From an optimization exercise on the open Yosys and OpenROAD flow, aimed at small area; shortcuts taken in it are not production practice. At most, simulation tests tie the RTL to the original design; equivalence was not proved. Not every run is shown, and edits may drop behaviour that the tests do not exercise. Function not checked in runs 8, 12 and 13: the RTL went through the layout flow alone.

### config.mk
export PLATFORM = sky130hd
export DESIGN_NAME = audio_generator_12b_unsigned
export DESIGN_NICKNAME = audio_generator_12b_unsigned
export VERILOG_FILES = /design/flow/design.v
export SDC_FILE = /design/flow/constraint.sdc
export NUM_CORES = 8
export LEC_CHECK = 0
export ABC_AREA = 1
export CAP_MARGIN = 20
export CORE_MARGIN = 2
export CORE_UTILIZATION = 40
export SLEW_MARGIN = 20
### design.v
module sine_quarter (x, z);
	input [5:0] x;
	output [10:0] z;
	wire n18, n19, n20, n21, n22, n23, n24,
	n25, n26, n27, n28, n29, n30, n31, n32,
	n33, n34, n35, n36, n37, n38, n39, n40,
	n41, n42, n43, n44, n45, n46, n47, n48,
	n49, n50, n51, n52, n53, n54, n55, n56,
	n57, n58, n59, n60, n61, n62, n63, n64,
	n65, n66, n67, n68, n69, n70, n71, n72,
	n73, n74, n75, n76, n77, n78, n79, n80,
	n81, n82, n83, n84, n85, n87, n88, n89,
	n90, n91, n92, n93, n94, n95, n96, n97,
	n98, n99, n100, n101, n102, n103, n105,
	n106, n107, n108, n109, n110, n111, n112,
	n113, n114, n115, n117, n118, n119, n120,
	n121, n122, n123, n124, n125, n126, n127,
	n128, n129, n130, n131, n132, n133, n134,
	n135, n137, n138, n139, n140, n141, n142,
	n143, n144, n145, n146, n147, n148, n150,
	n151, n152, n153, n154, n155, n156, n158,
	n159, n160, n161, n162, n163, n164, n165,
	n166, n167, n168, n169, n170, n171, n172,
	n174, n175, n176, n177, n178, n179, n180,
	n181, n182, n183, n184, n185, n186, n187,
	n188, n189, n190, n192, n193, n194, n195,
	n196, n198, n199;
	assign n18 = x[4] & x[5];
	assign n19 = x[1] & x[4];
	assign n20 = ~x[3] & ~n19;
	assign n21 = n18 & n20;
	assign n22 = ~x[4] & x[5];
	assign n23 = ~n21 & ~n22;
	assign n24 = x[1] & x[2];
	assign n25 = ~x[1] & ~x[2];
	assign n26 = ~n24 & ~n25;
	assign n27 = x[3] & ~x[4];
	assign n28 = x[3] & x[5];
	assign n29 = x[4] & ~n28;
	assign n30 = ~n27 & ~n29;
	assign n31 = ~x[0] & n25;
	assign n32 = ~x[0] & x[5];
	assign n33 = x[0] & x[4];
	assign n34 = ~n32 & ~n33;
	assign n35 = ~n31 & ~n34;
	assign n36 = n30 & n35;
	assign n37 = ~n21 & ~n36;
	assign n38 = ~n26 & n37;
	assign n39 = ~n23 & ~n38;
	assign n40 = ~x[0] & n39;
	assign n41 = x[0] & ~x[2];
	assign n42 = ~x[1] & n41;
	assign n43 = ~n40 & ~n42;
	assign n44 = ~x[3] & ~x[5];
	assign n45 = ~x[3] & x[4];
	assign n46 = ~n27 & ~n45;
	assign n47 = ~n44 & n46;
	assign n48 = ~n43 & n47;
	assign n49 = ~x[4] & ~x[5];
	assign n50 = ~n18 & ~n49;
	assign n51 = x[2] & n50;
	assign n52 = ~n30 & n51;
	assign n53 = ~n44 & ~n52;
	assign n54 = x[4] & n24;
	assign n55 = x[0] & ~x[1];
	assign n56 = ~x[0] & x[1];
	assign n57 = ~n55 & ~n56;
	assign n58 = ~n54 & ~n57;
	assign n59 = ~n53 & n58;
	assign n60 = x[5] & n59;
	assign n61 = n30 & ~n41;
	assign n62 = ~n44 & ~n61;
	assign n63 = ~x[4] & ~n41;
	assign n64 = x[1] & ~n63;
	assign n65 = ~n62 & n64;
	assign n66 = x[0] & n27;
	assign n67 = x[0] & x[1];
	assign n68 = x[1] & ~x[4];
	assign n69 = ~n67 & ~n68;
	assign n70 = ~n66 & ~n69;
	assign n71 = x[2] & ~x[5];
	assign n72 = ~x[1] & n27;
	assign n73 = n71 & ~n72;
	assign n74 = ~n70 & n73;
	assign n75 = x[2] & ~x[3];
	assign n76 = ~x[1] & x[4];
	assign n77 = n75 & n76;
	assign n78 = ~x[2] & x[3];
	assign n79 = ~x[1] & ~x[5];
	assign n80 = ~x[4] & n79;
	assign n81 = n78 & n80;
	assign n82 = ~n77 & ~n81;
	assign n83 = ~n74 & n82;
	assign n84 = ~n65 & n83;
	assign n85 = ~n60 & n84;
	assign z[0] = n48 | ~n85;
	assign n87 = ~n51 & ~n73;
	assign n88 = x[3] & ~n87;
	assign n89 = n82 & ~n88;
	assign n90 = x[0] & ~n89;
	assign n91 = x[1] & n30;
	assign n92 = x[1] & ~x[5];
	assign n93 = ~x[2] & ~n92;
	assign n94 = ~n71 & ~n93;
	assign n95 = ~x[3] & ~n94;
	assign n96 = ~n91 & ~n95;
	assign n97 = ~x[0] & ~n96;
	assign n98 = x[3] & x[4];
	assign n99 = x[1] & ~n34;
	assign n100 = ~n98 & ~n99;
	assign n101 = ~x[2] & ~n79;
	assign n102 = ~n100 & n101;
	assign n103 = ~n97 & ~n102;
	assign z[1] = ~n90 & n103;
	assign n105 = ~n28 & ~n44;
	assign n106 = ~x[0] & n105;
	assign n107 = x[2] & x[4];
	assign n108 = ~n55 & n107;
	assign n109 = ~n106 & n108;
	assign n110 = n42 & n45;
	assign n111 = n27 & n31;
	assign n112 = n46 & n92;
	assign n113 = ~n111 & ~n112;
	assign n114 = ~n110 & n113;
	assign n115 = ~n109 & n114;
	assign z[2] = n39 | ~n115;
	assign n117 = ~x[2] & ~n33;
	assign n118 = n46 & n117;
	assign n119 = ~n25 & n27;
	assign n120 = n67 & n107;
	assign n121 = ~n119 & ~n120;
	assign n122 = ~n118 & n121;
	assign n123 = x[5] & n78;
	assign n124 = n122 & n123;
	assign n125 = ~n66 & ~n77;
	assign n126 = ~n21 & n125;
	assign n127 = ~n124 & n126;
	assign n128 = ~x[5] & ~n122;
	assign n129 = ~x[5] & n76;
	assign n130 = x[2] & n18;
	assign n131 = ~n129 & ~n130;
	assign n132 = ~x[0] & ~n131;
	assign n133 = x[1] & x[3];
	assign n134 = n132 & ~n133;
	assign n135 = ~n128 & ~n134;
	assign z[3] = n127 & n135;
	assign n137 = ~n68 & ~n71;
	assign n138 = ~n76 & n137;
	assign n139 = ~x[0] & ~n20;
	assign n140 = ~n138 & n139;
	assign n141 = x[0] & ~x[3];
	assign n142 = ~n22 & n141;
	assign n143 = ~n54 & n142;
	assign n144 = ~n75 & n129;
	assign n145 = ~n67 & ~n107;
	assign n146 = n28 & ~n145;
	assign n147 = ~n144 & ~n146;
	assign n148 = ~n143 & n147;
	assign z[4] = n140 | ~n148;
	assign n150 = ~x[5] & ~n98;
	assign n151 = ~n18 & n31;
	assign n152 = ~n150 & n151;
	assign n153 = ~n41 & ~n49;
	assign n154 = n133 & ~n153;
	assign n155 = ~n152 & ~n154;
	assign n156 = n37 & n155;
	assign z[5] = n59 | ~n156;
	assign n158 = ~n56 & n71;
	assign n159 = ~n98 & ~n158;
	assign n160 = x[4] & n158;
	assign n161 = ~n159 & ~n160;
	assign n162 = n55 & ~n161;
	assign n163 = ~z[5] & n162;
	assign n164 = ~n18 & n56;
	assign n165 = ~n38 & n164;
	assign n166 = ~n55 & n161;
	assign n167 = ~x[3] & n158;
	assign n168 = n18 & ~n26;
	assign n169 = ~n146 & ~n168;
	assign n170 = ~n167 & n169;
	assign n171 = ~n166 & n170;
	assign n172 = ~n165 & n171;
	assign z[6] = n163 | ~n172;
	assign n174 = n75 & ~n92;
	assign n175 = ~n39 & n174;
	assign n176 = ~n45 & ~n132;
	assign n177 = ~x[1] & ~n176;
	assign n178 = ~x[0] & ~x[2];
	assign n179 = ~x[4] & ~n25;
	assign n180 = ~n178 & n179;
	assign n181 = n105 & n180;
	assign n182 = n44 & ~n67;
	assign n183 = ~x[2] & ~n182;
	assign n184 = ~n181 & n183;
	assign n185 = ~n177 & n184;
	assign n186 = x[3] & ~n69;
	assign n187 = ~n66 & ~n186;
	assign n188 = n71 & ~n187;
	assign n189 = ~n130 & ~n188;
	assign n190 = ~n185 & n189;
	assign z[7] = n175 | ~n190;
	assign n192 = ~x[4] & ~n24;
	assign n193 = ~n54 & ~n192;
	assign n194 = n44 & ~n193;
	assign n195 = n50 & n78;
	assign n196 = ~n181 & ~n195;
	assign z[8] = ~n194 & n196;
	assign n198 = ~n28 & ~n45;
	assign n199 = ~n181 & n198;
	assign z[9] = ~n194 & ~n199;
	assign z[10] = n54 | ~n150;
endmodule
module phase_carry (x, z);
	input [6:0] x;
	output [11:0] z;
	wire n20, n21, n22, n23, n24, n25, n26,
	n27, n28, n29, n30, n31, n32, n33, n34,
	n35, n36, n37, n38, n39, n40, n41, n42,
	n43, n44, n45, n46, n47, n48, n49, n51,
	n52, n53, n55, n56, n58, n59, n60, n61,
	n62, n63, n64, n65, n66, n67, n68, n69,
	n70, n71, n72, n73, n74, n75, n76, n77,
	n78, n79, n80, n81, n82, n83, n84, n85,
	n86, n87, n88, n89, n90, n91, n94, n95,
	n96, n97, n98, n99, n100, n101, n102,
	n103, n104, n105, n106, n107, n109, n110,
	n111, n112, n114, n115, n116, n117, n118,
	n119, n120, n121, n122, n124, n126, n127,
	n128, n129, n130, n131, n132, n133, n134,
	n135, n136, n137, n138, n139, n140, n142;
	assign n20 = x[1] & ~x[3];
	assign n21 = x[4] & n20;
	assign n22 = x[5] & n21;
	assign n23 = x[0] & ~x[5];
	assign n24 = ~x[0] & x[5];
	assign n25 = ~n23 & ~n24;
	assign n26 = x[1] & x[4];
	assign n27 = x[3] & ~n26;
	assign n28 = ~x[1] & ~x[4];
	assign n29 = x[2] & ~n28;
	assign n30 = ~n27 & ~n29;
	assign n31 = n25 & n30;
	assign n32 = ~n22 & n31;
	assign n33 = ~x[0] & ~x[2];
	assign n34 = x[0] & x[2];
	assign n35 = ~n33 & ~n34;
	assign n36 = n27 & ~n35;
	assign n37 = ~x[0] & ~x[3];
	assign n38 = x[2] & x[4];
	assign n39 = n37 & n38;
	assign n40 = ~n36 & ~n39;
	assign n41 = x[5] & ~n40;
	assign n42 = x[0] & x[3];
	assign n43 = ~n37 & ~n42;
	assign n44 = ~x[2] & ~x[4];
	assign n45 = ~n43 & ~n44;
	assign n46 = ~n29 & n43;
	assign n47 = ~x[5] & ~n46;
	assign n48 = ~n45 & n47;
	assign n49 = ~n41 & ~n48;
	assign z[0] = ~n32 & n49;
	assign n51 = x[0] & n26;
	assign n52 = x[2] & x[3];
	assign n53 = n51 & n52;
	assign z[1] = x[5] & n53;
	assign n55 = ~n26 & ~n28;
	assign n56 = n43 & n55;
	assign z[9] = n53 | n56;
	assign n58 = ~x[2] & x[6];
	assign n59 = n21 & ~n58;
	assign n60 = ~x[5] & ~x[6];
	assign n61 = ~x[1] & x[3];
	assign n62 = ~x[4] & n61;
	assign n63 = ~n60 & n62;
	assign n64 = ~n59 & ~n63;
	assign n65 = x[5] & ~x[6];
	assign n66 = ~n23 & ~n65;
	assign n67 = x[0] & ~x[6];
	assign n68 = ~n28 & n67;
	assign n69 = ~n66 & ~n68;
	assign n70 = ~n64 & n69;
	assign n71 = n64 & ~n69;
	assign n72 = ~n70 & ~n71;
	assign n73 = n25 & n55;
	assign n74 = x[2] & ~x[6];
	assign n75 = ~n58 & ~n74;
	assign n76 = n73 & ~n75;
	assign n77 = ~x[3] & ~x[5];
	assign n78 = x[3] & x[5];
	assign n79 = ~n77 & ~n78;
	assign n80 = x[0] & x[6];
	assign n81 = n79 & n80;
	assign n82 = n37 & n60;
	assign n83 = ~n81 & ~n82;
	assign n84 = n74 & ~n83;
	assign n85 = ~n76 & ~n84;
	assign n86 = ~n72 & n85;
	assign n87 = ~z[0] & ~n86;
	assign n88 = ~n20 & ~n61;
	assign n89 = n25 & n88;
	assign n90 = x[6] & n26;
	assign n91 = n89 & n90;
	assign z[4] = n87 | n91;
	assign z[2] = z[9] & z[4];
	assign n94 = ~n35 & n89;
	assign n95 = ~n37 & n94;
	assign n96 = ~n21 & ~n62;
	assign n97 = ~n25 & ~n96;
	assign n98 = ~n35 & n97;
	assign n99 = n55 & ~n88;
	assign n100 = n35 & ~n79;
	assign n101 = n99 & n100;
	assign n102 = x[0] & ~x[4];
	assign n103 = ~x[0] & x[4];
	assign n104 = ~n102 & ~n103;
	assign n105 = n89 & ~n104;
	assign n106 = ~n101 & ~n105;
	assign n107 = ~n98 & n106;
	assign z[6] = n95 | ~n107;
	assign n109 = ~n89 & ~n97;
	assign n110 = ~z[6] & ~n109;
	assign n111 = ~n35 & n79;
	assign n112 = n99 & n111;
	assign z[3] = ~n110 & ~n112;
	assign n114 = ~x[1] & n23;
	assign n115 = x[1] & n24;
	assign n116 = ~n75 & ~n115;
	assign n117 = ~n114 & n116;
	assign n118 = ~x[0] & n28;
	assign n119 = n83 & n118;
	assign n120 = ~n51 & n75;
	assign n121 = ~n73 & n120;
	assign n122 = ~n119 & n121;
	assign z[5] = ~n117 & ~n122;
	assign n124 = ~n52 & n94;
	assign z[8] = n107 & ~n124;
	assign n126 = ~n38 & ~n44;
	assign n127 = ~x[1] & n126;
	assign n128 = ~n28 & ~n126;
	assign n129 = ~n127 & ~n128;
	assign n130 = ~n83 & n129;
	assign n131 = n26 & n74;
	assign n132 = ~n127 & ~n131;
	assign n133 = ~n79 & ~n80;
	assign n134 = ~x[0] & ~x[6];
	assign n135 = ~n78 & ~n134;
	assign n136 = ~n133 & ~n135;
	assign n137 = ~n132 & n136;
	assign n138 = n56 & ~n126;
	assign n139 = n69 & n138;
	assign n140 = ~n137 & ~n139;
	assign z[10] = ~n130 & n140;
	assign n142 = ~x[1] & n33;
	assign z[11] = ~n43 & ~n142;
	assign z[7] = z[2];
endmodule
module audio_generator_12b_unsigned (Clock, nStart, Select, Out);
	input Clock, nStart;
	input [11:0] Select;
	output reg [11:0] Out;
	reg run;
	always @(posedge Clock, negedge nStart)
		if (!nStart) run <= 1'b0;
		else run <= 1'b1;
	reg [6:0] e;
	wire [6:0] e_next;
	always @(posedge Clock) e <= e_next;
	wire [11:0] cy;
	phase_carry pc (e, cy);
	reg [20:0] d0;	 
	wire [20:0] d0_next;
	always @(posedge Clock) d0 <= d0_next;
	wire [11:0] op0;
	wire cr0;
	tone_term t0 (Select[0], d0[20:13], op0, cr0);
	reg [20:0] d1;	 
	wire [20:0] d1_next;
	always @(posedge Clock) d1 <= d1_next;
	wire [11:0] op1;
	wire cr1;
	tone_term t1 (Select[1], d1[20:13], op1, cr1);
	reg [20:0] d2;	 
	wire [20:0] d2_next;
	always @(posedge Clock) d2 <= d2_next;
	wire [11:0] op2;
	wire cr2;
	tone_term t2 (Select[2], d2[20:13], op2, cr2);
	reg [20:0] d3;	 
	wire [20:0] d3_next;
	always @(posedge Clock) d3 <= d3_next;
	wire [11:0] op3;
	wire cr3;
	tone_term t3 (Select[3], d3[20:13], op3, cr3);
	reg [20:0] d4;	 
	wire [20:0] d4_next;
	always @(posedge Clock) d4 <= d4_next;
	wire [11:0] op4;
	wire cr4;
	tone_term t4 (Select[4], d4[20:13], op4, cr4);
	reg [20:0] d5;	 
	wire [20:0] d5_next;
	always @(posedge Clock) d5 <= d5_next;
	wire [11:0] op5;
	wire cr5;
	tone_term t5 (Select[5], d5[20:13], op5, cr5);
	reg [20:0] d6;	 
	wire [20:0] d6_next;
	always @(posedge Clock) d6 <= d6_next;
	wire [11:0] op6;
	wire cr6;
	tone_term t6 (Select[6], d6[20:13], op6, cr6);
	reg [20:0] d7;	 
	wire [20:0] d7_next;
	always @(posedge Clock) d7 <= d7_next;
	wire [11:0] op7;
	wire cr7;
	tone_term t7 (Select[7], d7[20:13], op7, cr7);
	reg [20:0] d8;	 
	wire [20:0] d8_next;
	always @(posedge Clock) d8 <= d8_next;
	wire [11:0] op8;
	wire cr8;
	tone_term t8 (Select[8], d8[20:13], op8, cr8);
	reg [20:0] d9;	 
	wire [20:0] d9_next;
	always @(posedge Clock) d9 <= d9_next;
	wire [11:0] op9;
	wire cr9;
	tone_term t9 (Select[9], d9[20:13], op9, cr9);
	reg [20:0] d10;	 
	wire [20:0] d10_next;
	always @(posedge Clock) d10 <= d10_next;
	wire [11:0] op10;
	wire cr10;
	tone_term t10 (Select[10], d10[20:13], op10, cr10);
	reg [20:0] d11;	 
	wire [20:0] d11_next;
	always @(posedge Clock) d11 <= d11_next;
	wire [11:0] op11;
	wire cr11;
	tone_term t11 (Select[11], d11[20:13], op11, cr11);
	wire [12:0] mix;
	wire m0, m1, m2, m3, m4, m5, m6, m7, m8, m9, m10, m11, m12, m13, m14, m15;
	wire m16, m17, m18, m19, m20, m21, m22, m23, m24, m25, m26, m27, m28, m29, m30, m31;
	wire m32, m33, m34, m35, m36, m37, m38, m39, m40, m41, m42, m43, m44, m45, m46, m47;
	wire m48, m49, m50, m51, m52, m53, m54, m55, m56, m57, m58, m59, m60, m61, m62, m63;
	wire m64, m65, m66, m67, m68, m69, m70, m71, m72, m73, m74, m75, m76, m77, m78, m79;
	wire m80, m81, m82, m83, m84, m85, m86, m87, m88, m89, m90, m91, m92, m93, m94, m95;
	wire m96, m97, m98, m99, m100, m101, m102, m103, m104, m105, m106, m107, m108, m109, m110, m111;
	wire m112, m113, m114, m115, m116, m117, m118, m119, m120, m121, m122, m123, m124, m125, m126, m127;
	wire m128, m129, m130, m131, m132, m133, m134, m135, m136, m137, m138, m139, m140, m141, m142, m143;
	wire m144, m145, m146, m147, m148, m149, m150, m151, m152, m153, m154, m155, m156, m157, m158, m159;
	wire m160, m161, m162, m163, m164, m165, m166, m167, m168, m169, m170, m171, m172, m173, m174, m175;
	wire m176, m177, m178, m179, m180, m181, m182, m183, m184, m185, m186, m187, m188, m189, m190, m191;
	wire m192, m193, m194, m195, m196, m197, m198, m199, m200, m201, m202, m203, m204, m205, m206, m207;
	wire m208, m209, m210, m211, m212, m213, m214, m215, m216, m217, m218, m219, m220, m221, m222, m223;
	wire m224, m225, m226, m227, m228, m229, m230, m231, m232, m233, m234, m235, m236, m237, m238, m239;
	wire m240, m241, m242, m243, m244, m245, m246, m247, m248, m249, m250, m251, m252, m253, m254, m255;
	wire m256, m257, m258, m259, m260, m261, m262, m263, m264, m265, m266, m267, m268, m269, m270, m271;
	wire m272, m273, m274, m275, m276, m277, m278, m279, m280, m281, m282, m283, m284, m285, m286, m287;
	wire m288, m289, m290, m291, m292, m293, m294, m295, m296, m297, m298, m299, m300, m301, m302, m303;
	wire m304, m305, m306, m307, m308, m309, m310, m311, m312, m313, m314, m315, m316, m317, m318, m319;
	wire m320, m321, m322, m323, m324, m325, m326, m327, m328, m329, m330, m331, m332, m333, m334, m335;
	wire m336, m337, m338, m339, m340, m341, m342, m343, m344, m345, m346, m347, m348, m349, m350, m351;
	wire m352, m353, m354, m355, m356, m357, m358, m359, m360, m361, m362, m363, m364, m365, m366, m367;
	wire m368, m369, m370, m371, m372, m373, m374, m375, m376, m377, m378, m379, m380, m381, m382, m383;
	wire m384, m385, m386, m387, m388, m389, m390, m391, m392, m393, m394, m395, m396, m397, m398, m399;
	wire m400, m401, m402, m403, m404, m405, m406, m407, m408, m409, m410, m411, m412, m413, m414, m415;
	wire m416, m417, m418, m419, m420, m421, m422, m423, m424, m425, m426, m427, m428, m429, m430, m431;
	wire m432, m433, m434, m435, m436, m437, m438, m439, m440, m441, m442, m443, m444, m445, m446, m447;
	wire m448, m449, m450, m451, m452, m453, m454, m455, m456, m457, m458, m459, m460, m461, m462, m463;
	wire m464, m465, m466, m467, m468, m469, m470, m471, m472, m473, m474, m475, m476, m477, m478, m479;
	wire m480, m481, m482, m483, m484, m485, m486, m487, m488, m489, m490, m491, m492, m493, m494, m495;
	wire m496, m497, m498, m499, m500, m501, m502, m503, m504, m505, m506, m507, m508, m509, m510, m511;
	wire m512, m513, m514, m515, m516, m517, m518, m519, m520, m521, m522, m523, m524, m525, m526, m527;
	wire m528, m529, m530, m531, m532, m533, m534, m535, m536, m537, m538;
	assign e_next[0] = run & (e[0] ^ 1'b1);
	assign e_next[1] = run & (e[1] ^ e[0]);
	assign m0 = e[1] & e[0];
	assign e_next[2] = run & (e[2] ^ m0);
	assign m1 = e[2] & m0;
	assign e_next[3] = run & (e[3] ^ m1);
	assign m2 = e[3] & m1;
	assign e_next[4] = run & (e[4] ^ m2);
	assign m3 = e[4] & m2;
	assign e_next[5] = run & (e[5] ^ m3);
	assign m4 = e[5] & m3;
	assign e_next[6] = run & (e[6] ^ m4);
	assign d0_next[0] = run & ~(d0[0] ^ cy[0]);
	assign m5 = d0[0] | cy[0];
	assign d0_next[1] = run & ~(d0[1] ^ m5);
	assign m6 = d0[1] | m5;
	assign d0_next[2] = run & ~(d0[2] ^ m6);
	assign m7 = d0[2] | m6;
	assign d0_next[3] = run & ~(d0[3] ^ m7);
	assign m8 = d0[3] | m7;
	assign d0_next[4] = run & (d0[4] ^ m8);
	assign m9 = d0[4] & m8;
	assign d0_next[5] = run & ~(d0[5] ^ m9);
	assign m10 = d0[5] | m9;
	assign d0_next[6] = run & (d0[6] ^ m10);
	assign m11 = d0[6] & m10;
	assign d0_next[7] = run & ~(d0[7] ^ m11);
	assign m12 = d0[7] | m11;
	assign d0_next[8] = run & (d0[8] ^ m12);
	assign m13 = d0[8] & m12;
	assign d0_next[9] = run & (d0[9] ^ m13);
	assign m14 = d0[9] & m13;
	assign d0_next[10] = run & (d0[10] ^ m14);
	assign m15 = d0[10] & m14;
	assign d0_next[11] = run & (d0[11] ^ m15);
	assign m16 = d0[11] & m15;
	assign d0_next[12] = run & (d0[12] ^ m16);
	assign m17 = d0[12] & m16;
	assign d0_next[13] = run & (d0[13] ^ m17);
	assign m18 = d0[13] & m17;
	assign d0_next[14] = run & (d0[14] ^ m18);
	assign m19 = d0[14] & m18;
	assign d0_next[15] = run & (d0[15] ^ m19);
	assign m20 = d0[15] & m19;
	assign d0_next[16] = run & (d0[16] ^ m20);
	assign m21 = d0[16] & m20;
	assign d0_next[17] = run & (d0[17] ^ m21);
	assign m22 = d0[17] & m21;
	assign d0_next[18] = run & (d0[18] ^ m22);
	assign m23 = d0[18] & m22;
	assign d0_next[19] = run & (d0[19] ^ m23);
	assign m24 = d0[19] & m23;
	assign d0_next[20] = run & (d0[20] ^ m24);
	assign d1_next[0] = run & (d1[0] ^ cy[1]);
	assign m25 = d1[0] & cy[1];
	assign d1_next[1] = run & ~(d1[1] ^ m25);
	assign m26 = d1[1] | m25;
	assign d1_next[2] = run & (d1[2] ^ m26);
	assign m27 = d1[2] & m26;
	assign d1_next[3] = run & ~(d1[3] ^ m27);
	assign m28 = d1[3] | m27;
	assign d1_next[4] = run & ~(d1[4] ^ m28);
	assign m29 = d1[4] | m28;
	assign d1_next[5] = run & ~(d1[5] ^ m29);
	assign m30 = d1[5] | m29;
	assign d1_next[6] = run & (d1[6] ^ m30);
	assign m31 = d1[6] & m30;
	assign d1_next[7] = run & ~(d1[7] ^ m31);
	assign m32 = d1[7] | m31;
	assign d1_next[8] = run & (d1[8] ^ m32);
	assign m33 = d1[8] & m32;
	assign d1_next[9] = run & (d1[9] ^ m33);
	assign m34 = d1[9] & m33;
	assign d1_next[10] = run & (d1[10] ^ m34);
	assign m35 = d1[10] & m34;
	assign d1_next[11] = run & (d1[11] ^ m35);
	assign m36 = d1[11] & m35;
	assign d1_next[12] = run & (d1[12] ^ m36);
	assign m37 = d1[12] & m36;
	assign d1_next[13] = run & (d1[13] ^ m37);
	assign m38 = d1[13] & m37;
	assign d1_next[14] = run & (d1[14] ^ m38);
	assign m39 = d1[14] & m38;
	assign d1_next[15] = run & (d1[15] ^ m39);
	assign m40 = d1[15] & m39;
	assign d1_next[16] = run & (d1[16] ^ m40);
	assign m41 = d1[16] & m40;
	assign d1_next[17] = run & (d1[17] ^ m41);
	assign m42 = d1[17] & m41;
	assign d1_next[18] = run & (d1[18] ^ m42);
	assign m43 = d1[18] & m42;
	assign d1_next[19] = run & (d1[19] ^ m43);
	assign m44 = d1[19] & m43;
	assign d1_next[20] = run & (d1[20] ^ m44);
	assign d2_next[0] = run & ~(d2[0] ^ cy[2]);
	assign m45 = d2[0] | cy[2];
	assign d2_next[1] = run & (d2[1] ^ m45);
	assign m46 = d2[1] & m45;
	assign d2_next[2] = run & ~(d2[2] ^ m46);
	assign m47 = d2[2] | m46;
	assign d2_next[3] = run & (d2[3] ^ m47);
	assign m48 = d2[3] & m47;
	assign d2_next[4] = run & (d2[4] ^ m48);
	assign m49 = d2[4] & m48;
	assign d2_next[5] = run & (d2[5] ^ m49);
	assign m50 = d2[5] & m49;
	assign d2_next[6] = run & ~(d2[6] ^ m50);
	assign m51 = d2[6] | m50;
	assign d2_next[7] = run & ~(d2[7] ^ m51);
	assign m52 = d2[7] | m51;
	assign d2_next[8] = run & (d2[8] ^ m52);
	assign m53 = d2[8] & m52;
	assign d2_next[9] = run & (d2[9] ^ m53);
	assign m54 = d2[9] & m53;
	assign d2_next[10] = run & (d2[10] ^ m54);
	assign m55 = d2[10] & m54;
	assign d2_next[11] = run & (d2[11] ^ m55);
	assign m56 = d2[11] & m55;
	assign d2_next[12] = run & (d2[12] ^ m56);
	assign m57 = d2[12] & m56;
	assign d2_next[13] = run & (d2[13] ^ m57);
	assign m58 = d2[13] & m57;
	assign d2_next[14] = run & (d2[14] ^ m58);
	assign m59 = d2[14] & m58;
	assign d2_next[15] = run & (d2[15] ^ m59);
	assign m60 = d2[15] & m59;
	assign d2_next[16] = run & (d2[16] ^ m60);
	assign m61 = d2[16] & m60;
	assign d2_next[17] = run & (d2[17] ^ m61);
	assign m62 = d2[17] & m61;
	assign d2_next[18] = run & (d2[18] ^ m62);
	assign m63 = d2[18] & m62;
	assign d2_next[19] = run & (d2[19] ^ m63);
	assign m64 = d2[19] & m63;
	assign d2_next[20] = run & (d2[20] ^ m64);
	assign d3_next[0] = run & (d3[0] ^ cy[3]);
	assign m65 = d3[0] & cy[3];
	assign d3_next[1] = run & (d3[1] ^ m65);
	assign m66 = d3[1] & m65;
	assign d3_next[2] = run & (d3[2] ^ m66);
	assign m67 = d3[2] & m66;
	assign d3_next[3] = run & (d3[3] ^ m67);
	assign m68 = d3[3] & m67;
	assign d3_next[4] = run & ~(d3[4] ^ m68);
	assign m69 = d3[4] | m68;
	assign d3_next[5] = run & (d3[5] ^ m69);
	assign m70 = d3[5] & m69;
	assign d3_next[6] = run & ~(d3[6] ^ m70);
	assign m71 = d3[6] | m70;
	assign d3_next[7] = run & ~(d3[7] ^ m71);
	assign m72 = d3[7] | m71;
	assign d3_next[8] = run & (d3[8] ^ m72);
	assign m73 = d3[8] & m72;
	assign d3_next[9] = run & (d3[9] ^ m73);
	assign m74 = d3[9] & m73;
	assign d3_next[10] = run & (d3[10] ^ m74);
	assign m75 = d3[10] & m74;
	assign d3_next[11] = run & (d3[11] ^ m75);
	assign m76 = d3[11] & m75;
	assign d3_next[12] = run & (d3[12] ^ m76);
	assign m77 = d3[12] & m76;
	assign d3_next[13] = run & (d3[13] ^ m77);
	assign m78 = d3[13] & m77;
	assign d3_next[14] = run & (d3[14] ^ m78);
	assign m79 = d3[14] & m78;
	assign d3_next[15] = run & (d3[15] ^ m79);
	assign m80 = d3[15] & m79;
	assign d3_next[16] = run & (d3[16] ^ m80);
	assign m81 = d3[16] & m80;
	assign d3_next[17] = run & (d3[17] ^ m81);
	assign m82 = d3[17] & m81;
	assign d3_next[18] = run & (d3[18] ^ m82);
	assign m83 = d3[18] & m82;
	assign d3_next[19] = run & (d3[19] ^ m83);
	assign m84 = d3[19] & m83;
	assign d3_next[20] = run & (d3[20] ^ m84);
	assign d4_next[0] = run & ~(d4[0] ^ cy[4]);
	assign m85 = d4[0] | cy[4];
	assign d4_next[1] = run & (d4[1] ^ m85);
	assign m86 = d4[1] & m85;
	assign d4_next[2] = run & ~(d4[2] ^ m86);
	assign m87 = d4[2] | m86;
	assign d4_next[3] = run & ~(d4[3] ^ m87);
	assign m88 = d4[3] | m87;
	assign d4_next[4] = run & ~(d4[4] ^ m88);
	assign m89 = d4[4] | m88;
	assign d4_next[5] = run & (d4[5] ^ m89);
	assign m90 = d4[5] & m89;
	assign d4_next[6] = run & ~(d4[6] ^ m90);
	assign m91 = d4[6] | m90;
	assign d4_next[7] = run & ~(d4[7] ^ m91);
	assign m92 = d4[7] | m91;
	assign d4_next[8] = run & (d4[8] ^ m92);
	assign m93 = d4[8] & m92;
	assign d4_next[9] = run & (d4[9] ^ m93);
	assign m94 = d4[9] & m93;
	assign d4_next[10] = run & (d4[10] ^ m94);
	assign m95 = d4[10] & m94;
	assign d4_next[11] = run & (d4[11] ^ m95);
	assign m96 = d4[11] & m95;
	assign d4_next[12] = run & (d4[12] ^ m96);
	assign m97 = d4[12] & m96;
	assign d4_next[13] = run & (d4[13] ^ m97);
	assign m98 = d4[13] & m97;
	assign d4_next[14] = run & (d4[14] ^ m98);
	assign m99 = d4[14] & m98;
	assign d4_next[15] = run & (d4[15] ^ m99);
	assign m100 = d4[15] & m99;
	assign d4_next[16] = run & (d4[16] ^ m100);
	assign m101 = d4[16] & m100;
	assign d4_next[17] = run & (d4[17] ^ m101);
	assign m102 = d4[17] & m101;
	assign d4_next[18] = run & (d4[18] ^ m102);
	assign m103 = d4[18] & m102;
	assign d4_next[19] = run & (d4[19] ^ m103);
	assign m104 = d4[19] & m103;
	assign d4_next[20] = run & (d4[20] ^ m104);
	assign d5_next[0] = run & (d5[0] ^ cy[5]);
	assign m105 = d5[0] & cy[5];
	assign d5_next[1] = run & ~(d5[1] ^ m105);
	assign m106 = d5[1] | m105;
	assign d5_next[2] = run & (d5[2] ^ m106);
	assign m107 = d5[2] & m106;
	assign d5_next[3] = run & ~(d5[3] ^ m107);
	assign m108 = d5[3] | m107;
	assign d5_next[4] = run & (d5[4] ^ m108);
	assign m109 = d5[4] & m108;
	assign d5_next[5] = run & ~(d5[5] ^ m109);
	assign m110 = d5[5] | m109;
	assign d5_next[6] = run & ~(d5[6] ^ m110);
	assign m111 = d5[6] | m110;
	assign d5_next[7] = run & ~(d5[7] ^ m111);
	assign m112 = d5[7] | m111;
	assign d5_next[8] = run & (d5[8] ^ m112);
	assign m113 = d5[8] & m112;
	assign d5_next[9] = run & (d5[9] ^ m113);
	assign m114 = d5[9] & m113;
	assign d5_next[10] = run & (d5[10] ^ m114);
	assign m115 = d5[10] & m114;
	assign d5_next[11] = run & (d5[11] ^ m115);
	assign m116 = d5[11] & m115;
	assign d5_next[12] = run & (d5[12] ^ m116);
	assign m117 = d5[12] & m116;
	assign d5_next[13] = run & (d5[13] ^ m117);
	assign m118 = d5[13] & m117;
	assign d5_next[14] = run & (d5[14] ^ m118);
	assign m119 = d5[14] & m118;
	assign d5_next[15] = run & (d5[15] ^ m119);
	assign m120 = d5[15] & m119;
	assign d5_next[16] = run & (d5[16] ^ m120);
	assign m121 = d5[16] & m120;
	assign d5_next[17] = run & (d5[17] ^ m121);
	assign m122 = d5[17] & m121;
	assign d5_next[18] = run & (d5[18] ^ m122);
	assign m123 = d5[18] & m122;
	assign d5_next[19] = run & (d5[19] ^ m123);
	assign m124 = d5[19] & m123;
	assign d5_next[20] = run & (d5[20] ^ m124);
	assign d6_next[0] = run & (d6[0] ^ cy[6]);
	assign m125 = d6[0] & cy[6];
	assign d6_next[1] = run & (d6[1] ^ m125);
	assign m126 = d6[1] & m125;
	assign d6_next[2] = run & (d6[2] ^ m126);
	assign m127 = d6[2] & m126;
	assign d6_next[3] = run & ~(d6[3] ^ m127);
	assign m128 = d6[3] | m127;
	assign d6_next[4] = run & ~(d6[4] ^ m128);
	assign m129 = d6[4] | m128;
	assign d6_next[5] = run & ~(d6[5] ^ m129);
	assign m130 = d6[5] | m129;
	assign d6_next[6] = run & ~(d6[6] ^ m130);
	assign m131 = d6[6] | m130;
	assign d6_next[7] = run & ~(d6[7] ^ m131);
	assign m132 = d6[7] | m131;
	assign d6_next[8] = run & (d6[8] ^ m132);
	assign m133 = d6[8] & m132;
	assign d6_next[9] = run & (d6[9] ^ m133);
	assign m134 = d6[9] & m133;
	assign d6_next[10] = run & (d6[10] ^ m134);
	assign m135 = d6[10] & m134;
	assign d6_next[11] = run & (d6[11] ^ m135);
	assign m136 = d6[11] & m135;
	assign d6_next[12] = run & (d6[12] ^ m136);
	assign m137 = d6[12] & m136;
	assign d6_next[13] = run & (d6[13] ^ m137);
	assign m138 = d6[13] & m137;
	assign d6_next[14] = run & (d6[14] ^ m138);
	assign m139 = d6[14] & m138;
	assign d6_next[15] = run & (d6[15] ^ m139);
	assign m140 = d6[15] & m139;
	assign d6_next[16] = run & (d6[16] ^ m140);
	assign m141 = d6[16] & m140;
	assign d6_next[17] = run & (d6[17] ^ m141);
	assign m142 = d6[17] & m141;
	assign d6_next[18] = run & (d6[18] ^ m142);
	assign m143 = d6[18] & m142;
	assign d6_next[19] = run & (d6[19] ^ m143);
	assign m144 = d6[19] & m143;
	assign d6_next[20] = run & (d6[20] ^ m144);
	assign d7_next[0] = run & ~(d7[0] ^ cy[7]);
	assign m145 = d7[0] | cy[7];
	assign d7_next[1] = run & ~(d7[1] ^ m145);
	assign m146 = d7[1] | m145;
	assign d7_next[2] = run & ~(d7[2] ^ m146);
	assign m147 = d7[2] | m146;
	assign d7_next[3] = run & (d7[3] ^ m147);
	assign m148 = d7[3] & m147;
	assign d7_next[4] = run & (d7[4] ^ m148);
	assign m149 = d7[4] & m148;
	assign d7_next[5] = run & (d7[5] ^ m149);
	assign m150 = d7[5] & m149;
	assign d7_next[6] = run & (d7[6] ^ m150);
	assign m151 = d7[6] & m150;
	assign d7_next[7] = run & (d7[7] ^ m151);
	assign m152 = d7[7] & m151;
	assign d7_next[8] = run & ~(d7[8] ^ m152);
	assign m153 = d7[8] | m152;
	assign d7_next[9] = run & (d7[9] ^ m153);
	assign m154 = d7[9] & m153;
	assign d7_next[10] = run & (d7[10] ^ m154);
	assign m155 = d7[10] & m154;
	assign d7_next[11] = run & (d7[11] ^ m155);
	assign m156 = d7[11] & m155;
	assign d7_next[12] = run & (d7[12] ^ m156);
	assign m157 = d7[12] & m156;
	assign d7_next[13] = run & (d7[13] ^ m157);
	assign m158 = d7[13] & m157;
	assign d7_next[14] = run & (d7[14] ^ m158);
	assign m159 = d7[14] & m158;
	assign d7_next[15] = run & (d7[15] ^ m159);
	assign m160 = d7[15] & m159;
	assign d7_next[16] = run & (d7[16] ^ m160);
	assign m161 = d7[16] & m160;
	assign d7_next[17] = run & (d7[17] ^ m161);
	assign m162 = d7[17] & m161;
	assign d7_next[18] = run & (d7[18] ^ m162);
	assign m163 = d7[18] & m162;
	assign d7_next[19] = run & (d7[19] ^ m163);
	assign m164 = d7[19] & m163;
	assign d7_next[20] = run & (d7[20] ^ m164);
	assign d8_next[0] = run & (d8[0] ^ cy[8]);
	assign m165 = d8[0] & cy[8];
	assign d8_next[1] = run & ~(d8[1] ^ m165);
	assign m166 = d8[1] | m165;
	assign d8_next[2] = run & ~(d8[2] ^ m166);
	assign m167 = d8[2] | m166;
	assign d8_next[3] = run & (d8[3] ^ m167);
	assign m168 = d8[3] & m167;
	assign d8_next[4] = run & ~(d8[4] ^ m168);
	assign m169 = d8[4] | m168;
	assign d8_next[5] = run & (d8[5] ^ m169);
	assign m170 = d8[5] & m169;
	assign d8_next[6] = run & (d8[6] ^ m170);
	assign m171 = d8[6] & m170;
	assign d8_next[7] = run & (d8[7] ^ m171);
	assign m172 = d8[7] & m171;
	assign d8_next[8] = run & ~(d8[8] ^ m172);
	assign m173 = d8[8] | m172;
	assign d8_next[9] = run & (d8[9] ^ m173);
	assign m174 = d8[9] & m173;
	assign d8_next[10] = run & (d8[10] ^ m174);
	assign m175 = d8[10] & m174;
	assign d8_next[11] = run & (d8[11] ^ m175);
	assign m176 = d8[11] & m175;
	assign d8_next[12] = run & (d8[12] ^ m176);
	assign m177 = d8[12] & m176;
	assign d8_next[13] = run & (d8[13] ^ m177);
	assign m178 = d8[13] & m177;
	assign d8_next[14] = run & (d8[14] ^ m178);
	assign m179 = d8[14] & m178;
	assign d8_next[15] = run & (d8[15] ^ m179);
	assign m180 = d8[15] & m179;
	assign d8_next[16] = run & (d8[16] ^ m180);
	assign m181 = d8[16] & m180;
	assign d8_next[17] = run & (d8[17] ^ m181);
	assign m182 = d8[17] & m181;
	assign d8_next[18] = run & (d8[18] ^ m182);
	assign m183 = d8[18] & m182;
	assign d8_next[19] = run & (d8[19] ^ m183);
	assign m184 = d8[19] & m183;
	assign d8_next[20] = run & (d8[20] ^ m184);
	assign d9_next[0] = run & ~(d9[0] ^ cy[9]);
	assign m185 = d9[0] | cy[9];
	assign d9_next[1] = run & ~(d9[1] ^ m185);
	assign m186 = d9[1] | m185;
	assign d9_next[2] = run & ~(d9[2] ^ m186);
	assign m187 = d9[2] | m186;
	assign d9_next[3] = run & (d9[3] ^ m187);
	assign m188 = d9[3] & m187;
	assign d9_next[4] = run & (d9[4] ^ m188);
	assign m189 = d9[4] & m188;
	assign d9_next[5] = run & ~(d9[5] ^ m189);
	assign m190 = d9[5] | m189;
	assign d9_next[6] = run & (d9[6] ^ m190);
	assign m191 = d9[6] & m190;
	assign d9_next[7] = run & (d9[7] ^ m191);
	assign m192 = d9[7] & m191;
	assign d9_next[8] = run & ~(d9[8] ^ m192);
	assign m193 = d9[8] | m192;
	assign d9_next[9] = run & (d9[9] ^ m193);
	assign m194 = d9[9] & m193;
	assign d9_next[10] = run & (d9[10] ^ m194);
	assign m195 = d9[10] & m194;
	assign d9_next[11] = run & (d9[11] ^ m195);
	assign m196 = d9[11] & m195;
	assign d9_next[12] = run & (d9[12] ^ m196);
	assign m197 = d9[12] & m196;
	assign d9_next[13] = run & (d9[13] ^ m197);
	assign m198 = d9[13] & m197;
	assign d9_next[14] = run & (d9[14] ^ m198);
	assign m199 = d9[14] & m198;
	assign d9_next[15] = run & (d9[15] ^ m199);
	assign m200 = d9[15] & m199;
	assign d9_next[16] = run & (d9[16] ^ m200);
	assign m201 = d9[16] & m200;
	assign d9_next[17] = run & (d9[17] ^ m201);
	assign m202 = d9[17] & m201;
	assign d9_next[18] = run & (d9[18] ^ m202);
	assign m203 = d9[18] & m202;
	assign d9_next[19] = run & (d9[19] ^ m203);
	assign m204 = d9[19] & m203;
	assign d9_next[20] = run & (d9[20] ^ m204);
	assign d10_next[0] = run & (d10[0] ^ cy[10]);
	assign m205 = d10[0] & cy[10];
	assign d10_next[1] = run & (d10[1] ^ m205);
	assign m206 = d10[1] & m205;
	assign d10_next[2] = run & (d10[2] ^ m206);
	assign m207 = d10[2] & m206;
	assign d10_next[3] = run & ~(d10[3] ^ m207);
	assign m208 = d10[3] | m207;
	assign d10_next[4] = run & ~(d10[4] ^ m208);
	assign m209 = d10[4] | m208;
	assign d10_next[5] = run & ~(d10[5] ^ m209);
	assign m210 = d10[5] | m209;
	assign d10_next[6] = run & (d10[6] ^ m210);
	assign m211 = d10[6] & m210;
	assign d10_next[7] = run & (d10[7] ^ m211);
	assign m212 = d10[7] & m211;
	assign d10_next[8] = run & ~(d10[8] ^ m212);
	assign m213 = d10[8] | m212;
	assign d10_next[9] = run & (d10[9] ^ m213);
	assign m214 = d10[9] & m213;
	assign d10_next[10] = run & (d10[10] ^ m214);
	assign m215 = d10[10] & m214;
	assign d10_next[11] = run & (d10[11] ^ m215);
	assign m216 = d10[11] & m215;
	assign d10_next[12] = run & (d10[12] ^ m216);
	assign m217 = d10[12] & m216;
	assign d10_next[13] = run & (d10[13] ^ m217);
	assign m218 = d10[13] & m217;
	assign d10_next[14] = run & (d10[14] ^ m218);
	assign m219 = d10[14] & m218;
	assign d10_next[15] = run & (d10[15] ^ m219);
	assign m220 = d10[15] & m219;
	assign d10_next[16] = run & (d10[16] ^ m220);
	assign m221 = d10[16] & m220;
	assign d10_next[17] = run & (d10[17] ^ m221);
	assign m222 = d10[17] & m221;
	assign d10_next[18] = run & (d10[18] ^ m222);
	assign m223 = d10[18] & m222;
	assign d10_next[19] = run & (d10[19] ^ m223);
	assign m224 = d10[19] & m223;
	assign d10_next[20] = run & (d10[20] ^ m224);
	assign d11_next[0] = run & ~(d11[0] ^ cy[11]);
	assign m225 = d11[0] | cy[11];
	assign d11_next[1] = run & ~(d11[1] ^ m225);
	assign m226 = d11[1] | m225;
	assign d11_next[2] = run & (d11[2] ^ m226);
	assign m227 = d11[2] & m226;
	assign d11_next[3] = run & ~(d11[3] ^ m227);
	assign m228 = d11[3] | m227;
	assign d11_next[4] = run & (d11[4] ^ m228);
	assign m229 = d11[4] & m228;
	assign d11_next[5] = run & (d11[5] ^ m229);
	assign m230 = d11[5] & m229;
	assign d11_next[6] = run & ~(d11[6] ^ m230);
	assign m231 = d11[6] | m230;
	assign d11_next[7] = run & (d11[7] ^ m231);
	assign m232 = d11[7] & m231;
	assign d11_next[8] = run & ~(d11[8] ^ m232);
	assign m233 = d11[8] | m232;
	assign d11_next[9] = run & (d11[9] ^ m233);
	assign m234 = d11[9] & m233;
	assign d11_next[10] = run & (d11[10] ^ m234);
	assign m235 = d11[10] & m234;
	assign d11_next[11] = run & (d11[11] ^ m235);
	assign m236 = d11[11] & m235;
	assign d11_next[12] = run & (d11[12] ^ m236);
	assign m237 = d11[12] & m236;
	assign d11_next[13] = run & (d11[13] ^ m237);
	assign m238 = d11[13] & m237;
	assign d11_next[14] = run & (d11[14] ^ m238);
	assign m239 = d11[14] & m238;
	assign d11_next[15] = run & (d11[15] ^ m239);
	assign m240 = d11[15] & m239;
	assign d11_next[16] = run & (d11[16] ^ m240);
	assign m241 = d11[16] & m240;
	assign d11_next[17] = run & (d11[17] ^ m241);
	assign m242 = d11[17] & m241;
	assign d11_next[18] = run & (d11[18] ^ m242);
	assign m243 = d11[18] & m242;
	assign d11_next[19] = run & (d11[19] ^ m243);
	assign m244 = d11[19] & m243;
	assign d11_next[20] = run & (d11[20] ^ m244);
	assign m245 = op0[0] ^ ~cr0 ^ op1[0];
	assign m246 = (op0[0] & ~cr0) | (op0[0] & op1[0]) | (~cr0 & op1[0]);
	assign m247 = ~cr1 ^ op2[0] ^ ~cr2;
	assign m248 = (~cr1 & op2[0]) | (~cr1 & ~cr2) | (op2[0] & ~cr2);
	assign m249 = op3[0] ^ ~cr3 ^ op4[0];
	assign m250 = (op3[0] & ~cr3) | (op3[0] & op4[0]) | (~cr3 & op4[0]);
	assign m251 = ~cr4 ^ op5[0] ^ ~cr5;
	assign m252 = (~cr4 & op5[0]) | (~cr4 & ~cr5) | (op5[0] & ~cr5);
	assign m253 = op6[0] ^ ~cr6 ^ op7[0];
	assign m254 = (op6[0] & ~cr6) | (op6[0] & op7[0]) | (~cr6 & op7[0]);
	assign m255 = ~cr7 ^ op8[0] ^ ~cr8;
	assign m256 = (~cr7 & op8[0]) | (~cr7 & ~cr8) | (op8[0] & ~cr8);
	assign m257 = op9[0] ^ ~cr9 ^ op10[0];
	assign m258 = (op9[0] & ~cr9) | (op9[0] & op10[0]) | (~cr9 & op10[0]);
	assign m259 = ~cr10 ^ op11[0] ^ ~cr11;
	assign m260 = (~cr10 & op11[0]) | (~cr10 & ~cr11) | (op11[0] & ~cr11);
	assign m261 = m245 ^ m247 ^ m249;
	assign m262 = (m245 & m247) | (m245 & m249) | (m247 & m249);
	assign m263 = m251 ^ m253 ^ m255;
	assign m264 = (m251 & m253) | (m251 & m255) | (m253 & m255);
	assign m265 = m257 ^ m259 ^ m261;
	assign m266 = (m257 & m259) | (m257 & m261) | (m259 & m261);
	assign m267 = m263 ^ m265;
	assign m268 = m263 & m265;
	assign m269 = op0[1] ^ op1[1] ^ op2[1];
	assign m270 = (op0[1] & op1[1]) | (op0[1] & op2[1]) | (op1[1] & op2[1]);
	assign m271 = op3[1] ^ op4[1] ^ op5[1];
	assign m272 = (op3[1] & op4[1]) | (op3[1] & op5[1]) | (op4[1] & op5[1]);
	assign m273 = op6[1] ^ op7[1] ^ op8[1];
	assign m274 = (op6[1] & op7[1]) | (op6[1] & op8[1]) | (op7[1] & op8[1]);
	assign m275 = op9[1] ^ op10[1] ^ op11[1];
	assign m276 = (op9[1] & op10[1]) | (op9[1] & op11[1]) | (op10[1] & op11[1]);
	assign m277 = m246 ^ m248 ^ m250;
	assign m278 = (m246 & m248) | (m246 & m250) | (m248 & m250);
	assign m279 = m252 ^ m254 ^ m256;
	assign m280 = (m252 & m254) | (m252 & m256) | (m254 & m256);
	assign m281 = m258 ^ m260 ^ m269;
	assign m282 = (m258 & m260) | (m258 & m269) | (m260 & m269);
	assign m283 = m271 ^ m273 ^ m275;
	assign m284 = (m271 & m273) | (m271 & m275) | (m273 & m275);
	assign m285 = m262 ^ m264 ^ m277;
	assign m286 = (m262 & m264) | (m262 & m277) | (m264 & m277);
	assign m287 = m279 ^ m281 ^ m283;
	assign m288 = (m279 & m281) | (m279 & m283) | (m281 & m283);
	assign m289 = m266 ^ m285 ^ m287;
	assign m290 = (m266 & m285) | (m266 & m287) | (m285 & m287);
	assign m291 = m268 ^ m289;
	assign m292 = m268 & m289;
	assign m293 = op0[2] ^ op1[2] ^ op2[2];
	assign m294 = (op0[2] & op1[2]) | (op0[2] & op2[2]) | (op1[2] & op2[2]);
	assign m295 = op3[2] ^ op4[2] ^ op5[2];
	assign m296 = (op3[2] & op4[2]) | (op3[2] & op5[2]) | (op4[2] & op5[2]);
	assign m297 = op6[2] ^ op7[2] ^ op8[2];
	assign m298 = (op6[2] & op7[2]) | (op6[2] & op8[2]) | (op7[2] & op8[2]);
	assign m299 = op9[2] ^ op10[2] ^ op11[2];
	assign m300 = (op9[2] & op10[2]) | (op9[2] & op11[2]) | (op10[2] & op11[2]);
	assign m301 = 1'b1 ^ m270 ^ m272;
	assign m302 = (1'b1 & m270) | (1'b1 & m272) | (m270 & m272);
	assign m303 = m274 ^ m276 ^ m293;
	assign m304 = (m274 & m276) | (m274 & m293) | (m276 & m293);
	assign m305 = m295 ^ m297 ^ m299;
	assign m306 = (m295 & m297) | (m295 & m299) | (m297 & m299);
	assign m307 = m278 ^ m280 ^ m282;
	assign m308 = (m278 & m280) | (m278 & m282) | (m280 & m282);
	assign m309 = m284 ^ m301 ^ m303;
	assign m310 = (m284 & m301) | (m284 & m303) | (m301 & m303);
	assign m311 = m305 ^ m286 ^ m288;
	assign m312 = (m305 & m286) | (m305 & m288) | (m286 & m288);
	assign m313 = m307 ^ m309 ^ m290;
	assign m314 = (m307 & m309) | (m307 & m290) | (m309 & m290);
	assign m315 = m311 ^ m292 ^ m313;
	assign m316 = (m311 & m292) | (m311 & m313) | (m292 & m313);
	assign m317 = op0[3] ^ op1[3] ^ op2[3];
	assign m318 = (op0[3] & op1[3]) | (op0[3] & op2[3]) | (op1[3] & op2[3]);
	assign m319 = op3[3] ^ op4[3] ^ op5[3];
	assign m320 = (op3[3] & op4[3]) | (op3[3] & op5[3]) | (op4[3] & op5[3]);
	assign m321 = op6[3] ^ op7[3] ^ op8[3];
	assign m322 = (op6[3] & op7[3]) | (op6[3] & op8[3]) | (op7[3] & op8[3]);
	assign m323 = op9[3] ^ op10[3] ^ op11[3];
	assign m324 = (op9[3] & op10[3]) | (op9[3] & op11[3]) | (op10[3] & op11[3]);
	assign m325 = m294 ^ m296 ^ m298;
	assign m326 = (m294 & m296) | (m294 & m298) | (m296 & m298);
	assign m327 = m300 ^ m317 ^ m319;
	assign m328 = (m300 & m317) | (m300 & m319) | (m317 & m319);
	assign m329 = m321 ^ m323 ^ m302;
	assign m330 = (m321 & m323) | (m321 & m302) | (m323 & m302);
	assign m331 = m304 ^ m306 ^ m325;
	assign m332 = (m304 & m306) | (m304 & m325) | (m306 & m325);
	assign m333 = m327 ^ m308 ^ m310;
	assign m334 = (m327 & m308) | (m327 & m310) | (m308 & m310);
	assign m335 = m329 ^ m331 ^ m312;
	assign m336 = (m329 & m331) | (m329 & m312) | (m331 & m312);
	assign m337 = m333 ^ m314 ^ m335;
	assign m338 = (m333 & m314) | (m333 & m335) | (m314 & m335);
	assign m339 = m316 ^ m337;
	assign m340 = m316 & m337;
	assign m341 = op0[4] ^ op1[4] ^ op2[4];
	assign m342 = (op0[4] & op1[4]) | (op0[4] & op2[4]) | (op1[4] & op2[4]);
	assign m343 = op3[4] ^ op4[4] ^ op5[4];
	assign m344 = (op3[4] & op4[4]) | (op3[4] & op5[4]) | (op4[4] & op5[4]);
	assign m345 = op6[4] ^ op7[4] ^ op8[4];
	assign m346 = (op6[4] & op7[4]) | (op6[4] & op8[4]) | (op7[4] & op8[4]);
	assign m347 = op9[4] ^ op10[4] ^ op11[4];
	assign m348 = (op9[4] & op10[4]) | (op9[4] & op11[4]) | (op10[4] & op11[4]);
	assign m349 = 1'b1 ^ m318 ^ m320;
	assign m350 = (1'b1 & m318) | (1'b1 & m320) | (m318 & m320);
	assign m351 = m322 ^ m324 ^ m341;
	assign m352 = (m322 & m324) | (m322 & m341) | (m324 & m341);
	assign m353 = m343 ^ m345 ^ m347;
	assign m354 = (m343 & m345) | (m343 & m347) | (m345 & m347);
	assign m355 = m326 ^ m328 ^ m349;
	assign m356 = (m326 & m328) | (m326 & m349) | (m328 & m349);
	assign m357 = m351 ^ m353 ^ m330;
	assign m358 = (m351 & m353) | (m351 & m330) | (m353 & m330);
	assign m359 = m332 ^ m355 ^ m334;
	assign m360 = (m332 & m355) | (m332 & m334) | (m355 & m334);
	assign m361 = m357 ^ m336 ^ m359;
	assign m362 = (m357 & m336) | (m357 & m359) | (m336 & m359);
	assign m363 = m338 ^ m361 ^ m340;
	assign m364 = (m338 & m361) | (m338 & m340) | (m361 & m340);
	assign m365 = op0[5] ^ op1[5] ^ op2[5];
	assign m366 = (op0[5] & op1[5]) | (op0[5] & op2[5]) | (op1[5] & op2[5]);
	assign m367 = op3[5] ^ op4[5] ^ op5[5];
	assign m368 = (op3[5] & op4[5]) | (op3[5] & op5[5]) | (op4[5] & op5[5]);
	assign m369 = op6[5] ^ op7[5] ^ op8[5];
	assign m370 = (op6[5] & op7[5]) | (op6[5] & op8[5]) | (op7[5] & op8[5]);
	assign m371 = op9[5] ^ op10[5] ^ op11[5];
	assign m372 = (op9[5] & op10[5]) | (op9[5] & op11[5]) | (op10[5] & op11[5]);
	assign m373 = 1'b1 ^ m342 ^ m344;
	assign m374 = (1'b1 & m342) | (1'b1 & m344) | (m342 & m344);
	assign m375 = m346 ^ m348 ^ m365;
	assign m376 = (m346 & m348) | (m346 & m365) | (m348 & m365);
	assign m377 = m367 ^ m369 ^ m371;
	assign m378 = (m367 & m369) | (m367 & m371) | (m369 & m371);
	assign m379 = m350 ^ m352 ^ m354;
	assign m380 = (m350 & m352) | (m350 & m354) | (m352 & m354);
	assign m381 = m373 ^ m375 ^ m377;
	assign m382 = (m373 & m375) | (m373 & m377) | (m375 & m377);
	assign m383 = m356 ^ m379 ^ m381;
	assign m384 = (m356 & m379) | (m356 & m381) | (m379 & m381);
	assign m385 = m358 ^ m383 ^ m360;
	assign m386 = (m358 & m383) | (m358 & m360) | (m383 & m360);
	assign m387 = m362 ^ m385 ^ m364;
	assign m388 = (m362 & m385) | (m362 & m364) | (m385 & m364);
	assign m389 = op0[6] ^ op1[6] ^ op2[6];
	assign m390 = (op0[6] & op1[6]) | (op0[6] & op2[6]) | (op1[6] & op2[6]);
	assign m391 = op3[6] ^ op4[6] ^ op5[6];
	assign m392 = (op3[6] & op4[6]) | (op3[6] & op5[6]) | (op4[6] & op5[6]);
	assign m393 = op6[6] ^ op7[6] ^ op8[6];
	assign m394 = (op6[6] & op7[6]) | (op6[6] & op8[6]) | (op7[6] & op8[6]);
	assign m395 = op9[6] ^ op10[6] ^ op11[6];
	assign m396 = (op9[6] & op10[6]) | (op9[6] & op11[6]) | (op10[6] & op11[6]);
	assign m397 = 1'b1 ^ m366 ^ m368;
	assign m398 = (1'b1 & m366) | (1'b1 & m368) | (m366 & m368);
	assign m399 = m370 ^ m372 ^ m389;
	assign m400 = (m370 & m372) | (m370 & m389) | (m372 & m389);
	assign m401 = m391 ^ m393 ^ m395;
	assign m402 = (m391 & m393) | (m391 & m395) | (m393 & m395);
	assign m403 = m374 ^ m376 ^ m378;
	assign m404 = (m374 & m376) | (m374 & m378) | (m376 & m378);
	assign m405 = m397 ^ m399 ^ m401;
	assign m406 = (m397 & m399) | (m397 & m401) | (m399 & m401);
	assign m407 = m380 ^ m382 ^ m403;
	assign m408 = (m380 & m382) | (m380 & m403) | (m382 & m403);
	assign m409 = m405 ^ m384 ^ m407;
	assign m410 = (m405 & m384) | (m405 & m407) | (m384 & m407);
	assign m411 = m409 ^ m386 ^ m388;
	assign m412 = (m409 & m386) | (m409 & m388) | (m386 & m388);
	assign m413 = op0[7] ^ op1[7] ^ op2[7];
	assign m414 = (op0[7] & op1[7]) | (op0[7] & op2[7]) | (op1[7] & op2[7]);
	assign m415 = op3[7] ^ op4[7] ^ op5[7];
	assign m416 = (op3[7] & op4[7]) | (op3[7] & op5[7]) | (op4[7] & op5[7]);
	assign m417 = op6[7] ^ op7[7] ^ op8[7];
	assign m418 = (op6[7] & op7[7]) | (op6[7] & op8[7]) | (op7[7] & op8[7]);
	assign m419 = op9[7] ^ op10[7] ^ op11[7];
	assign m420 = (op9[7] & op10[7]) | (op9[7] & op11[7]) | (op10[7] & op11[7]);
	assign m421 = 1'b1 ^ m390 ^ m392;
	assign m422 = (1'b1 & m390) | (1'b1 & m392) | (m390 & m392);
	assign m423 = m394 ^ m396 ^ m413;
	assign m424 = (m394 & m396) | (m394 & m413) | (m396 & m413);
	assign m425 = m415 ^ m417 ^ m419;
	assign m426 = (m415 & m417) | (m415 & m419) | (m417 & m419);
	assign m427 = m398 ^ m400 ^ m402;
	assign m428 = (m398 & m400) | (m398 & m402) | (m400 & m402);
	assign m429 = m421 ^ m423 ^ m425;
	assign m430 = (m421 & m423) | (m421 & m425) | (m423 & m425);
	assign m431 = m404 ^ m406 ^ m427;
	assign m432 = (m404 & m406) | (m404 & m427) | (m406 & m427);
	assign m433 = m429 ^ m408 ^ m431;
	assign m434 = (m429 & m408) | (m429 & m431) | (m408 & m431);
	assign m435 = m410 ^ m433 ^ m412;
	assign m436 = (m410 & m433) | (m410 & m412) | (m433 & m412);
	assign m437 = op0[8] ^ op1[8] ^ op2[8];
	assign m438 = (op0[8] & op1[8]) | (op0[8] & op2[8]) | (op1[8] & op2[8]);
	assign m439 = op3[8] ^ op4[8] ^ op5[8];
	assign m440 = (op3[8] & op4[8]) | (op3[8] & op5[8]) | (op4[8] & op5[8]);
	assign m441 = op6[8] ^ op7[8] ^ op8[8];
	assign m442 = (op6[8] & op7[8]) | (op6[8] & op8[8]) | (op7[8] & op8[8]);
	assign m443 = op9[8] ^ op10[8] ^ op11[8];
	assign m444 = (op9[8] & op10[8]) | (op9[8] & op11[8]) | (op10[8] & op11[8]);
	assign m445 = 1'b1 ^ m414 ^ m416;
	assign m446 = (1'b1 & m414) | (1'b1 & m416) | (m414 & m416);
	assign m447 = m418 ^ m420 ^ m437;
	assign m448 = (m418 & m420) | (m418 & m437) | (m420 & m437);
	assign m449 = m439 ^ m441 ^ m443;
	assign m450 = (m439 & m441) | (m439 & m443) | (m441 & m443);
	assign m451 = m422 ^ m424 ^ m426;
	assign m452 = (m422 & m424) | (m422 & m426) | (m424 & m426);
	assign m453 = m445 ^ m447 ^ m449;
	assign m454 = (m445 & m447) | (m445 & m449) | (m447 & m449);
	assign m455 = m428 ^ m430 ^ m451;
	assign m456 = (m428 & m430) | (m428 & m451) | (m430 & m451);
	assign m457 = m453 ^ m432 ^ m455;
	assign m458 = (m453 & m432) | (m453 & m455) | (m432 & m455);
	assign m459 = m434 ^ m457 ^ m436;
	assign m460 = (m434 & m457) | (m434 & m436) | (m457 & m436);
	assign m461 = op0[9] ^ op1[9] ^ op2[9];
	assign m462 = (op0[9] & op1[9]) | (op0[9] & op2[9]) | (op1[9] & op2[9]);
	assign m463 = op3[9] ^ op4[9] ^ op5[9];
	assign m464 = (op3[9] & op4[9]) | (op3[9] & op5[9]) | (op4[9] & op5[9]);
	assign m465 = op6[9] ^ op7[9] ^ op8[9];
	assign m466 = (op6[9] & op7[9]) | (op6[9] & op8[9]) | (op7[9] & op8[9]);
	assign m467 = op9[9] ^ op10[9] ^ op11[9];
	assign m468 = (op9[9] & op10[9]) | (op9[9] & op11[9]) | (op10[9] & op11[9]);
	assign m469 = 1'b1 ^ m438 ^ m440;
	assign m470 = (1'b1 & m438) | (1'b1 & m440) | (m438 & m440);
	assign m471 = m442 ^ m444 ^ m461;
	assign m472 = (m442 & m444) | (m442 & m461) | (m444 & m461);
	assign m473 = m463 ^ m465 ^ m467;
	assign m474 = (m463 & m465) | (m463 & m467) | (m465 & m467);
	assign m475 = m446 ^ m448 ^ m450;
	assign m476 = (m446 & m448) | (m446 & m450) | (m448 & m450);
	assign m477 = m469 ^ m471 ^ m473;
	assign m478 = (m469 & m471) | (m469 & m473) | (m471 & m473);
	assign m479 = m452 ^ m454 ^ m475;
	assign m480 = (m452 & m454) | (m452 & m475) | (m454 & m475);
	assign m481 = m477 ^ m456 ^ m479;
	assign m482 = (m477 & m456) | (m477 & m479) | (m456 & m479);
	assign m483 = m458 ^ m481 ^ m460;
	assign m484 = (m458 & m481) | (m458 & m460) | (m481 & m460);
	assign m485 = op0[10] ^ op1[10] ^ op2[10];
	assign m486 = (op0[10] & op1[10]) | (op0[10] & op2[10]) | (op1[10] & op2[10]);
	assign m487 = op3[10] ^ op4[10] ^ op5[10];
	assign m488 = (op3[10] & op4[10]) | (op3[10] & op5[10]) | (op4[10] & op5[10]);
	assign m489 = op6[10] ^ op7[10] ^ op8[10];
	assign m490 = (op6[10] & op7[10]) | (op6[10] & op8[10]) | (op7[10] & op8[10]);
	assign m491 = op9[10] ^ op10[10] ^ op11[10];
	assign m492 = (op9[10] & op10[10]) | (op9[10] & op11[10]) | (op10[10] & op11[10]);
	assign m493 = 1'b1 ^ m462 ^ m464;
	assign m494 = (1'b1 & m462) | (1'b1 & m464) | (m462 & m464);
	assign m495 = m466 ^ m468 ^ m485;
	assign m496 = (m466 & m468) | (m466 & m485) | (m468 & m485);
	assign m497 = m487 ^ m489 ^ m491;
	assign m498 = (m487 & m489) | (m487 & m491) | (m489 & m491);
	assign m499 = m470 ^ m472 ^ m474;
	assign m500 = (m470 & m472) | (m470 & m474) | (m472 & m474);
	assign m501 = m493 ^ m495 ^ m497;
	assign m502 = (m493 & m495) | (m493 & m497) | (m495 & m497);
	assign m503 = m476 ^ m478 ^ m499;
	assign m504 = (m476 & m478) | (m476 & m499) | (m478 & m499);
	assign m505 = m501 ^ m480 ^ m503;
	assign m506 = (m501 & m480) | (m501 & m503) | (m480 & m503);
	assign m507 = m482 ^ m505 ^ m484;
	assign m508 = (m482 & m505) | (m482 & m484) | (m505 & m484);
	assign m509 = op0[11] ^ op1[11] ^ op2[11];
	assign m510 = (op0[11] & op1[11]) | (op0[11] & op2[11]) | (op1[11] & op2[11]);
	assign m511 = op3[11] ^ op4[11] ^ op5[11];
	assign m512 = (op3[11] & op4[11]) | (op3[11] & op5[11]) | (op4[11] & op5[11]);
	assign m513 = op6[11] ^ op7[11] ^ op8[11];
	assign m514 = (op6[11] & op7[11]) | (op6[11] & op8[11]) | (op7[11] & op8[11]);
	assign m515 = op9[11] ^ op10[11] ^ op11[11];
	assign m516 = (op9[11] & op10[11]) | (op9[11] & op11[11]) | (op10[11] & op11[11]);
	assign m517 = 1'b1 ^ m486 ^ m488;
	assign m518 = (1'b1 & m486) | (1'b1 & m488) | (m486 & m488);
	assign m519 = m490 ^ m492 ^ m509;
	assign m520 = (m490 & m492) | (m490 & m509) | (m492 & m509);
	assign m521 = m511 ^ m513 ^ m515;
	assign m522 = (m511 & m513) | (m511 & m515) | (m513 & m515);
	assign m523 = m494 ^ m496 ^ m498;
	assign m524 = (m494 & m496) | (m494 & m498) | (m496 & m498);
	assign m525 = m517 ^ m519 ^ m521;
	assign m526 = (m517 & m519) | (m517 & m521) | (m519 & m521);
	assign m527 = m500 ^ m502 ^ m523;
	assign m528 = (m500 & m502) | (m500 & m523) | (m502 & m523);
	assign m529 = m525 ^ m504 ^ m527;
	assign m530 = (m525 & m504) | (m525 & m527) | (m504 & m527);
	assign m531 = m506 ^ m529 ^ m508;
	assign m532 = (m506 & m529) | (m506 & m508) | (m529 & m508);
	assign m533 = 1'b1 ^ m510 ^ m512;
	assign m534 = m514 ^ m516 ^ m518;
	assign m535 = m520 ^ m522 ^ m533;
	assign m536 = m524 ^ m526 ^ m534;
	assign m537 = m535 ^ m528 ^ m536;
	assign m538 = m530 ^ m537 ^ m532;
	assign mix[0] = m267;
	assign mix[1] = m291;
	assign mix[2] = m315;
	assign mix[3] = m339;
	assign mix[4] = m363;
	assign mix[5] = m387;
	assign mix[6] = m411;
	assign mix[7] = m435;
	assign mix[8] = m459;
	assign mix[9] = m483;
	assign mix[10] = m507;
	assign mix[11] = m531;
	assign mix[12] = m538;
	always @(posedge Clock) Out <= mix[12:1];
endmodule
module tone_term (sel, a_in, op, cr);
	input sel;
	input [7:0] a_in;
	output [11:0] op;
	output cr;
	wire [7:0] a = {a_in[7] | !sel, a_in[6] | !sel, a_in[5:0] & {6{sel}}};
	wire h = a[7];
	wire z = (a[5:0] == 6'd0);
	wire [5:0] m = a[5:0] ^ {6{a[6]}};
	wire [5:0] j;
	assign j[0] = m[0] ^ a[6];
	wire k0 = m[0] & a[6];
	assign j[1] = m[1] ^ k0;
	wire k1 = m[1] & k0;
	assign j[2] = m[2] ^ k1;
	wire k2 = m[2] & k1;
	assign j[3] = m[3] ^ k2;
	wire k3 = m[3] & k2;
	assign j[4] = m[4] ^ k3;
	wire k4 = m[4] & k3;
	assign j[5] = m[5] ^ k4;
	wire [10:0] c;
	sine_quarter q (j, c);
	wire f = z ? !a[6] : h;
	wire s = !h & !z;
	assign op = {!s, c ^ {11{f}}};
	assign cr = !h & !(z & !a[6]);
endmodule
### constraint.sdc
create_clock -name core_clock -period 20.0 [get_ports {Clock}]
set_input_delay 4.0000 -clock core_clock [delete_from_list [all_inputs] [get_ports {Clock}]]
set_output_delay 4.0000 -clock core_clock [all_outputs]
set_load 0.01 [all_outputs]
### run.sh
#!/bin/bash
# synth_recipe.tcl (not shown) runs the flow's synth.tcl, then flattens the netlist and writes it again
# the make line also repeats each setting of config.mk as NAME=value (left out here)
make -C /OpenROAD-flow-scripts/flow DESIGN_CONFIG=/design/flow/config.mk WORK_HOME=/design/flow/orfs CLKGATE_MAP_FILE= SYNTH_SCRIPT=/design/flow/synth_recipe.tcl finish
**Run 1: cell area per tile**

27 x 27 tiles, from dark purple (low) to yellow (high), 0 to 100% covered.
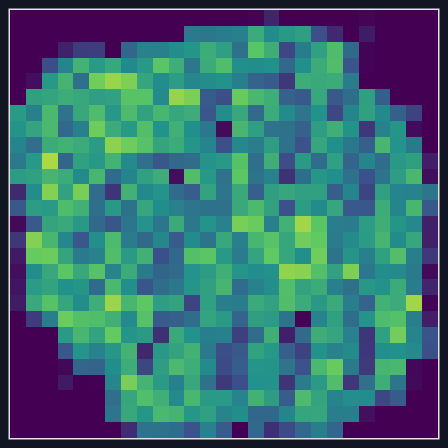
fullest tile: 87%
emptiest ninth of the die: top right
mean over tiles: 40%
tiles over 75% full: 4.4%
nearly empty tiles: 17%
Initial Utilization: 0.405
core footprint: 71700 sq um
fin util: 0.433

**Run 1: selected gate families**

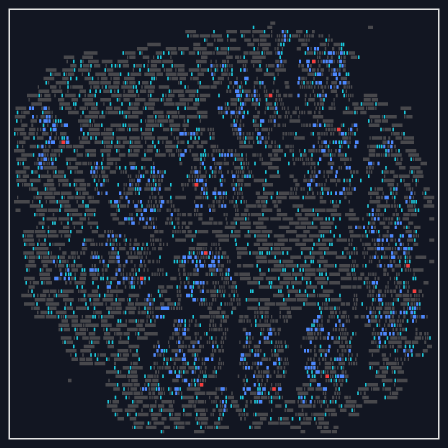
| colour | family | cells | most used |
|---|---|---|---|
| cyan | inverters | 835 | inv_1 |
| blue | inverting AOI/OAI gates | 438 | o21ai_0 |
| red | AND-OR and OR-AND gates | 12 | o21a_1 |
most common cell after layout, fill and taps aside: nand2_1
fin cells: 5148
fraction of area in multi-input gates: 0.640

**Run 1: zoomed window**

Window x 124 to 149, y 179 to 204 microns. Cells in grey, sequential cells in the stronger grey; small squares are vias.
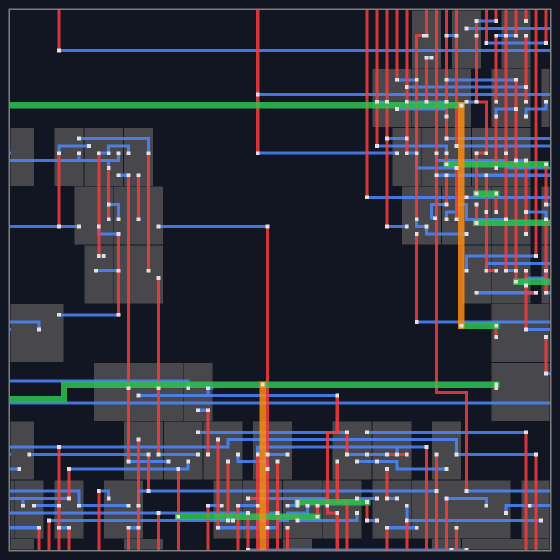
| colour | layer |
|---|---|
| red | met2 |
| green | met3 |
| orange | met4 |
| blue | met1 |
cells with their middle in the window: 43
most frequent: nand3_1 (13), nand2_1 (7), inv_1 (5)
sequential cells in the window: 0

**Run 1: routing congestion**

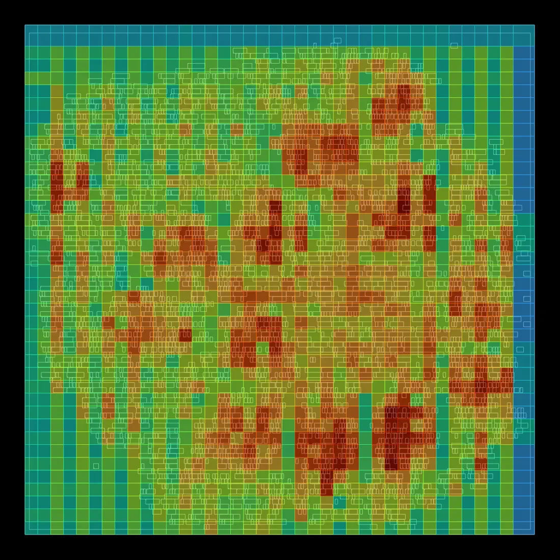
met3 GRT Util: 0.0238
met1 usage: 0.276
wire per inst: 14.5 microns
GRT Total Usage: 0.200
most used routing layer: met2

[run 1: final cells by class]
cell class | count | area [sq um]
Clock buffer | 50 | 1010
Clock inverter | 11 | 92.6
Fill cell | 7484 | 40700
Inverter | 835 | 3140
Multi-Input combinational cell | 2999 | 19800
Sequential cell | 272 | 5450
Tap cell | 950 | 1190
Timing Repair Buffer | 31 | 295
[run 1: through the flow]
stage | area (sq um) | worst slack [ns]
after CTS | 31000 | 5.96
final | 31000 | 5.85
after detailed placement | 29900 | 5.37
after global routing | 31000 | 5.17
after floorplan | 29100 | 6.91
after global placement | 29900 | 5.32
[run 1: cells by family (layout without fill, tap and decap cells)]
group | count (synthesis) | count (layout) | synth area share
simple gates | 1863 | 1863 | 0.279
buf+inv | 946 | 927 | 0.130
fa+ha+maj | 570 | 570 | 0.279
compound gates | 450 | 450 | 0.0899
flops | 272 | 272 | 0.187
xor+xnor | 115 | 115 | 0.0346
other cells | 1 | 1 | 0.000129
[run 1: flip-flops by register name, indices dropped and copies added, names as in the netlist]
register  count
d6           21
Out          12
d7           21
d8           21
d5           21
d10          21
e             7
d9           21
d4           21
d0           21
d2           21
run           1
d3           21
d11          21
d1           21
[run 1: worst min-delay path: stages, from the launching register on]
cell and delay [ns]:
dfxtp_1 0.35, xnor2_1 0.07, nor2_1 0.07
[run 1: layer usage]
metal,up-vias,GRT usage,routed length [microns]
li1,13200,-,-
met1,11600,0.276,35000
met2,724,0.324,33500
met3,121,0.0238,3870
met4,0,0.0608,2230
met5,-,0,0
[run 1: worst max-delay path by stage]
| stage | endpoint | slack [ns] | cells after the start |
|---|---|---|---|
| 6_report | Out[11] | 5.85 | 45 |
| 5_1_grt | Out[11] | 5.17 | 42 |
| 4_1_cts | Out[11] | 5.96 | 42 |
| 3_5_place_dp | Out[11] | 5.37 | 45 |
| 3_3_place_gp | Out[11] | 5.32 | 40 |
| 2_1_floorplan | Out[11] | 6.91 | 46 |
[run 1: cell usage after synthesis (3+ instances only)]
master | instances | area, sq um
a21boi_0 | 5 | 37.5
xor2_1 | 74 | 648
a21oi_2 | 5 | 43.8
or2_2 | 5 | 31.3
nand3_1 | 347 | 1740
o21a_1 | 11 | 82.6
o21ai_0 | 179 | 896
o22ai_1 | 4 | 25.0
o31ai_1 | 3 | 22.5
fa_1 | 132 | 2640
nor3_1 | 12 | 60.1
o21ai_1 | 24 | 120
o2111ai_1 | 14 | 123
nor2_2 | 18 | 113
o21ai_2 | 7 | 61.3
nand2_2 | 29 | 181
o221ai_1 | 8 | 70.1
buf_2 | 41 | 205
o32ai_1 | 3 | 26.3
nor2_1 | 391 | 1470
a22oi_1 | 3 | 22.5
inv_1 | 801 | 3010
ha_1 | 438 | 5480
buf_4 | 21 | 158
inv_2 | 20 | 75.1
buf_6 | 11 | 124
nand2_4 | 9 | 101
a211oi_1 | 9 | 67.6
nand4_1 | 55 | 344
a31oi_1 | 5 | 31.3
clkbuf_1 | 36 | 135
nand3b_1 | 29 | 218
a21oi_1 | 122 | 611
xnor2_1 | 41 | 359
clkinv_1 | 14 | 52.6
nand2_1 | 938 | 3520
dfxtp_1 | 271 | 5430
nand3_2 | 24 | 240
o21bai_1 | 9 | 67.6
o211ai_1 | 33 | 248
==> flow_summary.yaml, run 1 <==
clocking:
  cts_tree: "yes"
  ctsRootBufferMaster: "clkbuf_16"
  cts_buffers: 34
  cts_setup_buffers: 0
  cts_num_sinks: 272
  cts.reportedPaths.clkPinSlew_ns: 0.07
  cts.repair.resized: 0
  clkLatencyLatePin_ns: 0.56
  holdBufCountCts: 0
  cts_buffer_depth: 3
  htreeDepth: 2
synthesis:
  yosys_warnings: 1
  syn_nets: 4801
  async_reset_ff_frac: 0.00368
  syn_inst: 4217
  synth-edff-count: 0
  synth-seq-area-share: 0.187
  avgSynthCellArea_sq_um: 6.89
  post_synth_num_cell_types: 54
  synth_area_sq_um: 29100
  synth_ff_type: "dfxtp_1"
  ys_ff_latch: 272
placement:
  dp_hpwl_mm: 59.1
  io_buffers: 25
  gp_congestion: 0.955
  dp.cells: 5087
worst_setup_path:
  cp_common_cell: "fa_1"
  critPathMaxStageDelay_ns: 0.62
  critPathLaunchType: "primary input"
  arrival_ns: 14.64
  cp_max_fo: 14
  cp.required_ns: 20.49
  reg2reg_slack_ns: 9.62
  critPathKind: "in2reg"
  path_delay_family: "adder cells"
  timing.rr.end: "Out[11]"
  crit_path_start: "Select[4]"
  r2r_start: "d4[13]"
  cp_slowest_cell: "clkdlybuf4s50_1"
  critPathCaptureType: "flip-flop"
  r2r_cells: 44
  critPathBufInv: 9
timing:
  finalSetupViolCount: 0
  fin_skew_ns: 0.0266
  slew_headroom: 0.358
  drv_slew: 0
  whs_ns: 0.521
  setup_tns_ns: 0
  fin_crit_sh: 0.708
  tightest_slew_ns: 0.964
  rsz0062_at_grt: "false"
  hold_viol: 0
  finalCriticalPeriod_ns: 14.15
  fmax_mhz: 70.7
routing:
  drt-total-wl_mm: 74.6
  drt_iter0_drc: 2560
  via_per_inst: 4.98
  final_antenna_net_count: 0
  vias: 25600
  drc: 0
  firstDrtPassIters: 6
global_route:
  antenna_found_initial: 0
  grt_max_degree: 90
  grt_pass1_vias: 23600
  grt_overflow: 0
  grt_pass1_wl_mm: 123
floorplan:
  dieArea_sq_um: 74900
  chipHeight_microns: 274
  fp.dieW_microns: 274
  fp-row-count: 98
  io_pins: 26
min_path:
  hold_depth: 2
  hold_path_class: "reg2reg"
  hp-start: "d1[20]"
  hold_end: "d1[20]"
run:
  maxCapViolCount: 0
cells_and_area:
  drive_gt1_frac: 0.0441
  antennaDiodeCount: 0
  layout.nets: 4757
  syn2layout_area_growth_pct: 6.72
  mostFrequentLayoutCells: "nand2_1 (938), inv_1 (801), ha_1 (438)"
outcome:
  status: "timing/DRC/antenna clean"
**Run 1: M2 wires**

Cells faint in the background.
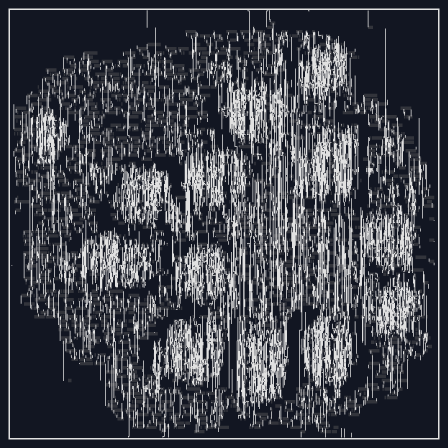

==> run 1 -> run 2 <==
--- a/design.v
+++ b/design.v
@@ -368,76 +368,184 @@
 	wire [11:0] cy;
 	phase_carry pc (e, cy);
-	reg [20:0] d0;	 
-	wire [20:0] d0_next;
-	always @(posedge Clock) d0 <= d0_next;
+	reg [12:0] d0;	 
+	reg h0, u0;	 
+	reg [5:0] j0;	 
+	wire [12:0] d0_next;
+	wire h0_next, u0_next;
+	wire [5:0] j0_next;
+	always @(posedge Clock) begin
+		d0 <= d0_next;
+		h0 <= h0_next;
+		u0 <= u0_next;
+		j0 <= j0_next;
+	end
 	wire [11:0] op0;
 	wire cr0;
-	tone_term t0 (Select[0], d0[20:13], op0, cr0);
-	reg [20:0] d1;	 
-	wire [20:0] d1_next;
-	always @(posedge Clock) d1 <= d1_next;
+	tone_term t0 (Select[0], h0, u0, j0, op0, cr0);
+	reg [12:0] d1;	 
+	reg h1, u1;	 
+	reg [5:0] j1;	 
+	wire [12:0] d1_next;
+	wire h1_next, u1_next;
+	wire [5:0] j1_next;
+	always @(posedge Clock) begin
+		d1 <= d1_next;
+		h1 <= h1_next;
+		u1 <= u1_next;
+		j1 <= j1_next;
+	end
 	wire [11:0] op1;
 	wire cr1;
-	tone_term t1 (Select[1], d1[20:13], op1, cr1);
-	reg [20:0] d2;	 
-	wire [20:0] d2_next;
-	always @(posedge Clock) d2 <= d2_next;
+	tone_term t1 (Select[1], h1, u1, j1, op1, cr1);
+	reg [12:0] d2;	 
+	reg h2, u2;	 
+	reg [5:0] j2;	 
+	wire [12:0] d2_next;
+	wire h2_next, u2_next;
+	wire [5:0] j2_next;
+	always @(posedge Clock) begin
+		d2 <= d2_next;
+		h2 <= h2_next;
+		u2 <= u2_next;
+		j2 <= j2_next;
+	end
 	wire [11:0] op2;
 	wire cr2;
-	tone_term t2 (Select[2], d2[20:13], op2, cr2);
-	reg [20:0] d3;	 
-	wire [20:0] d3_next;
-	always @(posedge Clock) d3 <= d3_next;
+	tone_term t2 (Select[2], h2, u2, j2, op2, cr2);
+	reg [12:0] d3;	 
+	reg h3, u3;	 
+	reg [5:0] j3;	 
+	wire [12:0] d3_next;
+	wire h3_next, u3_next;
+	wire [5:0] j3_next;
+	always @(posedge Clock) begin
+		d3 <= d3_next;
+		h3 <= h3_next;
+		u3 <= u3_next;
+		j3 <= j3_next;
+	end
 	wire [11:0] op3;
 	wire cr3;
-	tone_term t3 (Select[3], d3[20:13], op3, cr3);
-	reg [20:0] d4;	 
-	wire [20:0] d4_next;
-	always @(posedge Clock) d4 <= d4_next;
+	tone_term t3 (Select[3], h3, u3, j3, op3, cr3);
+	reg [12:0] d4;	 
+	reg h4, u4;	 
+	reg [5:0] j4;	 
+	wire [12:0] d4_next;
+	wire h4_next, u4_next;
+	wire [5:0] j4_next;
+	always @(posedge Clock) begin
+		d4 <= d4_next;
+		h4 <= h4_next;
+		u4 <= u4_next;
+		j4 <= j4_next;
+	end
 	wire [11:0] op4;
 	wire cr4;
-	tone_term t4 (Select[4], d4[20:13], op4, cr4);
-	reg [20:0] d5;	 
-	wire [20:0] d5_next;
-	always @(posedge Clock) d5 <= d5_next;
+	tone_term t4 (Select[4], h4, u4, j4, op4, cr4);
+	reg [12:0] d5;	 
+	reg h5, u5;	 
+	reg [5:0] j5;	 
+	wire [12:0] d5_next;
+	wire h5_next, u5_next;
+	wire [5:0] j5_next;
+	always @(posedge Clock) begin
+		d5 <= d5_next;
+		h5 <= h5_next;
+		u5 <= u5_next;
+		j5 <= j5_next;
+	end
 	wire [11:0] op5;
 	wire cr5;
-	tone_term t5 (Select[5], d5[20:13], op5, cr5);
-	reg [20:0] d6;	 
-	wire [20:0] d6_next;
-	always @(posedge Clock) d6 <= d6_next;
+	tone_term t5 (Select[5], h5, u5, j5, op5, cr5);
+	reg [12:0] d6;	 
+	reg h6, u6;	 
+	reg [5:0] j6;	 
+	wire [12:0] d6_next;
+	wire h6_next, u6_next;
+	wire [5:0] j6_next;
+	always @(posedge Clock) begin
+		d6 <= d6_next;
+		h6 <= h6_next;
+		u6 <= u6_next;
+		j6 <= j6_next;
+	end
 	wire [11:0] op6;
 	wire cr6;
-	tone_term t6 (Select[6], d6[20:13], op6, cr6);
-	reg [20:0] d7;	 
-	wire [20:0] d7_next;
-	always @(posedge Clock) d7 <= d7_next;
+	tone_term t6 (Select[6], h6, u6, j6, op6, cr6);
+	reg [12:0] d7;	 
+	reg h7, u7;	 
+	reg [5:0] j7;	 
+	wire [12:0] d7_next;
+	wire h7_next, u7_next;
+	wire [5:0] j7_next;
+	always @(posedge Clock) begin
+		d7 <= d7_next;
+		h7 <= h7_next;
+		u7 <= u7_next;
+		j7 <= j7_next;
+	end
 	wire [11:0] op7;
 	wire cr7;
-	tone_term t7 (Select[7], d7[20:13], op7, cr7);
-	reg [20:0] d8;	 
-	wire [20:0] d8_next;
-	always @(posedge Clock) d8 <= d8_next;
+	tone_term t7 (Select[7], h7, u7, j7, op7, cr7);
+	reg [12:0] d8;	 
+	reg h8, u8;	 
+	reg [5:0] j8;	 
+	wire [12:0] d8_next;
+	wire h8_next, u8_next;
+	wire [5:0] j8_next;
+	always @(posedge Clock) begin
+		d8 <= d8_next;
+		h8 <= h8_next;
+		u8 <= u8_next;
+		j8 <= j8_next;
+	end
 	wire [11:0] op8;
 	wire cr8;
-	tone_term t8 (Select[8], d8[20:13], op8, cr8);
-	reg [20:0] d9;	 
-	wire [20:0] d9_next;
-	always @(posedge Clock) d9 <= d9_next;
+	tone_term t8 (Select[8], h8, u8, j8, op8, cr8);
+	reg [12:0] d9;	 
+	reg h9, u9;	 
+	reg [5:0] j9;	 
+	wire [12:0] d9_next;
+	wire h9_next, u9_next;
+	wire [5:0] j9_next;
+	always @(posedge Clock) begin
+		d9 <= d9_next;
+		h9 <= h9_next;
+		u9 <= u9_next;
+		j9 <= j9_next;
+	end
 	wire [11:0] op9;
 	wire cr9;
-	tone_term t9 (Select[9], d9[20:13], op9, cr9);
-	reg [20:0] d10;	 
-	wire [20:0] d10_next;
-	always @(posedge Clock) d10 <= d10_next;
+	tone_term t9 (Select[9], h9, u9, j9, op9, cr9);
+	reg [12:0] d10;	 
+	reg h10, u10;	 
+	reg [5:0] j10;	 
+	wire [12:0] d10_next;
+	wire h10_next, u10_next;
+	wire [5:0] j10_next;
+	always @(posedge Clock) begin
+		d10 <= d10_next;
+		h10 <= h10_next;
+		u10 <= u10_next;
+		j10 <= j10_next;
+	end
 	wire [11:0] op10;
 	wire cr10;
-	tone_term t10 (Select[10], d10[20:13], op10, cr10);
-	reg [20:0] d11;	 
-	wire [20:0] d11_next;
-	always @(posedge Clock) d11 <= d11_next;
+	tone_term t10 (Select[10], h10, u10, j10, op10, cr10);
+	reg [12:0] d11;	 
+	reg h11, u11;	 
+	reg [5:0] j11;	 
+	wire [12:0] d11_next;
+	wire h11_next, u11_next;
+	wire [5:0] j11_next;
+	always @(posedge Clock) begin
+		d11 <= d11_next;
+		h11 <= h11_next;
+		u11 <= u11_next;
+		j11 <= j11_next;
+	end
 	wire [11:0] op11;
 	wire cr11;
-	tone_term t11 (Select[11], d11[20:13], op11, cr11);
+	tone_term t11 (Select[11], h11, u11, j11, op11, cr11);
 	wire [12:0] mix;
 	wire m0, m1, m2, m3, m4, m5, m6, m7, m8, m9, m10, m11, m12, m13, m14, m15;
@@ -513,19 +621,19 @@
 	assign d0_next[12] = run & (d0[12] ^ m16);
 	assign m17 = d0[12] & m16;
-	assign d0_next[13] = run & (d0[13] ^ m17);
-	assign m18 = d0[13] & m17;
-	assign d0_next[14] = run & (d0[14] ^ m18);
-	assign m19 = d0[14] & m18;
-	assign d0_next[15] = run & (d0[15] ^ m19);
-	assign m20 = d0[15] & m19;
-	assign d0_next[16] = run & (d0[16] ^ m20);
-	assign m21 = d0[16] & m20;
-	assign d0_next[17] = run & (d0[17] ^ m21);
-	assign m22 = d0[17] & m21;
-	assign d0_next[18] = run & (d0[18] ^ m22);
-	assign m23 = d0[18] & m22;
-	assign d0_next[19] = run & (d0[19] ^ m23);
-	assign m24 = d0[19] & m23;
-	assign d0_next[20] = run & (d0[20] ^ m24);
+	assign j0_next[0] = run & (j0[0] ^ m17);
+	assign m18 = m17 & (j0[0] ^ u0);
+	assign j0_next[1] = run & (j0[1] ^ m18);
+	assign m19 = m18 & (j0[1] ^ u0);
+	assign j0_next[2] = run & (j0[2] ^ m19);
+	assign m20 = m19 & (j0[2] ^ u0);
+	assign j0_next[3] = run & (j0[3] ^ m20);
+	assign m21 = m20 & (j0[3] ^ u0);
+	assign j0_next[4] = run & (j0[4] ^ m21);
+	assign m22 = m21 & (j0[4] ^ u0);
+	assign j0_next[5] = run & (j0[5] ^ m22);
+	assign m23 = m17 & ~u0 & (&j0);
+	assign m24 = m17 & u0 & (j0 == 6'd1);
+	assign u0_next = run & (u0 ^ (m23 | m24));
+	assign h0_next = run & (h0 ^ m24);
 	assign d1_next[0] = run & (d1[0] ^ cy[1]);
 	assign m25 = d1[0] & cy[1];
@@ -554,19 +662,19 @@
 	assign d1_next[12] = run & (d1[12] ^ m36);
 	assign m37 = d1[12] & m36;
-	assign d1_next[13] = run & (d1[13] ^ m37);
-	assign m38 = d1[13] & m37;
-	assign d1_next[14] = run & (d1[14] ^ m38);
-	assign m39 = d1[14] & m38;
-	assign d1_next[15] = run & (d1[15] ^ m39);
-	assign m40 = d1[15] & m39;
-	assign d1_next[16] = run & (d1[16] ^ m40);
-	assign m41 = d1[16] & m40;
-	assign d1_next[17] = run & (d1[17] ^ m41);
-	assign m42 = d1[17] & m41;
-	assign d1_next[18] = run & (d1[18] ^ m42);
-	assign m43 = d1[18] & m42;
-	assign d1_next[19] = run & (d1[19] ^ m43);
-	assign m44 = d1[19] & m43;
-	assign d1_next[20] = run & (d1[20] ^ m44);
+	assign j1_next[0] = run & (j1[0] ^ m37);
+	assign m38 = m37 & (j1[0] ^ u1);
+	assign j1_next[1] = run & (j1[1] ^ m38);
+	assign m39 = m38 & (j1[1] ^ u1);
+	assign j1_next[2] = run & (j1[2] ^ m39);
+	assign m40 = m39 & (j1[2] ^ u1);
+	assign j1_next[3] = run & (j1[3] ^ m40);
+	assign m41 = m40 & (j1[3] ^ u1);
+	assign j1_next[4] = run & (j1[4] ^ m41);
+	assign m42 = m41 & (j1[4] ^ u1);
+	assign j1_next[5] = run & (j1[5] ^ m42);
+	assign m43 = m37 & ~u1 & (&j1);
+	assign m44 = m37 & u1 & (j1 == 6'd1);
+	assign u1_next = run & (u1 ^ (m43 | m44));
+	assign h1_next = run & (h1 ^ m44);
 	assign d2_next[0] = run & ~(d2[0] ^ cy[2]);
 	assign m45 = d2[0] | cy[2];
@@ -595,19 +703,19 @@
 	assign d2_next[12] = run & (d2[12] ^ m56);
 	assign m57 = d2[12] & m56;
-	assign d2_next[13] = run & (d2[13] ^ m57);
-	assign m58 = d2[13] & m57;
-	assign d2_next[14] = run & (d2[14] ^ m58);
-	assign m59 = d2[14] & m58;
-	assign d2_next[15] = run & (d2[15] ^ m59);
-	assign m60 = d2[15] & m59;
-	assign d2_next[16] = run & (d2[16] ^ m60);
-	assign m61 = d2[16] & m60;
-	assign d2_next[17] = run & (d2[17] ^ m61);
-	assign m62 = d2[17] & m61;
-	assign d2_next[18] = run & (d2[18] ^ m62);
-	assign m63 = d2[18] & m62;
-	assign d2_next[19] = run & (d2[19] ^ m63);
-	assign m64 = d2[19] & m63;
-	assign d2_next[20] = run & (d2[20] ^ m64);
+	assign j2_next[0] = run & (j2[0] ^ m57);
+	assign m58 = m57 & (j2[0] ^ u2);
+	assign j2_next[1] = run & (j2[1] ^ m58);
+	assign m59 = m58 & (j2[1] ^ u2);
+	assign j2_next[2] = run & (j2[2] ^ m59);
+	assign m60 = m59 & (j2[2] ^ u2);
+	assign j2_next[3] = run & (j2[3] ^ m60);
+	assign m61 = m60 & (j2[3] ^ u2);
+	assign j2_next[4] = run & (j2[4] ^ m61);
+	assign m62 = m61 & (j2[4] ^ u2);
+	assign j2_next[5] = run & (j2[5] ^ m62);
+	assign m63 = m57 & ~u2 & (&j2);
+	assign m64 = m57 & u2 & (j2 == 6'd1);
+	assign u2_next = run & (u2 ^ (m63 | m64));
+	assign h2_next = run & (h2 ^ m64);
 	assign d3_next[0] = run & (d3[0] ^ cy[3]);
 	assign m65 = d3[0] & cy[3];
@@ -636,19 +744,19 @@
 	assign d3_next[12] = run & (d3[12] ^ m76);
 	assign m77 = d3[12] & m76;
-	assign d3_next[13] = run & (d3[13] ^ m77);
-	assign m78 = d3[13] & m77;
-	assign d3_next[14] = run & (d3[14] ^ m78);
-	assign m79 = d3[14] & m78;
-	assign d3_next[15] = run & (d3[15] ^ m79);
-	assign m80 = d3[15] & m79;
-	assign d3_next[16] = run & (d3[16] ^ m80);
-	assign m81 = d3[16] & m80;
-	assign d3_next[17] = run & (d3[17] ^ m81);
-	assign m82 = d3[17] & m81;
-	assign d3_next[18] = run & (d3[18] ^ m82);
-	assign m83 = d3[18] & m82;
-	assign d3_next[19] = run & (d3[19] ^ m83);
-	assign m84 = d3[19] & m83;
-	assign d3_next[20] = run & (d3[20] ^ m84);
+	assign j3_next[0] = run & (j3[0] ^ m77);
+	assign m78 = m77 & (j3[0] ^ u3);
+	assign j3_next[1] = run & (j3[1] ^ m78);
+	assign m79 = m78 & (j3[1] ^ u3);
+	assign j3_next[2] = run & (j3[2] ^ m79);
+	assign m80 = m79 & (j3[2] ^ u3);
+	assign j3_next[3] = run & (j3[3] ^ m80);
+	assign m81 = m80 & (j3[3] ^ u3);
+	assign j3_next[4] = run & (j3[4] ^ m81);
+	assign m82 = m81 & (j3[4] ^ u3);
+	assign j3_next[5] = run & (j3[5] ^ m82);
+	assign m83 = m77 & ~u3 & (&j3);
+	assign m84 = m77 & u3 & (j3 == 6'd1);
+	assign u3_next = run & (u3 ^ (m83 | m84));
+	assign h3_next = run & (h3 ^ m84);
 	assign d4_next[0] = run & ~(d4[0] ^ cy[4]);
 	assign m85 = d4[0] | cy[4];
@@ -677,19 +785,19 @@
 	assign d4_next[12] = run & (d4[12] ^ m96);
 	assign m97 = d4[12] & m96;
-	assign d4_next[13] = run & (d4[13] ^ m97);
-	assign m98 = d4[13] & m97;
-	assign d4_next[14] = run & (d4[14] ^ m98);
-	assign m99 = d4[14] & m98;
-	assign d4_next[15] = run & (d4[15] ^ m99);
-	assign m100 = d4[15] & m99;
-	assign d4_next[16] = run & (d4[16] ^ m100);
-	assign m101 = d4[16] & m100;
-	assign d4_next[17] = run & (d4[17] ^ m101);
-	assign m102 = d4[17] & m101;
-	assign d4_next[18] = run & (d4[18] ^ m102);
-	assign m103 = d4[18] & m102;
-	assign d4_next[19] = run & (d4[19] ^ m103);
-	assign m104 = d4[19] & m103;
-	assign d4_next[20] = run & (d4[20] ^ m104);
+	assign j4_next[0] = run & (j4[0] ^ m97);
+	assign m98 = m97 & (j4[0] ^ u4);
+	assign j4_next[1] = run & (j4[1] ^ m98);
+	assign m99 = m98 & (j4[1] ^ u4);
+	assign j4_next[2] = run & (j4[2] ^ m99);
+	assign m100 = m99 & (j4[2] ^ u4);
+	assign j4_next[3] = run & (j4[3] ^ m100);
+	assign m101 = m100 & (j4[3] ^ u4);
+	assign j4_next[4] = run & (j4[4] ^ m101);
+	assign m102 = m101 & (j4[4] ^ u4);
+	assign j4_next[5] = run & (j4[5] ^ m102);
+	assign m103 = m97 & ~u4 & (&j4);
+	assign m104 = m97 & u4 & (j4 == 6'd1);
+	assign u4_next = run & (u4 ^ (m103 | m104));
+	assign h4_next = run & (h4 ^ m104);
 	assign d5_next[0] = run & (d5[0] ^ cy[5]);
 	assign m105 = d5[0] & cy[5];
@@ -718,19 +826,19 @@
 	assign d5_next[12] = run & (d5[12] ^ m116);
 	assign m117 = d5[12] & m116;
-	assign d5_next[13] = run & (d5[13] ^ m117);
-	assign m118 = d5[13] & m117;
-	assign d5_next[14] = run & (d5[14] ^ m118);
-	assign m119 = d5[14] & m118;
-	assign d5_next[15] = run & (d5[15] ^ m119);
-	assign m120 = d5[15] & m119;
-	assign d5_next[16] = run & (d5[16] ^ m120);
-	assign m121 = d5[16] & m120;
-	assign d5_next[17] = run & (d5[17] ^ m121);
-	assign m122 = d5[17] & m121;
-	assign d5_next[18] = run & (d5[18] ^ m122);
-	assign m123 = d5[18] & m122;
-	assign d5_next[19] = run & (d5[19] ^ m123);
-	assign m124 = d5[19] & m123;
-	assign d5_next[20] = run & (d5[20] ^ m124);
+	assign j5_next[0] = run & (j5[0] ^ m117);
+	assign m118 = m117 & (j5[0] ^ u5);
+	assign j5_next[1] = run & (j5[1] ^ m118);
+	assign m119 = m118 & (j5[1] ^ u5);
+	assign j5_next[2] = run & (j5[2] ^ m119);
+	assign m120 = m119 & (j5[2] ^ u5);
+	assign j5_next[3] = run & (j5[3] ^ m120);
+	assign m121 = m120 & (j5[3] ^ u5);
+	assign j5_next[4] = run & (j5[4] ^ m121);
+	assign m122 = m121 & (j5[4] ^ u5);
+	assign j5_next[5] = run & (j5[5] ^ m122);
+	assign m123 = m117 & ~u5 & (&j5);
+	assign m124 = m117 & u5 & (j5 == 6'd1);
+	assign u5_next = run & (u5 ^ (m123 | m124));
+	assign h5_next = run & (h5 ^ m124);
 	assign d6_next[0] = run & (d6[0] ^ cy[6]);
 	assign m125 = d6[0] & cy[6];
@@ -759,19 +867,19 @@
 	assign d6_next[12] = run & (d6[12] ^ m136);
 	assign m137 = d6[12] & m136;
-	assign d6_next[13] = run & (d6[13] ^ m137);
-	assign m138 = d6[13] & m137;
-	assign d6_next[14] = run & (d6[14] ^ m138);
-	assign m139 = d6[14] & m138;
-	assign d6_next[15] = run & (d6[15] ^ m139);
-	assign m140 = d6[15] & m139;
-	assign d6_next[16] = run & (d6[16] ^ m140);
-	assign m141 = d6[16] & m140;
-	assign d6_next[17] = run & (d6[17] ^ m141);
-	assign m142 = d6[17] & m141;
-	assign d6_next[18] = run & (d6[18] ^ m142);
-	assign m143 = d6[18] & m142;
-	assign d6_next[19] = run & (d6[19] ^ m143);
-	assign m144 = d6[19] & m143;
-	assign d6_next[20] = run & (d6[20] ^ m144);
+	assign j6_next[0] = run & (j6[0] ^ m137);
+	assign m138 = m137 & (j6[0] ^ u6);
+	assign j6_next[1] = run & (j6[1] ^ m138);
+	assign m139 = m138 & (j6[1] ^ u6);
+	assign j6_next[2] = run & (j6[2] ^ m139);
+	assign m140 = m139 & (j6[2] ^ u6);
+	assign j6_next[3] = run & (j6[3] ^ m140);
+	assign m141 = m140 & (j6[3] ^ u6);
+	assign j6_next[4] = run & (j6[4] ^ m141);
+	assign m142 = m141 & (j6[4] ^ u6);
+	assign j6_next[5] = run & (j6[5] ^ m142);
+	assign m143 = m137 & ~u6 & (&j6);
+	assign m144 = m137 & u6 & (j6 == 6'd1);
+	assign u6_next = run & (u6 ^ (m143 | m144));
+	assign h6_next = run & (h6 ^ m144);
 	assign d7_next[0] = run & ~(d7[0] ^ cy[7]);
 	assign m145 = d7[0] | cy[7];
@@ -800,19 +908,19 @@
 	assign d7_next[12] = run & (d7[12] ^ m156);
 	assign m157 = d7[12] & m156;
-	assign d7_next[13] = run & (d7[13] ^ m157);
-	assign m158 = d7[13] & m157;
-	assign d7_next[14] = run & (d7[14] ^ m158);
-	assign m159 = d7[14] & m158;
-	assign d7_next[15] = run & (d7[15] ^ m159);
-	assign m160 = d7[15] & m159;
-	assign d7_next[16] = run & (d7[16] ^ m160);
-	assign m161 = d7[16] & m160;
-	assign d7_next[17] = run & (d7[17] ^ m161);
-	assign m162 = d7[17] & m161;
-	assign d7_next[18] = run & (d7[18] ^ m162);
-	assign m163 = d7[18] & m162;
-	assign d7_next[19] = run & (d7[19] ^ m163);
-	assign m164 = d7[19] & m163;
-	assign d7_next[20] = run & (d7[20] ^ m164);
+	assign j7_next[0] = run & (j7[0] ^ m157);
+	assign m158 = m157 & (j7[0] ^ u7);
+	assign j7_next[1] = run & (j7[1] ^ m158);
+	assign m159 = m158 & (j7[1] ^ u7);
+	assign j7_next[2] = run & (j7[2] ^ m159);
+	assign m160 = m159 & (j7[2] ^ u7);
+	assign j7_next[3] = run & (j7[3] ^ m160);
+	assign m161 = m160 & (j7[3] ^ u7);
+	assign j7_next[4] = run & (j7[4] ^ m161);
+	assign m162 = m161 & (j7[4] ^ u7);
+	assign j7_next[5] = run & (j7[5] ^ m162);
+	assign m163 = m157 & ~u7 & (&j7);
+	assign m164 = m157 & u7 & (j7 == 6'd1);
+	assign u7_next = run & (u7 ^ (m163 | m164));
+	assign h7_next = run & (h7 ^ m164);
 	assign d8_next[0] = run & (d8[0] ^ cy[8]);
 	assign m165 = d8[0] & cy[8];
@@ -841,19 +949,19 @@
 	assign d8_next[12] = run & (d8[12] ^ m176);
 	assign m177 = d8[12] & m176;
-	assign d8_next[13] = run & (d8[13] ^ m177);
-	assign m178 = d8[13] & m177;
-	assign d8_next[14] = run & (d8[14] ^ m178);
-	assign m179 = d8[14] & m178;
-	assign d8_next[15] = run & (d8[15] ^ m179);
-	assign m180 = d8[15] & m179;
-	assign d8_next[16] = run & (d8[16] ^ m180);
-	assign m181 = d8[16] & m180;
-	assign d8_next[17] = run & (d8[17] ^ m181);
-	assign m182 = d8[17] & m181;
-	assign d8_next[18] = run & (d8[18] ^ m182);
-	assign m183 = d8[18] & m182;
-	assign d8_next[19] = run & (d8[19] ^ m183);
-	assign m184 = d8[19] & m183;
-	assign d8_next[20] = run & (d8[20] ^ m184);
+	assign j8_next[0] = run & (j8[0] ^ m177);
+	assign m178 = m177 & (j8[0] ^ u8);
+	assign j8_next[1] = run & (j8[1] ^ m178);
+	assign m179 = m178 & (j8[1] ^ u8);
+	assign j8_next[2] = run & (j8[2] ^ m179);
+	assign m180 = m179 & (j8[2] ^ u8);
+	assign j8_next[3] = run & (j8[3] ^ m180);
+	assign m181 = m180 & (j8[3] ^ u8);
+	assign j8_next[4] = run & (j8[4] ^ m181);
+	assign m182 = m181 & (j8[4] ^ u8);
+	assign j8_next[5] = run & (j8[5] ^ m182);
+	assign m183 = m177 & ~u8 & (&j8);
+	assign m184 = m177 & u8 & (j8 == 6'd1);
+	assign u8_next = run & (u8 ^ (m183 | m184));
+	assign h8_next = run & (h8 ^ m184);
 	assign d9_next[0] = run & ~(d9[0] ^ cy[9]);
 	assign m185 = d9[0] | cy[9];
@@ -882,19 +990,19 @@
 	assign d9_next[12] = run & (d9[12] ^ m196);
 	assign m197 = d9[12] & m196;
-	assign d9_next[13] = run & (d9[13] ^ m197);
-	assign m198 = d9[13] & m197;
-	assign d9_next[14] = run & (d9[14] ^ m198);
-	assign m199 = d9[14] & m198;
-	assign d9_next[15] = run & (d9[15] ^ m199);
-	assign m200 = d9[15] & m199;
-	assign d9_next[16] = run & (d9[16] ^ m200);
-	assign m201 = d9[16] & m200;
-	assign d9_next[17] = run & (d9[17] ^ m201);
-	assign m202 = d9[17] & m201;
-	assign d9_next[18] = run & (d9[18] ^ m202);
-	assign m203 = d9[18] & m202;
-	assign d9_next[19] = run & (d9[19] ^ m203);
-	assign m204 = d9[19] & m203;
-	assign d9_next[20] = run & (d9[20] ^ m204);
+	assign j9_next[0] = run & (j9[0] ^ m197);
+	assign m198 = m197 & (j9[0] ^ u9);
+	assign j9_next[1] = run & (j9[1] ^ m198);
+	assign m199 = m198 & (j9[1] ^ u9);
+	assign j9_next[2] = run & (j9[2] ^ m199);
+	assign m200 = m199 & (j9[2] ^ u9);
+	assign j9_next[3] = run & (j9[3] ^ m200);
+	assign m201 = m200 & (j9[3] ^ u9);
+	assign j9_next[4] = run & (j9[4] ^ m201);
+	assign m202 = m201 & (j9[4] ^ u9);
+	assign j9_next[5] = run & (j9[5] ^ m202);
+	assign m203 = m197 & ~u9 & (&j9);
+	assign m204 = m197 & u9 & (j9 == 6'd1);
+	assign u9_next = run & (u9 ^ (m203 | m204));
+	assign h9_next = run & (h9 ^ m204);
 	assign d10_next[0] = run & (d10[0] ^ cy[10]);
 	assign m205 = d10[0] & cy[10];
@@ -923,19 +1031,19 @@
 	assign d10_next[12] = run & (d10[12] ^ m216);
 	assign m217 = d10[12] & m216;
-	assign d10_next[13] = run & (d10[13] ^ m217);
-	assign m218 = d10[13] & m217;
-	assign d10_next[14] = run & (d10[14] ^ m218);
-	assign m219 = d10[14] & m218;
-	assign d10_next[15] = run & (d10[15] ^ m219);
-	assign m220 = d10[15] & m219;
-	assign d10_next[16] = run & (d10[16] ^ m220);
-	assign m221 = d10[16] & m220;
-	assign d10_next[17] = run & (d10[17] ^ m221);
-	assign m222 = d10[17] & m221;
-	assign d10_next[18] = run & (d10[18] ^ m222);
-	assign m223 = d10[18] & m222;
-	assign d10_next[19] = run & (d10[19] ^ m223);
-	assign m224 = d10[19] & m223;
-	assign d10_next[20] = run & (d10[20] ^ m224);
+	assign j10_next[0] = run & (j10[0] ^ m217);
+	assign m218 = m217 & (j10[0] ^ u10);
+	assign j10_next[1] = run & (j10[1] ^ m218);
+	assign m219 = m218 & (j10[1] ^ u10);
+	assign j10_next[2] = run & (j10[2] ^ m219);
+	assign m220 = m219 & (j10[2] ^ u10);
+	assign j10_next[3] = run & (j10[3] ^ m220);
+	assign m221 = m220 & (j10[3] ^ u10);
+	assign j10_next[4] = run & (j10[4] ^ m221);
+	assign m222 = m221 & (j10[4] ^ u10);
+	assign j10_next[5] = run & (j10[5] ^ m222);
+	assign m223 = m217 & ~u10 & (&j10);
+	assign m224 = m217 & u10 & (j10 == 6'd1);
+	assign u10_next = run & (u10 ^ (m223 | m224));
+	assign h10_next = run & (h10 ^ m224);
 	assign d11_next[0] = run & ~(d11[0] ^ cy[11]);
 	assign m225 = d11[0] | cy[11];
@@ -964,19 +1072,19 @@
 	assign d11_next[12] = run & (d11[12] ^ m236);
 	assign m237 = d11[12] & m236;
-	assign d11_next[13] = run & (d11[13] ^ m237);
-	assign m238 = d11[13] & m237;
-	assign d11_next[14] = run & (d11[14] ^ m238);
-	assign m239 = d11[14] & m238;
-	assign d11_next[15] = run & (d11[15] ^ m239);
-	assign m240 = d11[15] & m239;
-	assign d11_next[16] = run & (d11[16] ^ m240);
-	assign m241 = d11[16] & m240;
-	assign d11_next[17] = run & (d11[17] ^ m241);
-	assign m242 = d11[17] & m241;
-	assign d11_next[18] = run & (d11[18] ^ m242);
-	assign m243 = d11[18] & m242;
-	assign d11_next[19] = run & (d11[19] ^ m243);
-	assign m244 = d11[19] & m243;
-	assign d11_next[20] = run & (d11[20] ^ m244);
+	assign j11_next[0] = run & (j11[0] ^ m237);
+	assign m238 = m237 & (j11[0] ^ u11);
+	assign j11_next[1] = run & (j11[1] ^ m238);
+	assign m239 = m238 & (j11[1] ^ u11);
+	assign j11_next[2] = run & (j11[2] ^ m239);
+	assign m240 = m239 & (j11[2] ^ u11);
+	assign j11_next[3] = run & (j11[3] ^ m240);
+	assign m241 = m240 & (j11[3] ^ u11);
+	assign j11_next[4] = run & (j11[4] ^ m241);
+	assign m242 = m241 & (j11[4] ^ u11);
+	assign j11_next[5] = run & (j11[5] ^ m242);
+	assign m243 = m237 & ~u11 & (&j11);
+	assign m244 = m237 & u11 & (j11 == 6'd1);
+	assign u11_next = run & (u11 ^ (m243 | m244));
+	assign h11_next = run & (h11 ^ m244);
 	assign m245 = op0[0] ^ ~cr0 ^ op1[0];
 	assign m246 = (op0[0] & ~cr0) | (op0[0] & op1[0]) | (~cr0 & op1[0]);
@@ -1288,30 +1396,18 @@
 	always @(posedge Clock) Out <= mix[12:1];
 endmodule
-module tone_term (sel, a_in, op, cr);
-	input sel;
-	input [7:0] a_in;
+module tone_term (sel, h_in, u_in, j_in, op, cr);
+	input sel, h_in, u_in;
+	input [5:0] j_in;
 	output [11:0] op;
 	output cr;
-	wire [7:0] a = {a_in[7] | !sel, a_in[6] | !sel, a_in[5:0] & {6{sel}}};
-	wire h = a[7];
-	wire z = (a[5:0] == 6'd0);
-	wire [5:0] m = a[5:0] ^ {6{a[6]}};
-	wire [5:0] j;
-	assign j[0] = m[0] ^ a[6];
-	wire k0 = m[0] & a[6];
-	assign j[1] = m[1] ^ k0;
-	wire k1 = m[1] & k0;
-	assign j[2] = m[2] ^ k1;
-	wire k2 = m[2] & k1;
-	assign j[3] = m[3] ^ k2;
-	wire k3 = m[3] & k2;
-	assign j[4] = m[4] ^ k3;
-	wire k4 = m[4] & k3;
-	assign j[5] = m[5] ^ k4;
+	wire h = h_in | !sel;
+	wire u = u_in | !sel;
+	wire [5:0] j = j_in & {6{sel}};
+	wire z = !(|j);
 	wire [10:0] c;
 	sine_quarter q (j, c);
-	wire f = z ? !a[6] : h;
+	wire f = z ? !u : h;
 	wire s = !h & !z;
 	assign op = {!s, c ^ {11{f}}};
-	assign cr = !h & !(z & !a[6]);
+	assign cr = !h & !(z & !u);
 endmodule
--- a/config.mk
+++ b/config.mk
@@ -10,3 +10,4 @@
 export CORE_MARGIN = 2
 export CORE_UTILIZATION = 40
+export CTS_BUF_LIST = sky130_fd_sc_hd__clkbuf_4
 export SLEW_MARGIN = 20
**Run 2: M2 wires**

Cells faint in the background.
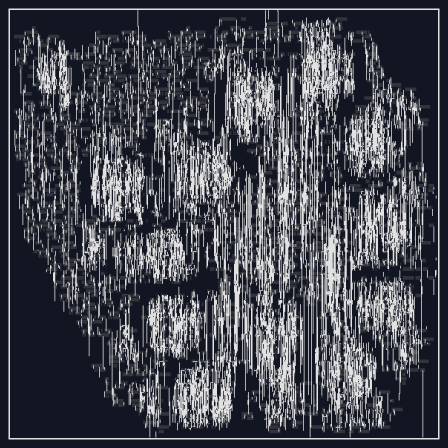
main direction: vertical
wire length on this layer: 35.9 mm
met2 Track Usage GR: 0.372
via count: 26300
final WL: 79.5 mm

==> flow_summary.yaml, run 2 <==
timing:
  fin_ws_ns: 7.67
  rsz0062_at_grt: "false"
  hold_viol: 0
  fmax_mhz: 81.1
  tightest_slew_ns: 0.892
  finalCriticalPeriod_ns: 12.33
  fin_crit_sh: 0.617
  finalSetupViolCount: 0
  slew_headroom: 0.402
  drv_slew: 0
  setup_tns_ns: 0
clocking:
  cts_buffers: 83
  clkLatencyLatePin_ns: 0.91
  cts_buffer_depth: 3
  cts_setup_buffers: 0
  cts_tree: "yes"
  cts.repair.resized: 0
  cts_num_sinks: 272
  ctsRootBufferMaster: "clkbuf_4"
  holdBufCountCts: 0
  cts.reportedPaths.clkPinSlew_ns: 0.07
worst_setup_path:
  cp_max_fo: 11
  cp_common_cell: "fa_1"
  path_delay_family: "adder cells"
  cp_slowest_cell: "clkdlybuf4s50_1"
  critPathLaunchType: "primary input"
  critPathKind: "in2reg"
  critPathBufInv: 4
  critPathMaxStageDelay_ns: 0.76
  arrival_ns: 13.06
  cp.required_ns: 20.73
  critPathCaptureType: "flip-flop"
  reg2reg_slack_ns: 10.99
floorplan:
  start_util: 0.405
  fp-row-count: 95
  io_pins: 26
  fp.dieW_microns: 265
  chipHeight_microns: 265
  coreArea_sq_um: 67400
  dieArea_sq_um: 70400
routing:
  final_antenna_net_count: 0
  drc: 0
  wl_per_cell_microns: 15.5
  via_per_inst: 5.14
  drt_iter0_drc: 2519
  firstDrtPassIters: 9
synthesis:
  syn_inst: 4173
  ys_ff_latch: 272
  synth_ff_type: "dfxtp_1"
  yosysMostFrequentCell: "nand2_1"
  post_synth_num_cell_types: 52
  netlist_top_cells_count: "nand2_1 (1052), inv_1 (706), nor2_1 (416), ha_1 (310), nand3_1 (278)"
  synth-seq-area-share: 0.199
  synth-edff-count: 0
  synth.area.top_cells: "dfxtp_1 (20%), nand2_1 (14%), ha_1 (14%)"
  synth_area_sq_um: 27300
  yosysTopAreaCellShare: 0.199
  yosys_warnings: 1
  synth_top_area_cell: "dfxtp_1"
  avgSynthCellArea_sq_um: 6.55
cells_and_area:
  layout.nets: 4648
  syn2layout_area_growth_pct: 7.02
  drive_gt1_frac: 0.0539
  seq_area_sq_um: 5450
  final_area_sq_um: 29200
  layout_commonest_cell: "nand2_1"
placement:
  io_buffers: 25
  gp_congestion: 0.984
  placedInstanceArea_sq_um: 28200
  dp_slack_ns: 6.90
  dp_hpwl_mm: 62.7
run:
  maxCapViolCount: 0
min_path:
  hold_path_class: "reg2reg"
global_route:
  grt_pass1_vias: 24600
  grt_overflow: 0
  antenna_found_initial: 4
  grt_max_degree: 70
  grt_pass1_wl_mm: 130
outcome:
  status: "timing/DRC/antenna clean"
**Run 2: selected gate families**

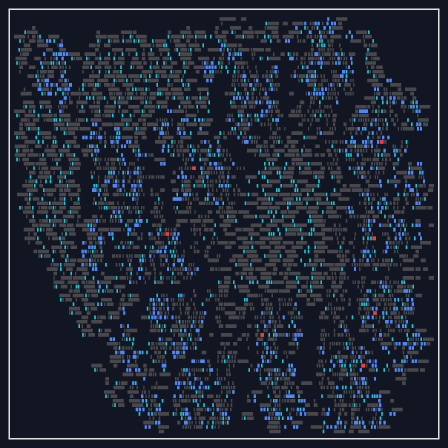
| colour | family | cells | most used |
|---|---|---|---|
| cyan | inverters | 740 | inv_1 |
| red | AND-OR and OR-AND gates | 7 | o21a_1 |
| blue | inverting AOI/OAI gates | 582 | o21ai_0 |
fraction of area in multi-input gates: 0.637
fin cells: 5125

[run 2: cells by family (layout without fill, tap and decap cells)]
kind of cell	count (synthesis)	after routing	share of synthesized area
and+or+nand+nor	1947	1947	0.298
DFF	272	272	0.199
xor gates and xnor gates	87	87	0.0279
buffers and inverters	835	911	0.119
adders and majority gates	442	442	0.239
AOI/OAI and AO/OA	589	589	0.116
other	1	4	0.000137
[run 2: area by class of cell]
type,instances,share of cell area
well taps,873,0.0373
multi-input cells,3066,0.637
flip-flops and latches,272,0.186
clock buffers,116,0.0298
repair buffers,29,0.00958
clock inverters,26,0.00492
diodes,3,0.000257
inverters,740,0.0950
[run 2: worst paths after layout]
kind,from,endpoint,depth (start not counted)
hold / removal,h4,h4,1
hold reg to reg,h4,h4,1
min in group asynchronous,nStart,run,1
setup / recovery,Select[7],Out[11],29
setup reg to reg,j7[5],Out[11],28
max in group asynchronous,nStart,run,1
[run 2: routing by layer]
| metal | vias to the layer above | GRT usage | part of all wire |
|---|---|---|---|
| met5 | - | 0 | 0.00015 |
| met3 | 178 | 0.0332 | 0.067 |
| met4 | 2 | 0.0744 | 0.028 |
| met2 | 1017 | 0.372 | 0.45 |
| li1 | 13300 | - | - |
| met1 | 11800 | 0.305 | 0.45 |
[run 2: per-stage QoR]
step	cells	hold slack (ns)	util
5_1_grt	5125	0.480	0.434
6_report	5125	0.455	0.434
4_1_cts	5122	0.456	0.434
2_1_floorplan	4173	0.415	-
3_5_place_dp	4980	0.446	0.419
3_3_place_gp	4980	0.441	0.419
**Run 2: routing congestion**

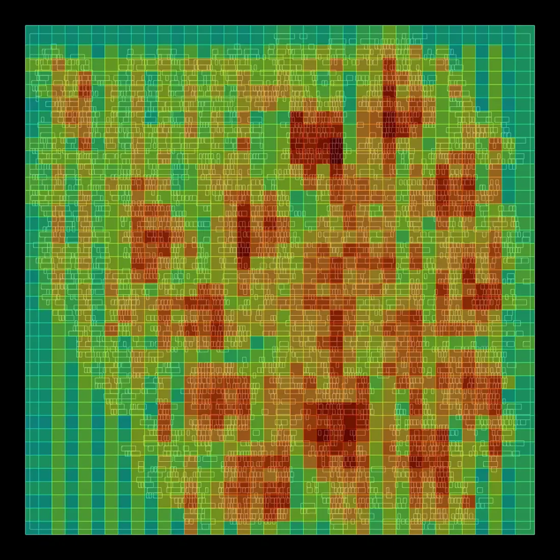

==> run 2 -> run 3 <==
--- a/config.mk
+++ b/config.mk
@@ -10,4 +10,6 @@
 export CORE_MARGIN = 2
 export CORE_UTILIZATION = 40
-export CTS_BUF_LIST = sky130_fd_sc_hd__clkbuf_4
+export CTS_BUF_LIST = sky130_fd_sc_hd__clkbuf_8
+export CTS_CLUSTER_DIAMETER = 60
+export CTS_CLUSTER_SIZE = 20
 export SLEW_MARGIN = 20
**Run 3: routing congestion**

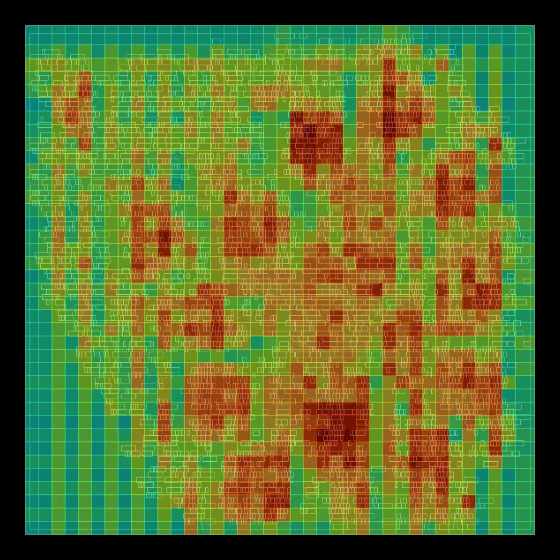
met1 usage: 0.307
GRT Total Usage: 0.222

==> flow_summary.yaml, run 3 <==
synthesis:
  yosysMostFrequentCell: "nand2_1"
  syn_nets: 4629
  synth_ff_type: "dfxtp_1"
  avgSynthCellArea_sq_um: 6.55
  synth-seq-area-share: 0.199
  post_synth_num_cell_types: 52
  yosysTopAreaCellShare: 0.199
floorplan:
  fp-row-count: 95
  chipHeight_microns: 265
  coreArea_sq_um: 67400
  dieArea_sq_um: 70400
  start_util: 0.405
  fp.dieW_microns: 265
outcome:
  status: "timing/DRC/antenna clean"
placement:
  dp_hpwl_mm: 62.7
timing:
  setup_tns_ns: 0
  finalCriticalPeriod_ns: 12.47
  fin_crit_sh: 0.623
  fmax_mhz: 80.2
  finalSetupViolCount: 0
  fin_skew_ns: 0.0440
clocking:
  htreeDepth: 1
  cts_buffer_depth: 3
  cts.reportedPaths.clkPinSlew_ns: 0.08
  cts_buffers: 31
  cts_num_sinks: 272
worst_setup_path:
  critPathKind: "in2reg"
  cp_slowest_cell: "clkdlybuf4s50_1"
  critPathMaxStageDelay_ns: 0.77
  arrival_ns: 13.09
routing:
  drc: 0
  final_antenna_net_count: 0
  drt_iter0_drc: 2385
  m1WireLength_mm: 36.5
  vias: 26000
global_route:
  antenna_found_initial: 2
  grt_pass1_vias: 24100
  grt_max_degree: 70
cells_and_area:
  layout_commonest_cell: "nand2_1"
  drive_gt1_frac: 0.0382
  layout.nets: 4596
**Run 3: selected gate families**

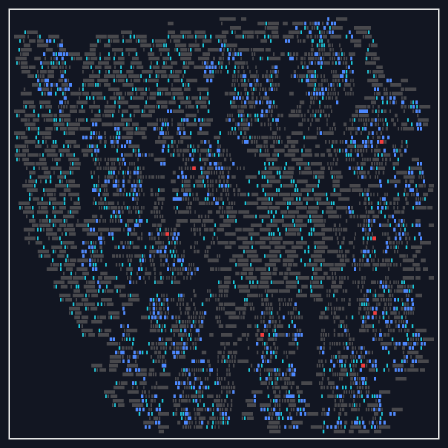
fin cells: 5037
fraction of area in multi-input gates: 0.643

[run 3: changes by cell type in the layout (fill, tap and decap cells not counted), sizes merged]
cell,previous run,this run
bufinv,0,1
clkbuf,116,32
clkinv,23,8
clkinvlp,1,4
inv,742,751
diode,3,1
[run 3: final timing paths]
check | from | to | slack, ns | depth (start not counted)
worst max-delay path | Select[7] | Out[11] | 7.53 | 29
worst min-delay path | h6 | h6 | 0.46 | 1
worst max register to register | j7[5] | Out[11] | 11.06 | 28
worst min register to register | h6 | h6 | 0.46 | 1
max in group asynchronous | nStart | run | 16.41 | 1
min in group asynchronous | nStart | run | 3.47 | 1
[run 3: per-layer routing]
metal,up-vias,GRT usage
li1,13100,-
met1,11700,0.307
met2,898,0.369
met3,160,0.0242
met4,2,0.0551
met5,-,0
[run 3: stage by stage]
step / hold slack, ns / util / cell area [sq um] / instances
2_1_floorplan: 0.415 / - / 27300 / 4173
3_3_place_gp: 0.441 / 0.419 / 28200 / 4980
3_5_place_dp: 0.446 / 0.419 / 28200 / 4980
4_1_cts: 0.460 / 0.430 / 29000 / 5036
5_1_grt: 0.485 / 0.430 / 29000 / 5037
6_report: 0.459 / 0.430 / 29000 / 5037
[run 3: kinds of logic (layout without fill, tap and decap cells)]
family                   after synthesis  in the layout  synth area share
adder cells (fa/ha/maj)              442            442             0.239
AND/OR/NAND/NOR                     1947           1947             0.298
XOR/XNOR                              87             87            0.0279
buffers and inverters                835            825             0.119
AO/OA/AOI/OAI                        589            589             0.116
other                                  1              2          0.000137
flip-flops                           272            272             0.199
[run 3: final cells by class]
cell class / instances / area (sq um)
fill: 7149 / 38400
multi-input combinational: 3066 / 18600
sequential: 272 / 5450
inverter: 740 / 2780
tap: 873 / 1090
clock buffer: 32 / 440
clock inverter: 24 / 287
timing repair buffer: 29 / 280
antenna: 1 / 2.50
[run 3: critical path: cells and delay by family]
family                   cells  cell delay [ns]
adder cells (fa/ha/maj)     16             6.04
XOR/XNOR                     3             0.50
buffers and inverters        4             1.17
AND/OR/NAND/NOR              5             0.66
AO/OA/AOI/OAI                1             0.72
**Run 3: cell area per tile**

27 x 27 tiles, from dark purple (low) to yellow (high), 0 to 100% covered.
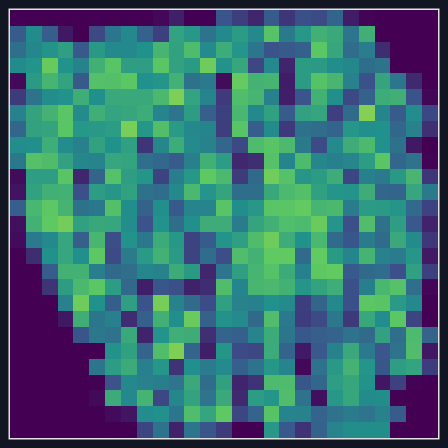

==> run 3 -> run 4 <==
==> flow/run.sh (new file) <==
#!/bin/bash
# Own layout flow: the standard ORFS flow (standard.sh) with these changes:
# - synthesis: ABC maps the logic with an area-oriented script
#   (flow/abc_area_nf.script) and Yosys extracts only full adders (no half
#   adders) before ABC; registers, flattening and renaming are unchanged;
# - CTS and port buffering use the arguments in flow/extra_args.txt (one
#   make variable assignment per line, e.g. smaller clock buffers).
# Each tool's output goes to orfs/logs as in the standard flow; make's own
# output goes to flow_make.log here.
set -euo pipefail
W=$(pwd)
F=$W/flow
sed -e 's|^\( *\)extract_fa {\*}\[dont_use_extract_fa_args\]|\1extract_fa -fa|' \
    -e "s|^\( *\)log_cmd abc {\*}\$abc_args|\1log_cmd abc {*}[lreplace \$abc_args 1 1 $F/abc_area_nf.script]|" \
    "$FLOW_HOME/scripts/synth.tcl" > "$W/synth_area.tcl"
grep -q "extract_fa -fa" "$W/synth_area.tcl"
grep -q "abc_area_nf.script" "$W/synth_area.tcl"
sed -e "s|source \$::env(SCRIPTS_DIR)/synth.tcl|source $W/synth_area.tcl|" "$W/synth_recipe.tcl" > "$W/synth_recipe_area.tcl"
grep -q "synth_area.tcl" "$W/synth_recipe_area.tcl"
sed -e "s|SYNTH_SCRIPT=[^ ]*|SYNTH_SCRIPT=$W/synth_recipe_area.tcl|" "$W/standard.sh" > "$W/standard_area.sh"
grep -q "synth_recipe_area.tcl" "$W/standard_area.sh"
ARGS=()
if [[ -f "$F/extra_args.txt" ]]; then
  while IFS= read -r line; do
    [[ -z "$line" || "$line" == \#* ]] && continue
    ARGS+=("$line")
  done < "$F/extra_args.txt"
fi
bash "$W/standard_area.sh" "${ARGS[@]}" finish > "$W/flow_make.log" 2>&1
==> flow/abc_area_nf.script (new file) <==
strash; &get -n; &dch; &nf -R 1000; &put; topo
==> flow/extra_args.txt (new file) <==
CTS_ARGS=-sink_clustering_enable -repair_clock_nets -dont_use_dummy_load -buf_list sky130_fd_sc_hd__clkbuf_8 -sink_clustering_size 20 -sink_clustering_max_diameter 50
BUFFER_PORTS_ARGS=-buffer_cell sky130_fd_sc_hd__buf_2
==> standard.sh (new file) <==
#!/bin/bash
# synth_recipe.tcl (not shown) runs the flow's synth.tcl, then flattens the netlist and writes it again
# the make line also repeats each setting of config.mk as NAME=value (left out here)
make -C /OpenROAD-flow-scripts/flow DESIGN_CONFIG=/design/flow/config.mk WORK_HOME=/design/flow/orfs CLKGATE_MAP_FILE= SYNTH_SCRIPT=/design/flow/synth_recipe.tcl "${@:-finish}"
--- a/config.mk
+++ b/config.mk
@@ -10,6 +10,3 @@
 export CORE_MARGIN = 2
 export CORE_UTILIZATION = 40
-export CTS_BUF_LIST = sky130_fd_sc_hd__clkbuf_8
-export CTS_CLUSTER_DIAMETER = 60
-export CTS_CLUSTER_SIZE = 20
 export SLEW_MARGIN = 20
removed: run.sh
**Run 4: cell area per tile**

24 x 24 tiles, from dark purple (low) to yellow (high), 0 to 100% covered.
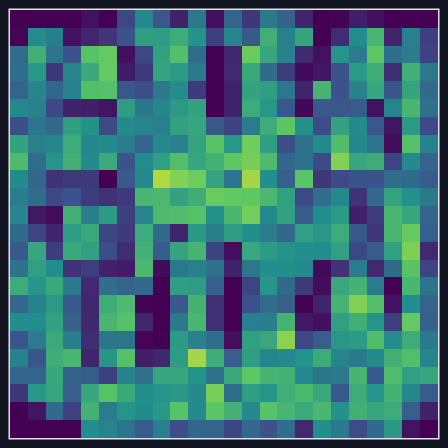
tiles over 75% full: 3.5%
fullest tile: 88%
nearly empty tiles: 5.9%
mean over tiles: 40%
densest ninth of the die: middle
core footprint: 56500 sq um
fin util: 0.436
Initial Utilization: 0.405

**Run 4: zoomed window**

Window x 109 to 134, y 158 to 183 microns. Cells in grey, sequential cells in the stronger grey; small squares are vias.
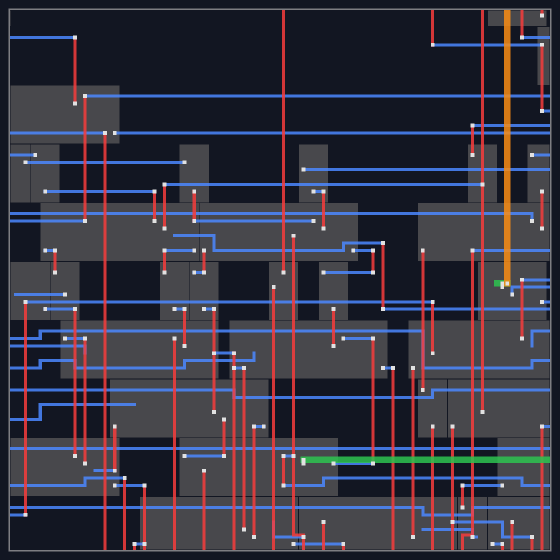
| colour | layer |
|---|---|
| blue | met1 |
| green | met3 |
| red | met2 |
| orange | met4 |
most frequent: fa_1 (13), clkinv_1 (12), xnor2_1 (1)
sequential cells in the window: 0
cells with their middle in the window: 26

==> flow_summary.yaml, run 4 <==
timing:
  fmax_mhz: 76.0
  finalSetupViolCount: 0
  tightest_slew_ns: 0.848
  hold_viol: 0
  rsz0062_at_grt: "false"
  drv_slew: 0
  slew_headroom: 0.435
  fin_skew_ns: 0.100
  finalCriticalPeriod_ns: 13.16
  setup_tns_ns: 0
  fin_crit_sh: 0.658
floorplan:
  io_pins: 26
  fp-row-count: 87
  fp.dieW_microns: 243
  chipHeight_microns: 243
  dieArea_sq_um: 59200
clocking:
  holdBufCountCts: 0
  cts_buffer_depth: 3
  cts.reportedPaths.clkPinSlew_ns: 0.08
  cts_tree: "yes"
  cts_buffers: 38
  cts_num_sinks: 272
  cts_setup_buffers: 0
  htreeDepth: 2
  ctsRootBufferMaster: "clkbuf_8"
  cts.repair.resized: 0
  clkLatencyLatePin_ns: 0.63
worst_setup_path:
  cp_max_fo: 16
  critPathCaptureType: "flip-flop"
  path_delay_family: "adder cells"
  critPathBufInv: 4
  critPathMaxStageDelay_ns: 0.58
  cp_slowest_cell: "fa_1"
  critPathKind: "in2reg"
  arrival_ns: 13.65
  cp.required_ns: 20.49
  critPathLaunchType: "primary input"
  cp_common_cell: "fa_1"
routing:
  drc: 0
  vias: 23900
  drt-total-wl_mm: 74.0
  via_per_inst: 6.08
  wl_per_cell_microns: 18.8
  drt_iter0_drc: 4003
  final_antenna_net_count: 0
  firstDrtPassIters: 12
synthesis:
  post_synth_num_cell_types: 61
  synth-seq-area-share: 0.238
  ys_ff_latch: 272
  syn_nets: 3251
  synth.area.top_cells: "dfxtp_1 (24%), fa_1 (12%), nor2_1 (7.1%)"
  synth_top_area_cell: "dfxtp_1"
  netlist_top_cells_count: "nor2_1 (435), nand2_1 (374), o21ai_0 (295), a21oi_1 (282), dfxtp_1 (271)"
  synth-edff-count: 0
  synth_area_sq_um: 22900
  yosysTopAreaCellShare: 0.237
  async_reset_ff_frac: 0.00368
  syn_inst: 3105
  avgSynthCellArea_sq_um: 7.37
  yosysMostFrequentCell: "nor2_1"
  yosys_warnings: 1
  synth_ff_type: "dfxtp_1"
run:
  maxCapViolCount: 0
global_route:
  groute.layer.met2.usage: 0.393
  grt-busiest-layer: "met2"
  grt_max_degree: 102
  grt_pass1_vias: 22100
  met3_usage: 0.0330
  grt_pass1_wl_mm: 121
  use_met1: 0.351
  grt_overflow: 0
  antenna_found_initial: 2
  grtUsageTotal: 0.247
cells_and_area:
  fillers: 5712
  layout.nets: 3330
  layout_commonest_cell: "nor2_1"
  mostFrequentLayoutCells: "nor2_1 (435), nand2_1 (374), o21ai_0 (294)"
  drive_gt1_frac: 0.0255
  syn2layout_area_growth_pct: 7.50
placement:
  dp_hpwl_mm: 55.0
  gp_congestion: 0.957
  io_buffers: 25
outcome:
  status: "timing/DRC/antenna clean"
min_path:
  hold_path_class: "reg2reg"
[run 4: changes by cell type after synthesis, moves of 35 or more]
cell / before / now
clkinv_1: 0 / 127
a21oi_1: 235 / 282
xor2_1: 58 / 168
clkbuf_1: 38 / 0
and3_1: 3 / 49
nand2_1: 1052 / 374
o21ai_0: 260 / 295
inv_1: 706 / 0
nor3_1: 67 / 140
nand3_1: 278 / 107
ha_1: 310 / 0
nand2_2: 35 / 0
and2_0: 0 / 97
xnor2_1: 29 / 133
[run 4: cells by family (layout without fill, tap and decap cells)]
logic type,after synthesis,count (layout),share of synthesized area
AND/OR/NAND/NOR,1402,1402,0.284
AO/OA/AOI/OAI,862,862,0.223
XOR/XNOR,301,301,0.115
flip-flops,272,272,0.238
adder cells (fa/ha/maj),132,132,0.115
buffers and inverters,127,204,0.0208
multiplexers,8,8,0.00355
other,1,2,0.000164
[run 4: metal layers]
layer	wire length, microns	part of all wire	vias to the layer above
met5	0	0	-
met2	33100	0.45	1291
li1	-	-	11300
met1	32800	0.44	11100
met3	5840	0.079	226
met4	2280	0.031	0
[run 4: layout make-up]
type,instances,area [sq um],share of cell area
antenna,1,2.50,0.000102
timing repair buffer,39,230,0.00935
tap,756,946,0.0384
inverter,127,482,0.0196
sequential,272,5450,0.222
multi-input combinational,2706,17000,0.690
clock buffer,38,523,0.0212
[run 4: path summary, 6_finish.rpt]
| check | endpoint | start | slack (ns) | cells past startpoint |
|---|---|---|---|---|
| min | d5[0] | d5[0] | 0.43 | 2 |
| min in group asynchronous | run | nStart | 3.13 | 1 |
| max in group asynchronous | run | nStart | 16.78 | 1 |
| min reg2reg | d5[0] | d5[0] | 0.43 | 2 |
| max | Out[11] | Select[3] | 6.84 | 31 |
| max reg2reg | Out[11] | j3[4] | 9.66 | 30 |
[run 4: per-stage QoR]
stage               cell area [sq um]  utilization  setup slack (ns)  cells  hold slack [ns]
floorplan                       22900            -              7.53   3105            0.412
global placement                24100        0.426              6.38   3900            0.419
detailed placement              24100        0.426              6.30   3900            0.425
CTS                             24600        0.435              6.91   3938            0.437
global route                    24600        0.436              6.36   3939            0.463
finish                          24600        0.436              6.84   3939            0.433
[run 4: worst min-delay path: cells and delay by family, from the launching register on]
family,cells,cell delay (ns)
DFF,1,0.31
AOI/OAI and AO/OA,1,0.05
buffers and inverters,1,0.04
**Run 4: M2 wires**

Cells faint in the background.
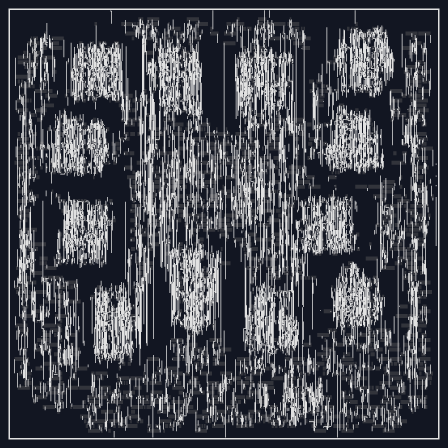

==> run 4 -> run 5 <==
==> flow/extra_args.txt (replaced) <==
CTS_ARGS=-sink_clustering_enable -repair_clock_nets -dont_use_dummy_load -buf_list sky130_fd_sc_hd__clkbuf_4 -sink_clustering_size 12 -sink_clustering_max_diameter 40
BUFFER_PORTS_ARGS=-buffer_cell sky130_fd_sc_hd__buf_1
**Run 5: M2 wires**

Cells faint in the background.
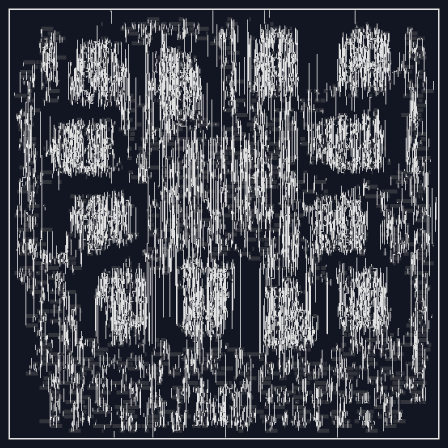
main direction: vertical
longest straight run: 80.9 microns
final WL: 73.9 mm
met2 Track Usage GR: 0.393
via count: 23900

==> flow_summary.yaml, run 5 <==
outcome:
  status: "timing/DRC/antenna clean"
global_route:
  antenna_found_initial: 1
  grt_pass1_vias: 22100
  met3_usage: 0.0334
  grt_overflow: 0
  use_met1: 0.343
  grt_pass1_wl_mm: 120
  grtUsageTotal: 0.244
  grt_max_degree: 84
worst_setup_path:
  critPathBufInv: 4
  critPathKind: "in2reg"
  path_delay_family: "adder cells"
  critPathCaptureType: "flip-flop"
  cp.required_ns: 20.65
  cp_max_fo: 16
  cp_slowest_cell: "fa_1"
  arrival_ns: 13.67
  cp_common_cell: "fa_1"
  critPathMaxStageDelay_ns: 0.59
  critPathLaunchType: "primary input"
cells_and_area:
  layout_commonest_cell: "nor2_1"
  fin_util: 0.433
  syn2layout_area_growth_pct: 6.75
  final_area_sq_um: 24400
  multi_input_area_sq_um: 17000
  fillers: 5784
  mostFrequentLayoutCells: "nor2_1 (435), nand2_1 (374), o21ai_0 (294)"
  drive_gt1_frac: 0.0216
  seq_area_sq_um: 5450
clocking:
  holdBufCountCts: 0
  cts_buffers: 51
  cts_setup_buffers: 0
  cts.repair.resized: 0
  cts.reportedPaths.clkPinSlew_ns: 0.09
  ctsRootBufferMaster: "clkbuf_4"
  htreeDepth: 2
  cts_buffer_depth: 3
  cts_tree: "yes"
synthesis:
  synth-edff-count: 0
  synth_ff_type: "dfxtp_1"
  synth_top_area_cell: "dfxtp_1"
  yosysMostFrequentCell: "nor2_1"
  netlist_top_cells_count: "nor2_1 (435), nand2_1 (374), o21ai_0 (295), a21oi_1 (282), dfxtp_1 (271)"
  post_synth_num_cell_types: 61
  async_reset_ff_frac: 0.00368
  syn_inst: 3105
  ys_ff_latch: 272
  yosysTopAreaCellShare: 0.237
  synth_area_sq_um: 22900
  avgSynthCellArea_sq_um: 7.37
  yosys_warnings: 1
  synth.area.top_cells: "dfxtp_1 (24%), fa_1 (12%), nor2_1 (7.1%)"
  synth-seq-area-share: 0.238
timing:
  setup_tns_ns: 0
  tightest_slew_ns: 0.951
  fin_skew_ns: 0.0988
  fmax_mhz: 76.8
  drv_slew: 0
  hold_viol: 0
  fin_crit_sh: 0.651
  finalSetupViolCount: 0
  rsz0062_at_grt: "false"
  finalCriticalPeriod_ns: 13.02
min_path:
  hold_path_class: "reg2reg"
floorplan:
  coreArea_sq_um: 56500
  fp-row-count: 87
  io_pins: 26
  chipHeight_microns: 243
  fp.dieW_microns: 243
  dieArea_sq_um: 59200
  start_util: 0.405
placement:
  placedInstanceArea_sq_um: 24000
  gp_congestion: 0.952
  dp_hpwl_mm: 55.1
run:
  maxCapViolCount: 0
routing:
  wl_per_cell_microns: 18.7
  via_per_inst: 6.05
  firstDrtPassIters: 6
**Run 5: zoomed window**

Window x 109 to 134, y 158 to 183 microns. Cells in grey, sequential cells in the stronger grey; small squares are vias.
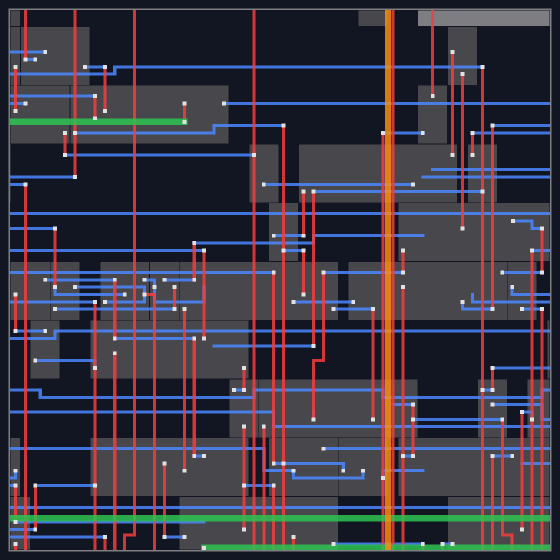
| colour | layer |
|---|---|
| green | met3 |
| blue | met1 |
| red | met2 |
| orange | met4 |
sequential cells in the window: 0
cells with their middle in the window: 27
most frequent: fa_1 (11), clkinv_1 (10)

[run 5: cell families after synthesis]
group | Yosys count | share of synthesized area
buffers and inverters | 127 | 0.0208
other | 1 | 0.000164
adder cells (fa/ha/maj) | 132 | 0.115
AND/OR/NAND/NOR | 1402 | 0.284
flip-flops | 272 | 0.238
AO/OA/AOI/OAI | 862 | 0.223
multiplexers | 8 | 0.00355
XOR/XNOR | 301 | 0.115
[run 5: final timing paths]
path                                start  endpoint  slack [ns]  depth (start not counted)
worst max-delay path            Select[3]   Out[11]        6.98                         31
worst min-delay path                d9[4]     d9[4]        0.43                          2
worst max register to register      j3[4]   Out[11]        9.96                         30
worst min register to register      d9[4]     d9[4]        0.43                          2
max in group asynchronous          nStart       run       16.92                          1
min in group asynchronous          nStart       run        2.97                          1
[run 5: final cells by class]
| cell class | instances | share of cell area |
|---|---|---|
| flip-flops and latches | 272 | 0.223 |
| clock buffers | 51 | 0.0157 |
| repair buffers | 39 | 0.00814 |
| diodes | 1 | 0.000102 |
| well taps | 756 | 0.0387 |
| inverters | 127 | 0.0197 |
| multi-input cells | 2706 | 0.695 |
[run 5: metrics by stage]
step	hold slack, ns	worst slack (ns)	cells
after global placement	0.418	6.39	3900
final	0.434	6.98	3952
after detailed placement	0.424	6.37	3900
after floorplan	0.412	7.53	3105
after global routing	0.458	6.42	3952
after CTS	0.438	7.15	3951
[run 5: worst reg2reg max path, delay by kind of cell, from the launching register on]
| kind | cells | cell delay (ns) |
|---|---|---|
| buffers and inverters | 3 | 0.27 |
| AO/OA/AOI/OAI | 5 | 1.60 |
| flip-flops | 1 | 0.67 |
| adder cells (fa/ha/maj) | 14 | 5.72 |
| AND/OR/NAND/NOR | 4 | 0.98 |
| XOR/XNOR | 4 | 0.71 |
[run 5: layer usage]
metal | routed length [microns] | vias to the layer above
li1 | - | 11300
met1 | 32900 | 11200
met2 | 33500 | 1208
met3 | 5540 | 186
met4 | 1990 | 0
met5 | 0 | -
**Run 5: cell area per tile**

24 x 24 tiles, from dark purple (low) to yellow (high), 0 to 100% covered.
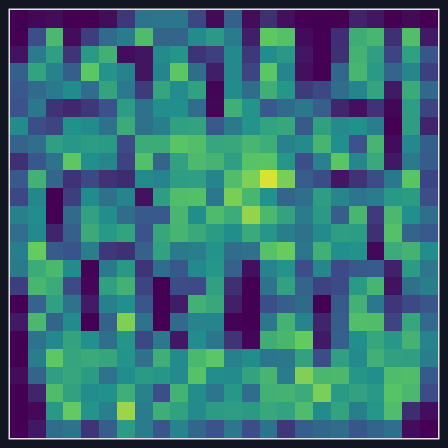

==> run 5 -> run 6 <==
==> flow/extra_args.txt (replaced) <==
CTS_ARGS=-sink_clustering_enable -repair_clock_nets -dont_use_dummy_load -buf_list sky130_fd_sc_hd__clkbuf_4 -sink_clustering_size 10 -sink_clustering_max_diameter 35
BUFFER_PORTS_ARGS=-buffer_cell sky130_fd_sc_hd__buf_1
**Run 6: cell area per tile**

24 x 24 tiles, from dark purple (low) to yellow (high), 0 to 100% covered.
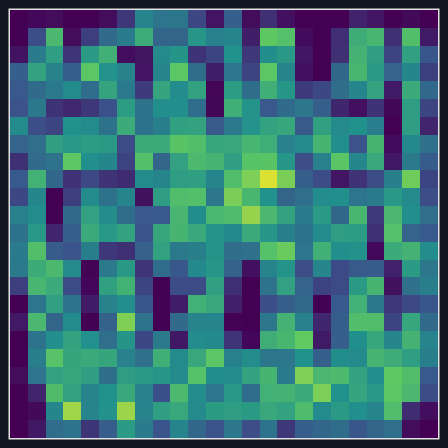
densest ninth of the die: middle
mean over tiles: 40%
emptiest ninth of the die: top right
nearly empty tiles: 6.4%
tiles over 75% full: 2.3%
fin util: 0.433

==> flow_summary.yaml, run 6 <==
synthesis:
  yosysTopAreaCellShare: 0.237
  syn_inst: 3105
  synth_area_sq_um: 22900
  netlist_top_cells_count: "nor2_1 (435), nand2_1 (374), o21ai_0 (295), a21oi_1 (282), dfxtp_1 (271)"
  avgSynthCellArea_sq_um: 7.37
  synth_top_area_cell: "dfxtp_1"
  synth-edff-count: 0
  yosysMostFrequentCell: "nor2_1"
  yosys_warnings: 1
  synth-seq-area-share: 0.238
  post_synth_num_cell_types: 61
  synth_ff_type: "dfxtp_1"
  async_reset_ff_frac: 0.00368
  ys_ff_latch: 272
  synth.area.top_cells: "dfxtp_1 (24%), fa_1 (12%), nor2_1 (7.1%)"
worst_setup_path:
  arrival_ns: 13.65
  critPathKind: "in2reg"
  cp.required_ns: 20.70
  critPathCaptureType: "flip-flop"
  cp_slowest_cell: "fa_1"
  critPathMaxStageDelay_ns: 0.59
  critPathLaunchType: "primary input"
  cp_max_fo: 16
  cp_common_cell: "fa_1"
global_route:
  met3_usage: 0.0360
  grt_pass1_vias: 22100
  grt-busiest-layer: "met2"
  grtUsageTotal: 0.245
  antenna_found_initial: 1
  grt_pass1_wl_mm: 120
  grt_overflow: 0
  use_met1: 0.342
  groute.layer.met2.usage: 0.393
cells_and_area:
  syn2layout_area_growth_pct: 6.92
  final_area_sq_um: 24500
  drive_gt1_frac: 0.0231
  fin_cells: 3957
  layout.nets: 3348
floorplan:
  fp.dieW_microns: 243
  io_pins: 26
  chipHeight_microns: 243
  dieArea_sq_um: 59200
  fp-row-count: 87
  coreArea_sq_um: 56500
clocking:
  cts_buffer_depth: 3
  cts_num_sinks: 272
  ctsRootBufferMaster: "clkbuf_4"
  cts.repair.resized: 0
  cts_buffers: 56
  clkLatencyLatePin_ns: 0.81
  cts_tree: "yes"
  holdBufCountCts: 0
  cts.reportedPaths.clkPinSlew_ns: 0.07
  htreeDepth: 2
routing:
  drc: 0
  drt_iter0_drc: 3296
  final_antenna_net_count: 0
  vias: 24000
  firstDrtPassIters: 8
  via_per_inst: 6.07
  drt-total-wl_mm: 73.9
placement:
  placedInstanceArea_sq_um: 24000
  dp_slack_ns: 6.37
  gp_congestion: 0.952
  io_buffers: 25
  dp.cells: 3900
timing:
  hold_viol: 0
  drv_slew: 0
  fin_skew_ns: 0.127
  finalCriticalPeriod_ns: 12.95
  fin_crit_sh: 0.647
  fmax_mhz: 77.2
  rsz0062_at_grt: "false"
  slew_headroom: 0.334
  fin_ws_ns: 7.05
  whs_ns: 0.431
  finalSetupViolCount: 0
outcome:
  status: "timing/DRC/antenna clean"
**Run 6: zoomed window**

Window x 109 to 134, y 158 to 183 microns. Cells in grey, sequential cells in the stronger grey; small squares are vias.
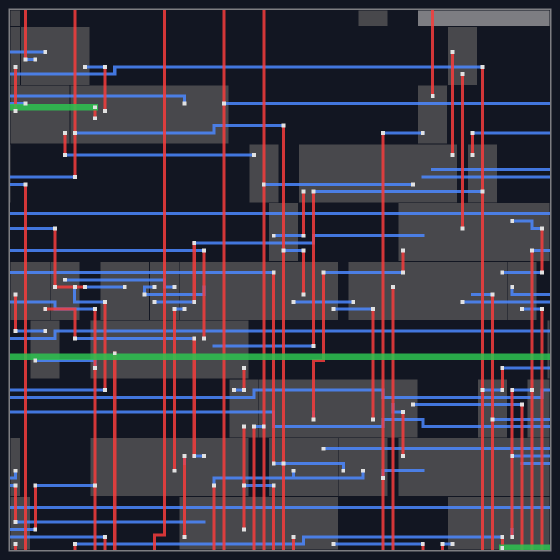
| colour | layer |
|---|---|
| red | met2 |
| green | met3 |
| blue | met1 |
cells with their middle in the window: 27
sequential cells in the window: 0
most frequent: fa_1 (11), clkinv_1 (10)

[run 6: cell types whose count changed in the layout (fill, tap and decap cells not counted)]
cell,change
clkbuf_4,+5
[run 6: cell families after synthesis]
group	after synthesis	share of synthesized area
AO/OA/AOI/OAI	862	0.223
XOR/XNOR	301	0.115
adder cells (fa/ha/maj)	132	0.115
buffers and inverters	127	0.0208
flip-flops	272	0.238
multiplexers	8	0.00355
other	1	0.000164
AND/OR/NAND/NOR	1402	0.284
[run 6: layer usage]
metal	vias to the layer above	routed length, microns
li1	11300	-
met3	201	5810
met2	1236	33400
met4	0	2100
met5	-	0
met1	11200	32600
[run 6: layout make-up]
cell class | instances | area (sq um)
Inverter | 127 | 482
Timing Repair Buffer | 39 | 199
Clock buffer | 56 | 420
Multi-Input combinational cell | 2706 | 17000
Antenna cell | 1 | 2.50
Fill cell | 5785 | 32000
Sequential cell | 272 | 5450
Tap cell | 756 | 946
[run 6: path summary, 6_finish.rpt]
check / from / to / slack [ns] / cells after the start
max in group asynchronous: nStart / run / 16.93 / 1
hold / removal: d9[4] / d9[4] / 0.43 / 2
hold reg to reg: d9[4] / d9[4] / 0.43 / 2
min in group asynchronous: nStart / run / 2.96 / 1
setup reg to reg: j3[4] / Out[11] / 10.02 / 30
setup / recovery: Select[3] / Out[11] / 7.05 / 31
[run 6: critical path: cells and delay by family]
kind,cells,cell delay [ns]
adder cells (fa/ha/maj),14,5.72
AO/OA/AOI/OAI,5,1.55
AND/OR/NAND/NOR,4,0.99
buffers and inverters,4,0.69
XOR/XNOR,4,0.70
**Run 6: selected gate families**

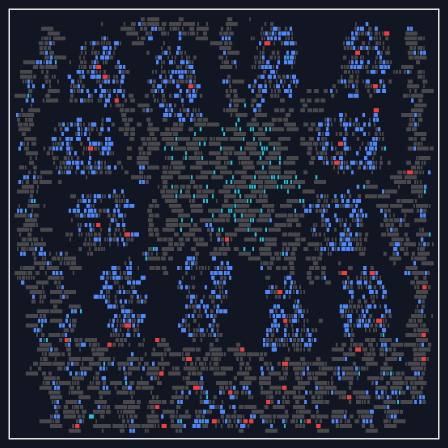

==> run 6 -> run 7 <==
==> flow/run.sh (replaced) <==
#!/bin/bash
# Own layout flow: the standard ORFS flow, with one change in synthesis:
# ABC maps the logic with an area-oriented script (flow/abc_area_nf.script)
# and Yosys extracts only full adders (no half adders) before ABC.
# Everything else (registers, flattening, renaming, floorplan, placement,
# CTS, routing, finish) is the standard flow as standard.sh runs it.
set -euo pipefail
W=$(pwd)
F=$W/flow
# synthesis script: ORFS's synth.tcl with the two changes above
sed -e 's|^\( *\)extract_fa {\*}\[dont_use_extract_fa_args\]|\1extract_fa -fa|' \
    -e "s|^\( *\)log_cmd abc {\*}\$abc_args|\1log_cmd abc {*}[lreplace \$abc_args 1 1 $F/abc_area_nf.script]|" \
    "$FLOW_HOME/scripts/synth.tcl" > "$W/synth_area.tcl"
grep -q "extract_fa -fa" "$W/synth_area.tcl"
grep -q "abc_area_nf.script" "$W/synth_area.tcl"
# The standard flow's synthesis wrapper, sourcing the script above instead of synth.tcl
sed -e "s|source \$::env(SCRIPTS_DIR)/synth.tcl|source $W/synth_area.tcl|" "$W/synth_recipe.tcl" > "$W/synth_recipe_area.tcl"
grep -q "synth_area.tcl" "$W/synth_recipe_area.tcl"
# standard.sh with the synthesis wrapper swapped
sed -e "s|SYNTH_SCRIPT=[^ ]*|SYNTH_SCRIPT=$W/synth_recipe_area.tcl|" "$W/standard.sh" > "$W/standard_area.sh"
grep -q "synth_recipe_area.tcl" "$W/standard_area.sh"
bash "$W/standard_area.sh" > "$W/flow_make.log" 2>&1
removed: flow/extra_args.txt
**Run 7: selected gate families**

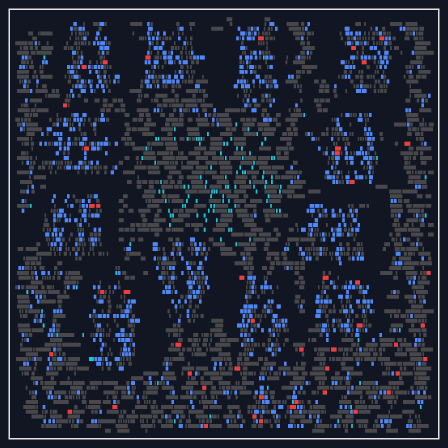
fin cells: 3953
fraction of area in multi-input gates: 0.673
most common cell after layout, fill and taps aside: nor2_1

**Run 7: cell area per tile**

24 x 24 tiles, from dark purple (low) to yellow (high), 0 to 100% covered.
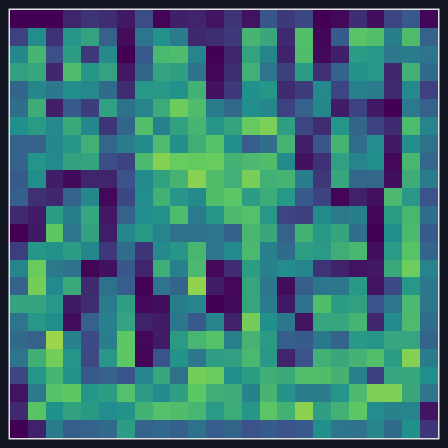
mean over tiles: 41%
nearly empty tiles: 3.5%
tiles over 75% full: 3.8%
fullest tile: 85%
fin util: 0.446

==> flow_summary.yaml, run 7 <==
outcome:
  status: "timing/DRC/antenna clean"
cells_and_area:
  syn2layout_area_growth_pct: 10.2
  drive_gt1_frac: 0.0213
  fillers: 5670
  final_area_sq_um: 25200
  mostFrequentLayoutCells: "nor2_1 (435), nand2_1 (374), o21ai_0 (294)"
  layout.nets: 3321
synthesis:
  yosys_warnings: 1
  syn_inst: 3105
  synth.area.mux_share: 0.00355
  post_synth_num_cell_types: 61
  synthSimpleGateAreaFrac: 0.284
  async_reset_ff_frac: 0.00368
  synth_area_sq_um: 22900
  synth_ff_type: "dfxtp_1"
  synth_top_family_by_area: "simple AND/OR/NAND/NOR gates"
  synth-compound-area-share: 0.223
  synth_xor_area_frac: 0.115
  avgSynthCellArea_sq_um: 7.37
timing:
  slew_headroom: 0.334
  tightest_slew_ns: 0.974
  finalSetupViolCount: 0
  hold_viol: 0
  fin_crit_sh: 0.686
  fin_skew_ns: 0.0173
  drv_slew: 0
  fmax_mhz: 72.9
  setup_tns_ns: 0
global_route:
  grt_max_degree: 85
  grtUsageTotal: 0.250
  grt_overflow: 0
  grt_pass1_vias: 22100
  grt_pass1_wl_mm: 122
  antenna_found_initial: 2
clocking:
  ctsRootBufferMaster: "clkbuf_16"
  cts.reportedPaths.clkPinSlew_ns: 0.07
  cts_buffers: 31
  clkLatencyLatePin_ns: 0.61
  cts_tree: "yes"
  cts_num_sinks: 272
  htreeDepth: 1
  cts.repair.resized: 0
  cts_setup_buffers: 0
  holdBufCountCts: 0
worst_setup_path:
  cp_common_cell: "fa_1"
  cp_max_fo: 16
  critPathLaunchType: "primary input"
  r2r_cells: 30
  timing.rr.end: "Out[11]"
  r2r_start: "j3[4]"
routing:
  drt-total-wl_mm: 75.6
  via_per_inst: 6.07
  firstDrtPassIters: 6
  wl_per_cell_microns: 19.1
  final_antenna_net_count: 0
  vias: 24000
floorplan:
  coreArea_sq_um: 56500
  fp-row-count: 87
  start_util: 0.405
  dieArea_sq_um: 59200
  fp.dieW_microns: 243
  chipHeight_microns: 243
placement:
  placedInstanceArea_sq_um: 24200
  dp_hpwl_mm: 56.1
  gp_congestion: 0.968
min_path:
  hp-start: "d9[4]"
  hold_end: "d9[4]"
  hold_path_class: "reg2reg"
run:
  maxCapViolCount: 0
==> run 7: per-stage QoR <==
| step | setup WS (ns) | utilization | hold slack, ns |
|---|---|---|---|
| after floorplan | 7.53 | - | 0.412 |
| after global placement | 5.80 | 0.428 | 0.419 |
| after detailed placement | 5.77 | 0.428 | 0.425 |
| after CTS | 6.42 | 0.446 | 0.434 |
| after global routing | 5.69 | 0.446 | 0.460 |
| final | 6.29 | 0.446 | 0.433 |
==> run 7: per-layer routing <==
metal,track usage,part of all wire,vias to the layer above
li1,-,-,11300
met5,0,0,-
met2,0.405,0.45,1223
met3,0.0249,0.068,183
met1,0.358,0.45,11300
met4,0.0545,0.028,0
==> run 7: cell families (layout without fill, tap and decap cells) <==
| family | after synthesis | after routing |
|---|---|---|
| AO/OA/AOI/OAI | 862 | 862 |
| buffers and inverters | 127 | 219 |
| other | 1 | 1 |
| flip-flops | 272 | 272 |
| multiplexers | 8 | 8 |
| AND/OR/NAND/NOR | 1402 | 1402 |
| XOR/XNOR | 301 | 301 |
| adder cells (fa/ha/maj) | 132 | 132 |
==> run 7: how the worst max path moves through the flow <==
stage               startpoint  cells past startpoint  slack, ns      end
global route         Select[3]                     31       5.69  Out[11]
floorplan           Select[11]                     26       7.53  Out[11]
global placement     Select[3]                     31       5.80  Out[11]
detailed placement   Select[3]                     31       5.77  Out[11]
finish               Select[3]                     31       6.29  Out[11]
CTS                  Select[3]                     31       6.42  Out[11]
==> run 7: critical path: cells and delay by family <==
family / cells / cell delay (ns)
fa+ha+maj: 14 / 5.77
xor+xnor: 4 / 0.70
compound gates: 5 / 1.72
buf+inv: 4 / 1.07
simple gates: 4 / 0.98
==> run 7: layout make-up <==
| class | count | area [sq um] | area share |
|---|---|---|---|
| Timing Repair Buffer | 37 | 340 | 0.0135 |
| Clock inverter | 15 | 153 | 0.00605 |
| Clock buffer | 40 | 870 | 0.0345 |
| Inverter | 127 | 482 | 0.0191 |
| Tap cell | 756 | 946 | 0.0375 |
| Sequential cell | 272 | 5450 | 0.216 |
| Multi-Input combinational cell | 2706 | 17000 | 0.673 |
**Run 7: zoomed window**

Window x 109 to 134, y 158 to 183 microns. Cells in grey, sequential cells in the stronger grey; small squares are vias.
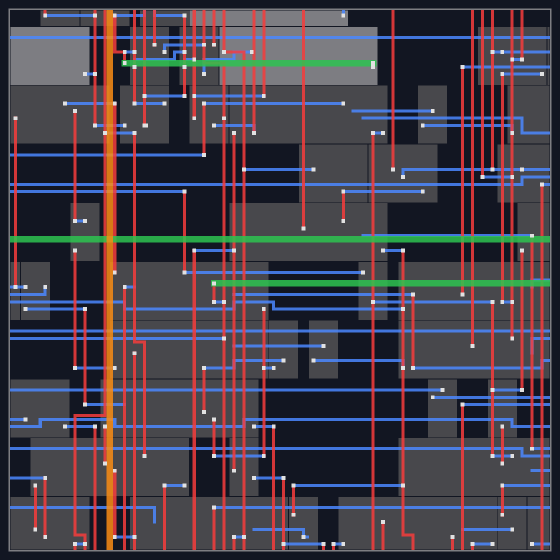

--- run 8 (changed files replaced; the others as in run 7) ---
removed: flow/run.sh
removed: flow/abc_area_nf.script
removed: standard.sh
==> design.v <==
module rom256x12 (
	address,
	clock,
	q);
	input	[7:0]  address;
	input	  clock;
	output	[11:0]  q;
	reg [11:0] mem [0:255];
	initial $readmemh("sine256.hex", mem);
	reg [7:0] address_reg;
	always @(posedge clock)
		address_reg <= address;
	assign q = mem[address_reg];
endmodule
module audio_generator_12b_unsigned (Clock, nStart, Select, Out);
	input Clock, nStart;
	input 	   [11:0] Select;
	output reg [11:0] Out;
	parameter C    = 32'd22474, C_sh = 32'd23810, D    = 32'd25225, D_sh = 32'd26726, E    = 32'd28315, F = 32'd29999, 
			  F_sh = 32'd31782, G    = 32'd33673, G_sh = 32'd35674, A    = 32'd37796, A_sh = 32'd40043, B = 32'd42424;
	reg [3:0] sum;
	integer i;
	always@(*)
	begin
		sum = 0;
		for (i = 0; i < 12; i = i + 1)
			sum = sum + Select[i];
	end
	wire signed [11:0] amplitude [11:0];
	waveform_generator_12b W1  (Clock, nStart, C,    amplitude[0]);
	waveform_generator_12b W2  (Clock, nStart, C_sh, amplitude[1]);
	waveform_generator_12b W3  (Clock, nStart, D,    amplitude[2]);
	waveform_generator_12b W4  (Clock, nStart, D_sh, amplitude[3]);
	waveform_generator_12b W5  (Clock, nStart, E,    amplitude[4]);
	waveform_generator_12b W6  (Clock, nStart, F,    amplitude[5]);
	waveform_generator_12b W7  (Clock, nStart, F_sh, amplitude[6]);
	waveform_generator_12b W8  (Clock, nStart, G,    amplitude[7]);
	waveform_generator_12b W9  (Clock, nStart, G_sh, amplitude[8]);
	waveform_generator_12b W10 (Clock, nStart, A,    amplitude[9]);
	waveform_generator_12b W11 (Clock, nStart, A_sh, amplitude[10]);
	waveform_generator_12b W12 (Clock, nStart, B,    amplitude[11]);
	reg signed [31:0] amplitude_sum;
	integer j;
	always@(posedge Clock)
	begin
		amplitude_sum = 0;
		for (j = 0; j < 12; j = j + 1)
		begin
			if (Select[j]) amplitude_sum = amplitude_sum + amplitude[j];
		end
		if (sum != 0) Out <= amplitude_sum >>> 1;
		else Out <= 0;
	end
endmodule
module waveform_generator_12b (Clock, nStart, phase_increment, amplitude);
	input Clock, nStart;
	input [31:0] phase_increment;
	output signed [31:0] amplitude;
	wire [31:0] phase_angle;
	numerically_controlled_oscillator_12b N1 (Clock, nStart, phase_increment, phase_angle);
	rom256x12 U1 (phase_angle[31:20], Clock, amplitude);
endmodule
module numerically_controlled_oscillator_12b (Clock, nStart, phase_increment, phase_angle);
	input Clock, nStart;
	input [31:0] phase_increment;
	output reg [31:0] phase_angle;
	always@(posedge Clock, negedge nStart)
		if (!nStart)
			phase_angle <= 0;
		else
			phase_angle <= phase_angle + phase_increment;
endmodule
==> sine256.hex <==
7ff
831
863
896
8c8
8fa
92b
95d
98e
9c0
9f1
a21
a51
a81
ab1
ae0
b0f
b3d
b6a
b98
bc4
bf0
c1c
c46
c71
c9a
cc3
ceb
d12
d38
d5e
d83
da7
dca
dec
e0d
e2e
e4d
e6c
e89
ea5
ec1
edb
ef5
f0d
f24
f3a
f4f
f63
f75
f87
f97
fa6
fb4
fc1
fcd
fd7
fe0
fe8
fef
ff5
ff9
ffc
ffe
fff
ffe
ffc
ff9
ff5
fef
fe8
fe0
fd7
fcd
fc1
fb4
fa6
f97
f87
f75
f63
f4f
f3a
f24
f0d
ef5
edb
ec1
ea5
e89
e6c
e4d
e2e
e0d
dec
dca
da7
d83
d5e
d38
d12
ceb
cc3
c9a
c71
c46
c1c
bf0
bc4
b98
b6a
b3d
b0f
ae0
ab1
a81
a51
a21
9f1
9c0
98e
95d
92b
8fa
8c8
896
863
831
7ff
7cd
79b
768
736
704
6d3
6a1
670
63e
60d
5dd
5ad
57d
54d
51e
4ef
4c1
494
466
43a
40e
3e2
3b8
38d
364
33b
313
2ec
2c6
2a0
27b
257
234
212
1f1
1d0
1b1
192
175
159
13d
123
109
0f1
0da
0c4
0af
09b
089
077
067
058
04a
03d
031
027
01e
016
00f
009
005
002
000
000
000
002
005
009
00f
016
01e
027
031
03d
04a
058
067
077
089
09b
0af
0c4
0da
0f1
109
123
13d
159
175
192
1b1
1d0
1f1
212
234
257
27b
2a0
2c6
2ec
313
33b
364
38d
3b8
3e2
40e
43a
466
494
4c1
4ef
51e
54d
57d
5ad
5dd
60d
63e
670
6a1
6d3
704
736
768
79b
7cd
==> run.sh <==
#!/bin/bash
# synth_recipe.tcl (not shown) runs the flow's synth.tcl, then flattens the netlist and writes it again
# the make line also repeats each setting of config.mk as NAME=value (left out here)
make -C /OpenROAD-flow-scripts/flow DESIGN_CONFIG=/design/flow/config.mk WORK_HOME=/design/flow/orfs CLKGATE_MAP_FILE= SYNTH_SCRIPT=/design/flow/synth_recipe.tcl finish
**Run 8: zoomed window**

Window x 178 to 203, y 254 to 279 microns. Cells in grey, sequential cells in the stronger grey; small squares are vias.
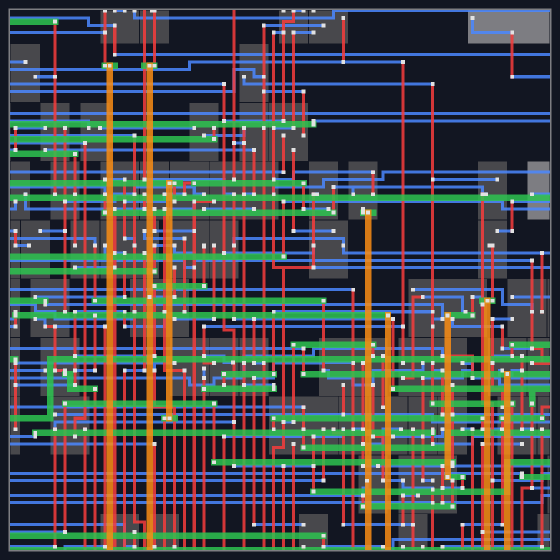

**Run 8: M2 wires**

Cells faint in the background.
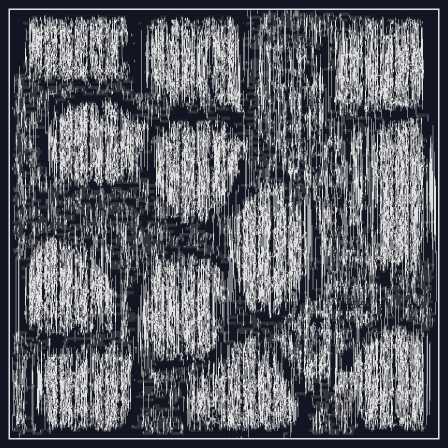
share of all routed wire: 41%
wire length on this layer: 113 mm
met2 Track Usage GR: 0.542
final WL: 274 mm
via count: 70500

==> flow_summary.yaml, run 8 <==
outcome:
  status: "timing/DRC/antenna clean"
global_route:
  antenna_found_initial: 8
  grt_max_degree: 94
  grt_pass1_wl_mm: 414
  grt_overflow: 0
  grtUsageTotal: 0.361
  grt_pass1_vias: 66200
clocking:
  htreeDepth: 2
  cts_buffers: 59
  cts_num_sinks: 482
  cts_tree: "yes"
  clkLatencyLatePin_ns: 0.70
  cts.reportedPaths.clkPinSlew_ns: 0.06
  cts_buffer_depth: 3
  holdBufCountCts: 0
  cts_setup_buffers: 0
  cts.repair.resized: 0
timing:
  finalSetupViolCount: 0
  tightest_slew_ns: 1.22
  hold_viol: 0
  fin_ws_ns: 3.85
  fmax_mhz: 61.9
  fin_crit_sh: 0.807
  setup_tns_ns: 0
  drv_slew: 0
  whs_ns: 0.421
  finalCriticalPeriod_ns: 16.15
placement:
  dp_hpwl_mm: 203
  gp_congestion: 1.06
  io_buffers: 25
  dp.cells: 10900
  placedInstanceArea_sq_um: 58700
  dp_slack_ns: 3.30
floorplan:
  coreArea_sq_um: 141000
  dieArea_sq_um: 145000
  fp.dieW_microns: 380
  start_util: 0.402
  io_pins: 26
  fp-row-count: 138
  chipHeight_microns: 380
synthesis:
  yosys_warnings: 5
  async_reset_ff_frac: 0.676
  synth_area_sq_um: 56700
  avgSynthCellArea_sq_um: 6.15
  ys_ff_latch: 482
  synth-seq-area-share: 0.199
  synth_top_area_cell: "dfrtp_1"
  yosysTopAreaCellShare: 0.144
  syn_nets: 9558
  synth.area.top_cells: "dfrtp_1 (14%), nand2_1 (11%), nor2_1 (8.3%)"
  synth-edff-count: 0
  synth_ff_type: "dfrtp_1"
  syn_inst: 9209
  yosysMostFrequentCell: "nand2_1"
min_path:
  hold_path_class: "reg2reg"
routing:
  wl_per_cell_microns: 25.0
  via_per_inst: 6.43
  final_antenna_net_count: 0
  drt_iter0_drc: 11900
  drc: 0
  firstDrtPassIters: 12
cells_and_area:
  final_area_sq_um: 60900
  layout_commonest_cell: "nand2_1"
  syn2layout_area_growth_pct: 7.39
  fin_util: 0.431
  fin_cells: 11000
  mostFrequentLayoutCells: "nand2_1 (1708), nor2_1 (1249), inv_1 (1162)"
  layout.nets: 9377
worst_setup_path:
  cp.required_ns: 20.60
  arrival_ns: 16.75
  critPathKind: "in2reg"
  cp_common_cell: "nand2_1"
  cp_max_fo: 15
  cp_slowest_cell: "clkdlybuf4s50_1"
  critPathMaxStageDelay_ns: 0.93
  critPathCaptureType: "flip-flop"
  critPathLaunchType: "primary input"
run:
  maxCapViolCount: 0
run 8: area by class of cell:
type	count	area (sq um)
Sequential cell	482	11300
Fill cell	15300	80200
Inverter	1214	4560
Clock buffer	76	1650
Clock inverter	35	444
Antenna cell	3	7.51
Multi-Input combinational cell	7114	39300
Timing Repair Buffer	157	1270
Tap cell	1890	2360
run 8: logic make-up (layout without fill, tap and decap cells):
family                     count (synthesis)  count (layout)  synth area share
adders and majority gates                335             335            0.0762
buffers and inverters                   1613            1482             0.108
other                                      0               3                 0
xor gates and xnor gates                 344             344            0.0532
and+or+nand+nor                         3872            3872             0.284
AOI/OAI and AO/OA                       2563            2563             0.280
DFF                                      482             482             0.199
run 8: worst paths after layout:
kind,from,end,slack [ns],cells past startpoint
setup / recovery,Select[0],Out[11],3.85,80
hold / removal,W12.N1.phase_angle[3],W12.N1.phase_angle[3],0.42,1
setup reg to reg,amplitude[1][1],Out[11],7.59,79
hold reg to reg,W12.N1.phase_angle[3],W12.N1.phase_angle[3],0.42,1
max in group asynchronous,nStart,W8.N1.phase_angle[27],14.61,3
min in group asynchronous,nStart,W1.N1.phase_angle[11],3.29,1
run 8: critical path: cells and delay by family:
kind / cells / cell delay (ns)
AND/OR/NAND/NOR: 37 / 4.05
XOR/XNOR: 4 / 0.65
buffers and inverters: 10 / 1.61
adder cells (fa/ha/maj): 11 / 3.40
AO/OA/AOI/OAI: 18 / 2.94
run 8: metal layers:
| metal | GRT usage | share of wire |
|---|---|---|
| met1 | 0.477 | 0.40 |
| met2 | 0.542 | 0.41 |
| met3 | 0.0997 | 0.13 |
| met4 | 0.171 | 0.062 |
| met5 | 0.000331 | 0.00015 |
**Run 8: routing congestion**

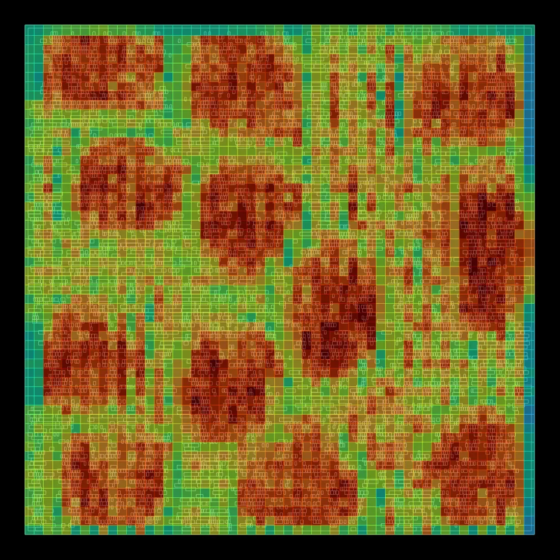

--- run 9: outline of the changes from run 8 ---
design.v: 72 -> 1355 lines; modules unchanged: 0
  sine_quarter: new, 209 lines
  phase_carry: new, 226 lines
  audio_generator_12b_unsigned: edited, 40 -> 898 lines
  tone_term: new, 16 lines
  mix_fa: new, 6 lines
  removed: rom256x12, waveform_generator_12b, numerically_controlled_oscillator_12b
==> module phase_carry as of run 9 <==
module phase_carry (x, z);
	input [7:0] x;
	output [11:0] z;
	wire n21, n22, n23, n24, n25, n26, n27,
	n28, n29, n30, n31, n32, n33, n34, n35,
	n36, n37, n38, n39, n40, n41, n42, n43,
	n44, n45, n46, n47, n48, n49, n50, n51,
	n52, n53, n54, n55, n56, n57, n59, n60,
	n61, n62, n63, n64, n65, n66, n67, n68,
	n69, n70, n71, n72, n73, n74, n75, n76,
	n77, n78, n79, n80, n81, n82, n83, n84,
	n85, n86, n87, n88, n89, n90, n91, n92,
	n93, n94, n95, n96, n97, n98, n99,
	n100, n101, n102, n103, n104, n105, n106,
	n107, n108, n109, n111, n112, n113, n114,
	n115, n116, n117, n118, n119, n120, n121,
	n122, n123, n124, n125, n126, n127, n128,
	n129, n130, n131, n132, n133, n134, n135,
	n136, n137, n138, n139, n140, n141, n142,
	n143, n144, n147, n148, n149, n150, n151,
	n152, n153, n154, n155, n156, n158, n159,
	n160, n161, n162, n163, n164, n165, n166,
	n167, n168, n169, n170, n171, n173, n174,
	n175, n176, n177, n178, n179, n180, n181,
	n182, n183, n184, n185, n187, n188, n189,
	n190, n191, n192, n193, n194, n195, n196,
	n198, n200, n201, n202, n203, n204, n206,
	n207, n208, n209, n210, n211, n212, n213,
	n214;
	assign n21 = x[3] & ~x[6];
	assign n22 = ~x[3] & x[6];
	assign n23 = ~n21 & ~n22;
	assign n24 = ~x[2] & ~x[5];
	assign n25 = x[2] & x[5];
	assign n26 = ~n24 & ~n25;
	assign n27 = ~n23 & n26;
	assign n28 = ~x[2] & ~x[6];
	assign n29 = x[2] & x[6];
	assign n30 = ~n28 & ~n29;
	assign n31 = ~x[0] & x[5];
	assign n32 = x[0] & ~x[5];
	assign n33 = ~n31 & ~n32;
	assign n34 = x[0] & ~x[4];
	assign n35 = ~x[0] & x[4];
	assign n36 = ~n34 & ~n35;
	assign n37 = n33 & ~n36;
	assign n38 = ~x[1] & ~x[4];
	assign n39 = x[1] & x[4];
	assign n40 = ~n38 & ~n39;
	assign n41 = ~n33 & n40;
	assign n42 = ~x[1] & ~x[6];
	assign n43 = x[1] & x[6];
	assign n44 = ~n42 & ~n43;
	assign n45 = ~x[0] & ~x[6];
	assign n46 = x[0] & x[1];
	assign n47 = ~n45 & ~n46;
	assign n48 = ~n44 & n47;
	assign n49 = ~n41 & n48;
	assign n50 = ~n37 & ~n49;
	assign n51 = ~n30 & n50;
	assign n52 = ~x[0] & ~x[3];
	assign n53 = x[0] & x[3];
	assign n54 = ~n52 & ~n53;
	assign n55 = n40 & n54;
	assign n56 = ~x[2] & n38;
	assign n57 = n52 & n56;
	assign z[11] = ~n55 & ~n57;
	assign n59 = ~n51 & z[11];
	assign n60 = ~x[5] & ~n39;
	assign n61 = x[5] & ~n38;
	assign n62 = ~n60 & ~n61;
	assign n63 = ~n33 & ~n62;
	assign n64 = x[3] & x[5];
	assign n65 = ~x[3] & ~x[5];
	assign n66 = ~n64 & ~n65;
	assign n67 = ~x[3] & ~x[4];
	assign n68 = x[3] & x[4];
	assign n69 = ~n67 & ~n68;
	assign n70 = ~n66 & n69;
	assign n71 = x[1] & ~x[3];
	assign n72 = x[4] & x[6];
	assign n73 = ~n71 & n72;
	assign n74 = ~x[1] & x[3];
	assign n75 = ~x[4] & ~x[6];
	assign n76 = ~n74 & n75;
	assign n77 = ~n73 & ~n76;
	assign n78 = ~n70 & ~n77;
	assign n79 = n63 & n78;
	assign n80 = n44 & n69;
	assign n81 = n62 & n80;
	assign n82 = n33 & n77;
	assign n83 = ~n71 & ~n74;
	assign n84 = ~n66 & ~n83;
	assign n85 = n41 & n84;
	assign n86 = ~n82 & ~n85;
	assign n87 = ~n81 & n86;
	assign n88 = ~n79 & n87;
	assign n89 = ~n59 & ~n88;
	assign n90 = n66 & n69;
	assign n91 = n71 & n90;
	assign n92 = ~x[5] & n38;
	assign n93 = ~n30 & ~n92;
	assign n94 = x[3] & n92;
	assign n95 = ~n93 & ~n94;
	assign n96 = ~n91 & n95;
	assign n97 = ~n89 & n96;
	assign n98 = n27 & ~n97;
	assign n99 = x[6] & ~n74;
	assign n100 = x[5] & ~n42;
	assign n101 = ~n99 & ~n100;
	assign n102 = x[2] & ~n21;
	assign n103 = ~n101 & n102;
	assign n104 = ~x[2] & n101;
	assign n105 = ~n36 & ~n104;
	assign n106 = ~n103 & n105;
	assign n107 = ~n98 & n106;
	assign n108 = n36 & ~n96;
	assign n109 = ~n89 & n108;
	assign z[3] = n107 | n109;
	assign n111 = ~n51 & ~n62;
	assign n112 = n30 & ~n69;
	assign n113 = ~n50 & ~n112;
	assign n114 = n62 & ~n113;
	assign n115 = ~n111 & ~n114;
	assign n116 = z[3] & n115;
	assign n117 = ~x[2] & ~n70;
	assign n118 = x[2] & n70;
	assign n119 = ~n117 & ~n118;
	assign n120 = n43 & ~n119;
	assign n121 = n42 & n119;
	assign n122 = ~n26 & n69;
	assign n123 = n26 & ~n90;
	assign n124 = ~n122 & ~n123;
	assign n125 = ~n121 & ~n124;
	assign n126 = ~n120 & n125;
	assign n127 = ~n66 & ~n126;
	assign n128 = n51 & ~n127;
	assign n129 = ~n36 & ~n40;
	assign n130 = ~n55 & ~n129;
	assign n131 = n50 & ~n130;
	assign n132 = n33 & ~n55;
	assign n133 = ~n69 & ~n132;
	assign n134 = ~n131 & ~n133;
	assign n135 = ~n41 & ~n134;
	assign n136 = ~n128 & ~n135;
	assign n137 = ~n116 & n136;
	assign n138 = n54 & ~n62;
	assign n139 = ~n27 & ~n138;
	assign n140 = n137 & ~n139;
	assign n141 = ~n27 & ~n137;
	assign n142 = ~n44 & ~n70;
	assign n143 = ~n80 & ~n142;
	assign n144 = ~n141 & ~n143;
	assign z[0] = n140 | ~n144;
	assign z[1] = n46 & n116;
	assign n147 = ~n30 & ~n129;
	assign n148 = ~n63 & n147;
	assign n149 = ~z[0] & ~n148;
	assign n150 = x[2] & ~x[7];
	assign n151 = ~x[2] & x[7];
	assign n152 = ~n150 & ~n151;
	assign n153 = ~n88 & ~n152;
	assign n154 = n88 & n152;
	assign n155 = ~n153 & ~n154;
	assign n156 = ~z[1] & ~n155;
	assign z[4] = n149 | ~n156;
	assign n158 = n27 & z[4];
	assign n159 = x[6] & ~n65;
	assign n160 = ~n64 & ~n159;
	assign n161 = ~x[0] & ~x[7];
	assign n162 = x[0] & x[7];
	assign n163 = ~n161 & ~n162;
	assign n164 = x[4] & ~n163;
	assign n165 = ~x[4] & n163;
	assign n166 = ~n164 & ~n165;
	assign n167 = n160 & n166;
	assign n168 = ~n160 & ~n166;
	assign n169 = ~n27 & ~n168;
	assign n170 = ~n167 & n169;
	assign n171 = ~z[1] & ~n170;
	assign z[2] = n158 | ~n171;
	assign n173 = x[1] & ~n31;
	assign n174 = n30 & ~n173;
	assign n175 = ~x[3] & ~x[7];
	assign n176 = x[3] & x[7];
	assign n177 = ~n175 & ~n176;
	assign n178 = ~x[1] & ~n32;
	assign n179 = ~n177 & ~n178;
	assign n180 = n174 & n179;
	assign n181 = ~n44 & ~n177;
	assign n182 = n44 & n177;
	assign n183 = ~n181 & ~n182;
	assign n184 = n148 & ~n183;
	assign n185 = z[0] & n184;
	assign z[5] = n180 | n185;
	assign n187 = ~n30 & ~n62;
	assign n188 = n113 & ~n187;
	assign n189 = ~n84 & n188;
	assign n190 = ~n45 & n119;
	assign n191 = x[0] & x[6];
	assign n192 = ~n119 & ~n191;
	assign n193 = ~n190 & ~n192;
	assign n194 = n84 & ~n188;
	assign n195 = n193 & n194;
	assign n196 = ~n189 & ~n195;
	assign z[6] = z[1] | ~n196;
	assign n198 = ~n30 & n135;
	assign z[8] = ~n137 & ~n198;
	assign n200 = x[1] & n64;
	assign n201 = n124 & n200;
	assign n202 = n26 & ~n129;
	assign n203 = ~n26 & ~n130;
	assign n204 = ~n202 & ~n203;
	assign z[9] = n201 | ~n204;
	assign n206 = x[7] & ~n43;
	assign n207 = ~x[7] & ~n42;
	assign n208 = ~n206 & ~n207;
	assign n209 = n124 & n208;
	assign n210 = ~n116 & n209;
	assign n211 = n126 & ~n163;
	assign n212 = n126 & ~n193;
	assign n213 = n163 & ~n212;
	assign n214 = ~n211 & ~n213;
	assign z[10] = ~n210 & n214;
	assign z[7] = z[2];
endmodule
==> module tone_term as of run 9 <==
module tone_term (sel, h_in, u_in, j_in, op, cr);
	input sel, h_in, u_in;
	input [5:0] j_in;
	output [11:0] op;
	output cr;
	wire h = h_in | !sel;
	wire u = u_in | !sel;
	wire [5:0] j = j_in & {6{sel}};
	wire z = !(|j);
	wire [10:0] c;
	sine_quarter q (j, c);
	wire f = z ? !u : h;
	wire s = !h & !z;
	assign op = {!s, c ^ {11{f}}};
	assign cr = !h & !(z & !u);
endmodule
==> module mix_fa as of run 9 <==
module mix_fa (A, B, CIN, SUM, COUT);
	input A, B, CIN;
	output SUM, COUT;
	assign SUM = A ^ B ^ CIN;
	assign COUT = (A & B) | (A & CIN) | (B & CIN);
endmodule
==> module sine_quarter as of run 9 <==
module sine_quarter (x, z);
	input [5:0] x;
	output [10:0] z;
	wire n18, n19, n20, n22, n23, n24, n25,
	n26, n27, n28, n29, n30, n31, n32, n33,
	n35, n36, n37, n38, n39, n40, n41, n42,
	n44, n45, n46, n47, n48, n49, n50, n51,
	n52, n53, n54, n55, n56, n57, n58, n59,
	n60, n61, n62, n63, n64, n65, n66, n67,
	n68, n69, n70, n71, n72, n73, n74, n75,
	n76, n77, n78, n79, n81, n82, n83, n84,
	n85, n86, n87, n88, n89, n90, n91, n92,
	n93, n94, n95, n96, n98, n99, n100,
	n101, n102, n103, n104, n105, n106, n107,
	n108, n109, n110, n111, n112, n113, n114,
	n115, n117, n118, n119, n120, n121, n122,
	n123, n124, n125, n126, n127, n128, n129,
	n130, n132, n133, n134, n135, n136, n137,
	n138, n139, n140, n141, n142, n143, n144,
	n145, n146, n147, n148, n149, n150, n152,
	n153, n154, n155, n156, n157, n158, n159,
	n160, n161, n162, n163, n164, n165, n167,
	n168, n169, n170, n171, n172, n173, n174,
	n175, n176, n177, n178, n179, n180, n181,
	n182, n183, n184, n185, n186, n188, n189,
	n190, n191, n192, n193, n194, n195, n196,
	n197;
	assign n18 = x[2] & x[1];
	assign n19 = ~x[3] & ~n18;
	assign n20 = x[4] & ~n19;
	assign z[10] = x[5] | n20;
	assign n22 = x[3] & ~x[2];
	assign n23 = ~x[3] & x[2];
	assign n24 = ~n22 & ~n23;
	assign n25 = x[5] & n24;
	assign n26 = ~x[5] & ~n19;
	assign n27 = ~n24 & n26;
	assign n28 = ~n25 & ~n27;
	assign n29 = ~x[2] & x[1];
	assign n30 = x[0] & n29;
	assign n31 = ~x[4] & ~n30;
	assign n32 = ~n28 & n31;
	assign n33 = x[4] & ~n27;
	assign z[8] = n32 | n33;
	assign n35 = x[4] & ~x[3];
	assign n36 = x[5] & x[3];
	assign n37 = ~n35 & ~n36;
	assign n38 = z[8] & n37;
	assign n39 = x[5] & ~x[4];
	assign n40 = ~x[4] & x[3];
	assign n41 = ~n39 & ~n40;
	assign n42 = ~z[8] & n41;
	assign z[9] = ~n38 & ~n42;
	assign n44 = ~x[4] & ~x[0];
	assign n45 = x[3] & ~n44;
	assign n46 = x[1] & ~x[0];
	assign n47 = ~x[1] & x[0];
	assign n48 = ~n46 & ~n47;
	assign n49 = ~x[4] & ~n48;
	assign n50 = ~n45 & ~n49;
	assign n51 = n22 & n50;
	assign n52 = x[4] & ~x[1];
	assign n53 = x[5] & ~n52;
	assign n54 = ~n44 & n53;
	assign n55 = ~x[3] & ~n54;
	assign n56 = x[1] & n55;
	assign n57 = x[2] & ~x[1];
	assign n58 = ~n29 & ~n57;
	assign n59 = x[5] & ~n58;
	assign n60 = ~x[4] & ~n59;
	assign n61 = ~n56 & n60;
	assign n62 = ~n51 & n61;
	assign n63 = n30 & n62;
	assign n64 = x[1] & x[0];
	assign n65 = ~x[2] & ~n64;
	assign n66 = ~n24 & n64;
	assign n67 = ~n65 & ~n66;
	assign n68 = ~x[3] & ~n53;
	assign n69 = ~n67 & n68;
	assign n70 = n39 & n67;
	assign n71 = x[4] & ~n29;
	assign n72 = x[0] & ~n57;
	assign n73 = n71 & ~n72;
	assign n74 = ~x[0] & n57;
	assign n75 = x[3] & ~n74;
	assign n76 = ~n73 & n75;
	assign n77 = n26 & ~n76;
	assign n78 = ~n70 & ~n77;
	assign n79 = ~n69 & n78;
	assign z[7] = ~n63 & n79;
	assign n81 = ~x[4] & x[1];
	assign n82 = n45 & ~n81;
	assign n83 = x[2] & ~n46;
	assign n84 = x[0] & n52;
	assign n85 = ~n83 & ~n84;
	assign n86 = n82 & n85;
	assign n87 = ~n29 & n40;
	assign n88 = ~n48 & n87;
	assign n89 = ~n50 & ~n88;
	assign n90 = ~n39 & ~n59;
	assign n91 = ~n89 & ~n90;
	assign n92 = ~n82 & n83;
	assign n93 = ~x[0] & n29;
	assign n94 = ~x[5] & ~n93;
	assign n95 = ~n92 & n94;
	assign n96 = ~n91 & ~n95;
	assign z[6] = n86 | n96;
	assign n98 = n52 & n85;
	assign n99 = ~n81 & ~n98;
	assign n100 = ~x[5] & n99;
	assign n101 = x[2] & x[0];
	assign n102 = n39 & ~n101;
	assign n103 = x[5] & ~n99;
	assign n104 = ~n102 & ~n103;
	assign n105 = ~n100 & n104;
	assign n106 = ~n30 & ~n105;
	assign n107 = x[3] & ~n106;
	assign n108 = ~n47 & n94;
	assign n109 = n55 & ~n108;
	assign n110 = n52 & n101;
	assign n111 = ~x[5] & ~x[2];
	assign n112 = n44 & ~n111;
	assign n113 = n58 & n112;
	assign n114 = ~n110 & ~n113;
	assign n115 = ~n109 & n114;
	assign z[5] = n107 | ~n115;
	assign n117 = n65 & n99;
	assign n118 = ~x[5] & ~x[0];
	assign n119 = x[5] & x[1];
	assign n120 = ~n52 & ~n119;
	assign n121 = ~n118 & n120;
	assign n122 = x[3] & ~n121;
	assign n123 = ~n117 & n122;
	assign n124 = ~n20 & ~n39;
	assign n125 = ~x[3] & x[0];
	assign n126 = n124 & n125;
	assign n127 = ~x[5] & ~n29;
	assign n128 = x[4] & ~n83;
	assign n129 = n127 & n128;
	assign n130 = ~n126 & ~n129;
	assign z[4] = n123 | ~n130;
	assign n132 = x[3] & ~n73;
	assign n133 = x[1] & ~n31;
	assign n134 = ~n57 & ~n133;
	assign n135 = ~n132 & ~n134;
	assign n136 = ~x[0] & ~n135;
	assign n137 = ~n52 & ~n128;
	assign n138 = ~n136 & ~n137;
	assign n139 = ~x[4] & ~n29;
	assign n140 = ~n24 & n139;
	assign n141 = ~n138 & ~n140;
	assign n142 = x[5] & n76;
	assign n143 = ~n141 & n142;
	assign n144 = ~x[5] & n141;
	assign n145 = x[0] & n40;
	assign n146 = ~n64 & n71;
	assign n147 = ~n75 & n146;
	assign n148 = ~n129 & n147;
	assign n149 = ~n145 & ~n148;
	assign n150 = ~n144 & n149;
	assign z[3] = ~n143 & n150;
	assign n152 = ~x[5] & n101;
	assign n153 = ~x[3] & ~n152;
	assign n154 = x[5] & ~x[0];
	assign n155 = n52 & ~n154;
	assign n156 = ~n153 & n155;
	assign n157 = x[2] & ~n154;
	assign n158 = ~x[1] & ~n118;
	assign n159 = ~n157 & ~n158;
	assign n160 = ~x[3] & ~n159;
	assign n161 = x[5] & ~x[2];
	assign n162 = x[3] & ~n161;
	assign n163 = x[4] & ~n162;
	assign n164 = ~n160 & n163;
	assign n165 = ~n156 & ~n164;
	assign z[2] = ~n62 & n165;
	assign n167 = ~x[2] & x[0];
	assign n168 = ~x[3] & ~n167;
	assign n169 = ~x[1] & ~n168;
	assign n170 = x[0] & ~n137;
	assign n171 = ~n81 & ~n161;
	assign n172 = ~n127 & n171;
	assign n173 = ~x[0] & ~n162;
	assign n174 = ~n172 & n173;
	assign n175 = ~n170 & ~n174;
	assign n176 = ~n169 & ~n175;
	assign n177 = ~x[2] & ~n124;
	assign n178 = ~n58 & n124;
	assign n179 = x[0] & ~n178;
	assign n180 = ~n177 & n179;
	assign n181 = ~x[4] & ~n180;
	assign n182 = x[5] & ~n83;
	assign n183 = n71 & ~n152;
	assign n184 = ~n182 & n183;
	assign n185 = x[3] & ~n184;
	assign n186 = ~n181 & n185;
	assign z[1] = ~n176 & ~n186;
	assign n188 = n119 & ~n167;
	assign n189 = z[5] & n188;
	assign n190 = x[5] & ~n55;
	assign n191 = n40 & ~n46;
	assign n192 = n58 & n191;
	assign n193 = ~n135 & ~n192;
	assign n194 = ~n190 & ~n193;
	assign n195 = n47 & ~n124;
	assign n196 = n193 & n195;
	assign n197 = ~n194 & ~n196;
	assign z[0] = n189 | ~n197;
endmodule
==> flow/run.sh (new file) <==
#!/bin/bash
# Own layout flow: the standard ORFS flow (standard.sh) with these changes.
# Synthesis (a copy of ORFS's synth.tcl, edited below):
#  - the mixer's full adders, module mix_fa in the RTL, are kept as a
#    hierarchy level and each instance becomes one sky130 fa_1 cell
#    (mix_fa has the fa_1 port names and function); Yosys's extract_fa is
#    not run;
#  - ABC maps the rest with the area-oriented script flow/abc_area.script.
#  Registers, flattening and renaming are as in the standard synthesis.
# Layout: the make variable assignments in flow/extra_args.txt (one per
# line) are passed to the standard flow (CTS and port buffer arguments).
# Each tool's output goes to orfs/logs as in the standard flow; make's
# output goes to flow_make.log here.
set -euo pipefail
W=$(pwd)
F=$W/flow
sed -e 's|^\(hierarchy -check -top \$::env(DESIGN_NAME)\)$|\1\nsetattr -mod -set keep_hierarchy 1 mix_fa|' \
    -e 's|^\( *\)extract_fa {\*}\[dont_use_extract_fa_args\]|\1chtype -map mix_fa sky130_fd_sc_hd__fa_1\n\1delete mix_fa|' \
    -e "s|^\( *\)log_cmd abc {\*}\$abc_args|\1log_cmd abc {*}[lreplace \$abc_args 1 1 $F/abc_area.script]|" \
    "$FLOW_HOME/scripts/synth.tcl" > "$W/synth_area.tcl"
grep -q "keep_hierarchy 1 mix_fa" "$W/synth_area.tcl"
grep -q "chtype -map mix_fa sky130_fd_sc_hd__fa_1" "$W/synth_area.tcl"
grep -q "abc_area.script" "$W/synth_area.tcl"
sed -e "s|source \$::env(SCRIPTS_DIR)/synth.tcl|source $W/synth_area.tcl|" "$W/synth_recipe.tcl" > "$W/synth_recipe_area.tcl"
grep -q "synth_area.tcl" "$W/synth_recipe_area.tcl"
sed -e "s|SYNTH_SCRIPT=[^ ]*|SYNTH_SCRIPT=$W/synth_recipe_area.tcl|" "$W/standard.sh" > "$W/standard_area.sh"
grep -q "synth_recipe_area.tcl" "$W/standard_area.sh"
ARGS=()
if [[ -f "$F/extra_args.txt" ]]; then
  while IFS= read -r line; do
    [[ -z "$line" || "$line" == \#* ]] && continue
    ARGS+=("$line")
  done < "$F/extra_args.txt"
fi
bash "$W/standard_area.sh" "${ARGS[@]}" finish > "$W/flow_make.log" 2>&1
==> flow/abc_area.script (new file) <==
strash; dch; amap -m -C 2000 -F 3 -A 8; topo
==> flow/extra_args.txt (new file) <==
CTS_ARGS=-sink_clustering_enable -repair_clock_nets -dont_use_dummy_load -buf_list sky130_fd_sc_hd__clkbuf_4
BUFFER_PORTS_ARGS=-buffer_cell sky130_fd_sc_hd__buf_1
==> standard.sh (new file) <==
#!/bin/bash
# synth_recipe.tcl (not shown) runs the flow's synth.tcl, then flattens the netlist and writes it again
# the make line also repeats each setting of config.mk as NAME=value (left out here)
make -C /OpenROAD-flow-scripts/flow DESIGN_CONFIG=/design/flow/config.mk WORK_HOME=/design/flow/orfs CLKGATE_MAP_FILE= SYNTH_SCRIPT=/design/flow/synth_recipe.tcl "${@:-finish}"
removed: sine256.hex
removed: run.sh
**Run 9: routing congestion**

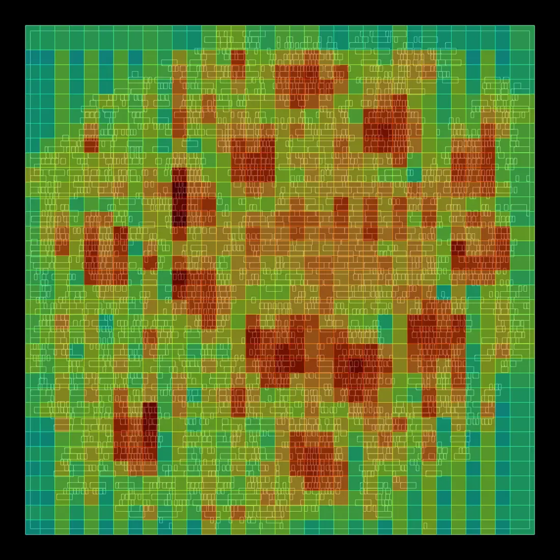
met3 GRT Util: 0.0416
fin util: 0.434
wire per inst: 16.3 microns
met2 Track Usage GR: 0.367

**Run 9: cell area per tile**

24 x 24 tiles, from dark purple (low) to yellow (high), 0 to 100% covered.
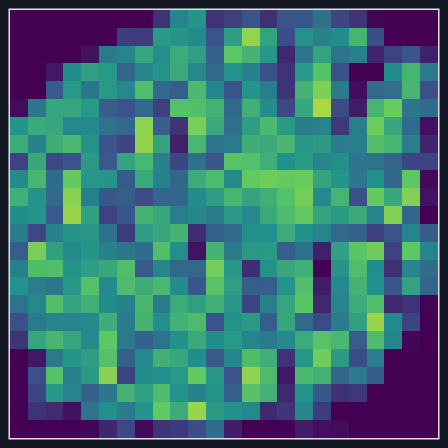
tiles over 75% full: 5.0%
nearly empty tiles: 12%
emptiest ninth of the die: bottom right
fullest tile: 87%
mean over tiles: 40%
core footprint: 54900 sq um
Initial Utilization: 0.403

==> flow_summary.yaml, run 9 <==
synthesis:
  netlist_top_cells_count: "nor2_1 (804), clkinv_1 (446), a21oi_1 (318), o21ai_0 (286), dfxtp_1 (260)"
  synth-compound-area-share: 0.333
  ys_ff_latch: 261
  synth_area_sq_um: 22100
  async_reset_ff_frac: 0.00383
  synth_xor_area_frac: 0.000792
  avgSynthCellArea_sq_um: 6.79
  synth_top_area_cell: "dfxtp_1"
  yosysMostFrequentCell: "nor2_1"
  syn_nets: 3400
  synthSimpleGateAreaFrac: 0.236
  synth.area.top_cells: "dfxtp_1 (24%), nor2_1 (14%), fa_1 (12%)"
  yosys_warnings: 1
  synth.area.mux_share: 0.000452
  post_synth_num_cell_types: 50
  synth_top_family_by_area: "compound AO/OA/AOI/OAI gates"
  synth-edff-count: 0
  synth-seq-area-share: 0.236
  syn_inst: 3257
min_path:
  hold_depth: 1
  hold_path_class: "reg2reg"
  hold_end: "h4"
  hp-start: "h4"
floorplan:
  chipHeight_microns: 239
  io_pins: 26
  fp-row-count: 86
  fp.dieW_microns: 239
  dieArea_sq_um: 57200
worst_setup_path:
  arrival_ns: 13.57
  cp_common_cell: "fa_1"
  cp_max_fo: 12
  cp_slowest_cell: "nor2_1"
  r2r_start: "j2[4]"
  reg2reg_slack_ns: 10.12
  r2r_cells: 34
  critPathMaxStageDelay_ns: 0.70
  critPathKind: "in2reg"
  path_delay_family: "adder cells"
  critPathBufInv: 6
  cp.depth: 35
  cp.required_ns: 20.65
  critPathLaunchType: "primary input"
global_route:
  grt_pass1_vias: 21300
  antenna_found_initial: 2
  grt_overflow: 0
  grt_max_degree: 145
  grtUsageTotal: 0.232
  grt_pass1_wl_mm: 109
timing:
  finalSetupViolCount: 0
  fmax_mhz: 77.4
  fin_skew_ns: 0.0925
  finalCriticalPeriod_ns: 12.92
  rsz0062_at_grt: "false"
  whs_ns: 0.446
  hold_viol: 0
  slew_headroom: 0.370
  drv_slew: 0
  tightest_slew_ns: 0.946
cells_and_area:
  drive_gt1_frac: 0.0281
  layout_commonest_cell: "nor2_1"
  syn2layout_area_growth_pct: 7.67
  mostFrequentLayoutCells: "nor2_1 (804), clkinv_1 (445), a21oi_1 (318)"
  layout.nets: 3521
  multi_input_area_sq_um: 15200
  fillers: 5787
clocking:
  cts.repair.resized: 0
  cts.reportedPaths.clkPinSlew_ns: 0.06
  cts_tree: "yes"
  cts_buffer_depth: 3
  ctsRootBufferMaster: "clkbuf_4"
  cts_buffers: 75
  htreeDepth: 3
  holdBufCountCts: 0
  cts_setup_buffers: 0
  clkLatencyLatePin_ns: 0.81
outcome:
  status: "timing/DRC/antenna clean"
routing:
  final_antenna_net_count: 0
  drc: 0
  drt-total-wl_mm: 66.5
  vias: 24100
  drt_iter0_drc: 2989
placement:
  gp_congestion: 0.995
  dp_hpwl_mm: 50.3
run:
  maxCapViolCount: 0
==> run 9: cell count changes in the layout (fill, tap and decap cells not counted), moves of 325 or more <==
| cell | previous run | this run |
|---|---|---|
| a21oi_1 | 651 | 318 |
| nand2_1 | 1708 | 208 |
| nor2_1 | 1249 | 804 |
| inv_1 | 1162 | 0 |
| nand3_1 | 521 | 61 |
| o21ai_0 | 819 | 286 |
| clkinv_1 | 42 | 445 |
| dfrtp_1 | 326 | 1 |
==> run 9: area by class of cell <==
cell class,instances,share of cell area
sequential,261,0.220
antenna,4,0.000420
timing repair buffer,44,0.00993
inverter,446,0.0706
clock buffer,75,0.0236
multi-input combinational,2550,0.639
tap,704,0.0370
==> run 9: cell families after synthesis <==
family	Yosys count
AND/OR/NAND/NOR	1267
multiplexers	1
other	1
buffers and inverters	446
XOR/XNOR	2
AO/OA/AOI/OAI	1150
adder cells (fa/ha/maj)	129
flip-flops	261
==> run 9: how the worst max path moves through the flow <==
stage,startpoint,endpoint,slack (ns)
3_3_place_gp,Select[3],Out[11],6.46
5_1_grt,Select[5],Out[10],6.17
6_report,Select[5],Out[10],7.08
2_1_floorplan,Select[6],Out[11],7.46
3_5_place_dp,Select[5],Out[11],6.37
4_1_cts,Select[5],Out[10],7.20
==> run 9: layer usage <==
metal / global-route usage / up-vias / routed length, microns
li1: - / 12100 / -
met1: 0.319 / 10600 / 29600
met2: 0.367 / 1203 / 29400
met3: 0.0416 / 201 / 5360
met4: 0.0746 / 0 / 2110
met5: 0 / - / 0
==> run 9: through the flow <==
stage / area (sq um) / setup WS (ns) / std cells / utilization
2_1_floorplan: 22100 / 7.46 / 3257 / -
3_3_place_gp: 23300 / 6.46 / 4005 / 0.424
3_5_place_dp: 23300 / 6.37 / 4005 / 0.424
4_1_cts: 23800 / 7.20 / 4080 / 0.434
5_1_grt: 23800 / 6.17 / 4083 / 0.434
6_report: 23800 / 7.08 / 4084 / 0.434
**Run 9: zoomed window**

Window x 107 to 132, y 155 to 180 microns. Cells in grey, sequential cells in the stronger grey; small squares are vias.
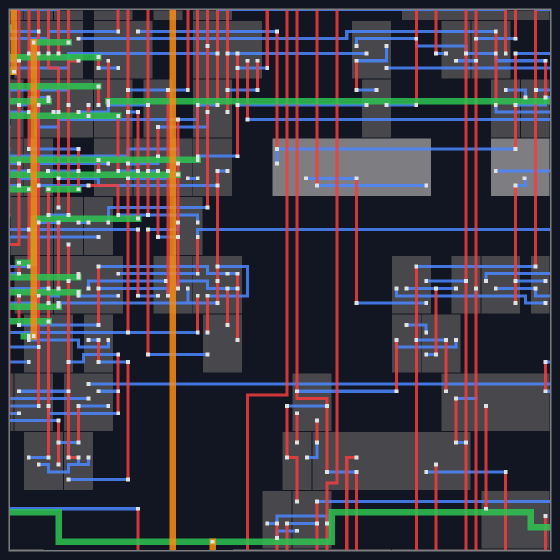

==> run 9 -> run 10 <==
==> flow/extra_args.txt (replaced) <==
CTS_ARGS=-sink_clustering_enable -repair_clock_nets -dont_use_dummy_load -buf_list sky130_fd_sc_hd__clkbuf_4 -sink_clustering_size 14 -sink_clustering_max_diameter 40
BUFFER_PORTS_ARGS=-buffer_cell sky130_fd_sc_hd__buf_1
**Run 10: zoomed window**

Window x 107 to 132, y 155 to 180 microns. Cells in grey, sequential cells in the stronger grey; small squares are vias.
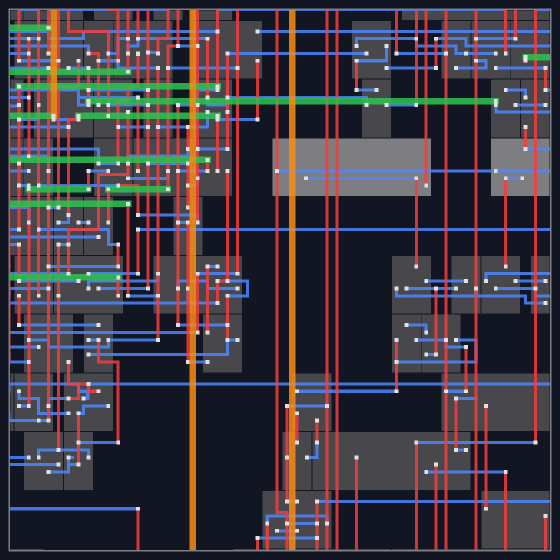
| colour | layer |
|---|---|
| orange | met4 |
| red | met2 |
| green | met3 |
| blue | met1 |
netlist names of flops here include: Out (1)
most frequent: nor2_1 (10), a21oi_1 (9), o21ai_0 (7)
sequential cells in the window: 1
cells with their middle in the window: 47

==> flow_summary.yaml, run 10 <==
cells_and_area:
  layout.nets: 3496
  final_area_sq_um: 23600
  layout_commonest_cell: "nor2_1"
  multi_input_area_sq_um: 15200
  drive_gt1_frac: 0.0209
  fin_cells: 4056
  syn2layout_area_growth_pct: 6.79
  fin_util: 0.431
  fillers: 5794
  seq_area_sq_um: 5230
  mostFrequentLayoutCells: "nor2_1 (804), clkinv_1 (445), a21oi_1 (318)"
timing:
  finalSetupViolCount: 0
  rsz0062_at_grt: "false"
  finalCriticalPeriod_ns: 13.07
  slew_headroom: 0.364
  fin_ws_ns: 6.93
  hold_viol: 0
  fmax_mhz: 76.5
  fin_skew_ns: 0.148
  fin_crit_sh: 0.653
  whs_ns: 0.450
  tightest_slew_ns: 0.953
  drv_slew: 0
  setup_tns_ns: 0
clocking:
  clkLatencyLatePin_ns: 0.83
  holdBufCountCts: 0
  cts.reportedPaths.clkPinSlew_ns: 0.07
  cts_tree: "yes"
  htreeDepth: 2
  cts_setup_buffers: 0
  cts.repair.resized: 0
  cts_num_sinks: 261
  cts_buffer_depth: 3
  cts_buffers: 50
  ctsRootBufferMaster: "clkbuf_4"
routing:
  wl_per_cell_microns: 16.3
  firstDrtPassIters: 9
  drt_iter0_drc: 2769
  drc: 0
  final_antenna_net_count: 0
  via_per_inst: 5.91
worst_setup_path:
  arrival_ns: 13.65
  cp_max_fo: 12
  cp_slowest_cell: "nor2_1"
  path_delay_family: "adder cells"
  critPathBufInv: 6
  r2r_cells: 34
  critPathKind: "in2reg"
  cp_common_cell: "fa_1"
  critPathLaunchType: "primary input"
  cp.required_ns: 20.59
  reg2reg_slack_ns: 9.96
  critPathMaxStageDelay_ns: 0.73
  r2r_start: "j5[4]"
  critPathCaptureType: "flip-flop"
  timing.rr.end: "Out[11]"
global_route:
  antenna_found_initial: 2
  grt_overflow: 0
  grtUsageTotal: 0.228
  grt_max_degree: 145
  grt_pass1_vias: 21100
  grt_pass1_wl_mm: 108
placement:
  io_buffers: 25
  dp_hpwl_mm: 50.3
  dp.cells: 4005
  dp_slack_ns: 6.37
  gp_congestion: 0.995
  placedInstanceArea_sq_um: 23300
synthesis:
  yosys_warnings: 1
  post_synth_num_cell_types: 50
  syn_nets: 3400
  ys_ff_latch: 261
  yosysTopAreaCellShare: 0.235
  synth_top_area_cell: "dfxtp_1"
  synth.area.top_cells: "dfxtp_1 (24%), nor2_1 (14%), fa_1 (12%)"
  netlist_top_cells_count: "nor2_1 (804), clkinv_1 (446), a21oi_1 (318), o21ai_0 (286), dfxtp_1 (260)"
  async_reset_ff_frac: 0.00383
  syn_inst: 3257
  synth_area_sq_um: 22100
  avgSynthCellArea_sq_um: 6.79
  synth_ff_type: "dfxtp_1"
  synth-edff-count: 0
outcome:
  status: "timing/DRC/antenna clean"
min_path:
  hold_end: "d1[0]"
  hp-start: "d1[0]"
  hold_depth: 2
  hold_path_class: "reg2reg"
floorplan:
  fp.dieW_microns: 239
  chipHeight_microns: 239
  dieArea_sq_um: 57200
  io_pins: 26
  fp-row-count: 86
  start_util: 0.403
  coreArea_sq_um: 54900
run:
  maxCapViolCount: 0
**Run 10: M2 wires**

Cells faint in the background.
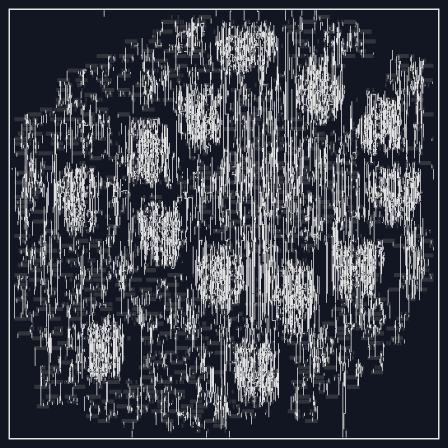
met2 Track Usage GR: 0.365
via count: 24000
final WL: 66.0 mm

run 10: worst max path at each step:
stage | start | to | slack (ns) | cells after the start
global route | Select[5] | Out[11] | 6.08 | 35
CTS | Select[5] | Out[11] | 7.13 | 35
detailed placement | Select[5] | Out[11] | 6.37 | 35
floorplan | Select[6] | Out[11] | 7.46 | 32
finish | Select[5] | Out[11] | 6.93 | 35
global placement | Select[3] | Out[11] | 6.46 | 35
run 10: layout make-up:
class,count,share of cell area
Timing Repair Buffer,44,0.0100
Antenna cell,1,0.000106
Multi-Input combinational cell,2550,0.644
Inverter,446,0.0712
Tap cell,704,0.0373
Sequential cell,261,0.221
Clock buffer,50,0.0159
run 10: metal layers:
layer	up-vias	GRT usage	part of all wire
li1	12000	-	-
met1	10500	0.317	0.44
met2	1262	0.365	0.44
met3	187	0.0325	0.084
met4	2	0.0746	0.033
met5	-	0	0.00024
run 10: cell families (layout without fill, tap and decap cells):
| logic type | Yosys count | in the layout | share of synthesized area |
|---|---|---|---|
| other cells | 1 | 2 | 0.000169 |
| compound gates | 1150 | 1150 | 0.333 |
| simple gates | 1267 | 1267 | 0.236 |
| xor+xnor | 2 | 2 | 0.000792 |
| buf+inv | 446 | 540 | 0.0757 |
| mux | 1 | 1 | 0.000452 |
| flops | 261 | 261 | 0.236 |
| fa+ha+maj | 129 | 129 | 0.117 |
run 10: worst register-to-register path: cells and delay by family (launching register included):
family	cells	cell delay, ns
simple gates	8	1.55
fa+ha+maj	13	5.50
buf+inv	5	0.85
flops	1	0.39
compound gates	8	1.51
**Run 10: selected gate families**

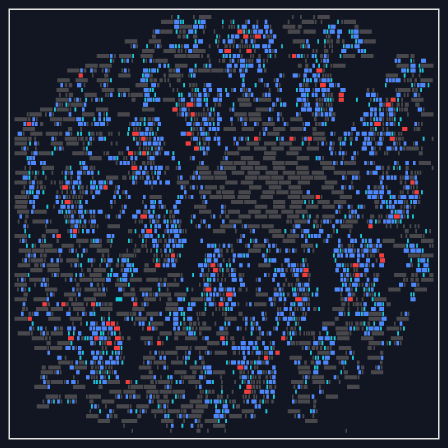

==> run 10 -> run 11 <==
==> flow/abc_area.script (replaced) <==
strash; dch; amap -m; topo
==> flow/extra_args.txt (replaced) <==
CTS_ARGS=-sink_clustering_enable -repair_clock_nets -dont_use_dummy_load -buf_list sky130_fd_sc_hd__clkbuf_4 -sink_clustering_size 10 -sink_clustering_max_diameter 35
BUFFER_PORTS_ARGS=-buffer_cell sky130_fd_sc_hd__buf_1
**Run 11: selected gate families**

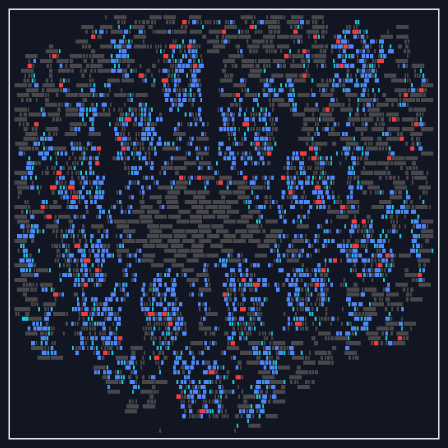
| colour | family | cells | most used | where |
|---|---|---|---|---|
| blue | inverting AOI/OAI gates | 969 | a21oi_1 | all over the die |
| red | AND-OR and OR-AND gates | 93 | o21a_1 | all over the die |
| cyan | inverters | 409 | clkinv_1 | all over the die |
fraction of area in multi-input gates: 0.650
fin cells: 4063

==> flow_summary.yaml, run 11 <==
worst_setup_path:
  critPathKind: "in2reg"
  cp.depth: 35
  cp_slowest_cell: "nor2_1"
  critPathBufInv: 7
  critPathMaxStageDelay_ns: 0.61
  cp.required_ns: 20.62
  critPathCaptureType: "flip-flop"
  arrival_ns: 13.50
  cp_common_cell: "fa_1"
  r2r_cells: 34
  critPathLaunchType: "primary input"
  cp_max_fo: 10
synthesis:
  synth-edff-count: 0
  netlist_top_cells_count: "nor2_1 (848), clkinv_1 (409), a21oi_1 (278), dfxtp_1 (260), nor3_1 (237)"
  syn_inst: 3260
  yosysMostFrequentCell: "nor2_1"
  yosys_warnings: 1
  async_reset_ff_frac: 0.00383
  avgSynthCellArea_sq_um: 6.79
  synth-seq-area-share: 0.236
  synth_top_area_cell: "dfxtp_1"
  syn_nets: 3403
  synth_ff_type: "dfxtp_1"
  post_synth_num_cell_types: 49
  synth_area_sq_um: 22200
floorplan:
  io_pins: 26
  fp-row-count: 86
  fp.dieW_microns: 239
  dieArea_sq_um: 57300
  chipHeight_microns: 239
  coreArea_sq_um: 54900
global_route:
  grt_max_degree: 90
  grt_pass1_vias: 21000
  grt_overflow: 0
  grt_pass1_wl_mm: 108
  antenna_found_initial: 2
routing:
  wl_per_cell_microns: 16.4
  via_per_inst: 5.87
  m1WireLength_mm: 29.6
  vias: 23900
  final_antenna_net_count: 0
  routed-wl-met3_mm: 5.03
  drt_iter0_drc: 2730
  met2RoutedLength_mm: 29.6
  highest_layer: "met5"
  firstDrtPassIters: 7
  drc: 0
min_path:
  hold_path_class: "reg2reg"
  hold_depth: 1
timing:
  drv_slew: 0
  fmax_mhz: 77.7
  finalSetupViolCount: 0
  rsz0062_at_grt: "false"
  hold_viol: 0
  slew_headroom: 0.313
  whs_ns: 0.451
  setup_tns_ns: 0
  finalCriticalPeriod_ns: 12.88
  tightest_slew_ns: 1.02
  fin_crit_sh: 0.644
clocking:
  cts.reportedPaths.clkPinSlew_ns: 0.08
  cts_buffers: 55
  cts_num_sinks: 261
  cts_tree: "yes"
  cts.repair.resized: 0
  cts_setup_buffers: 0
  cts_buffer_depth: 3
  ctsRootBufferMaster: "clkbuf_4"
  clkLatencyLatePin_ns: 0.81
cells_and_area:
  layout_commonest_cell: "nor2_1"
  mostFrequentLayoutCells: "nor2_1 (848), clkinv_1 (408), a21oi_1 (278)"
  syn2layout_area_growth_pct: 6.92
placement:
  io_buffers: 25
  gp_congestion: 1.00
outcome:
  status: "timing/DRC/antenna clean"
run:
  maxCapViolCount: 0
**Run 11: M2 wires**

Cells faint in the background.
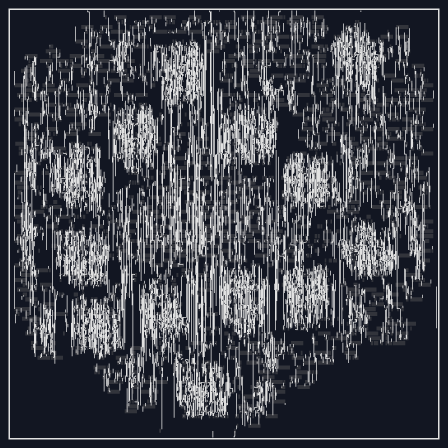
longest straight run: 87.4 microns
main direction: vertical
nets with wire on the layer: 2809
final WL: 66.5 mm
met2 Track Usage GR: 0.366

-- run 11: path summary, 6_finish.rpt --
kind                       startpoint  endpoint  slack [ns]
max in group asynchronous      nStart       run       16.94
max                         Select[5]   Out[11]        7.12
max reg2reg                     j5[4]   Out[11]       10.25
min in group asynchronous      nStart       run        2.97
min reg2reg                        h8        h8        0.45
min                                h8        h8        0.45
-- run 11: logic make-up after synthesis --
group / synth area share
and+or+nand+nor: 0.264
xor gates and xnor gates: 0.000791
other: 0.000169
adders and majority gates: 0.117
AOI/OAI and AO/OA: 0.313
buffers and inverters: 0.0693
DFF: 0.236
-- run 11: cell type report --
type / count / area [sq um]
multi-input cells: 2590 / 15400
fillers: 5743 / 31200
inverters: 409 / 1540
diodes: 1 / 2.50
clock buffers: 55 / 413
well taps: 704 / 881
repair buffers: 43 / 229
flip-flops and latches: 261 / 5230
-- run 11: metrics by stage --
stage | cells | cell area (sq um) | setup WS, ns | util
global placement | 4007 | 23300 | 6.47 | 0.424
global route | 4063 | 23700 | 6.47 | 0.432
floorplan | 3260 | 22200 | 7.72 | -
CTS | 4062 | 23700 | 7.21 | 0.432
detailed placement | 4007 | 23300 | 6.42 | 0.424
finish | 4063 | 23700 | 7.12 | 0.432
-- run 11: routing by layer --
layer,GRT usage,vias to the layer above
met5,0,-
met2,0.366,1143
met1,0.314,10500
met3,0.0358,184
met4,0.0773,2
li1,-,12000
**Run 11: cell area per tile**

24 x 24 tiles, from dark purple (low) to yellow (high), 0 to 100% covered.
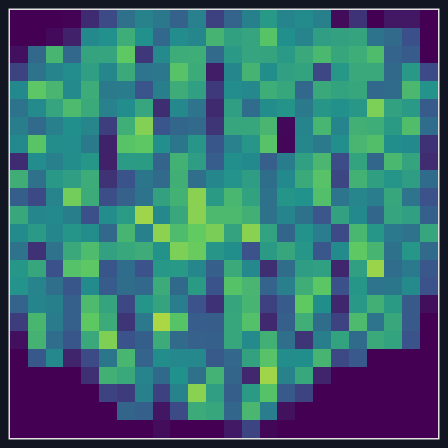

==> run 11 -> run 12 <==
--- a/design.v
+++ b/design.v
@@ -2,209 +2,198 @@
 	input [5:0] x;
 	output [10:0] z;
-	wire n18, n19, n20, n22, n23, n24, n25,
-	n26, n27, n28, n29, n30, n31, n32, n33,
-	n35, n36, n37, n38, n39, n40, n41, n42,
-	n44, n45, n46, n47, n48, n49, n50, n51,
-	n52, n53, n54, n55, n56, n57, n58, n59,
-	n60, n61, n62, n63, n64, n65, n66, n67,
-	n68, n69, n70, n71, n72, n73, n74, n75,
-	n76, n77, n78, n79, n81, n82, n83, n84,
-	n85, n86, n87, n88, n89, n90, n91, n92,
-	n93, n94, n95, n96, n98, n99, n100,
-	n101, n102, n103, n104, n105, n106, n107,
-	n108, n109, n110, n111, n112, n113, n114,
-	n115, n117, n118, n119, n120, n121, n122,
-	n123, n124, n125, n126, n127, n128, n129,
-	n130, n132, n133, n134, n135, n136, n137,
-	n138, n139, n140, n141, n142, n143, n144,
-	n145, n146, n147, n148, n149, n150, n152,
-	n153, n154, n155, n156, n157, n158, n159,
-	n160, n161, n162, n163, n164, n165, n167,
-	n168, n169, n170, n171, n172, n173, n174,
-	n175, n176, n177, n178, n179, n180, n181,
-	n182, n183, n184, n185, n186, n188, n189,
-	n190, n191, n192, n193, n194, n195, n196,
-	n197;
-	assign n18 = x[2] & x[1];
-	assign n19 = ~x[3] & ~n18;
-	assign n20 = x[4] & ~n19;
-	assign z[10] = x[5] | n20;
-	assign n22 = x[3] & ~x[2];
-	assign n23 = ~x[3] & x[2];
-	assign n24 = ~n22 & ~n23;
-	assign n25 = x[5] & n24;
-	assign n26 = ~x[5] & ~n19;
-	assign n27 = ~n24 & n26;
-	assign n28 = ~n25 & ~n27;
-	assign n29 = ~x[2] & x[1];
-	assign n30 = x[0] & n29;
-	assign n31 = ~x[4] & ~n30;
-	assign n32 = ~n28 & n31;
-	assign n33 = x[4] & ~n27;
-	assign z[8] = n32 | n33;
-	assign n35 = x[4] & ~x[3];
-	assign n36 = x[5] & x[3];
-	assign n37 = ~n35 & ~n36;
-	assign n38 = z[8] & n37;
-	assign n39 = x[5] & ~x[4];
-	assign n40 = ~x[4] & x[3];
-	assign n41 = ~n39 & ~n40;
-	assign n42 = ~z[8] & n41;
-	assign z[9] = ~n38 & ~n42;
-	assign n44 = ~x[4] & ~x[0];
-	assign n45 = x[3] & ~n44;
-	assign n46 = x[1] & ~x[0];
-	assign n47 = ~x[1] & x[0];
-	assign n48 = ~n46 & ~n47;
-	assign n49 = ~x[4] & ~n48;
-	assign n50 = ~n45 & ~n49;
-	assign n51 = n22 & n50;
-	assign n52 = x[4] & ~x[1];
-	assign n53 = x[5] & ~n52;
-	assign n54 = ~n44 & n53;
-	assign n55 = ~x[3] & ~n54;
-	assign n56 = x[1] & n55;
-	assign n57 = x[2] & ~x[1];
-	assign n58 = ~n29 & ~n57;
-	assign n59 = x[5] & ~n58;
-	assign n60 = ~x[4] & ~n59;
-	assign n61 = ~n56 & n60;
-	assign n62 = ~n51 & n61;
-	assign n63 = n30 & n62;
-	assign n64 = x[1] & x[0];
-	assign n65 = ~x[2] & ~n64;
-	assign n66 = ~n24 & n64;
-	assign n67 = ~n65 & ~n66;
-	assign n68 = ~x[3] & ~n53;
-	assign n69 = ~n67 & n68;
-	assign n70 = n39 & n67;
-	assign n71 = x[4] & ~n29;
-	assign n72 = x[0] & ~n57;
-	assign n73 = n71 & ~n72;
-	assign n74 = ~x[0] & n57;
-	assign n75 = x[3] & ~n74;
-	assign n76 = ~n73 & n75;
-	assign n77 = n26 & ~n76;
-	assign n78 = ~n70 & ~n77;
-	assign n79 = ~n69 & n78;
-	assign z[7] = ~n63 & n79;
-	assign n81 = ~x[4] & x[1];
-	assign n82 = n45 & ~n81;
-	assign n83 = x[2] & ~n46;
-	assign n84 = x[0] & n52;
-	assign n85 = ~n83 & ~n84;
-	assign n86 = n82 & n85;
-	assign n87 = ~n29 & n40;
-	assign n88 = ~n48 & n87;
-	assign n89 = ~n50 & ~n88;
-	assign n90 = ~n39 & ~n59;
-	assign n91 = ~n89 & ~n90;
-	assign n92 = ~n82 & n83;
-	assign n93 = ~x[0] & n29;
-	assign n94 = ~x[5] & ~n93;
-	assign n95 = ~n92 & n94;
-	assign n96 = ~n91 & ~n95;
-	assign z[6] = n86 | n96;
-	assign n98 = n52 & n85;
-	assign n99 = ~n81 & ~n98;
-	assign n100 = ~x[5] & n99;
-	assign n101 = x[2] & x[0];
-	assign n102 = n39 & ~n101;
-	assign n103 = x[5] & ~n99;
-	assign n104 = ~n102 & ~n103;
-	assign n105 = ~n100 & n104;
-	assign n106 = ~n30 & ~n105;
-	assign n107 = x[3] & ~n106;
-	assign n108 = ~n47 & n94;
-	assign n109 = n55 & ~n108;
-	assign n110 = n52 & n101;
-	assign n111 = ~x[5] & ~x[2];
-	assign n112 = n44 & ~n111;
-	assign n113 = n58 & n112;
-	assign n114 = ~n110 & ~n113;
-	assign n115 = ~n109 & n114;
-	assign z[5] = n107 | ~n115;
-	assign n117 = n65 & n99;
-	assign n118 = ~x[5] & ~x[0];
-	assign n119 = x[5] & x[1];
-	assign n120 = ~n52 & ~n119;
-	assign n121 = ~n118 & n120;
-	assign n122 = x[3] & ~n121;
-	assign n123 = ~n117 & n122;
-	assign n124 = ~n20 & ~n39;
-	assign n125 = ~x[3] & x[0];
-	assign n126 = n124 & n125;
-	assign n127 = ~x[5] & ~n29;
-	assign n128 = x[4] & ~n83;
-	assign n129 = n127 & n128;
-	assign n130 = ~n126 & ~n129;
-	assign z[4] = n123 | ~n130;
-	assign n132 = x[3] & ~n73;
-	assign n133 = x[1] & ~n31;
-	assign n134 = ~n57 & ~n133;
-	assign n135 = ~n132 & ~n134;
-	assign n136 = ~x[0] & ~n135;
-	assign n137 = ~n52 & ~n128;
-	assign n138 = ~n136 & ~n137;
-	assign n139 = ~x[4] & ~n29;
-	assign n140 = ~n24 & n139;
-	assign n141 = ~n138 & ~n140;
-	assign n142 = x[5] & n76;
-	assign n143 = ~n141 & n142;
-	assign n144 = ~x[5] & n141;
-	assign n145 = x[0] & n40;
-	assign n146 = ~n64 & n71;
-	assign n147 = ~n75 & n146;
-	assign n148 = ~n129 & n147;
-	assign n149 = ~n145 & ~n148;
-	assign n150 = ~n144 & n149;
-	assign z[3] = ~n143 & n150;
-	assign n152 = ~x[5] & n101;
-	assign n153 = ~x[3] & ~n152;
-	assign n154 = x[5] & ~x[0];
-	assign n155 = n52 & ~n154;
-	assign n156 = ~n153 & n155;
-	assign n157 = x[2] & ~n154;
-	assign n158 = ~x[1] & ~n118;
-	assign n159 = ~n157 & ~n158;
-	assign n160 = ~x[3] & ~n159;
-	assign n161 = x[5] & ~x[2];
-	assign n162 = x[3] & ~n161;
-	assign n163 = x[4] & ~n162;
-	assign n164 = ~n160 & n163;
-	assign n165 = ~n156 & ~n164;
-	assign z[2] = ~n62 & n165;
-	assign n167 = ~x[2] & x[0];
-	assign n168 = ~x[3] & ~n167;
-	assign n169 = ~x[1] & ~n168;
-	assign n170 = x[0] & ~n137;
-	assign n171 = ~n81 & ~n161;
-	assign n172 = ~n127 & n171;
-	assign n173 = ~x[0] & ~n162;
-	assign n174 = ~n172 & n173;
-	assign n175 = ~n170 & ~n174;
-	assign n176 = ~n169 & ~n175;
-	assign n177 = ~x[2] & ~n124;
-	assign n178 = ~n58 & n124;
-	assign n179 = x[0] & ~n178;
-	assign n180 = ~n177 & n179;
-	assign n181 = ~x[4] & ~n180;
-	assign n182 = x[5] & ~n83;
-	assign n183 = n71 & ~n152;
-	assign n184 = ~n182 & n183;
-	assign n185 = x[3] & ~n184;
-	assign n186 = ~n181 & n185;
-	assign z[1] = ~n176 & ~n186;
-	assign n188 = n119 & ~n167;
-	assign n189 = z[5] & n188;
-	assign n190 = x[5] & ~n55;
-	assign n191 = n40 & ~n46;
-	assign n192 = n58 & n191;
-	assign n193 = ~n135 & ~n192;
-	assign n194 = ~n190 & ~n193;
-	assign n195 = n47 & ~n124;
-	assign n196 = n193 & n195;
-	assign n197 = ~n194 & ~n196;
-	assign z[0] = n189 | ~n197;
+	wire n18, n19, n20, n21, n22, n23, n24,
+	n25, n26, n27, n28, n29, n30, n31, n32,
+	n33, n34, n35, n36, n37, n38, n39, n40,
+	n41, n42, n43, n44, n45, n46, n47, n48,
+	n49, n50, n51, n52, n53, n54, n55, n56,
+	n57, n58, n59, n60, n61, n62, n63, n64,
+	n65, n66, n67, n68, n69, n70, n71, n72,
+	n73, n74, n75, n76, n77, n78, n79, n80,
+	n81, n82, n83, n84, n85, n86, n87, n88,
+	n89, n90, n91, n92, n93, n95, n96, n97,
+	n98, n99, n100, n101, n102, n103, n104,
+	n105, n106, n107, n108, n109, n110, n111,
+	n112, n113, n114, n115, n116, n117, n118,
+	n120, n121, n122, n123, n124, n125, n126,
+	n127, n128, n129, n130, n131, n133, n134,
+	n135, n136, n137, n138, n139, n140, n141,
+	n142, n143, n145, n146, n147, n148, n149,
+	n150, n151, n152, n153, n155, n157, n158,
+	n159, n160, n161, n163, n164, n165, n166,
+	n167, n168, n169, n170, n171, n172, n173,
+	n174, n175, n177, n178, n179, n180, n181,
+	n183, n184, n185, n187, n188;
+	assign n18 = x[5] & ~x[4];
+	assign n19 = x[3] & x[4];
+	assign n20 = ~x[5] & n19;
+	assign n21 = ~n18 & ~n20;
+	assign n22 = x[1] & x[0];
+	assign n23 = x[3] & ~x[4];
+	assign n24 = n22 & ~n23;
+	assign n25 = x[2] & ~n24;
+	assign n26 = ~n21 & n25;
+	assign n27 = ~x[3] & ~x[0];
+	assign n28 = x[1] & x[2];
+	assign n29 = ~n27 & n28;
+	assign n30 = ~n26 & ~n29;
+	assign n31 = ~x[3] & ~n30;
+	assign n32 = ~x[1] & x[2];
+	assign n33 = ~x[5] & ~n32;
+	assign n34 = ~x[0] & ~n33;
+	assign n35 = ~x[4] & ~x[0];
+	assign n36 = x[1] & n35;
+	assign n37 = x[4] & x[0];
+	assign n38 = n28 & n37;
+	assign n39 = ~n36 & ~n38;
+	assign n40 = ~n34 & n39;
+	assign n41 = n31 & n40;
+	assign n42 = ~x[3] & x[4];
+	assign n43 = ~x[1] & ~x[0];
+	assign n44 = ~n42 & ~n43;
+	assign n45 = ~n32 & ~n44;
+	assign n46 = x[5] & ~n45;
+	assign n47 = x[5] & n42;
+	assign n48 = ~x[1] & n47;
+	assign n49 = ~x[3] & ~x[5];
+	assign n50 = ~n48 & ~n49;
+	assign n51 = ~x[1] & ~x[2];
+	assign n52 = ~n50 & n51;
+	assign n53 = ~x[5] & ~n36;
+	assign n54 = ~n52 & n53;
+	assign n55 = ~n46 & ~n54;
+	assign n56 = x[1] & ~x[2];
+	assign n57 = x[0] & n56;
+	assign n58 = ~n32 & ~n57;
+	assign n59 = x[3] & ~n58;
+	assign n60 = ~n26 & n59;
+	assign n61 = ~n21 & n22;
+	assign n62 = ~x[2] & n20;
+	assign n63 = ~x[0] & n62;
+	assign n64 = ~n61 & ~n63;
+	assign n65 = ~n60 & n64;
+	assign n66 = ~n55 & n65;
+	assign n67 = ~n41 & n66;
+	assign n68 = x[3] & x[5];
+	assign n69 = x[4] & ~x[0];
+	assign n70 = n56 & n69;
+	assign n71 = ~x[4] & n28;
+	assign n72 = ~n70 & ~n71;
+	assign n73 = n67 & ~n72;
+	assign n74 = ~n49 & ~n68;
+	assign n75 = x[2] & ~n74;
+	assign n76 = ~x[2] & ~n22;
+	assign n77 = n74 & n76;
+	assign n78 = ~x[4] & ~n77;
+	assign n79 = ~n75 & n78;
+	assign n80 = n32 & ~n79;
+	assign n81 = x[3] & n56;
+	assign n82 = ~n52 & ~n81;
+	assign n83 = ~n80 & n82;
+	assign n84 = x[0] & ~n83;
+	assign n85 = x[4] & n46;
+	assign n86 = ~n18 & ~n48;
+	assign n87 = n27 & ~n86;
+	assign n88 = ~n21 & n45;
+	assign n89 = ~n87 & ~n88;
+	assign n90 = ~n85 & n89;
+	assign n91 = ~n84 & n90;
+	assign n92 = ~n73 & n91;
+	assign n93 = n68 & n92;
+	assign z[0] = n67 & ~n93;
+	assign n95 = ~x[2] & n68;
+	assign n96 = ~n23 & ~n95;
+	assign n97 = x[0] & ~n96;
+	assign n98 = ~n28 & n79;
+	assign n99 = n97 & ~n98;
+	assign n100 = x[2] & ~x[5];
+	assign n101 = x[0] & n100;
+	assign n102 = ~n56 & ~n101;
+	assign n103 = n19 & ~n102;
+	assign n104 = ~n19 & ~n56;
+	assign n105 = x[4] & ~n28;
+	assign n106 = n104 & ~n105;
+	assign n107 = ~n32 & n34;
+	assign n108 = ~n106 & n107;
+	assign n109 = ~n103 & ~n108;
+	assign n110 = ~x[5] & ~n56;
+	assign n111 = ~x[4] & ~n32;
+	assign n112 = ~n110 & ~n111;
+	assign n113 = n27 & ~n112;
+	assign n114 = ~n28 & ~n51;
+	assign n115 = ~x[3] & n37;
+	assign n116 = n114 & n115;
+	assign n117 = ~n113 & ~n116;
+	assign n118 = n109 & n117;
+	assign z[1] = ~n99 & n118;
+	assign n120 = ~n38 & ~n48;
+	assign n121 = n18 & ~n51;
+	assign n122 = ~n29 & n121;
+	assign n123 = x[1] & ~x[5];
+	assign n124 = ~n23 & ~n42;
+	assign n125 = n123 & n124;
+	assign n126 = ~n122 & ~n125;
+	assign n127 = n120 & n126;
+	assign n128 = ~n27 & n104;
+	assign n129 = n45 & n128;
+	assign n130 = n69 & n75;
+	assign n131 = ~n129 & ~n130;
+	assign z[2] = ~n127 | ~n131;
+	assign n133 = n23 & n55;
+	assign n134 = n69 & ~n123;
+	assign n135 = n109 & n134;
+	assign n136 = ~n38 & ~n79;
+	assign n137 = ~x[5] & ~n136;
+	assign n138 = n42 & n101;
+	assign n139 = ~n48 & ~n138;
+	assign n140 = ~n63 & n139;
+	assign n141 = ~n97 & n140;
+	assign n142 = ~n137 & n141;
+	assign n143 = ~n135 & n142;
+	assign z[3] = ~n133 & n143;
+	assign n145 = ~n18 & ~n97;
+	assign n146 = x[1] & n68;
+	assign n147 = ~n145 & ~n146;
+	assign n148 = ~x[3] & ~n40;
+	assign n149 = n20 & n22;
+	assign n150 = n35 & n51;
+	assign n151 = ~n70 & ~n150;
+	assign n152 = ~n149 & n151;
+	assign n153 = ~n148 & n152;
+	assign z[4] = ~n147 & n153;
+	assign n155 = n36 & ~n67;
+	assign z[5] = ~n92 | n155;
+	assign n157 = ~n35 & ~n49;
+	assign n158 = ~n114 & ~n157;
+	assign n159 = ~n31 & n158;
+	assign n160 = ~x[3] & ~n28;
+	assign n161 = x[4] & ~n160;
+	assign z[10] = x[5] | n161;
+	assign n163 = n56 & ~z[10];
+	assign n164 = n20 & ~n56;
+	assign n165 = n23 & n32;
+	assign n166 = ~n164 & ~n165;
+	assign n167 = ~n163 & n166;
+	assign n168 = x[0] & ~n167;
+	assign n169 = ~x[3] & n22;
+	assign n170 = ~n43 & ~n169;
+	assign n171 = n18 & ~n170;
+	assign n172 = ~n47 & ~n164;
+	assign n173 = n114 & ~n172;
+	assign n174 = ~n171 & ~n173;
+	assign n175 = ~n168 & n174;
+	assign z[6] = ~n159 & n175;
+	assign n177 = n57 & n147;
+	assign n178 = n43 & ~n167;
+	assign n179 = ~n50 & n58;
+	assign n180 = ~n26 & ~n179;
+	assign n181 = ~n178 & n180;
+	assign z[7] = ~n177 & n181;
+	assign n183 = n49 & ~n71;
+	assign n184 = ~n105 & n183;
+	assign n185 = ~n62 & ~n184;
+	assign z[8] = ~n79 & n185;
+	assign n187 = ~n42 & ~n68;
+	assign n188 = ~n79 & n187;
+	assign z[9] = ~n184 & ~n188;
 endmodule
 module phase_carry (x, z);
==> flow/abc_area.script (replaced) <==
strash; dch; amap -m -C 2000 -F 3 -A 8; topo
--- a/config.mk
+++ b/config.mk
@@ -7,6 +7,6 @@
 export LEC_CHECK = 0
 export ABC_AREA = 1
-export CAP_MARGIN = 20
+export CAP_MARGIN = 10
 export CORE_MARGIN = 2
-export CORE_UTILIZATION = 40
-export SLEW_MARGIN = 20
+export CORE_UTILIZATION = 60
+export SLEW_MARGIN = 10
**Run 12: cell area per tile**

20 x 20 tiles, from dark purple (low) to yellow (high), 0 to 100% covered.
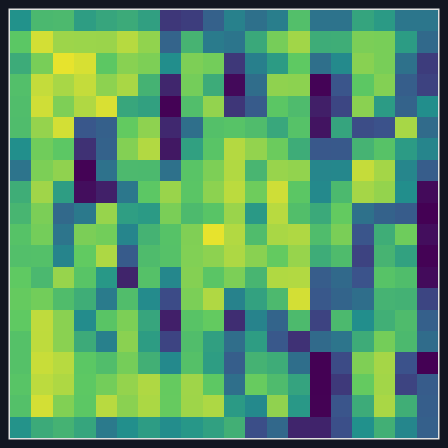
fullest tile: 97%
mean over tiles: 59%
tiles over 75% full: 33%
nearly empty tiles: 2.2%
emptiest ninth of the die: bottom right
fin util: 0.636
core footprint: 36300 sq um
Initial Utilization: 0.606

==> flow_summary.yaml, run 12 <==
outcome:
  status: "timing/DRC/antenna clean"
worst_setup_path:
  cp_max_fo: 7
  critPathMaxStageDelay_ns: 0.60
  cp_slowest_cell: "nor3_1"
  critPathKind: "in2reg"
  critPathLaunchType: "primary input"
  cp_common_cell: "fa_1"
  critPathBufInv: 6
  cp.required_ns: 20.63
  critPathCaptureType: "flip-flop"
global_route:
  grt_max_degree: 142
  grtUsageTotal: 0.380
  antenna_found_initial: 4
  grt_overflow: 0
  grt_pass1_vias: 23900
  grt_pass1_wl_mm: 119
routing:
  drt-total-wl_mm: 73.0
  drc: 0
  final_antenna_net_count: 0
  via_per_inst: 6.71
  vias: 25700
  drt_iter0_drc: 3642
synthesis:
  ys_ff_latch: 261
  avgSynthCellArea_sq_um: 6.69
  syn_inst: 3292
  synth_top_area_cell: "dfxtp_1"
  netlist_top_cells_count: "nor2_1 (788), clkinv_1 (496), o21ai_0 (283), nand2_1 (269), a21oi_1 (262)"
  synth_ff_type: "dfxtp_1"
  synth-edff-count: 0
  async_reset_ff_frac: 0.00383
  syn_nets: 3435
  yosys_warnings: 1
  synth.area.top_cells: "dfxtp_1 (24%), nor2_1 (13%), fa_1 (12%)"
run:
  maxCapViolCount: 0
clocking:
  cts_tree: "yes"
  holdBufCountCts: 0
  cts_num_sinks: 261
  clkLatencyLatePin_ns: 0.82
  cts_buffers: 49
  htreeDepth: 2
  cts.reportedPaths.clkPinSlew_ns: 0.10
  ctsRootBufferMaster: "clkbuf_4"
timing:
  fin_skew_ns: 0.0879
  finalCriticalPeriod_ns: 12.87
  hold_viol: 0
  setup_tns_ns: 0
  fmax_mhz: 77.7
  drv_slew: 0
floorplan:
  io_pins: 26
  chipHeight_microns: 196
  fp.dieW_microns: 196
cells_and_area:
  fin_cells: 3839
  fillers: 3108
  layout_commonest_cell: "nor2_1"
  syn2layout_area_growth_pct: 4.91
  mostFrequentLayoutCells: "nor2_1 (788), clkinv_1 (495), o21ai_0 (283)"
  final_area_sq_um: 23100
placement:
  gp_congestion: 1.14
  dp.cells: 3788
  dp_hpwl_mm: 55.9
  io_buffers: 25
**Run 12: routing congestion**

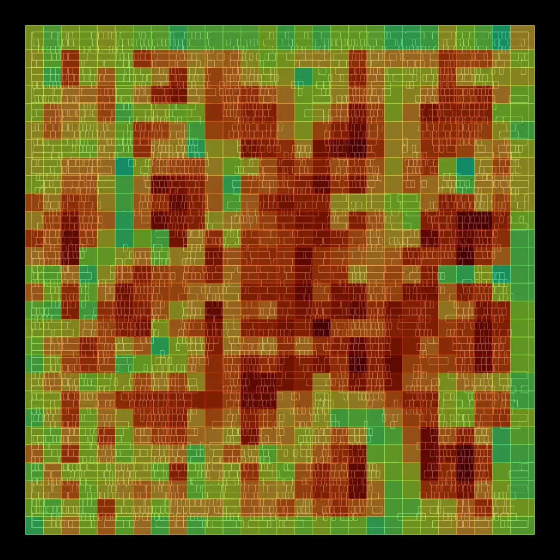
wire per inst: 19.0 microns
met2 Track Usage GR: 0.630
met1 usage: 0.464

[run 12: cell families after synthesis]
| family | Yosys count | synth area share |
|---|---|---|
| xor+xnor | 2 | 0.000795 |
| fa+ha+maj | 129 | 0.117 |
| buf+inv | 496 | 0.0845 |
| simple gates | 1377 | 0.259 |
| other cells | 1 | 0.000170 |
| flops | 261 | 0.237 |
| compound gates | 1026 | 0.301 |
[run 12: worst paths after layout]
| path | from | cells after the start | slack [ns] | end |
|---|---|---|---|---|
| min in group asynchronous | nStart | 1 | 2.96 | run |
| worst max-delay path | Select[6] | 34 | 7.13 | Out[11] |
| max in group asynchronous | nStart | 1 | 16.95 | run |
| worst min-delay path | d2[6] | 2 | 0.46 | d2[6] |
| worst min register to register | d2[6] | 2 | 0.46 | d2[6] |
| worst max register to register | j6[4] | 33 | 9.93 | Out[11] |
[run 12: routing by layer]
metal,track usage,up-vias,wire [microns]
met5,0,-,11
met4,0.215,2,5340
met3,0.0725,563,7930
met2,0.630,1954,32900
met1,0.464,11300,26800
li1,-,11900,-
[run 12: stage by stage]
| stage | hold slack (ns) | setup WS, ns |
|---|---|---|
| after CTS | 0.458 | 7.38 |
| after global placement | 0.437 | 6.63 |
| final | 0.455 | 7.13 |
| after detailed placement | 0.444 | 6.59 |
| after global routing | 0.478 | 6.59 |
| after floorplan | 0.424 | 7.81 |
[run 12: cell type report]
type,count,share of cell area
sequential,261,0.226
tap,468,0.0253
multi-input combinational,2535,0.646
timing repair buffer,28,0.00504
inverter,496,0.0809
clock buffer,49,0.0159
antenna,2,0.000217
[run 12: tightest hold or removal path, delay by kind of cell (launching register included)]
family             cells  cell delay (ns)
DFF                    1             0.32
and+or+nand+nor        1             0.05
AOI/OAI and AO/OA      1             0.05
**Run 12: zoomed window**

Window x 85 to 110, y 124 to 149 microns. Cells in grey, sequential cells in the stronger grey; small squares are vias.
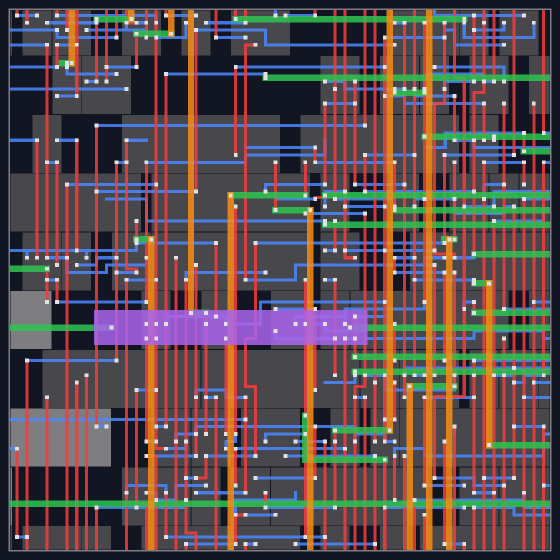

==> run 12 -> run 13 <==
--- a/config.mk
+++ b/config.mk
@@ -9,4 +9,4 @@
 export CAP_MARGIN = 10
 export CORE_MARGIN = 2
-export CORE_UTILIZATION = 60
+export CORE_UTILIZATION = 40
 export SLEW_MARGIN = 10
**Run 13: zoomed window**

Window x 107 to 132, y 155 to 180 microns. Cells in grey, sequential cells in the stronger grey; small squares are vias.
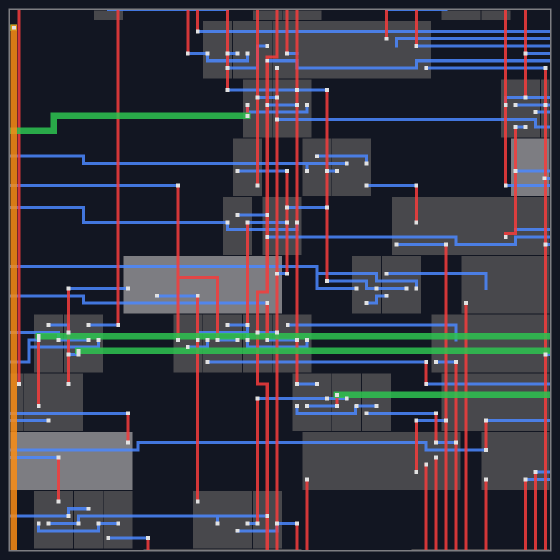

**Run 13: M2 wires**

Cells faint in the background.
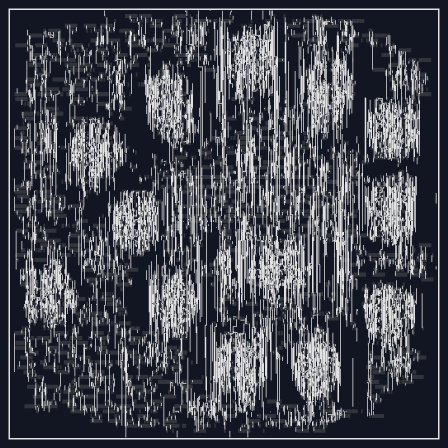
wire length on this layer: 32.4 mm
nets with wire on the layer: 2911
met2 Track Usage GR: 0.413
via count: 24400
final WL: 72.8 mm

==> flow_summary.yaml, run 13 <==
outcome:
  status: "timing/DRC/antenna clean"
synthesis:
  syn_nets: 3435
  synth_xor_area_frac: 0.000795
  synth_top_family_by_area: "compound AO/OA/AOI/OAI gates"
  synth_top_area_cell: "dfxtp_1"
  syn_inst: 3292
  synthSimpleGateAreaFrac: 0.259
  post_synth_num_cell_types: 50
  yosys_warnings: 1
  synth_area_sq_um: 22000
  ys_ff_latch: 261
  synth-edff-count: 0
  synth.area.top_cells: "dfxtp_1 (24%), nor2_1 (13%), fa_1 (12%)"
  synth_ff_type: "dfxtp_1"
  synth-seq-area-share: 0.237
  netlist_top_cells_count: "nor2_1 (788), clkinv_1 (496), o21ai_0 (283), nand2_1 (269), a21oi_1 (262)"
  yosysMostFrequentCell: "nor2_1"
  async_reset_ff_frac: 0.00383
  avgSynthCellArea_sq_um: 6.69
  synth_adder_area_share: 0.117
  yosysTopAreaCellShare: 0.236
  synth-compound-area-share: 0.301
global_route:
  grt_pass1_vias: 22000
  grt_overflow: 0
  grtUsageTotal: 0.254
  grt_max_degree: 151
  grt_pass1_wl_mm: 118
timing:
  slew_headroom: 0.312
  whs_ns: 0.450
  fin_skew_ns: 0.111
  fmax_mhz: 78.3
  tightest_slew_ns: 1.02
  rsz0062_at_grt: "false"
  drv_slew: 0
  hold_viol: 0
  finalSetupViolCount: 0
  fin_crit_sh: 0.639
  setup_tns_ns: 0
placement:
  gp_congestion: 1.04
  dp_hpwl_mm: 56.6
  io_buffers: 25
worst_setup_path:
  cp_common_cell: "fa_1"
  r2r_cells: 33
  timing.rr.end: "Out[11]"
  reg2reg_slack_ns: 10.15
  critPathBufInv: 5
  cp.depth: 33
  cp.required_ns: 20.63
  cp_slowest_cell: "nor2_1"
  crit_path_start: "Select[4]"
  critPathLaunchType: "primary input"
  cp_max_fo: 8
  critPathCaptureType: "flip-flop"
  path_delay_family: "adder cells"
  critPathCapture: "Out[11]"
  r2r_start: "j7[4]"
  critPathKind: "in2reg"
  arrival_ns: 13.40
run:
  maxCapViolCount: 0
clocking:
  cts_tree: "yes"
  holdBufCountCts: 0
  htreeDepth: 2
  cts_buffers: 60
  cts.reportedPaths.clkPinSlew_ns: 0.05
  clkLatencyLatePin_ns: 0.84
  ctsRootBufferMaster: "clkbuf_4"
  cts_num_sinks: 261
  cts_setup_buffers: 0
  cts.repair.resized: 0
cells_and_area:
  syn2layout_area_growth_pct: 6.73
  mostFrequentLayoutCells: "nor2_1 (788), clkinv_1 (495), o21ai_0 (283)"
  layout.nets: 3528
  layout_commonest_cell: "nor2_1"
  drive_gt1_frac: 0.0198
floorplan:
  start_util: 0.402
  fp-row-count: 86
  chipHeight_microns: 239
  io_pins: 26
  coreArea_sq_um: 54800
  fp.dieW_microns: 239
routing:
  final_antenna_net_count: 0
  firstDrtPassIters: 13
  wl_per_cell_microns: 17.8
min_path:
  hp-start: "d3[6]"
==> run 13: cell types whose count changed in the layout (fill, tap and decap cells not counted) <==
| cell | before | now |
|---|---|---|
| clkbuf_4 | 49 | 60 |
| buf_4 | 3 | 6 |
==> run 13: how the worst min path moves through the flow <==
stage	endpoint	slack, ns	cells past startpoint
2_1_floorplan	h2	0.42	1
3_3_place_gp	d9[1]	0.44	2
3_5_place_dp	d2[6]	0.44	2
4_1_cts	d9[1]	0.45	2
5_1_grt	d8[1]	0.48	2
6_report	d3[6]	0.45	2
==> run 13: cell type report <==
type	instances	area (sq um)
inverters	496	1870
clock buffers	60	450
fillers	5705	31300
well taps	704	881
multi-input cells	2535	14900
flip-flops and latches	261	5230
diodes	2	5.00
repair buffers	31	139
==> run 13: kinds of logic (layout without fill, tap and decap cells) <==
group           count (synthesis)  count (layout)
simple gates                 1377            1377
compound gates               1026            1026
buf+inv                       496             587
flops                         261             261
fa+ha+maj                     129             129
xor+xnor                        2               2
other cells                     1               3
==> run 13: worst register-to-register path: cells and delay by family (launching register included) <==
family	cells	cell delay, ns
and+or+nand+nor	9	1.78
adders and majority gates	13	5.53
buffers and inverters	5	0.83
AOI/OAI and AO/OA	6	0.99
DFF	1	0.56
==> run 13: layer usage <==
layer  share of wire  GRT usage  wire (microns)  vias to the layer above
li1                -          -               -                    12000
met1            0.43      0.342           31300                    10800
met2            0.45      0.413           32400                     1318
met3           0.080     0.0401            5810                      285
met4           0.044     0.0884            3200                        2
met5         0.00018          0              13                        -
==> run 13: through the flow <==
stage	cell area, sq um	utilization	setup WS [ns]	std cells
floorplan	22000	-	7.81	3292
global placement	23100	0.421	6.45	4027
detailed placement	23100	0.421	6.57	4027
CTS	23500	0.429	7.38	4087
global route	23500	0.429	6.74	4089
finish	23500	0.429	7.23	4089
**Run 13: selected gate families**

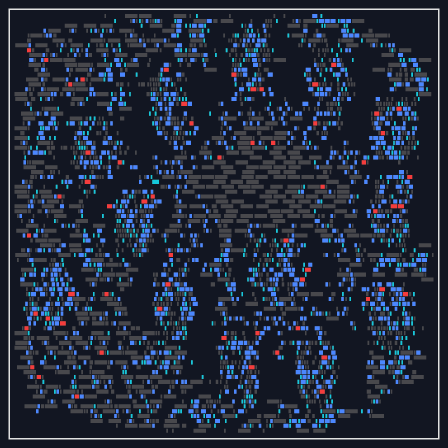

==> run 14: too many edits to list; what changed since run 13 <==
design.v: 1344 -> 1332 lines; modules unchanged: 4
  audio_generator_12b_unsigned: edited, 898 -> 886 lines
--- a/config.mk
+++ b/config.mk
@@ -9,4 +9,4 @@
 export CAP_MARGIN = 10
 export CORE_MARGIN = 2
-export CORE_UTILIZATION = 40
+export CORE_UTILIZATION = 60
 export SLEW_MARGIN = 10
**Run 14: selected gate families**

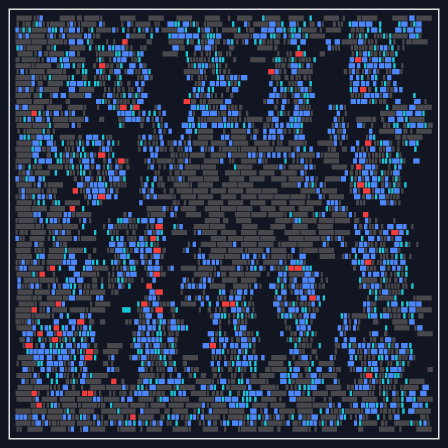
| colour | family | cells | most used | where |
|---|---|---|---|---|
| red | AND-OR and OR-AND gates | 55 | o21a_1 | all over the die |
| cyan | inverters | 507 | clkinv_1 | all over the die |
| blue | inverting AOI/OAI gates | 956 | o21ai_0 | all over the die |
fraction of area in multi-input gates: 0.642
fin cells: 3834

==> flow_summary.yaml, run 14 <==
synthesis:
  synth_top_area_cell: "dfxtp_1"
  async_reset_ff_frac: 0.00383
  netlist_top_cells_count: "nor2_1 (745), clkinv_1 (507), o21ai_0 (289), nand2_1 (286), dfxtp_1 (260)"
  synth_area_sq_um: 22000
  yosysMostFrequentCell: "nor2_1"
  yosys_warnings: 1
  yosysTopAreaCellShare: 0.237
  post_synth_num_cell_types: 49
  synth-seq-area-share: 0.238
  avgSynthCellArea_sq_um: 6.71
  syn_inst: 3278
  ys_ff_latch: 261
routing:
  via_per_inst: 6.74
  routed-wl-met3_mm: 8.24
  drt_iter0_drc: 3958
  drt-total-wl_mm: 73.0
  final_antenna_net_count: 0
  m1WireLength_mm: 27.2
  drc: 0
  met2RoutedLength_mm: 32.3
  highest_layer: "met4"
cells_and_area:
  final_area_sq_um: 23100
  drive_gt1_frac: 0.0187
  layout_commonest_cell: "nor2_1"
worst_setup_path:
  r2r_start: "j10[4]"
  cp_common_cell: "fa_1"
  critPathBufInv: 5
  path_delay_family: "adder cells"
  critPathKind: "in2reg"
  cp.required_ns: 20.67
  cp_slowest_cell: "nor3_1"
clocking:
  holdBufCountCts: 0
  clkLatencyLatePin_ns: 0.79
  cts_tree: "yes"
  ctsRootBufferMaster: "clkbuf_4"
  htreeDepth: 2
  cts_buffers: 53
  cts.repair.resized: 0
placement:
  placedInstanceArea_sq_um: 22700
  gp_congestion: 1.12
  dp_hpwl_mm: 56.4
floorplan:
  chipHeight_microns: 195
  dieArea_sq_um: 38200
  fp-row-count: 70
timing:
  setup_tns_ns: 0
  rsz0062_at_grt: "false"
  hold_viol: 0
  fin_crit_sh: 0.674
  finalCriticalPeriod_ns: 13.49
outcome:
  status: "timing/DRC/antenna clean"
min_path:
  hp-start: "d3[6]"
global_route:
  grt_pass1_wl_mm: 118
  grt_max_degree: 130
run:
  maxCapViolCount: 0
**Run 14: routing congestion**

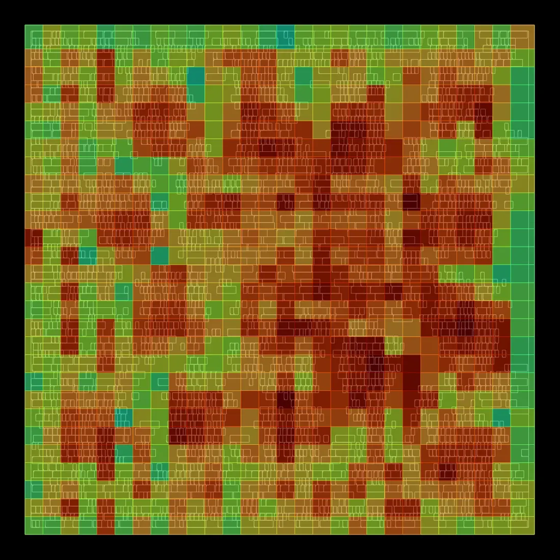
fin util: 0.637
wire per inst: 19.0 microns
met2 Track Usage GR: 0.617

-- run 14: cell count changes after synthesis, moves of 7 or more --
cell and delta:
nor2_1 -43, nand2_1 +17, a21oi_1 -14, clkinv_1 +11, or2_0 +9, a222oi_1 -7, or3_1 +7
-- run 14: final timing paths --
path / cells after the start / slack, ns / to
worst max-delay path: 33 / 6.51 / Out[11]
worst min-delay path: 2 / 0.45 / d3[6]
worst max register to register: 32 / 9.35 / Out[11]
worst min register to register: 2 / 0.45 / d3[6]
max in group asynchronous: 1 / 16.95 / run
min in group asynchronous: 1 / 2.95 / run
-- run 14: final cells by class --
type,instances,area [sq um],share of cell area
Antenna cell,1,2.50,0.000108
Clock buffer,53,398,0.0172
Inverter,507,1910,0.0825
Multi-Input combinational cell,2510,14900,0.642
Sequential cell,261,5230,0.226
Tap cell,468,586,0.0253
Timing Repair Buffer,34,161,0.00697
-- run 14: tightest hold or removal path: cells and delay by family, from the launching register on --
kind	cells	cell delay, ns
AO/OA/AOI/OAI	1	0.05
flip-flops	1	0.32
AND/OR/NAND/NOR	1	0.05
-- run 14: routing by layer --
layer,vias up,GRT usage
li1,11800,-
met1,11400,0.467
met2,2045,0.617
met3,569,0.0744
met4,0,0.206
met5,-,0
-- run 14: metrics by stage --
stage | hold slack [ns] | worst slack, ns | cells | util
after floorplan | 0.424 | 7.46 | 3278 | -
after global placement | 0.437 | 6.18 | 3780 | 0.626
after detailed placement | 0.445 | 6.09 | 3780 | 0.626
after CTS | 0.458 | 6.91 | 3833 | 0.637
after global routing | 0.478 | 6.29 | 3834 | 0.637
final | 0.453 | 6.51 | 3834 | 0.637
-- run 14: kinds of logic after synthesis --
kind of cell,count (synthesis),synth area share
AND/OR/NAND/NOR,1365,0.258
AO/OA/AOI/OAI,1011,0.297
buffers and inverters,507,0.0865
flip-flops,261,0.238
adder cells (fa/ha/maj),132,0.120
XOR/XNOR,1,0.000398
other,1,0.000171
**Run 14: cell area per tile**

20 x 20 tiles, from dark purple (low) to yellow (high), 0 to 100% covered.
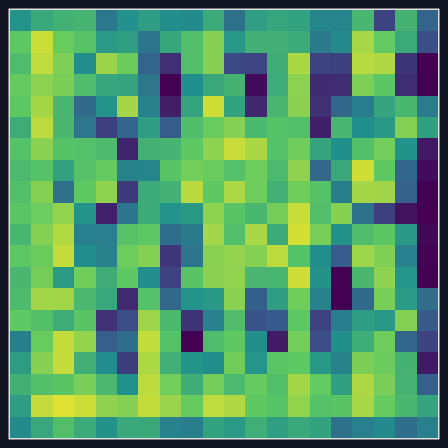

## Run 15: large edit since run 14, in outline
design.v: 1332 -> 1332 lines; modules unchanged: 4
  audio_generator_12b_unsigned: edited, 886 -> 886 lines
==> flow/extra_args.txt (replaced) <==
CTS_ARGS=-sink_clustering_enable -repair_clock_nets -dont_use_dummy_load -buf_list sky130_fd_sc_hd__clkbuf_4 -sink_clustering_size 12 -sink_clustering_max_diameter 30
BUFFER_PORTS_ARGS=-buffer_cell sky130_fd_sc_hd__buf_1
**Run 15: cell area per tile**

19 x 19 tiles, from dark purple (low) to yellow (high), 0 to 100% covered.
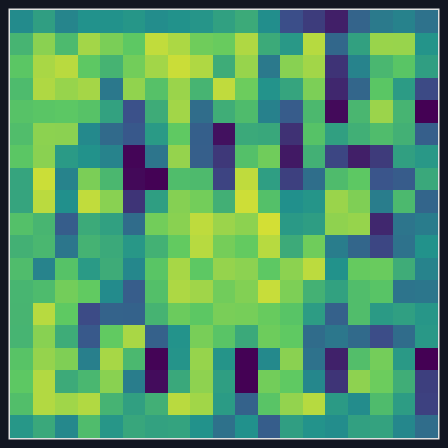
fin util: 0.642
Initial Utilization: 0.609
core footprint: 35600 sq um

**Run 15: routing congestion**

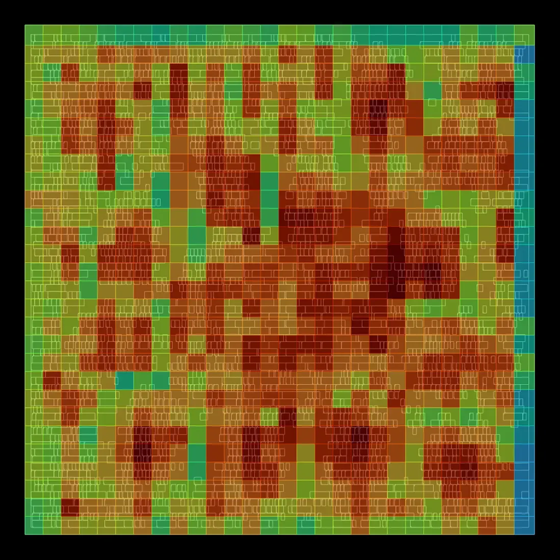
GRT Total Usage: 0.375
met1 usage: 0.478

==> flow_summary.yaml, run 15 <==
placement:
  dp_slack_ns: 6.16
  gp_congestion: 1.08
  io_buffers: 25
  dp_hpwl_mm: 55.7
  dp.cells: 3731
routing:
  drt_iter0_drc: 3365
  vias: 25300
  final_antenna_net_count: 0
  drc: 0
  drt-total-wl_mm: 71.7
  firstDrtPassIters: 10
  via_per_inst: 6.68
  wl_per_cell_microns: 18.9
timing:
  drv_slew: 0
  whs_ns: 0.463
  setup_tns_ns: 0
  finalCriticalPeriod_ns: 13.15
  finalSetupViolCount: 0
  hold_viol: 0
  rsz0062_at_grt: "false"
  slew_headroom: 0.185
  fin_ws_ns: 6.85
  tightest_slew_ns: 1.21
  fin_skew_ns: 0.138
  fin_crit_sh: 0.657
  fmax_mhz: 76.1
clocking:
  cts_tree: "yes"
  cts.repair.resized: 0
  htreeDepth: 2
  holdBufCountCts: 0
  cts_setup_buffers: 0
  clkLatencyLatePin_ns: 0.90
  cts_num_sinks: 261
  ctsRootBufferMaster: "clkbuf_4"
  cts_buffer_depth: 3
  cts.reportedPaths.clkPinSlew_ns: 0.04
  cts_buffers: 56
synthesis:
  synth.area.top_cells: "dfxtp_1 (24%), nor2_1 (14%), fa_1 (12%)"
  synth_ff_type: "dfxtp_1"
  synth_area_sq_um: 21700
  synth_top_area_cell: "dfxtp_1"
  yosysMostFrequentCell: "nor2_1"
  syn_inst: 3236
  async_reset_ff_frac: 0.00383
  ys_ff_latch: 261
  syn_nets: 3382
  avgSynthCellArea_sq_um: 6.69
  netlist_top_cells_count: "nor2_1 (795), clkinv_1 (445), nand2_1 (318), a21oi_1 (282), o21ai_0 (266)"
  yosys_warnings: 1
  post_synth_num_cell_types: 51
  synth-edff-count: 0
  yosysTopAreaCellShare: 0.240
  synth-seq-area-share: 0.241
floorplan:
  fp.dieW_microns: 194
  dieArea_sq_um: 37600
  fp-row-count: 69
  chipHeight_microns: 194
  io_pins: 26
cells_and_area:
  fillers: 3038
  layout.nets: 3474
  multi_input_area_sq_um: 14800
  fin_cells: 3791
  mostFrequentLayoutCells: "nor2_1 (795), clkinv_1 (444), nand2_1 (318)"
  syn2layout_area_growth_pct: 5.44
  layout_commonest_cell: "nor2_1"
  drive_gt1_frac: 0.0201
  seq_area_sq_um: 5230
global_route:
  antenna_found_initial: 2
  grt_overflow: 0
  grt_max_degree: 85
  grt_pass1_vias: 23500
  grt_pass1_wl_mm: 117
worst_setup_path:
  cp_slowest_cell: "nor3_1"
  cp.required_ns: 20.72
  critPathMaxStageDelay_ns: 0.56
  cp_max_fo: 9
  path_delay_family: "adder cells"
  critPathLaunchType: "primary input"
  arrival_ns: 13.87
  critPathBufInv: 5
  critPathCaptureType: "flip-flop"
  cp_common_cell: "fa_1"
  critPathKind: "in2reg"
min_path:
  hold_path_class: "reg2reg"
outcome:
  status: "timing/DRC/antenna clean"
run:
  maxCapViolCount: 0
-- run 15: cell types whose count changed in the layout (fill, tap and decap cells not counted), sizes merged, moves of 15 or more --
cell,change
a21oi,+34
clkinv,-62
nand2,+32
nand2b,-15
nand3,-22
nor2,+50
o21ai,-23
-- run 15: final cells by class --
class / instances / area share
sequential: 261 / 0.229
antenna: 4 / 0.000438
tap: 461 / 0.0253
clock buffer: 56 / 0.0184
timing repair buffer: 34 / 0.00707
inverter: 445 / 0.0734
multi-input combinational: 2530 / 0.646
-- run 15: final timing paths --
path	startpoint	end	slack [ns]	depth (start not counted)
setup / recovery	Select[10]	Out[11]	6.85	34
min in group asynchronous	nStart	run	2.94	1
hold reg to reg	d4[11]	d4[11]	0.46	2
setup reg to reg	j10[4]	Out[11]	9.67	33
max in group asynchronous	nStart	run	16.92	1
hold / removal	d4[11]	d4[11]	0.46	2
-- run 15: per-stage QoR --
stage / area, sq um / utilization
after floorplan: 21700 / -
after global placement: 22400 / 0.630
after detailed placement: 22400 / 0.630
after CTS: 22800 / 0.642
after global routing: 22800 / 0.642
final: 22800 / 0.642
-- run 15: layer usage --
layer,vias up,part of all wire,GRT usage
met4,0,0.067,0.186
met1,11100,0.38,0.478
met5,-,0,0
li1,11700,-,-
met2,2004,0.44,0.604
met3,506,0.11,0.0814
-- run 15: kinds of logic (layout without fill, tap and decap cells) --
family / Yosys count / in the layout / share of synthesized area
other: 1 / 5 / 0.000173
flip-flops: 261 / 261 / 0.241
AND/OR/NAND/NOR: 1399 / 1399 / 0.264
adder cells (fa/ha/maj): 132 / 132 / 0.122
AO/OA/AOI/OAI: 997 / 997 / 0.295
XOR/XNOR: 1 / 1 / 0.000404
buffers and inverters: 445 / 535 / 0.0771
-- run 15: worst register-to-register path, delay by kind of cell, from the launching register on --
family | cells | cell delay [ns]
adders and majority gates | 14 | 6.08
AOI/OAI and AO/OA | 9 | 1.51
and+or+nand+nor | 6 | 1.34
buffers and inverters | 4 | 0.77
DFF | 1 | 0.51

==> screenshots <==
M2 wires.
Cells faint in the background.
panel A
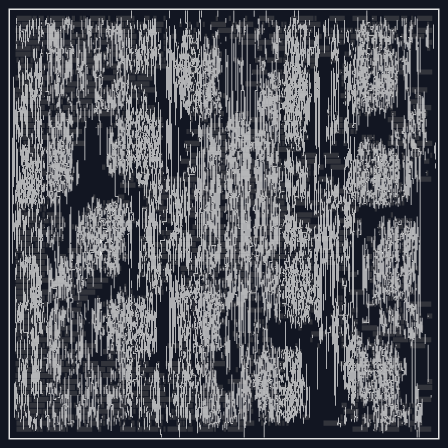
panel B
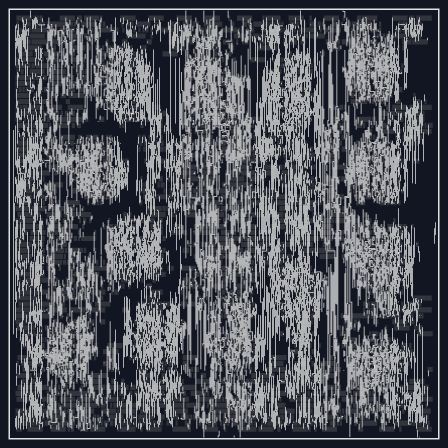
panel C
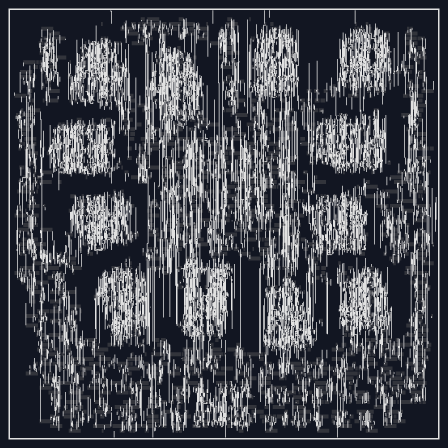
panel D
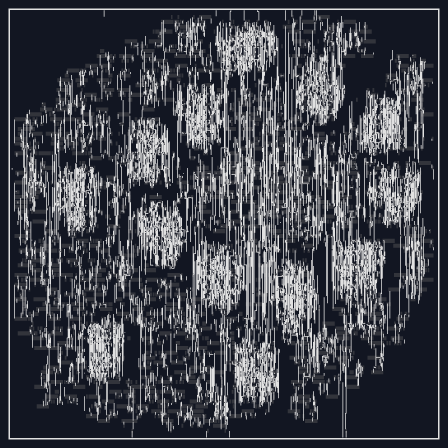
panel E
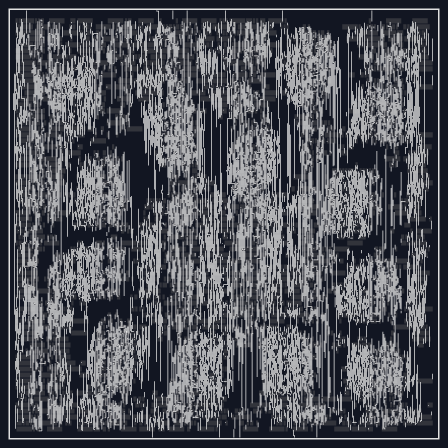
panel F
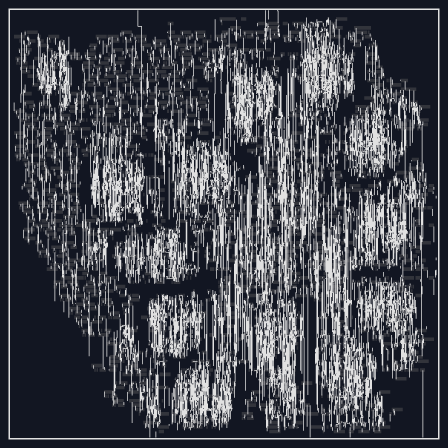
Run 14 is panel B.
Run 6 is panel C.
Run 15 is panel E.
Run 12 is panel A.
Run 9 is panel D.
Run 3 is panel F.

Key to panel B:
wire length on this layer: 32.3 mm
longest straight run: 93.2 microns
main direction: vertical
share of all routed wire: 44%
nets with wire on the layer: 3109


==> layout pictures side by side <==
Zoomed window.
(a)
Window x 85 to 110, y 124 to 149 microns. Cells in grey, sequential cells in the stronger grey; small squares are vias.
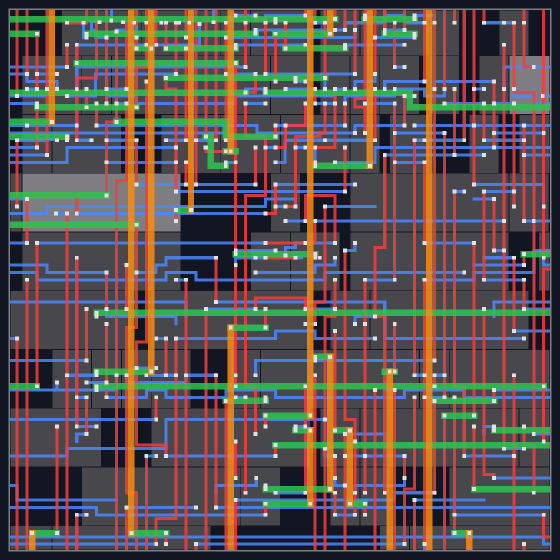
(b)
Window x 85 to 110, y 123 to 148 microns. Cells in grey, sequential cells in the stronger grey; small squares are vias.
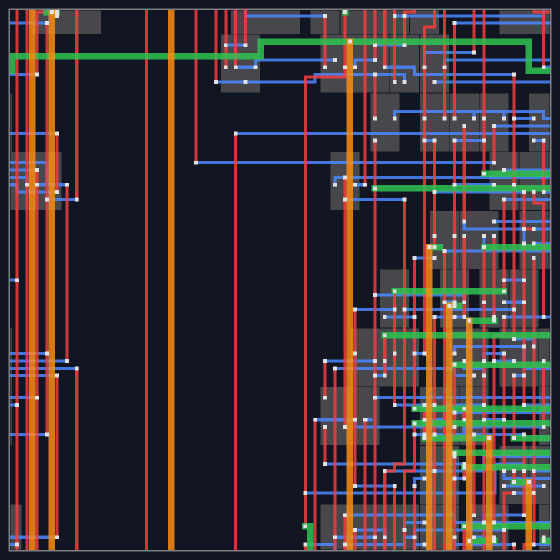
(c)
Window x 120 to 145, y 173 to 198 microns. Cells in grey, sequential cells in the stronger grey; small squares are vias.
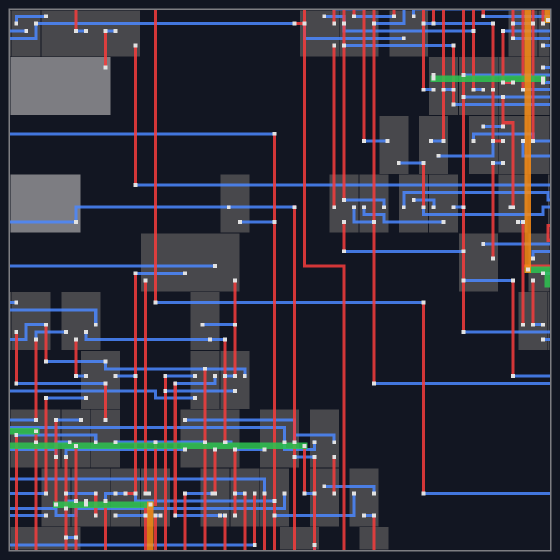
(d)
Window x 107 to 132, y 155 to 180 microns. Cells in grey, sequential cells in the stronger grey; small squares are vias.
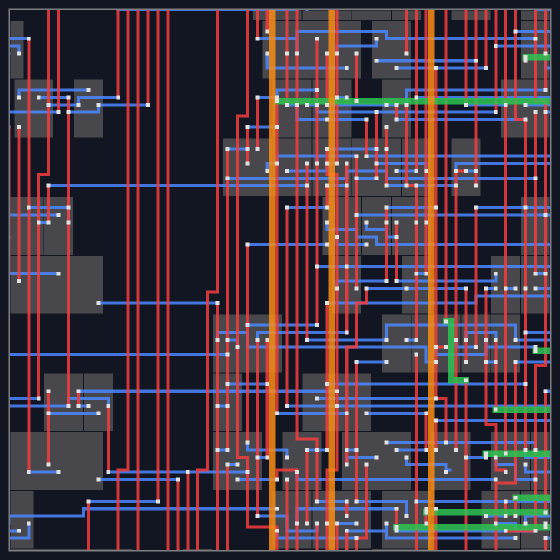
(b) -> run 15
(a) -> run 14
(d) -> run 11
(c) -> run 3

Key to (b):
| colour | layer |
|---|---|
| green | met3 |
| orange | met4 |
| red | met2 |
| blue | met1 |
most frequent: nor2_1 (12), clkinv_1 (7), nor3_1 (4)
cells with their middle in the window: 33
sequential cells in the window: 0

==> port drivers added, routing unchanged <==
The flow's constraints put no driver on any port. The routed layouts listed below were extracted and timed again, unchanged, in two steps. Step 1 (the two cells are an assumption about what drives the block):
set clk [get_ports {Clock}]
set_driving_cell -lib_cell sky130_fd_sc_hd__clkbuf_16 $clk
set_driving_cell -lib_cell sky130_fd_sc_hd__buf_2 [delete_from_list [all_inputs] $clk]
Step 2 times the ports against the registers' clock, not the clock port: input delays grow and output delays shrink by t, the midpoint of the rising clock arrivals with the driver on. Three values: no drivers, after step 1, after step 2; two values: the first two.
run | t, ns | slack for setup (ns) | worst setup path at the end | clock arrival spread, ns | slew at the worst register clock pin (ns)
run 1 | 0.615 | 5.848 / 5.854 / 5.238 | input to register | 0.030 / 0.031 | 0.07 / 0.07
run 2 | 0.911 | 7.667 / 7.700 / 6.789 | input to register | 0.122 / 0.122 | 0.08 / 0.08
run 3 | 0.736 | 7.533 / 7.559 / 6.823 | input to register | 0.044 / 0.044 | 0.12 / 0.12
run 4 | 0.631 | 6.837 / 6.845 / 6.214 | input to register | 0.103 / 0.103 | 0.11 / 0.11
run 5 | 0.801 | 6.979 / 6.971 / 6.170 | input to register | 0.099 / 0.098 | 0.12 / 0.12
run 6 | 0.812 | 7.051 / 7.044 / 6.232 | input to register | 0.151 / 0.150 | 0.10 / 0.10
run 7 | 0.661 | 6.288 / 6.305 / 5.644 | input to register | 0.018 / 0.018 | 0.07 / 0.07
run 8 | 0.748 | 3.850 / 3.840 / 3.092 | input to register | 0.043 / 0.043 | 0.08 / 0.08
run 9 | 0.819 | 7.080 / 7.100 / 6.282 | input to register | 0.093 / 0.093 | 0.07 / 0.07
run 10 | 0.806 | 6.935 / 6.959 / 6.153 | input to register | 0.150 / 0.151 | 0.11 / 0.11
run 11 | 0.810 | 7.123 / 7.151 / 6.341 | input to register | 0.106 / 0.106 | 0.10 / 0.10
run 12 | 0.831 | 7.125 / 7.156 / 6.326 | input to register | 0.093 / 0.093 | 0.11 / 0.11
run 13 | 0.851 | 7.226 / 7.255 / 6.405 | input to register | 0.123 / 0.123 | 0.10 / 0.10
run 14 | 0.808 | 6.510 / 6.539 / 5.731 | input to register | 0.083 / 0.084 | 0.11 / 0.11
run 15 | 0.865 | 6.853 / 6.885 / 6.021 | input to register | 0.171 / 0.171 | 0.11 / 0.11
After both steps setup and hold are still met in every run listed. The setup slack of run 2, which loses most, moves by +0.033 ns with the drivers and by -0.878 ns with both steps.
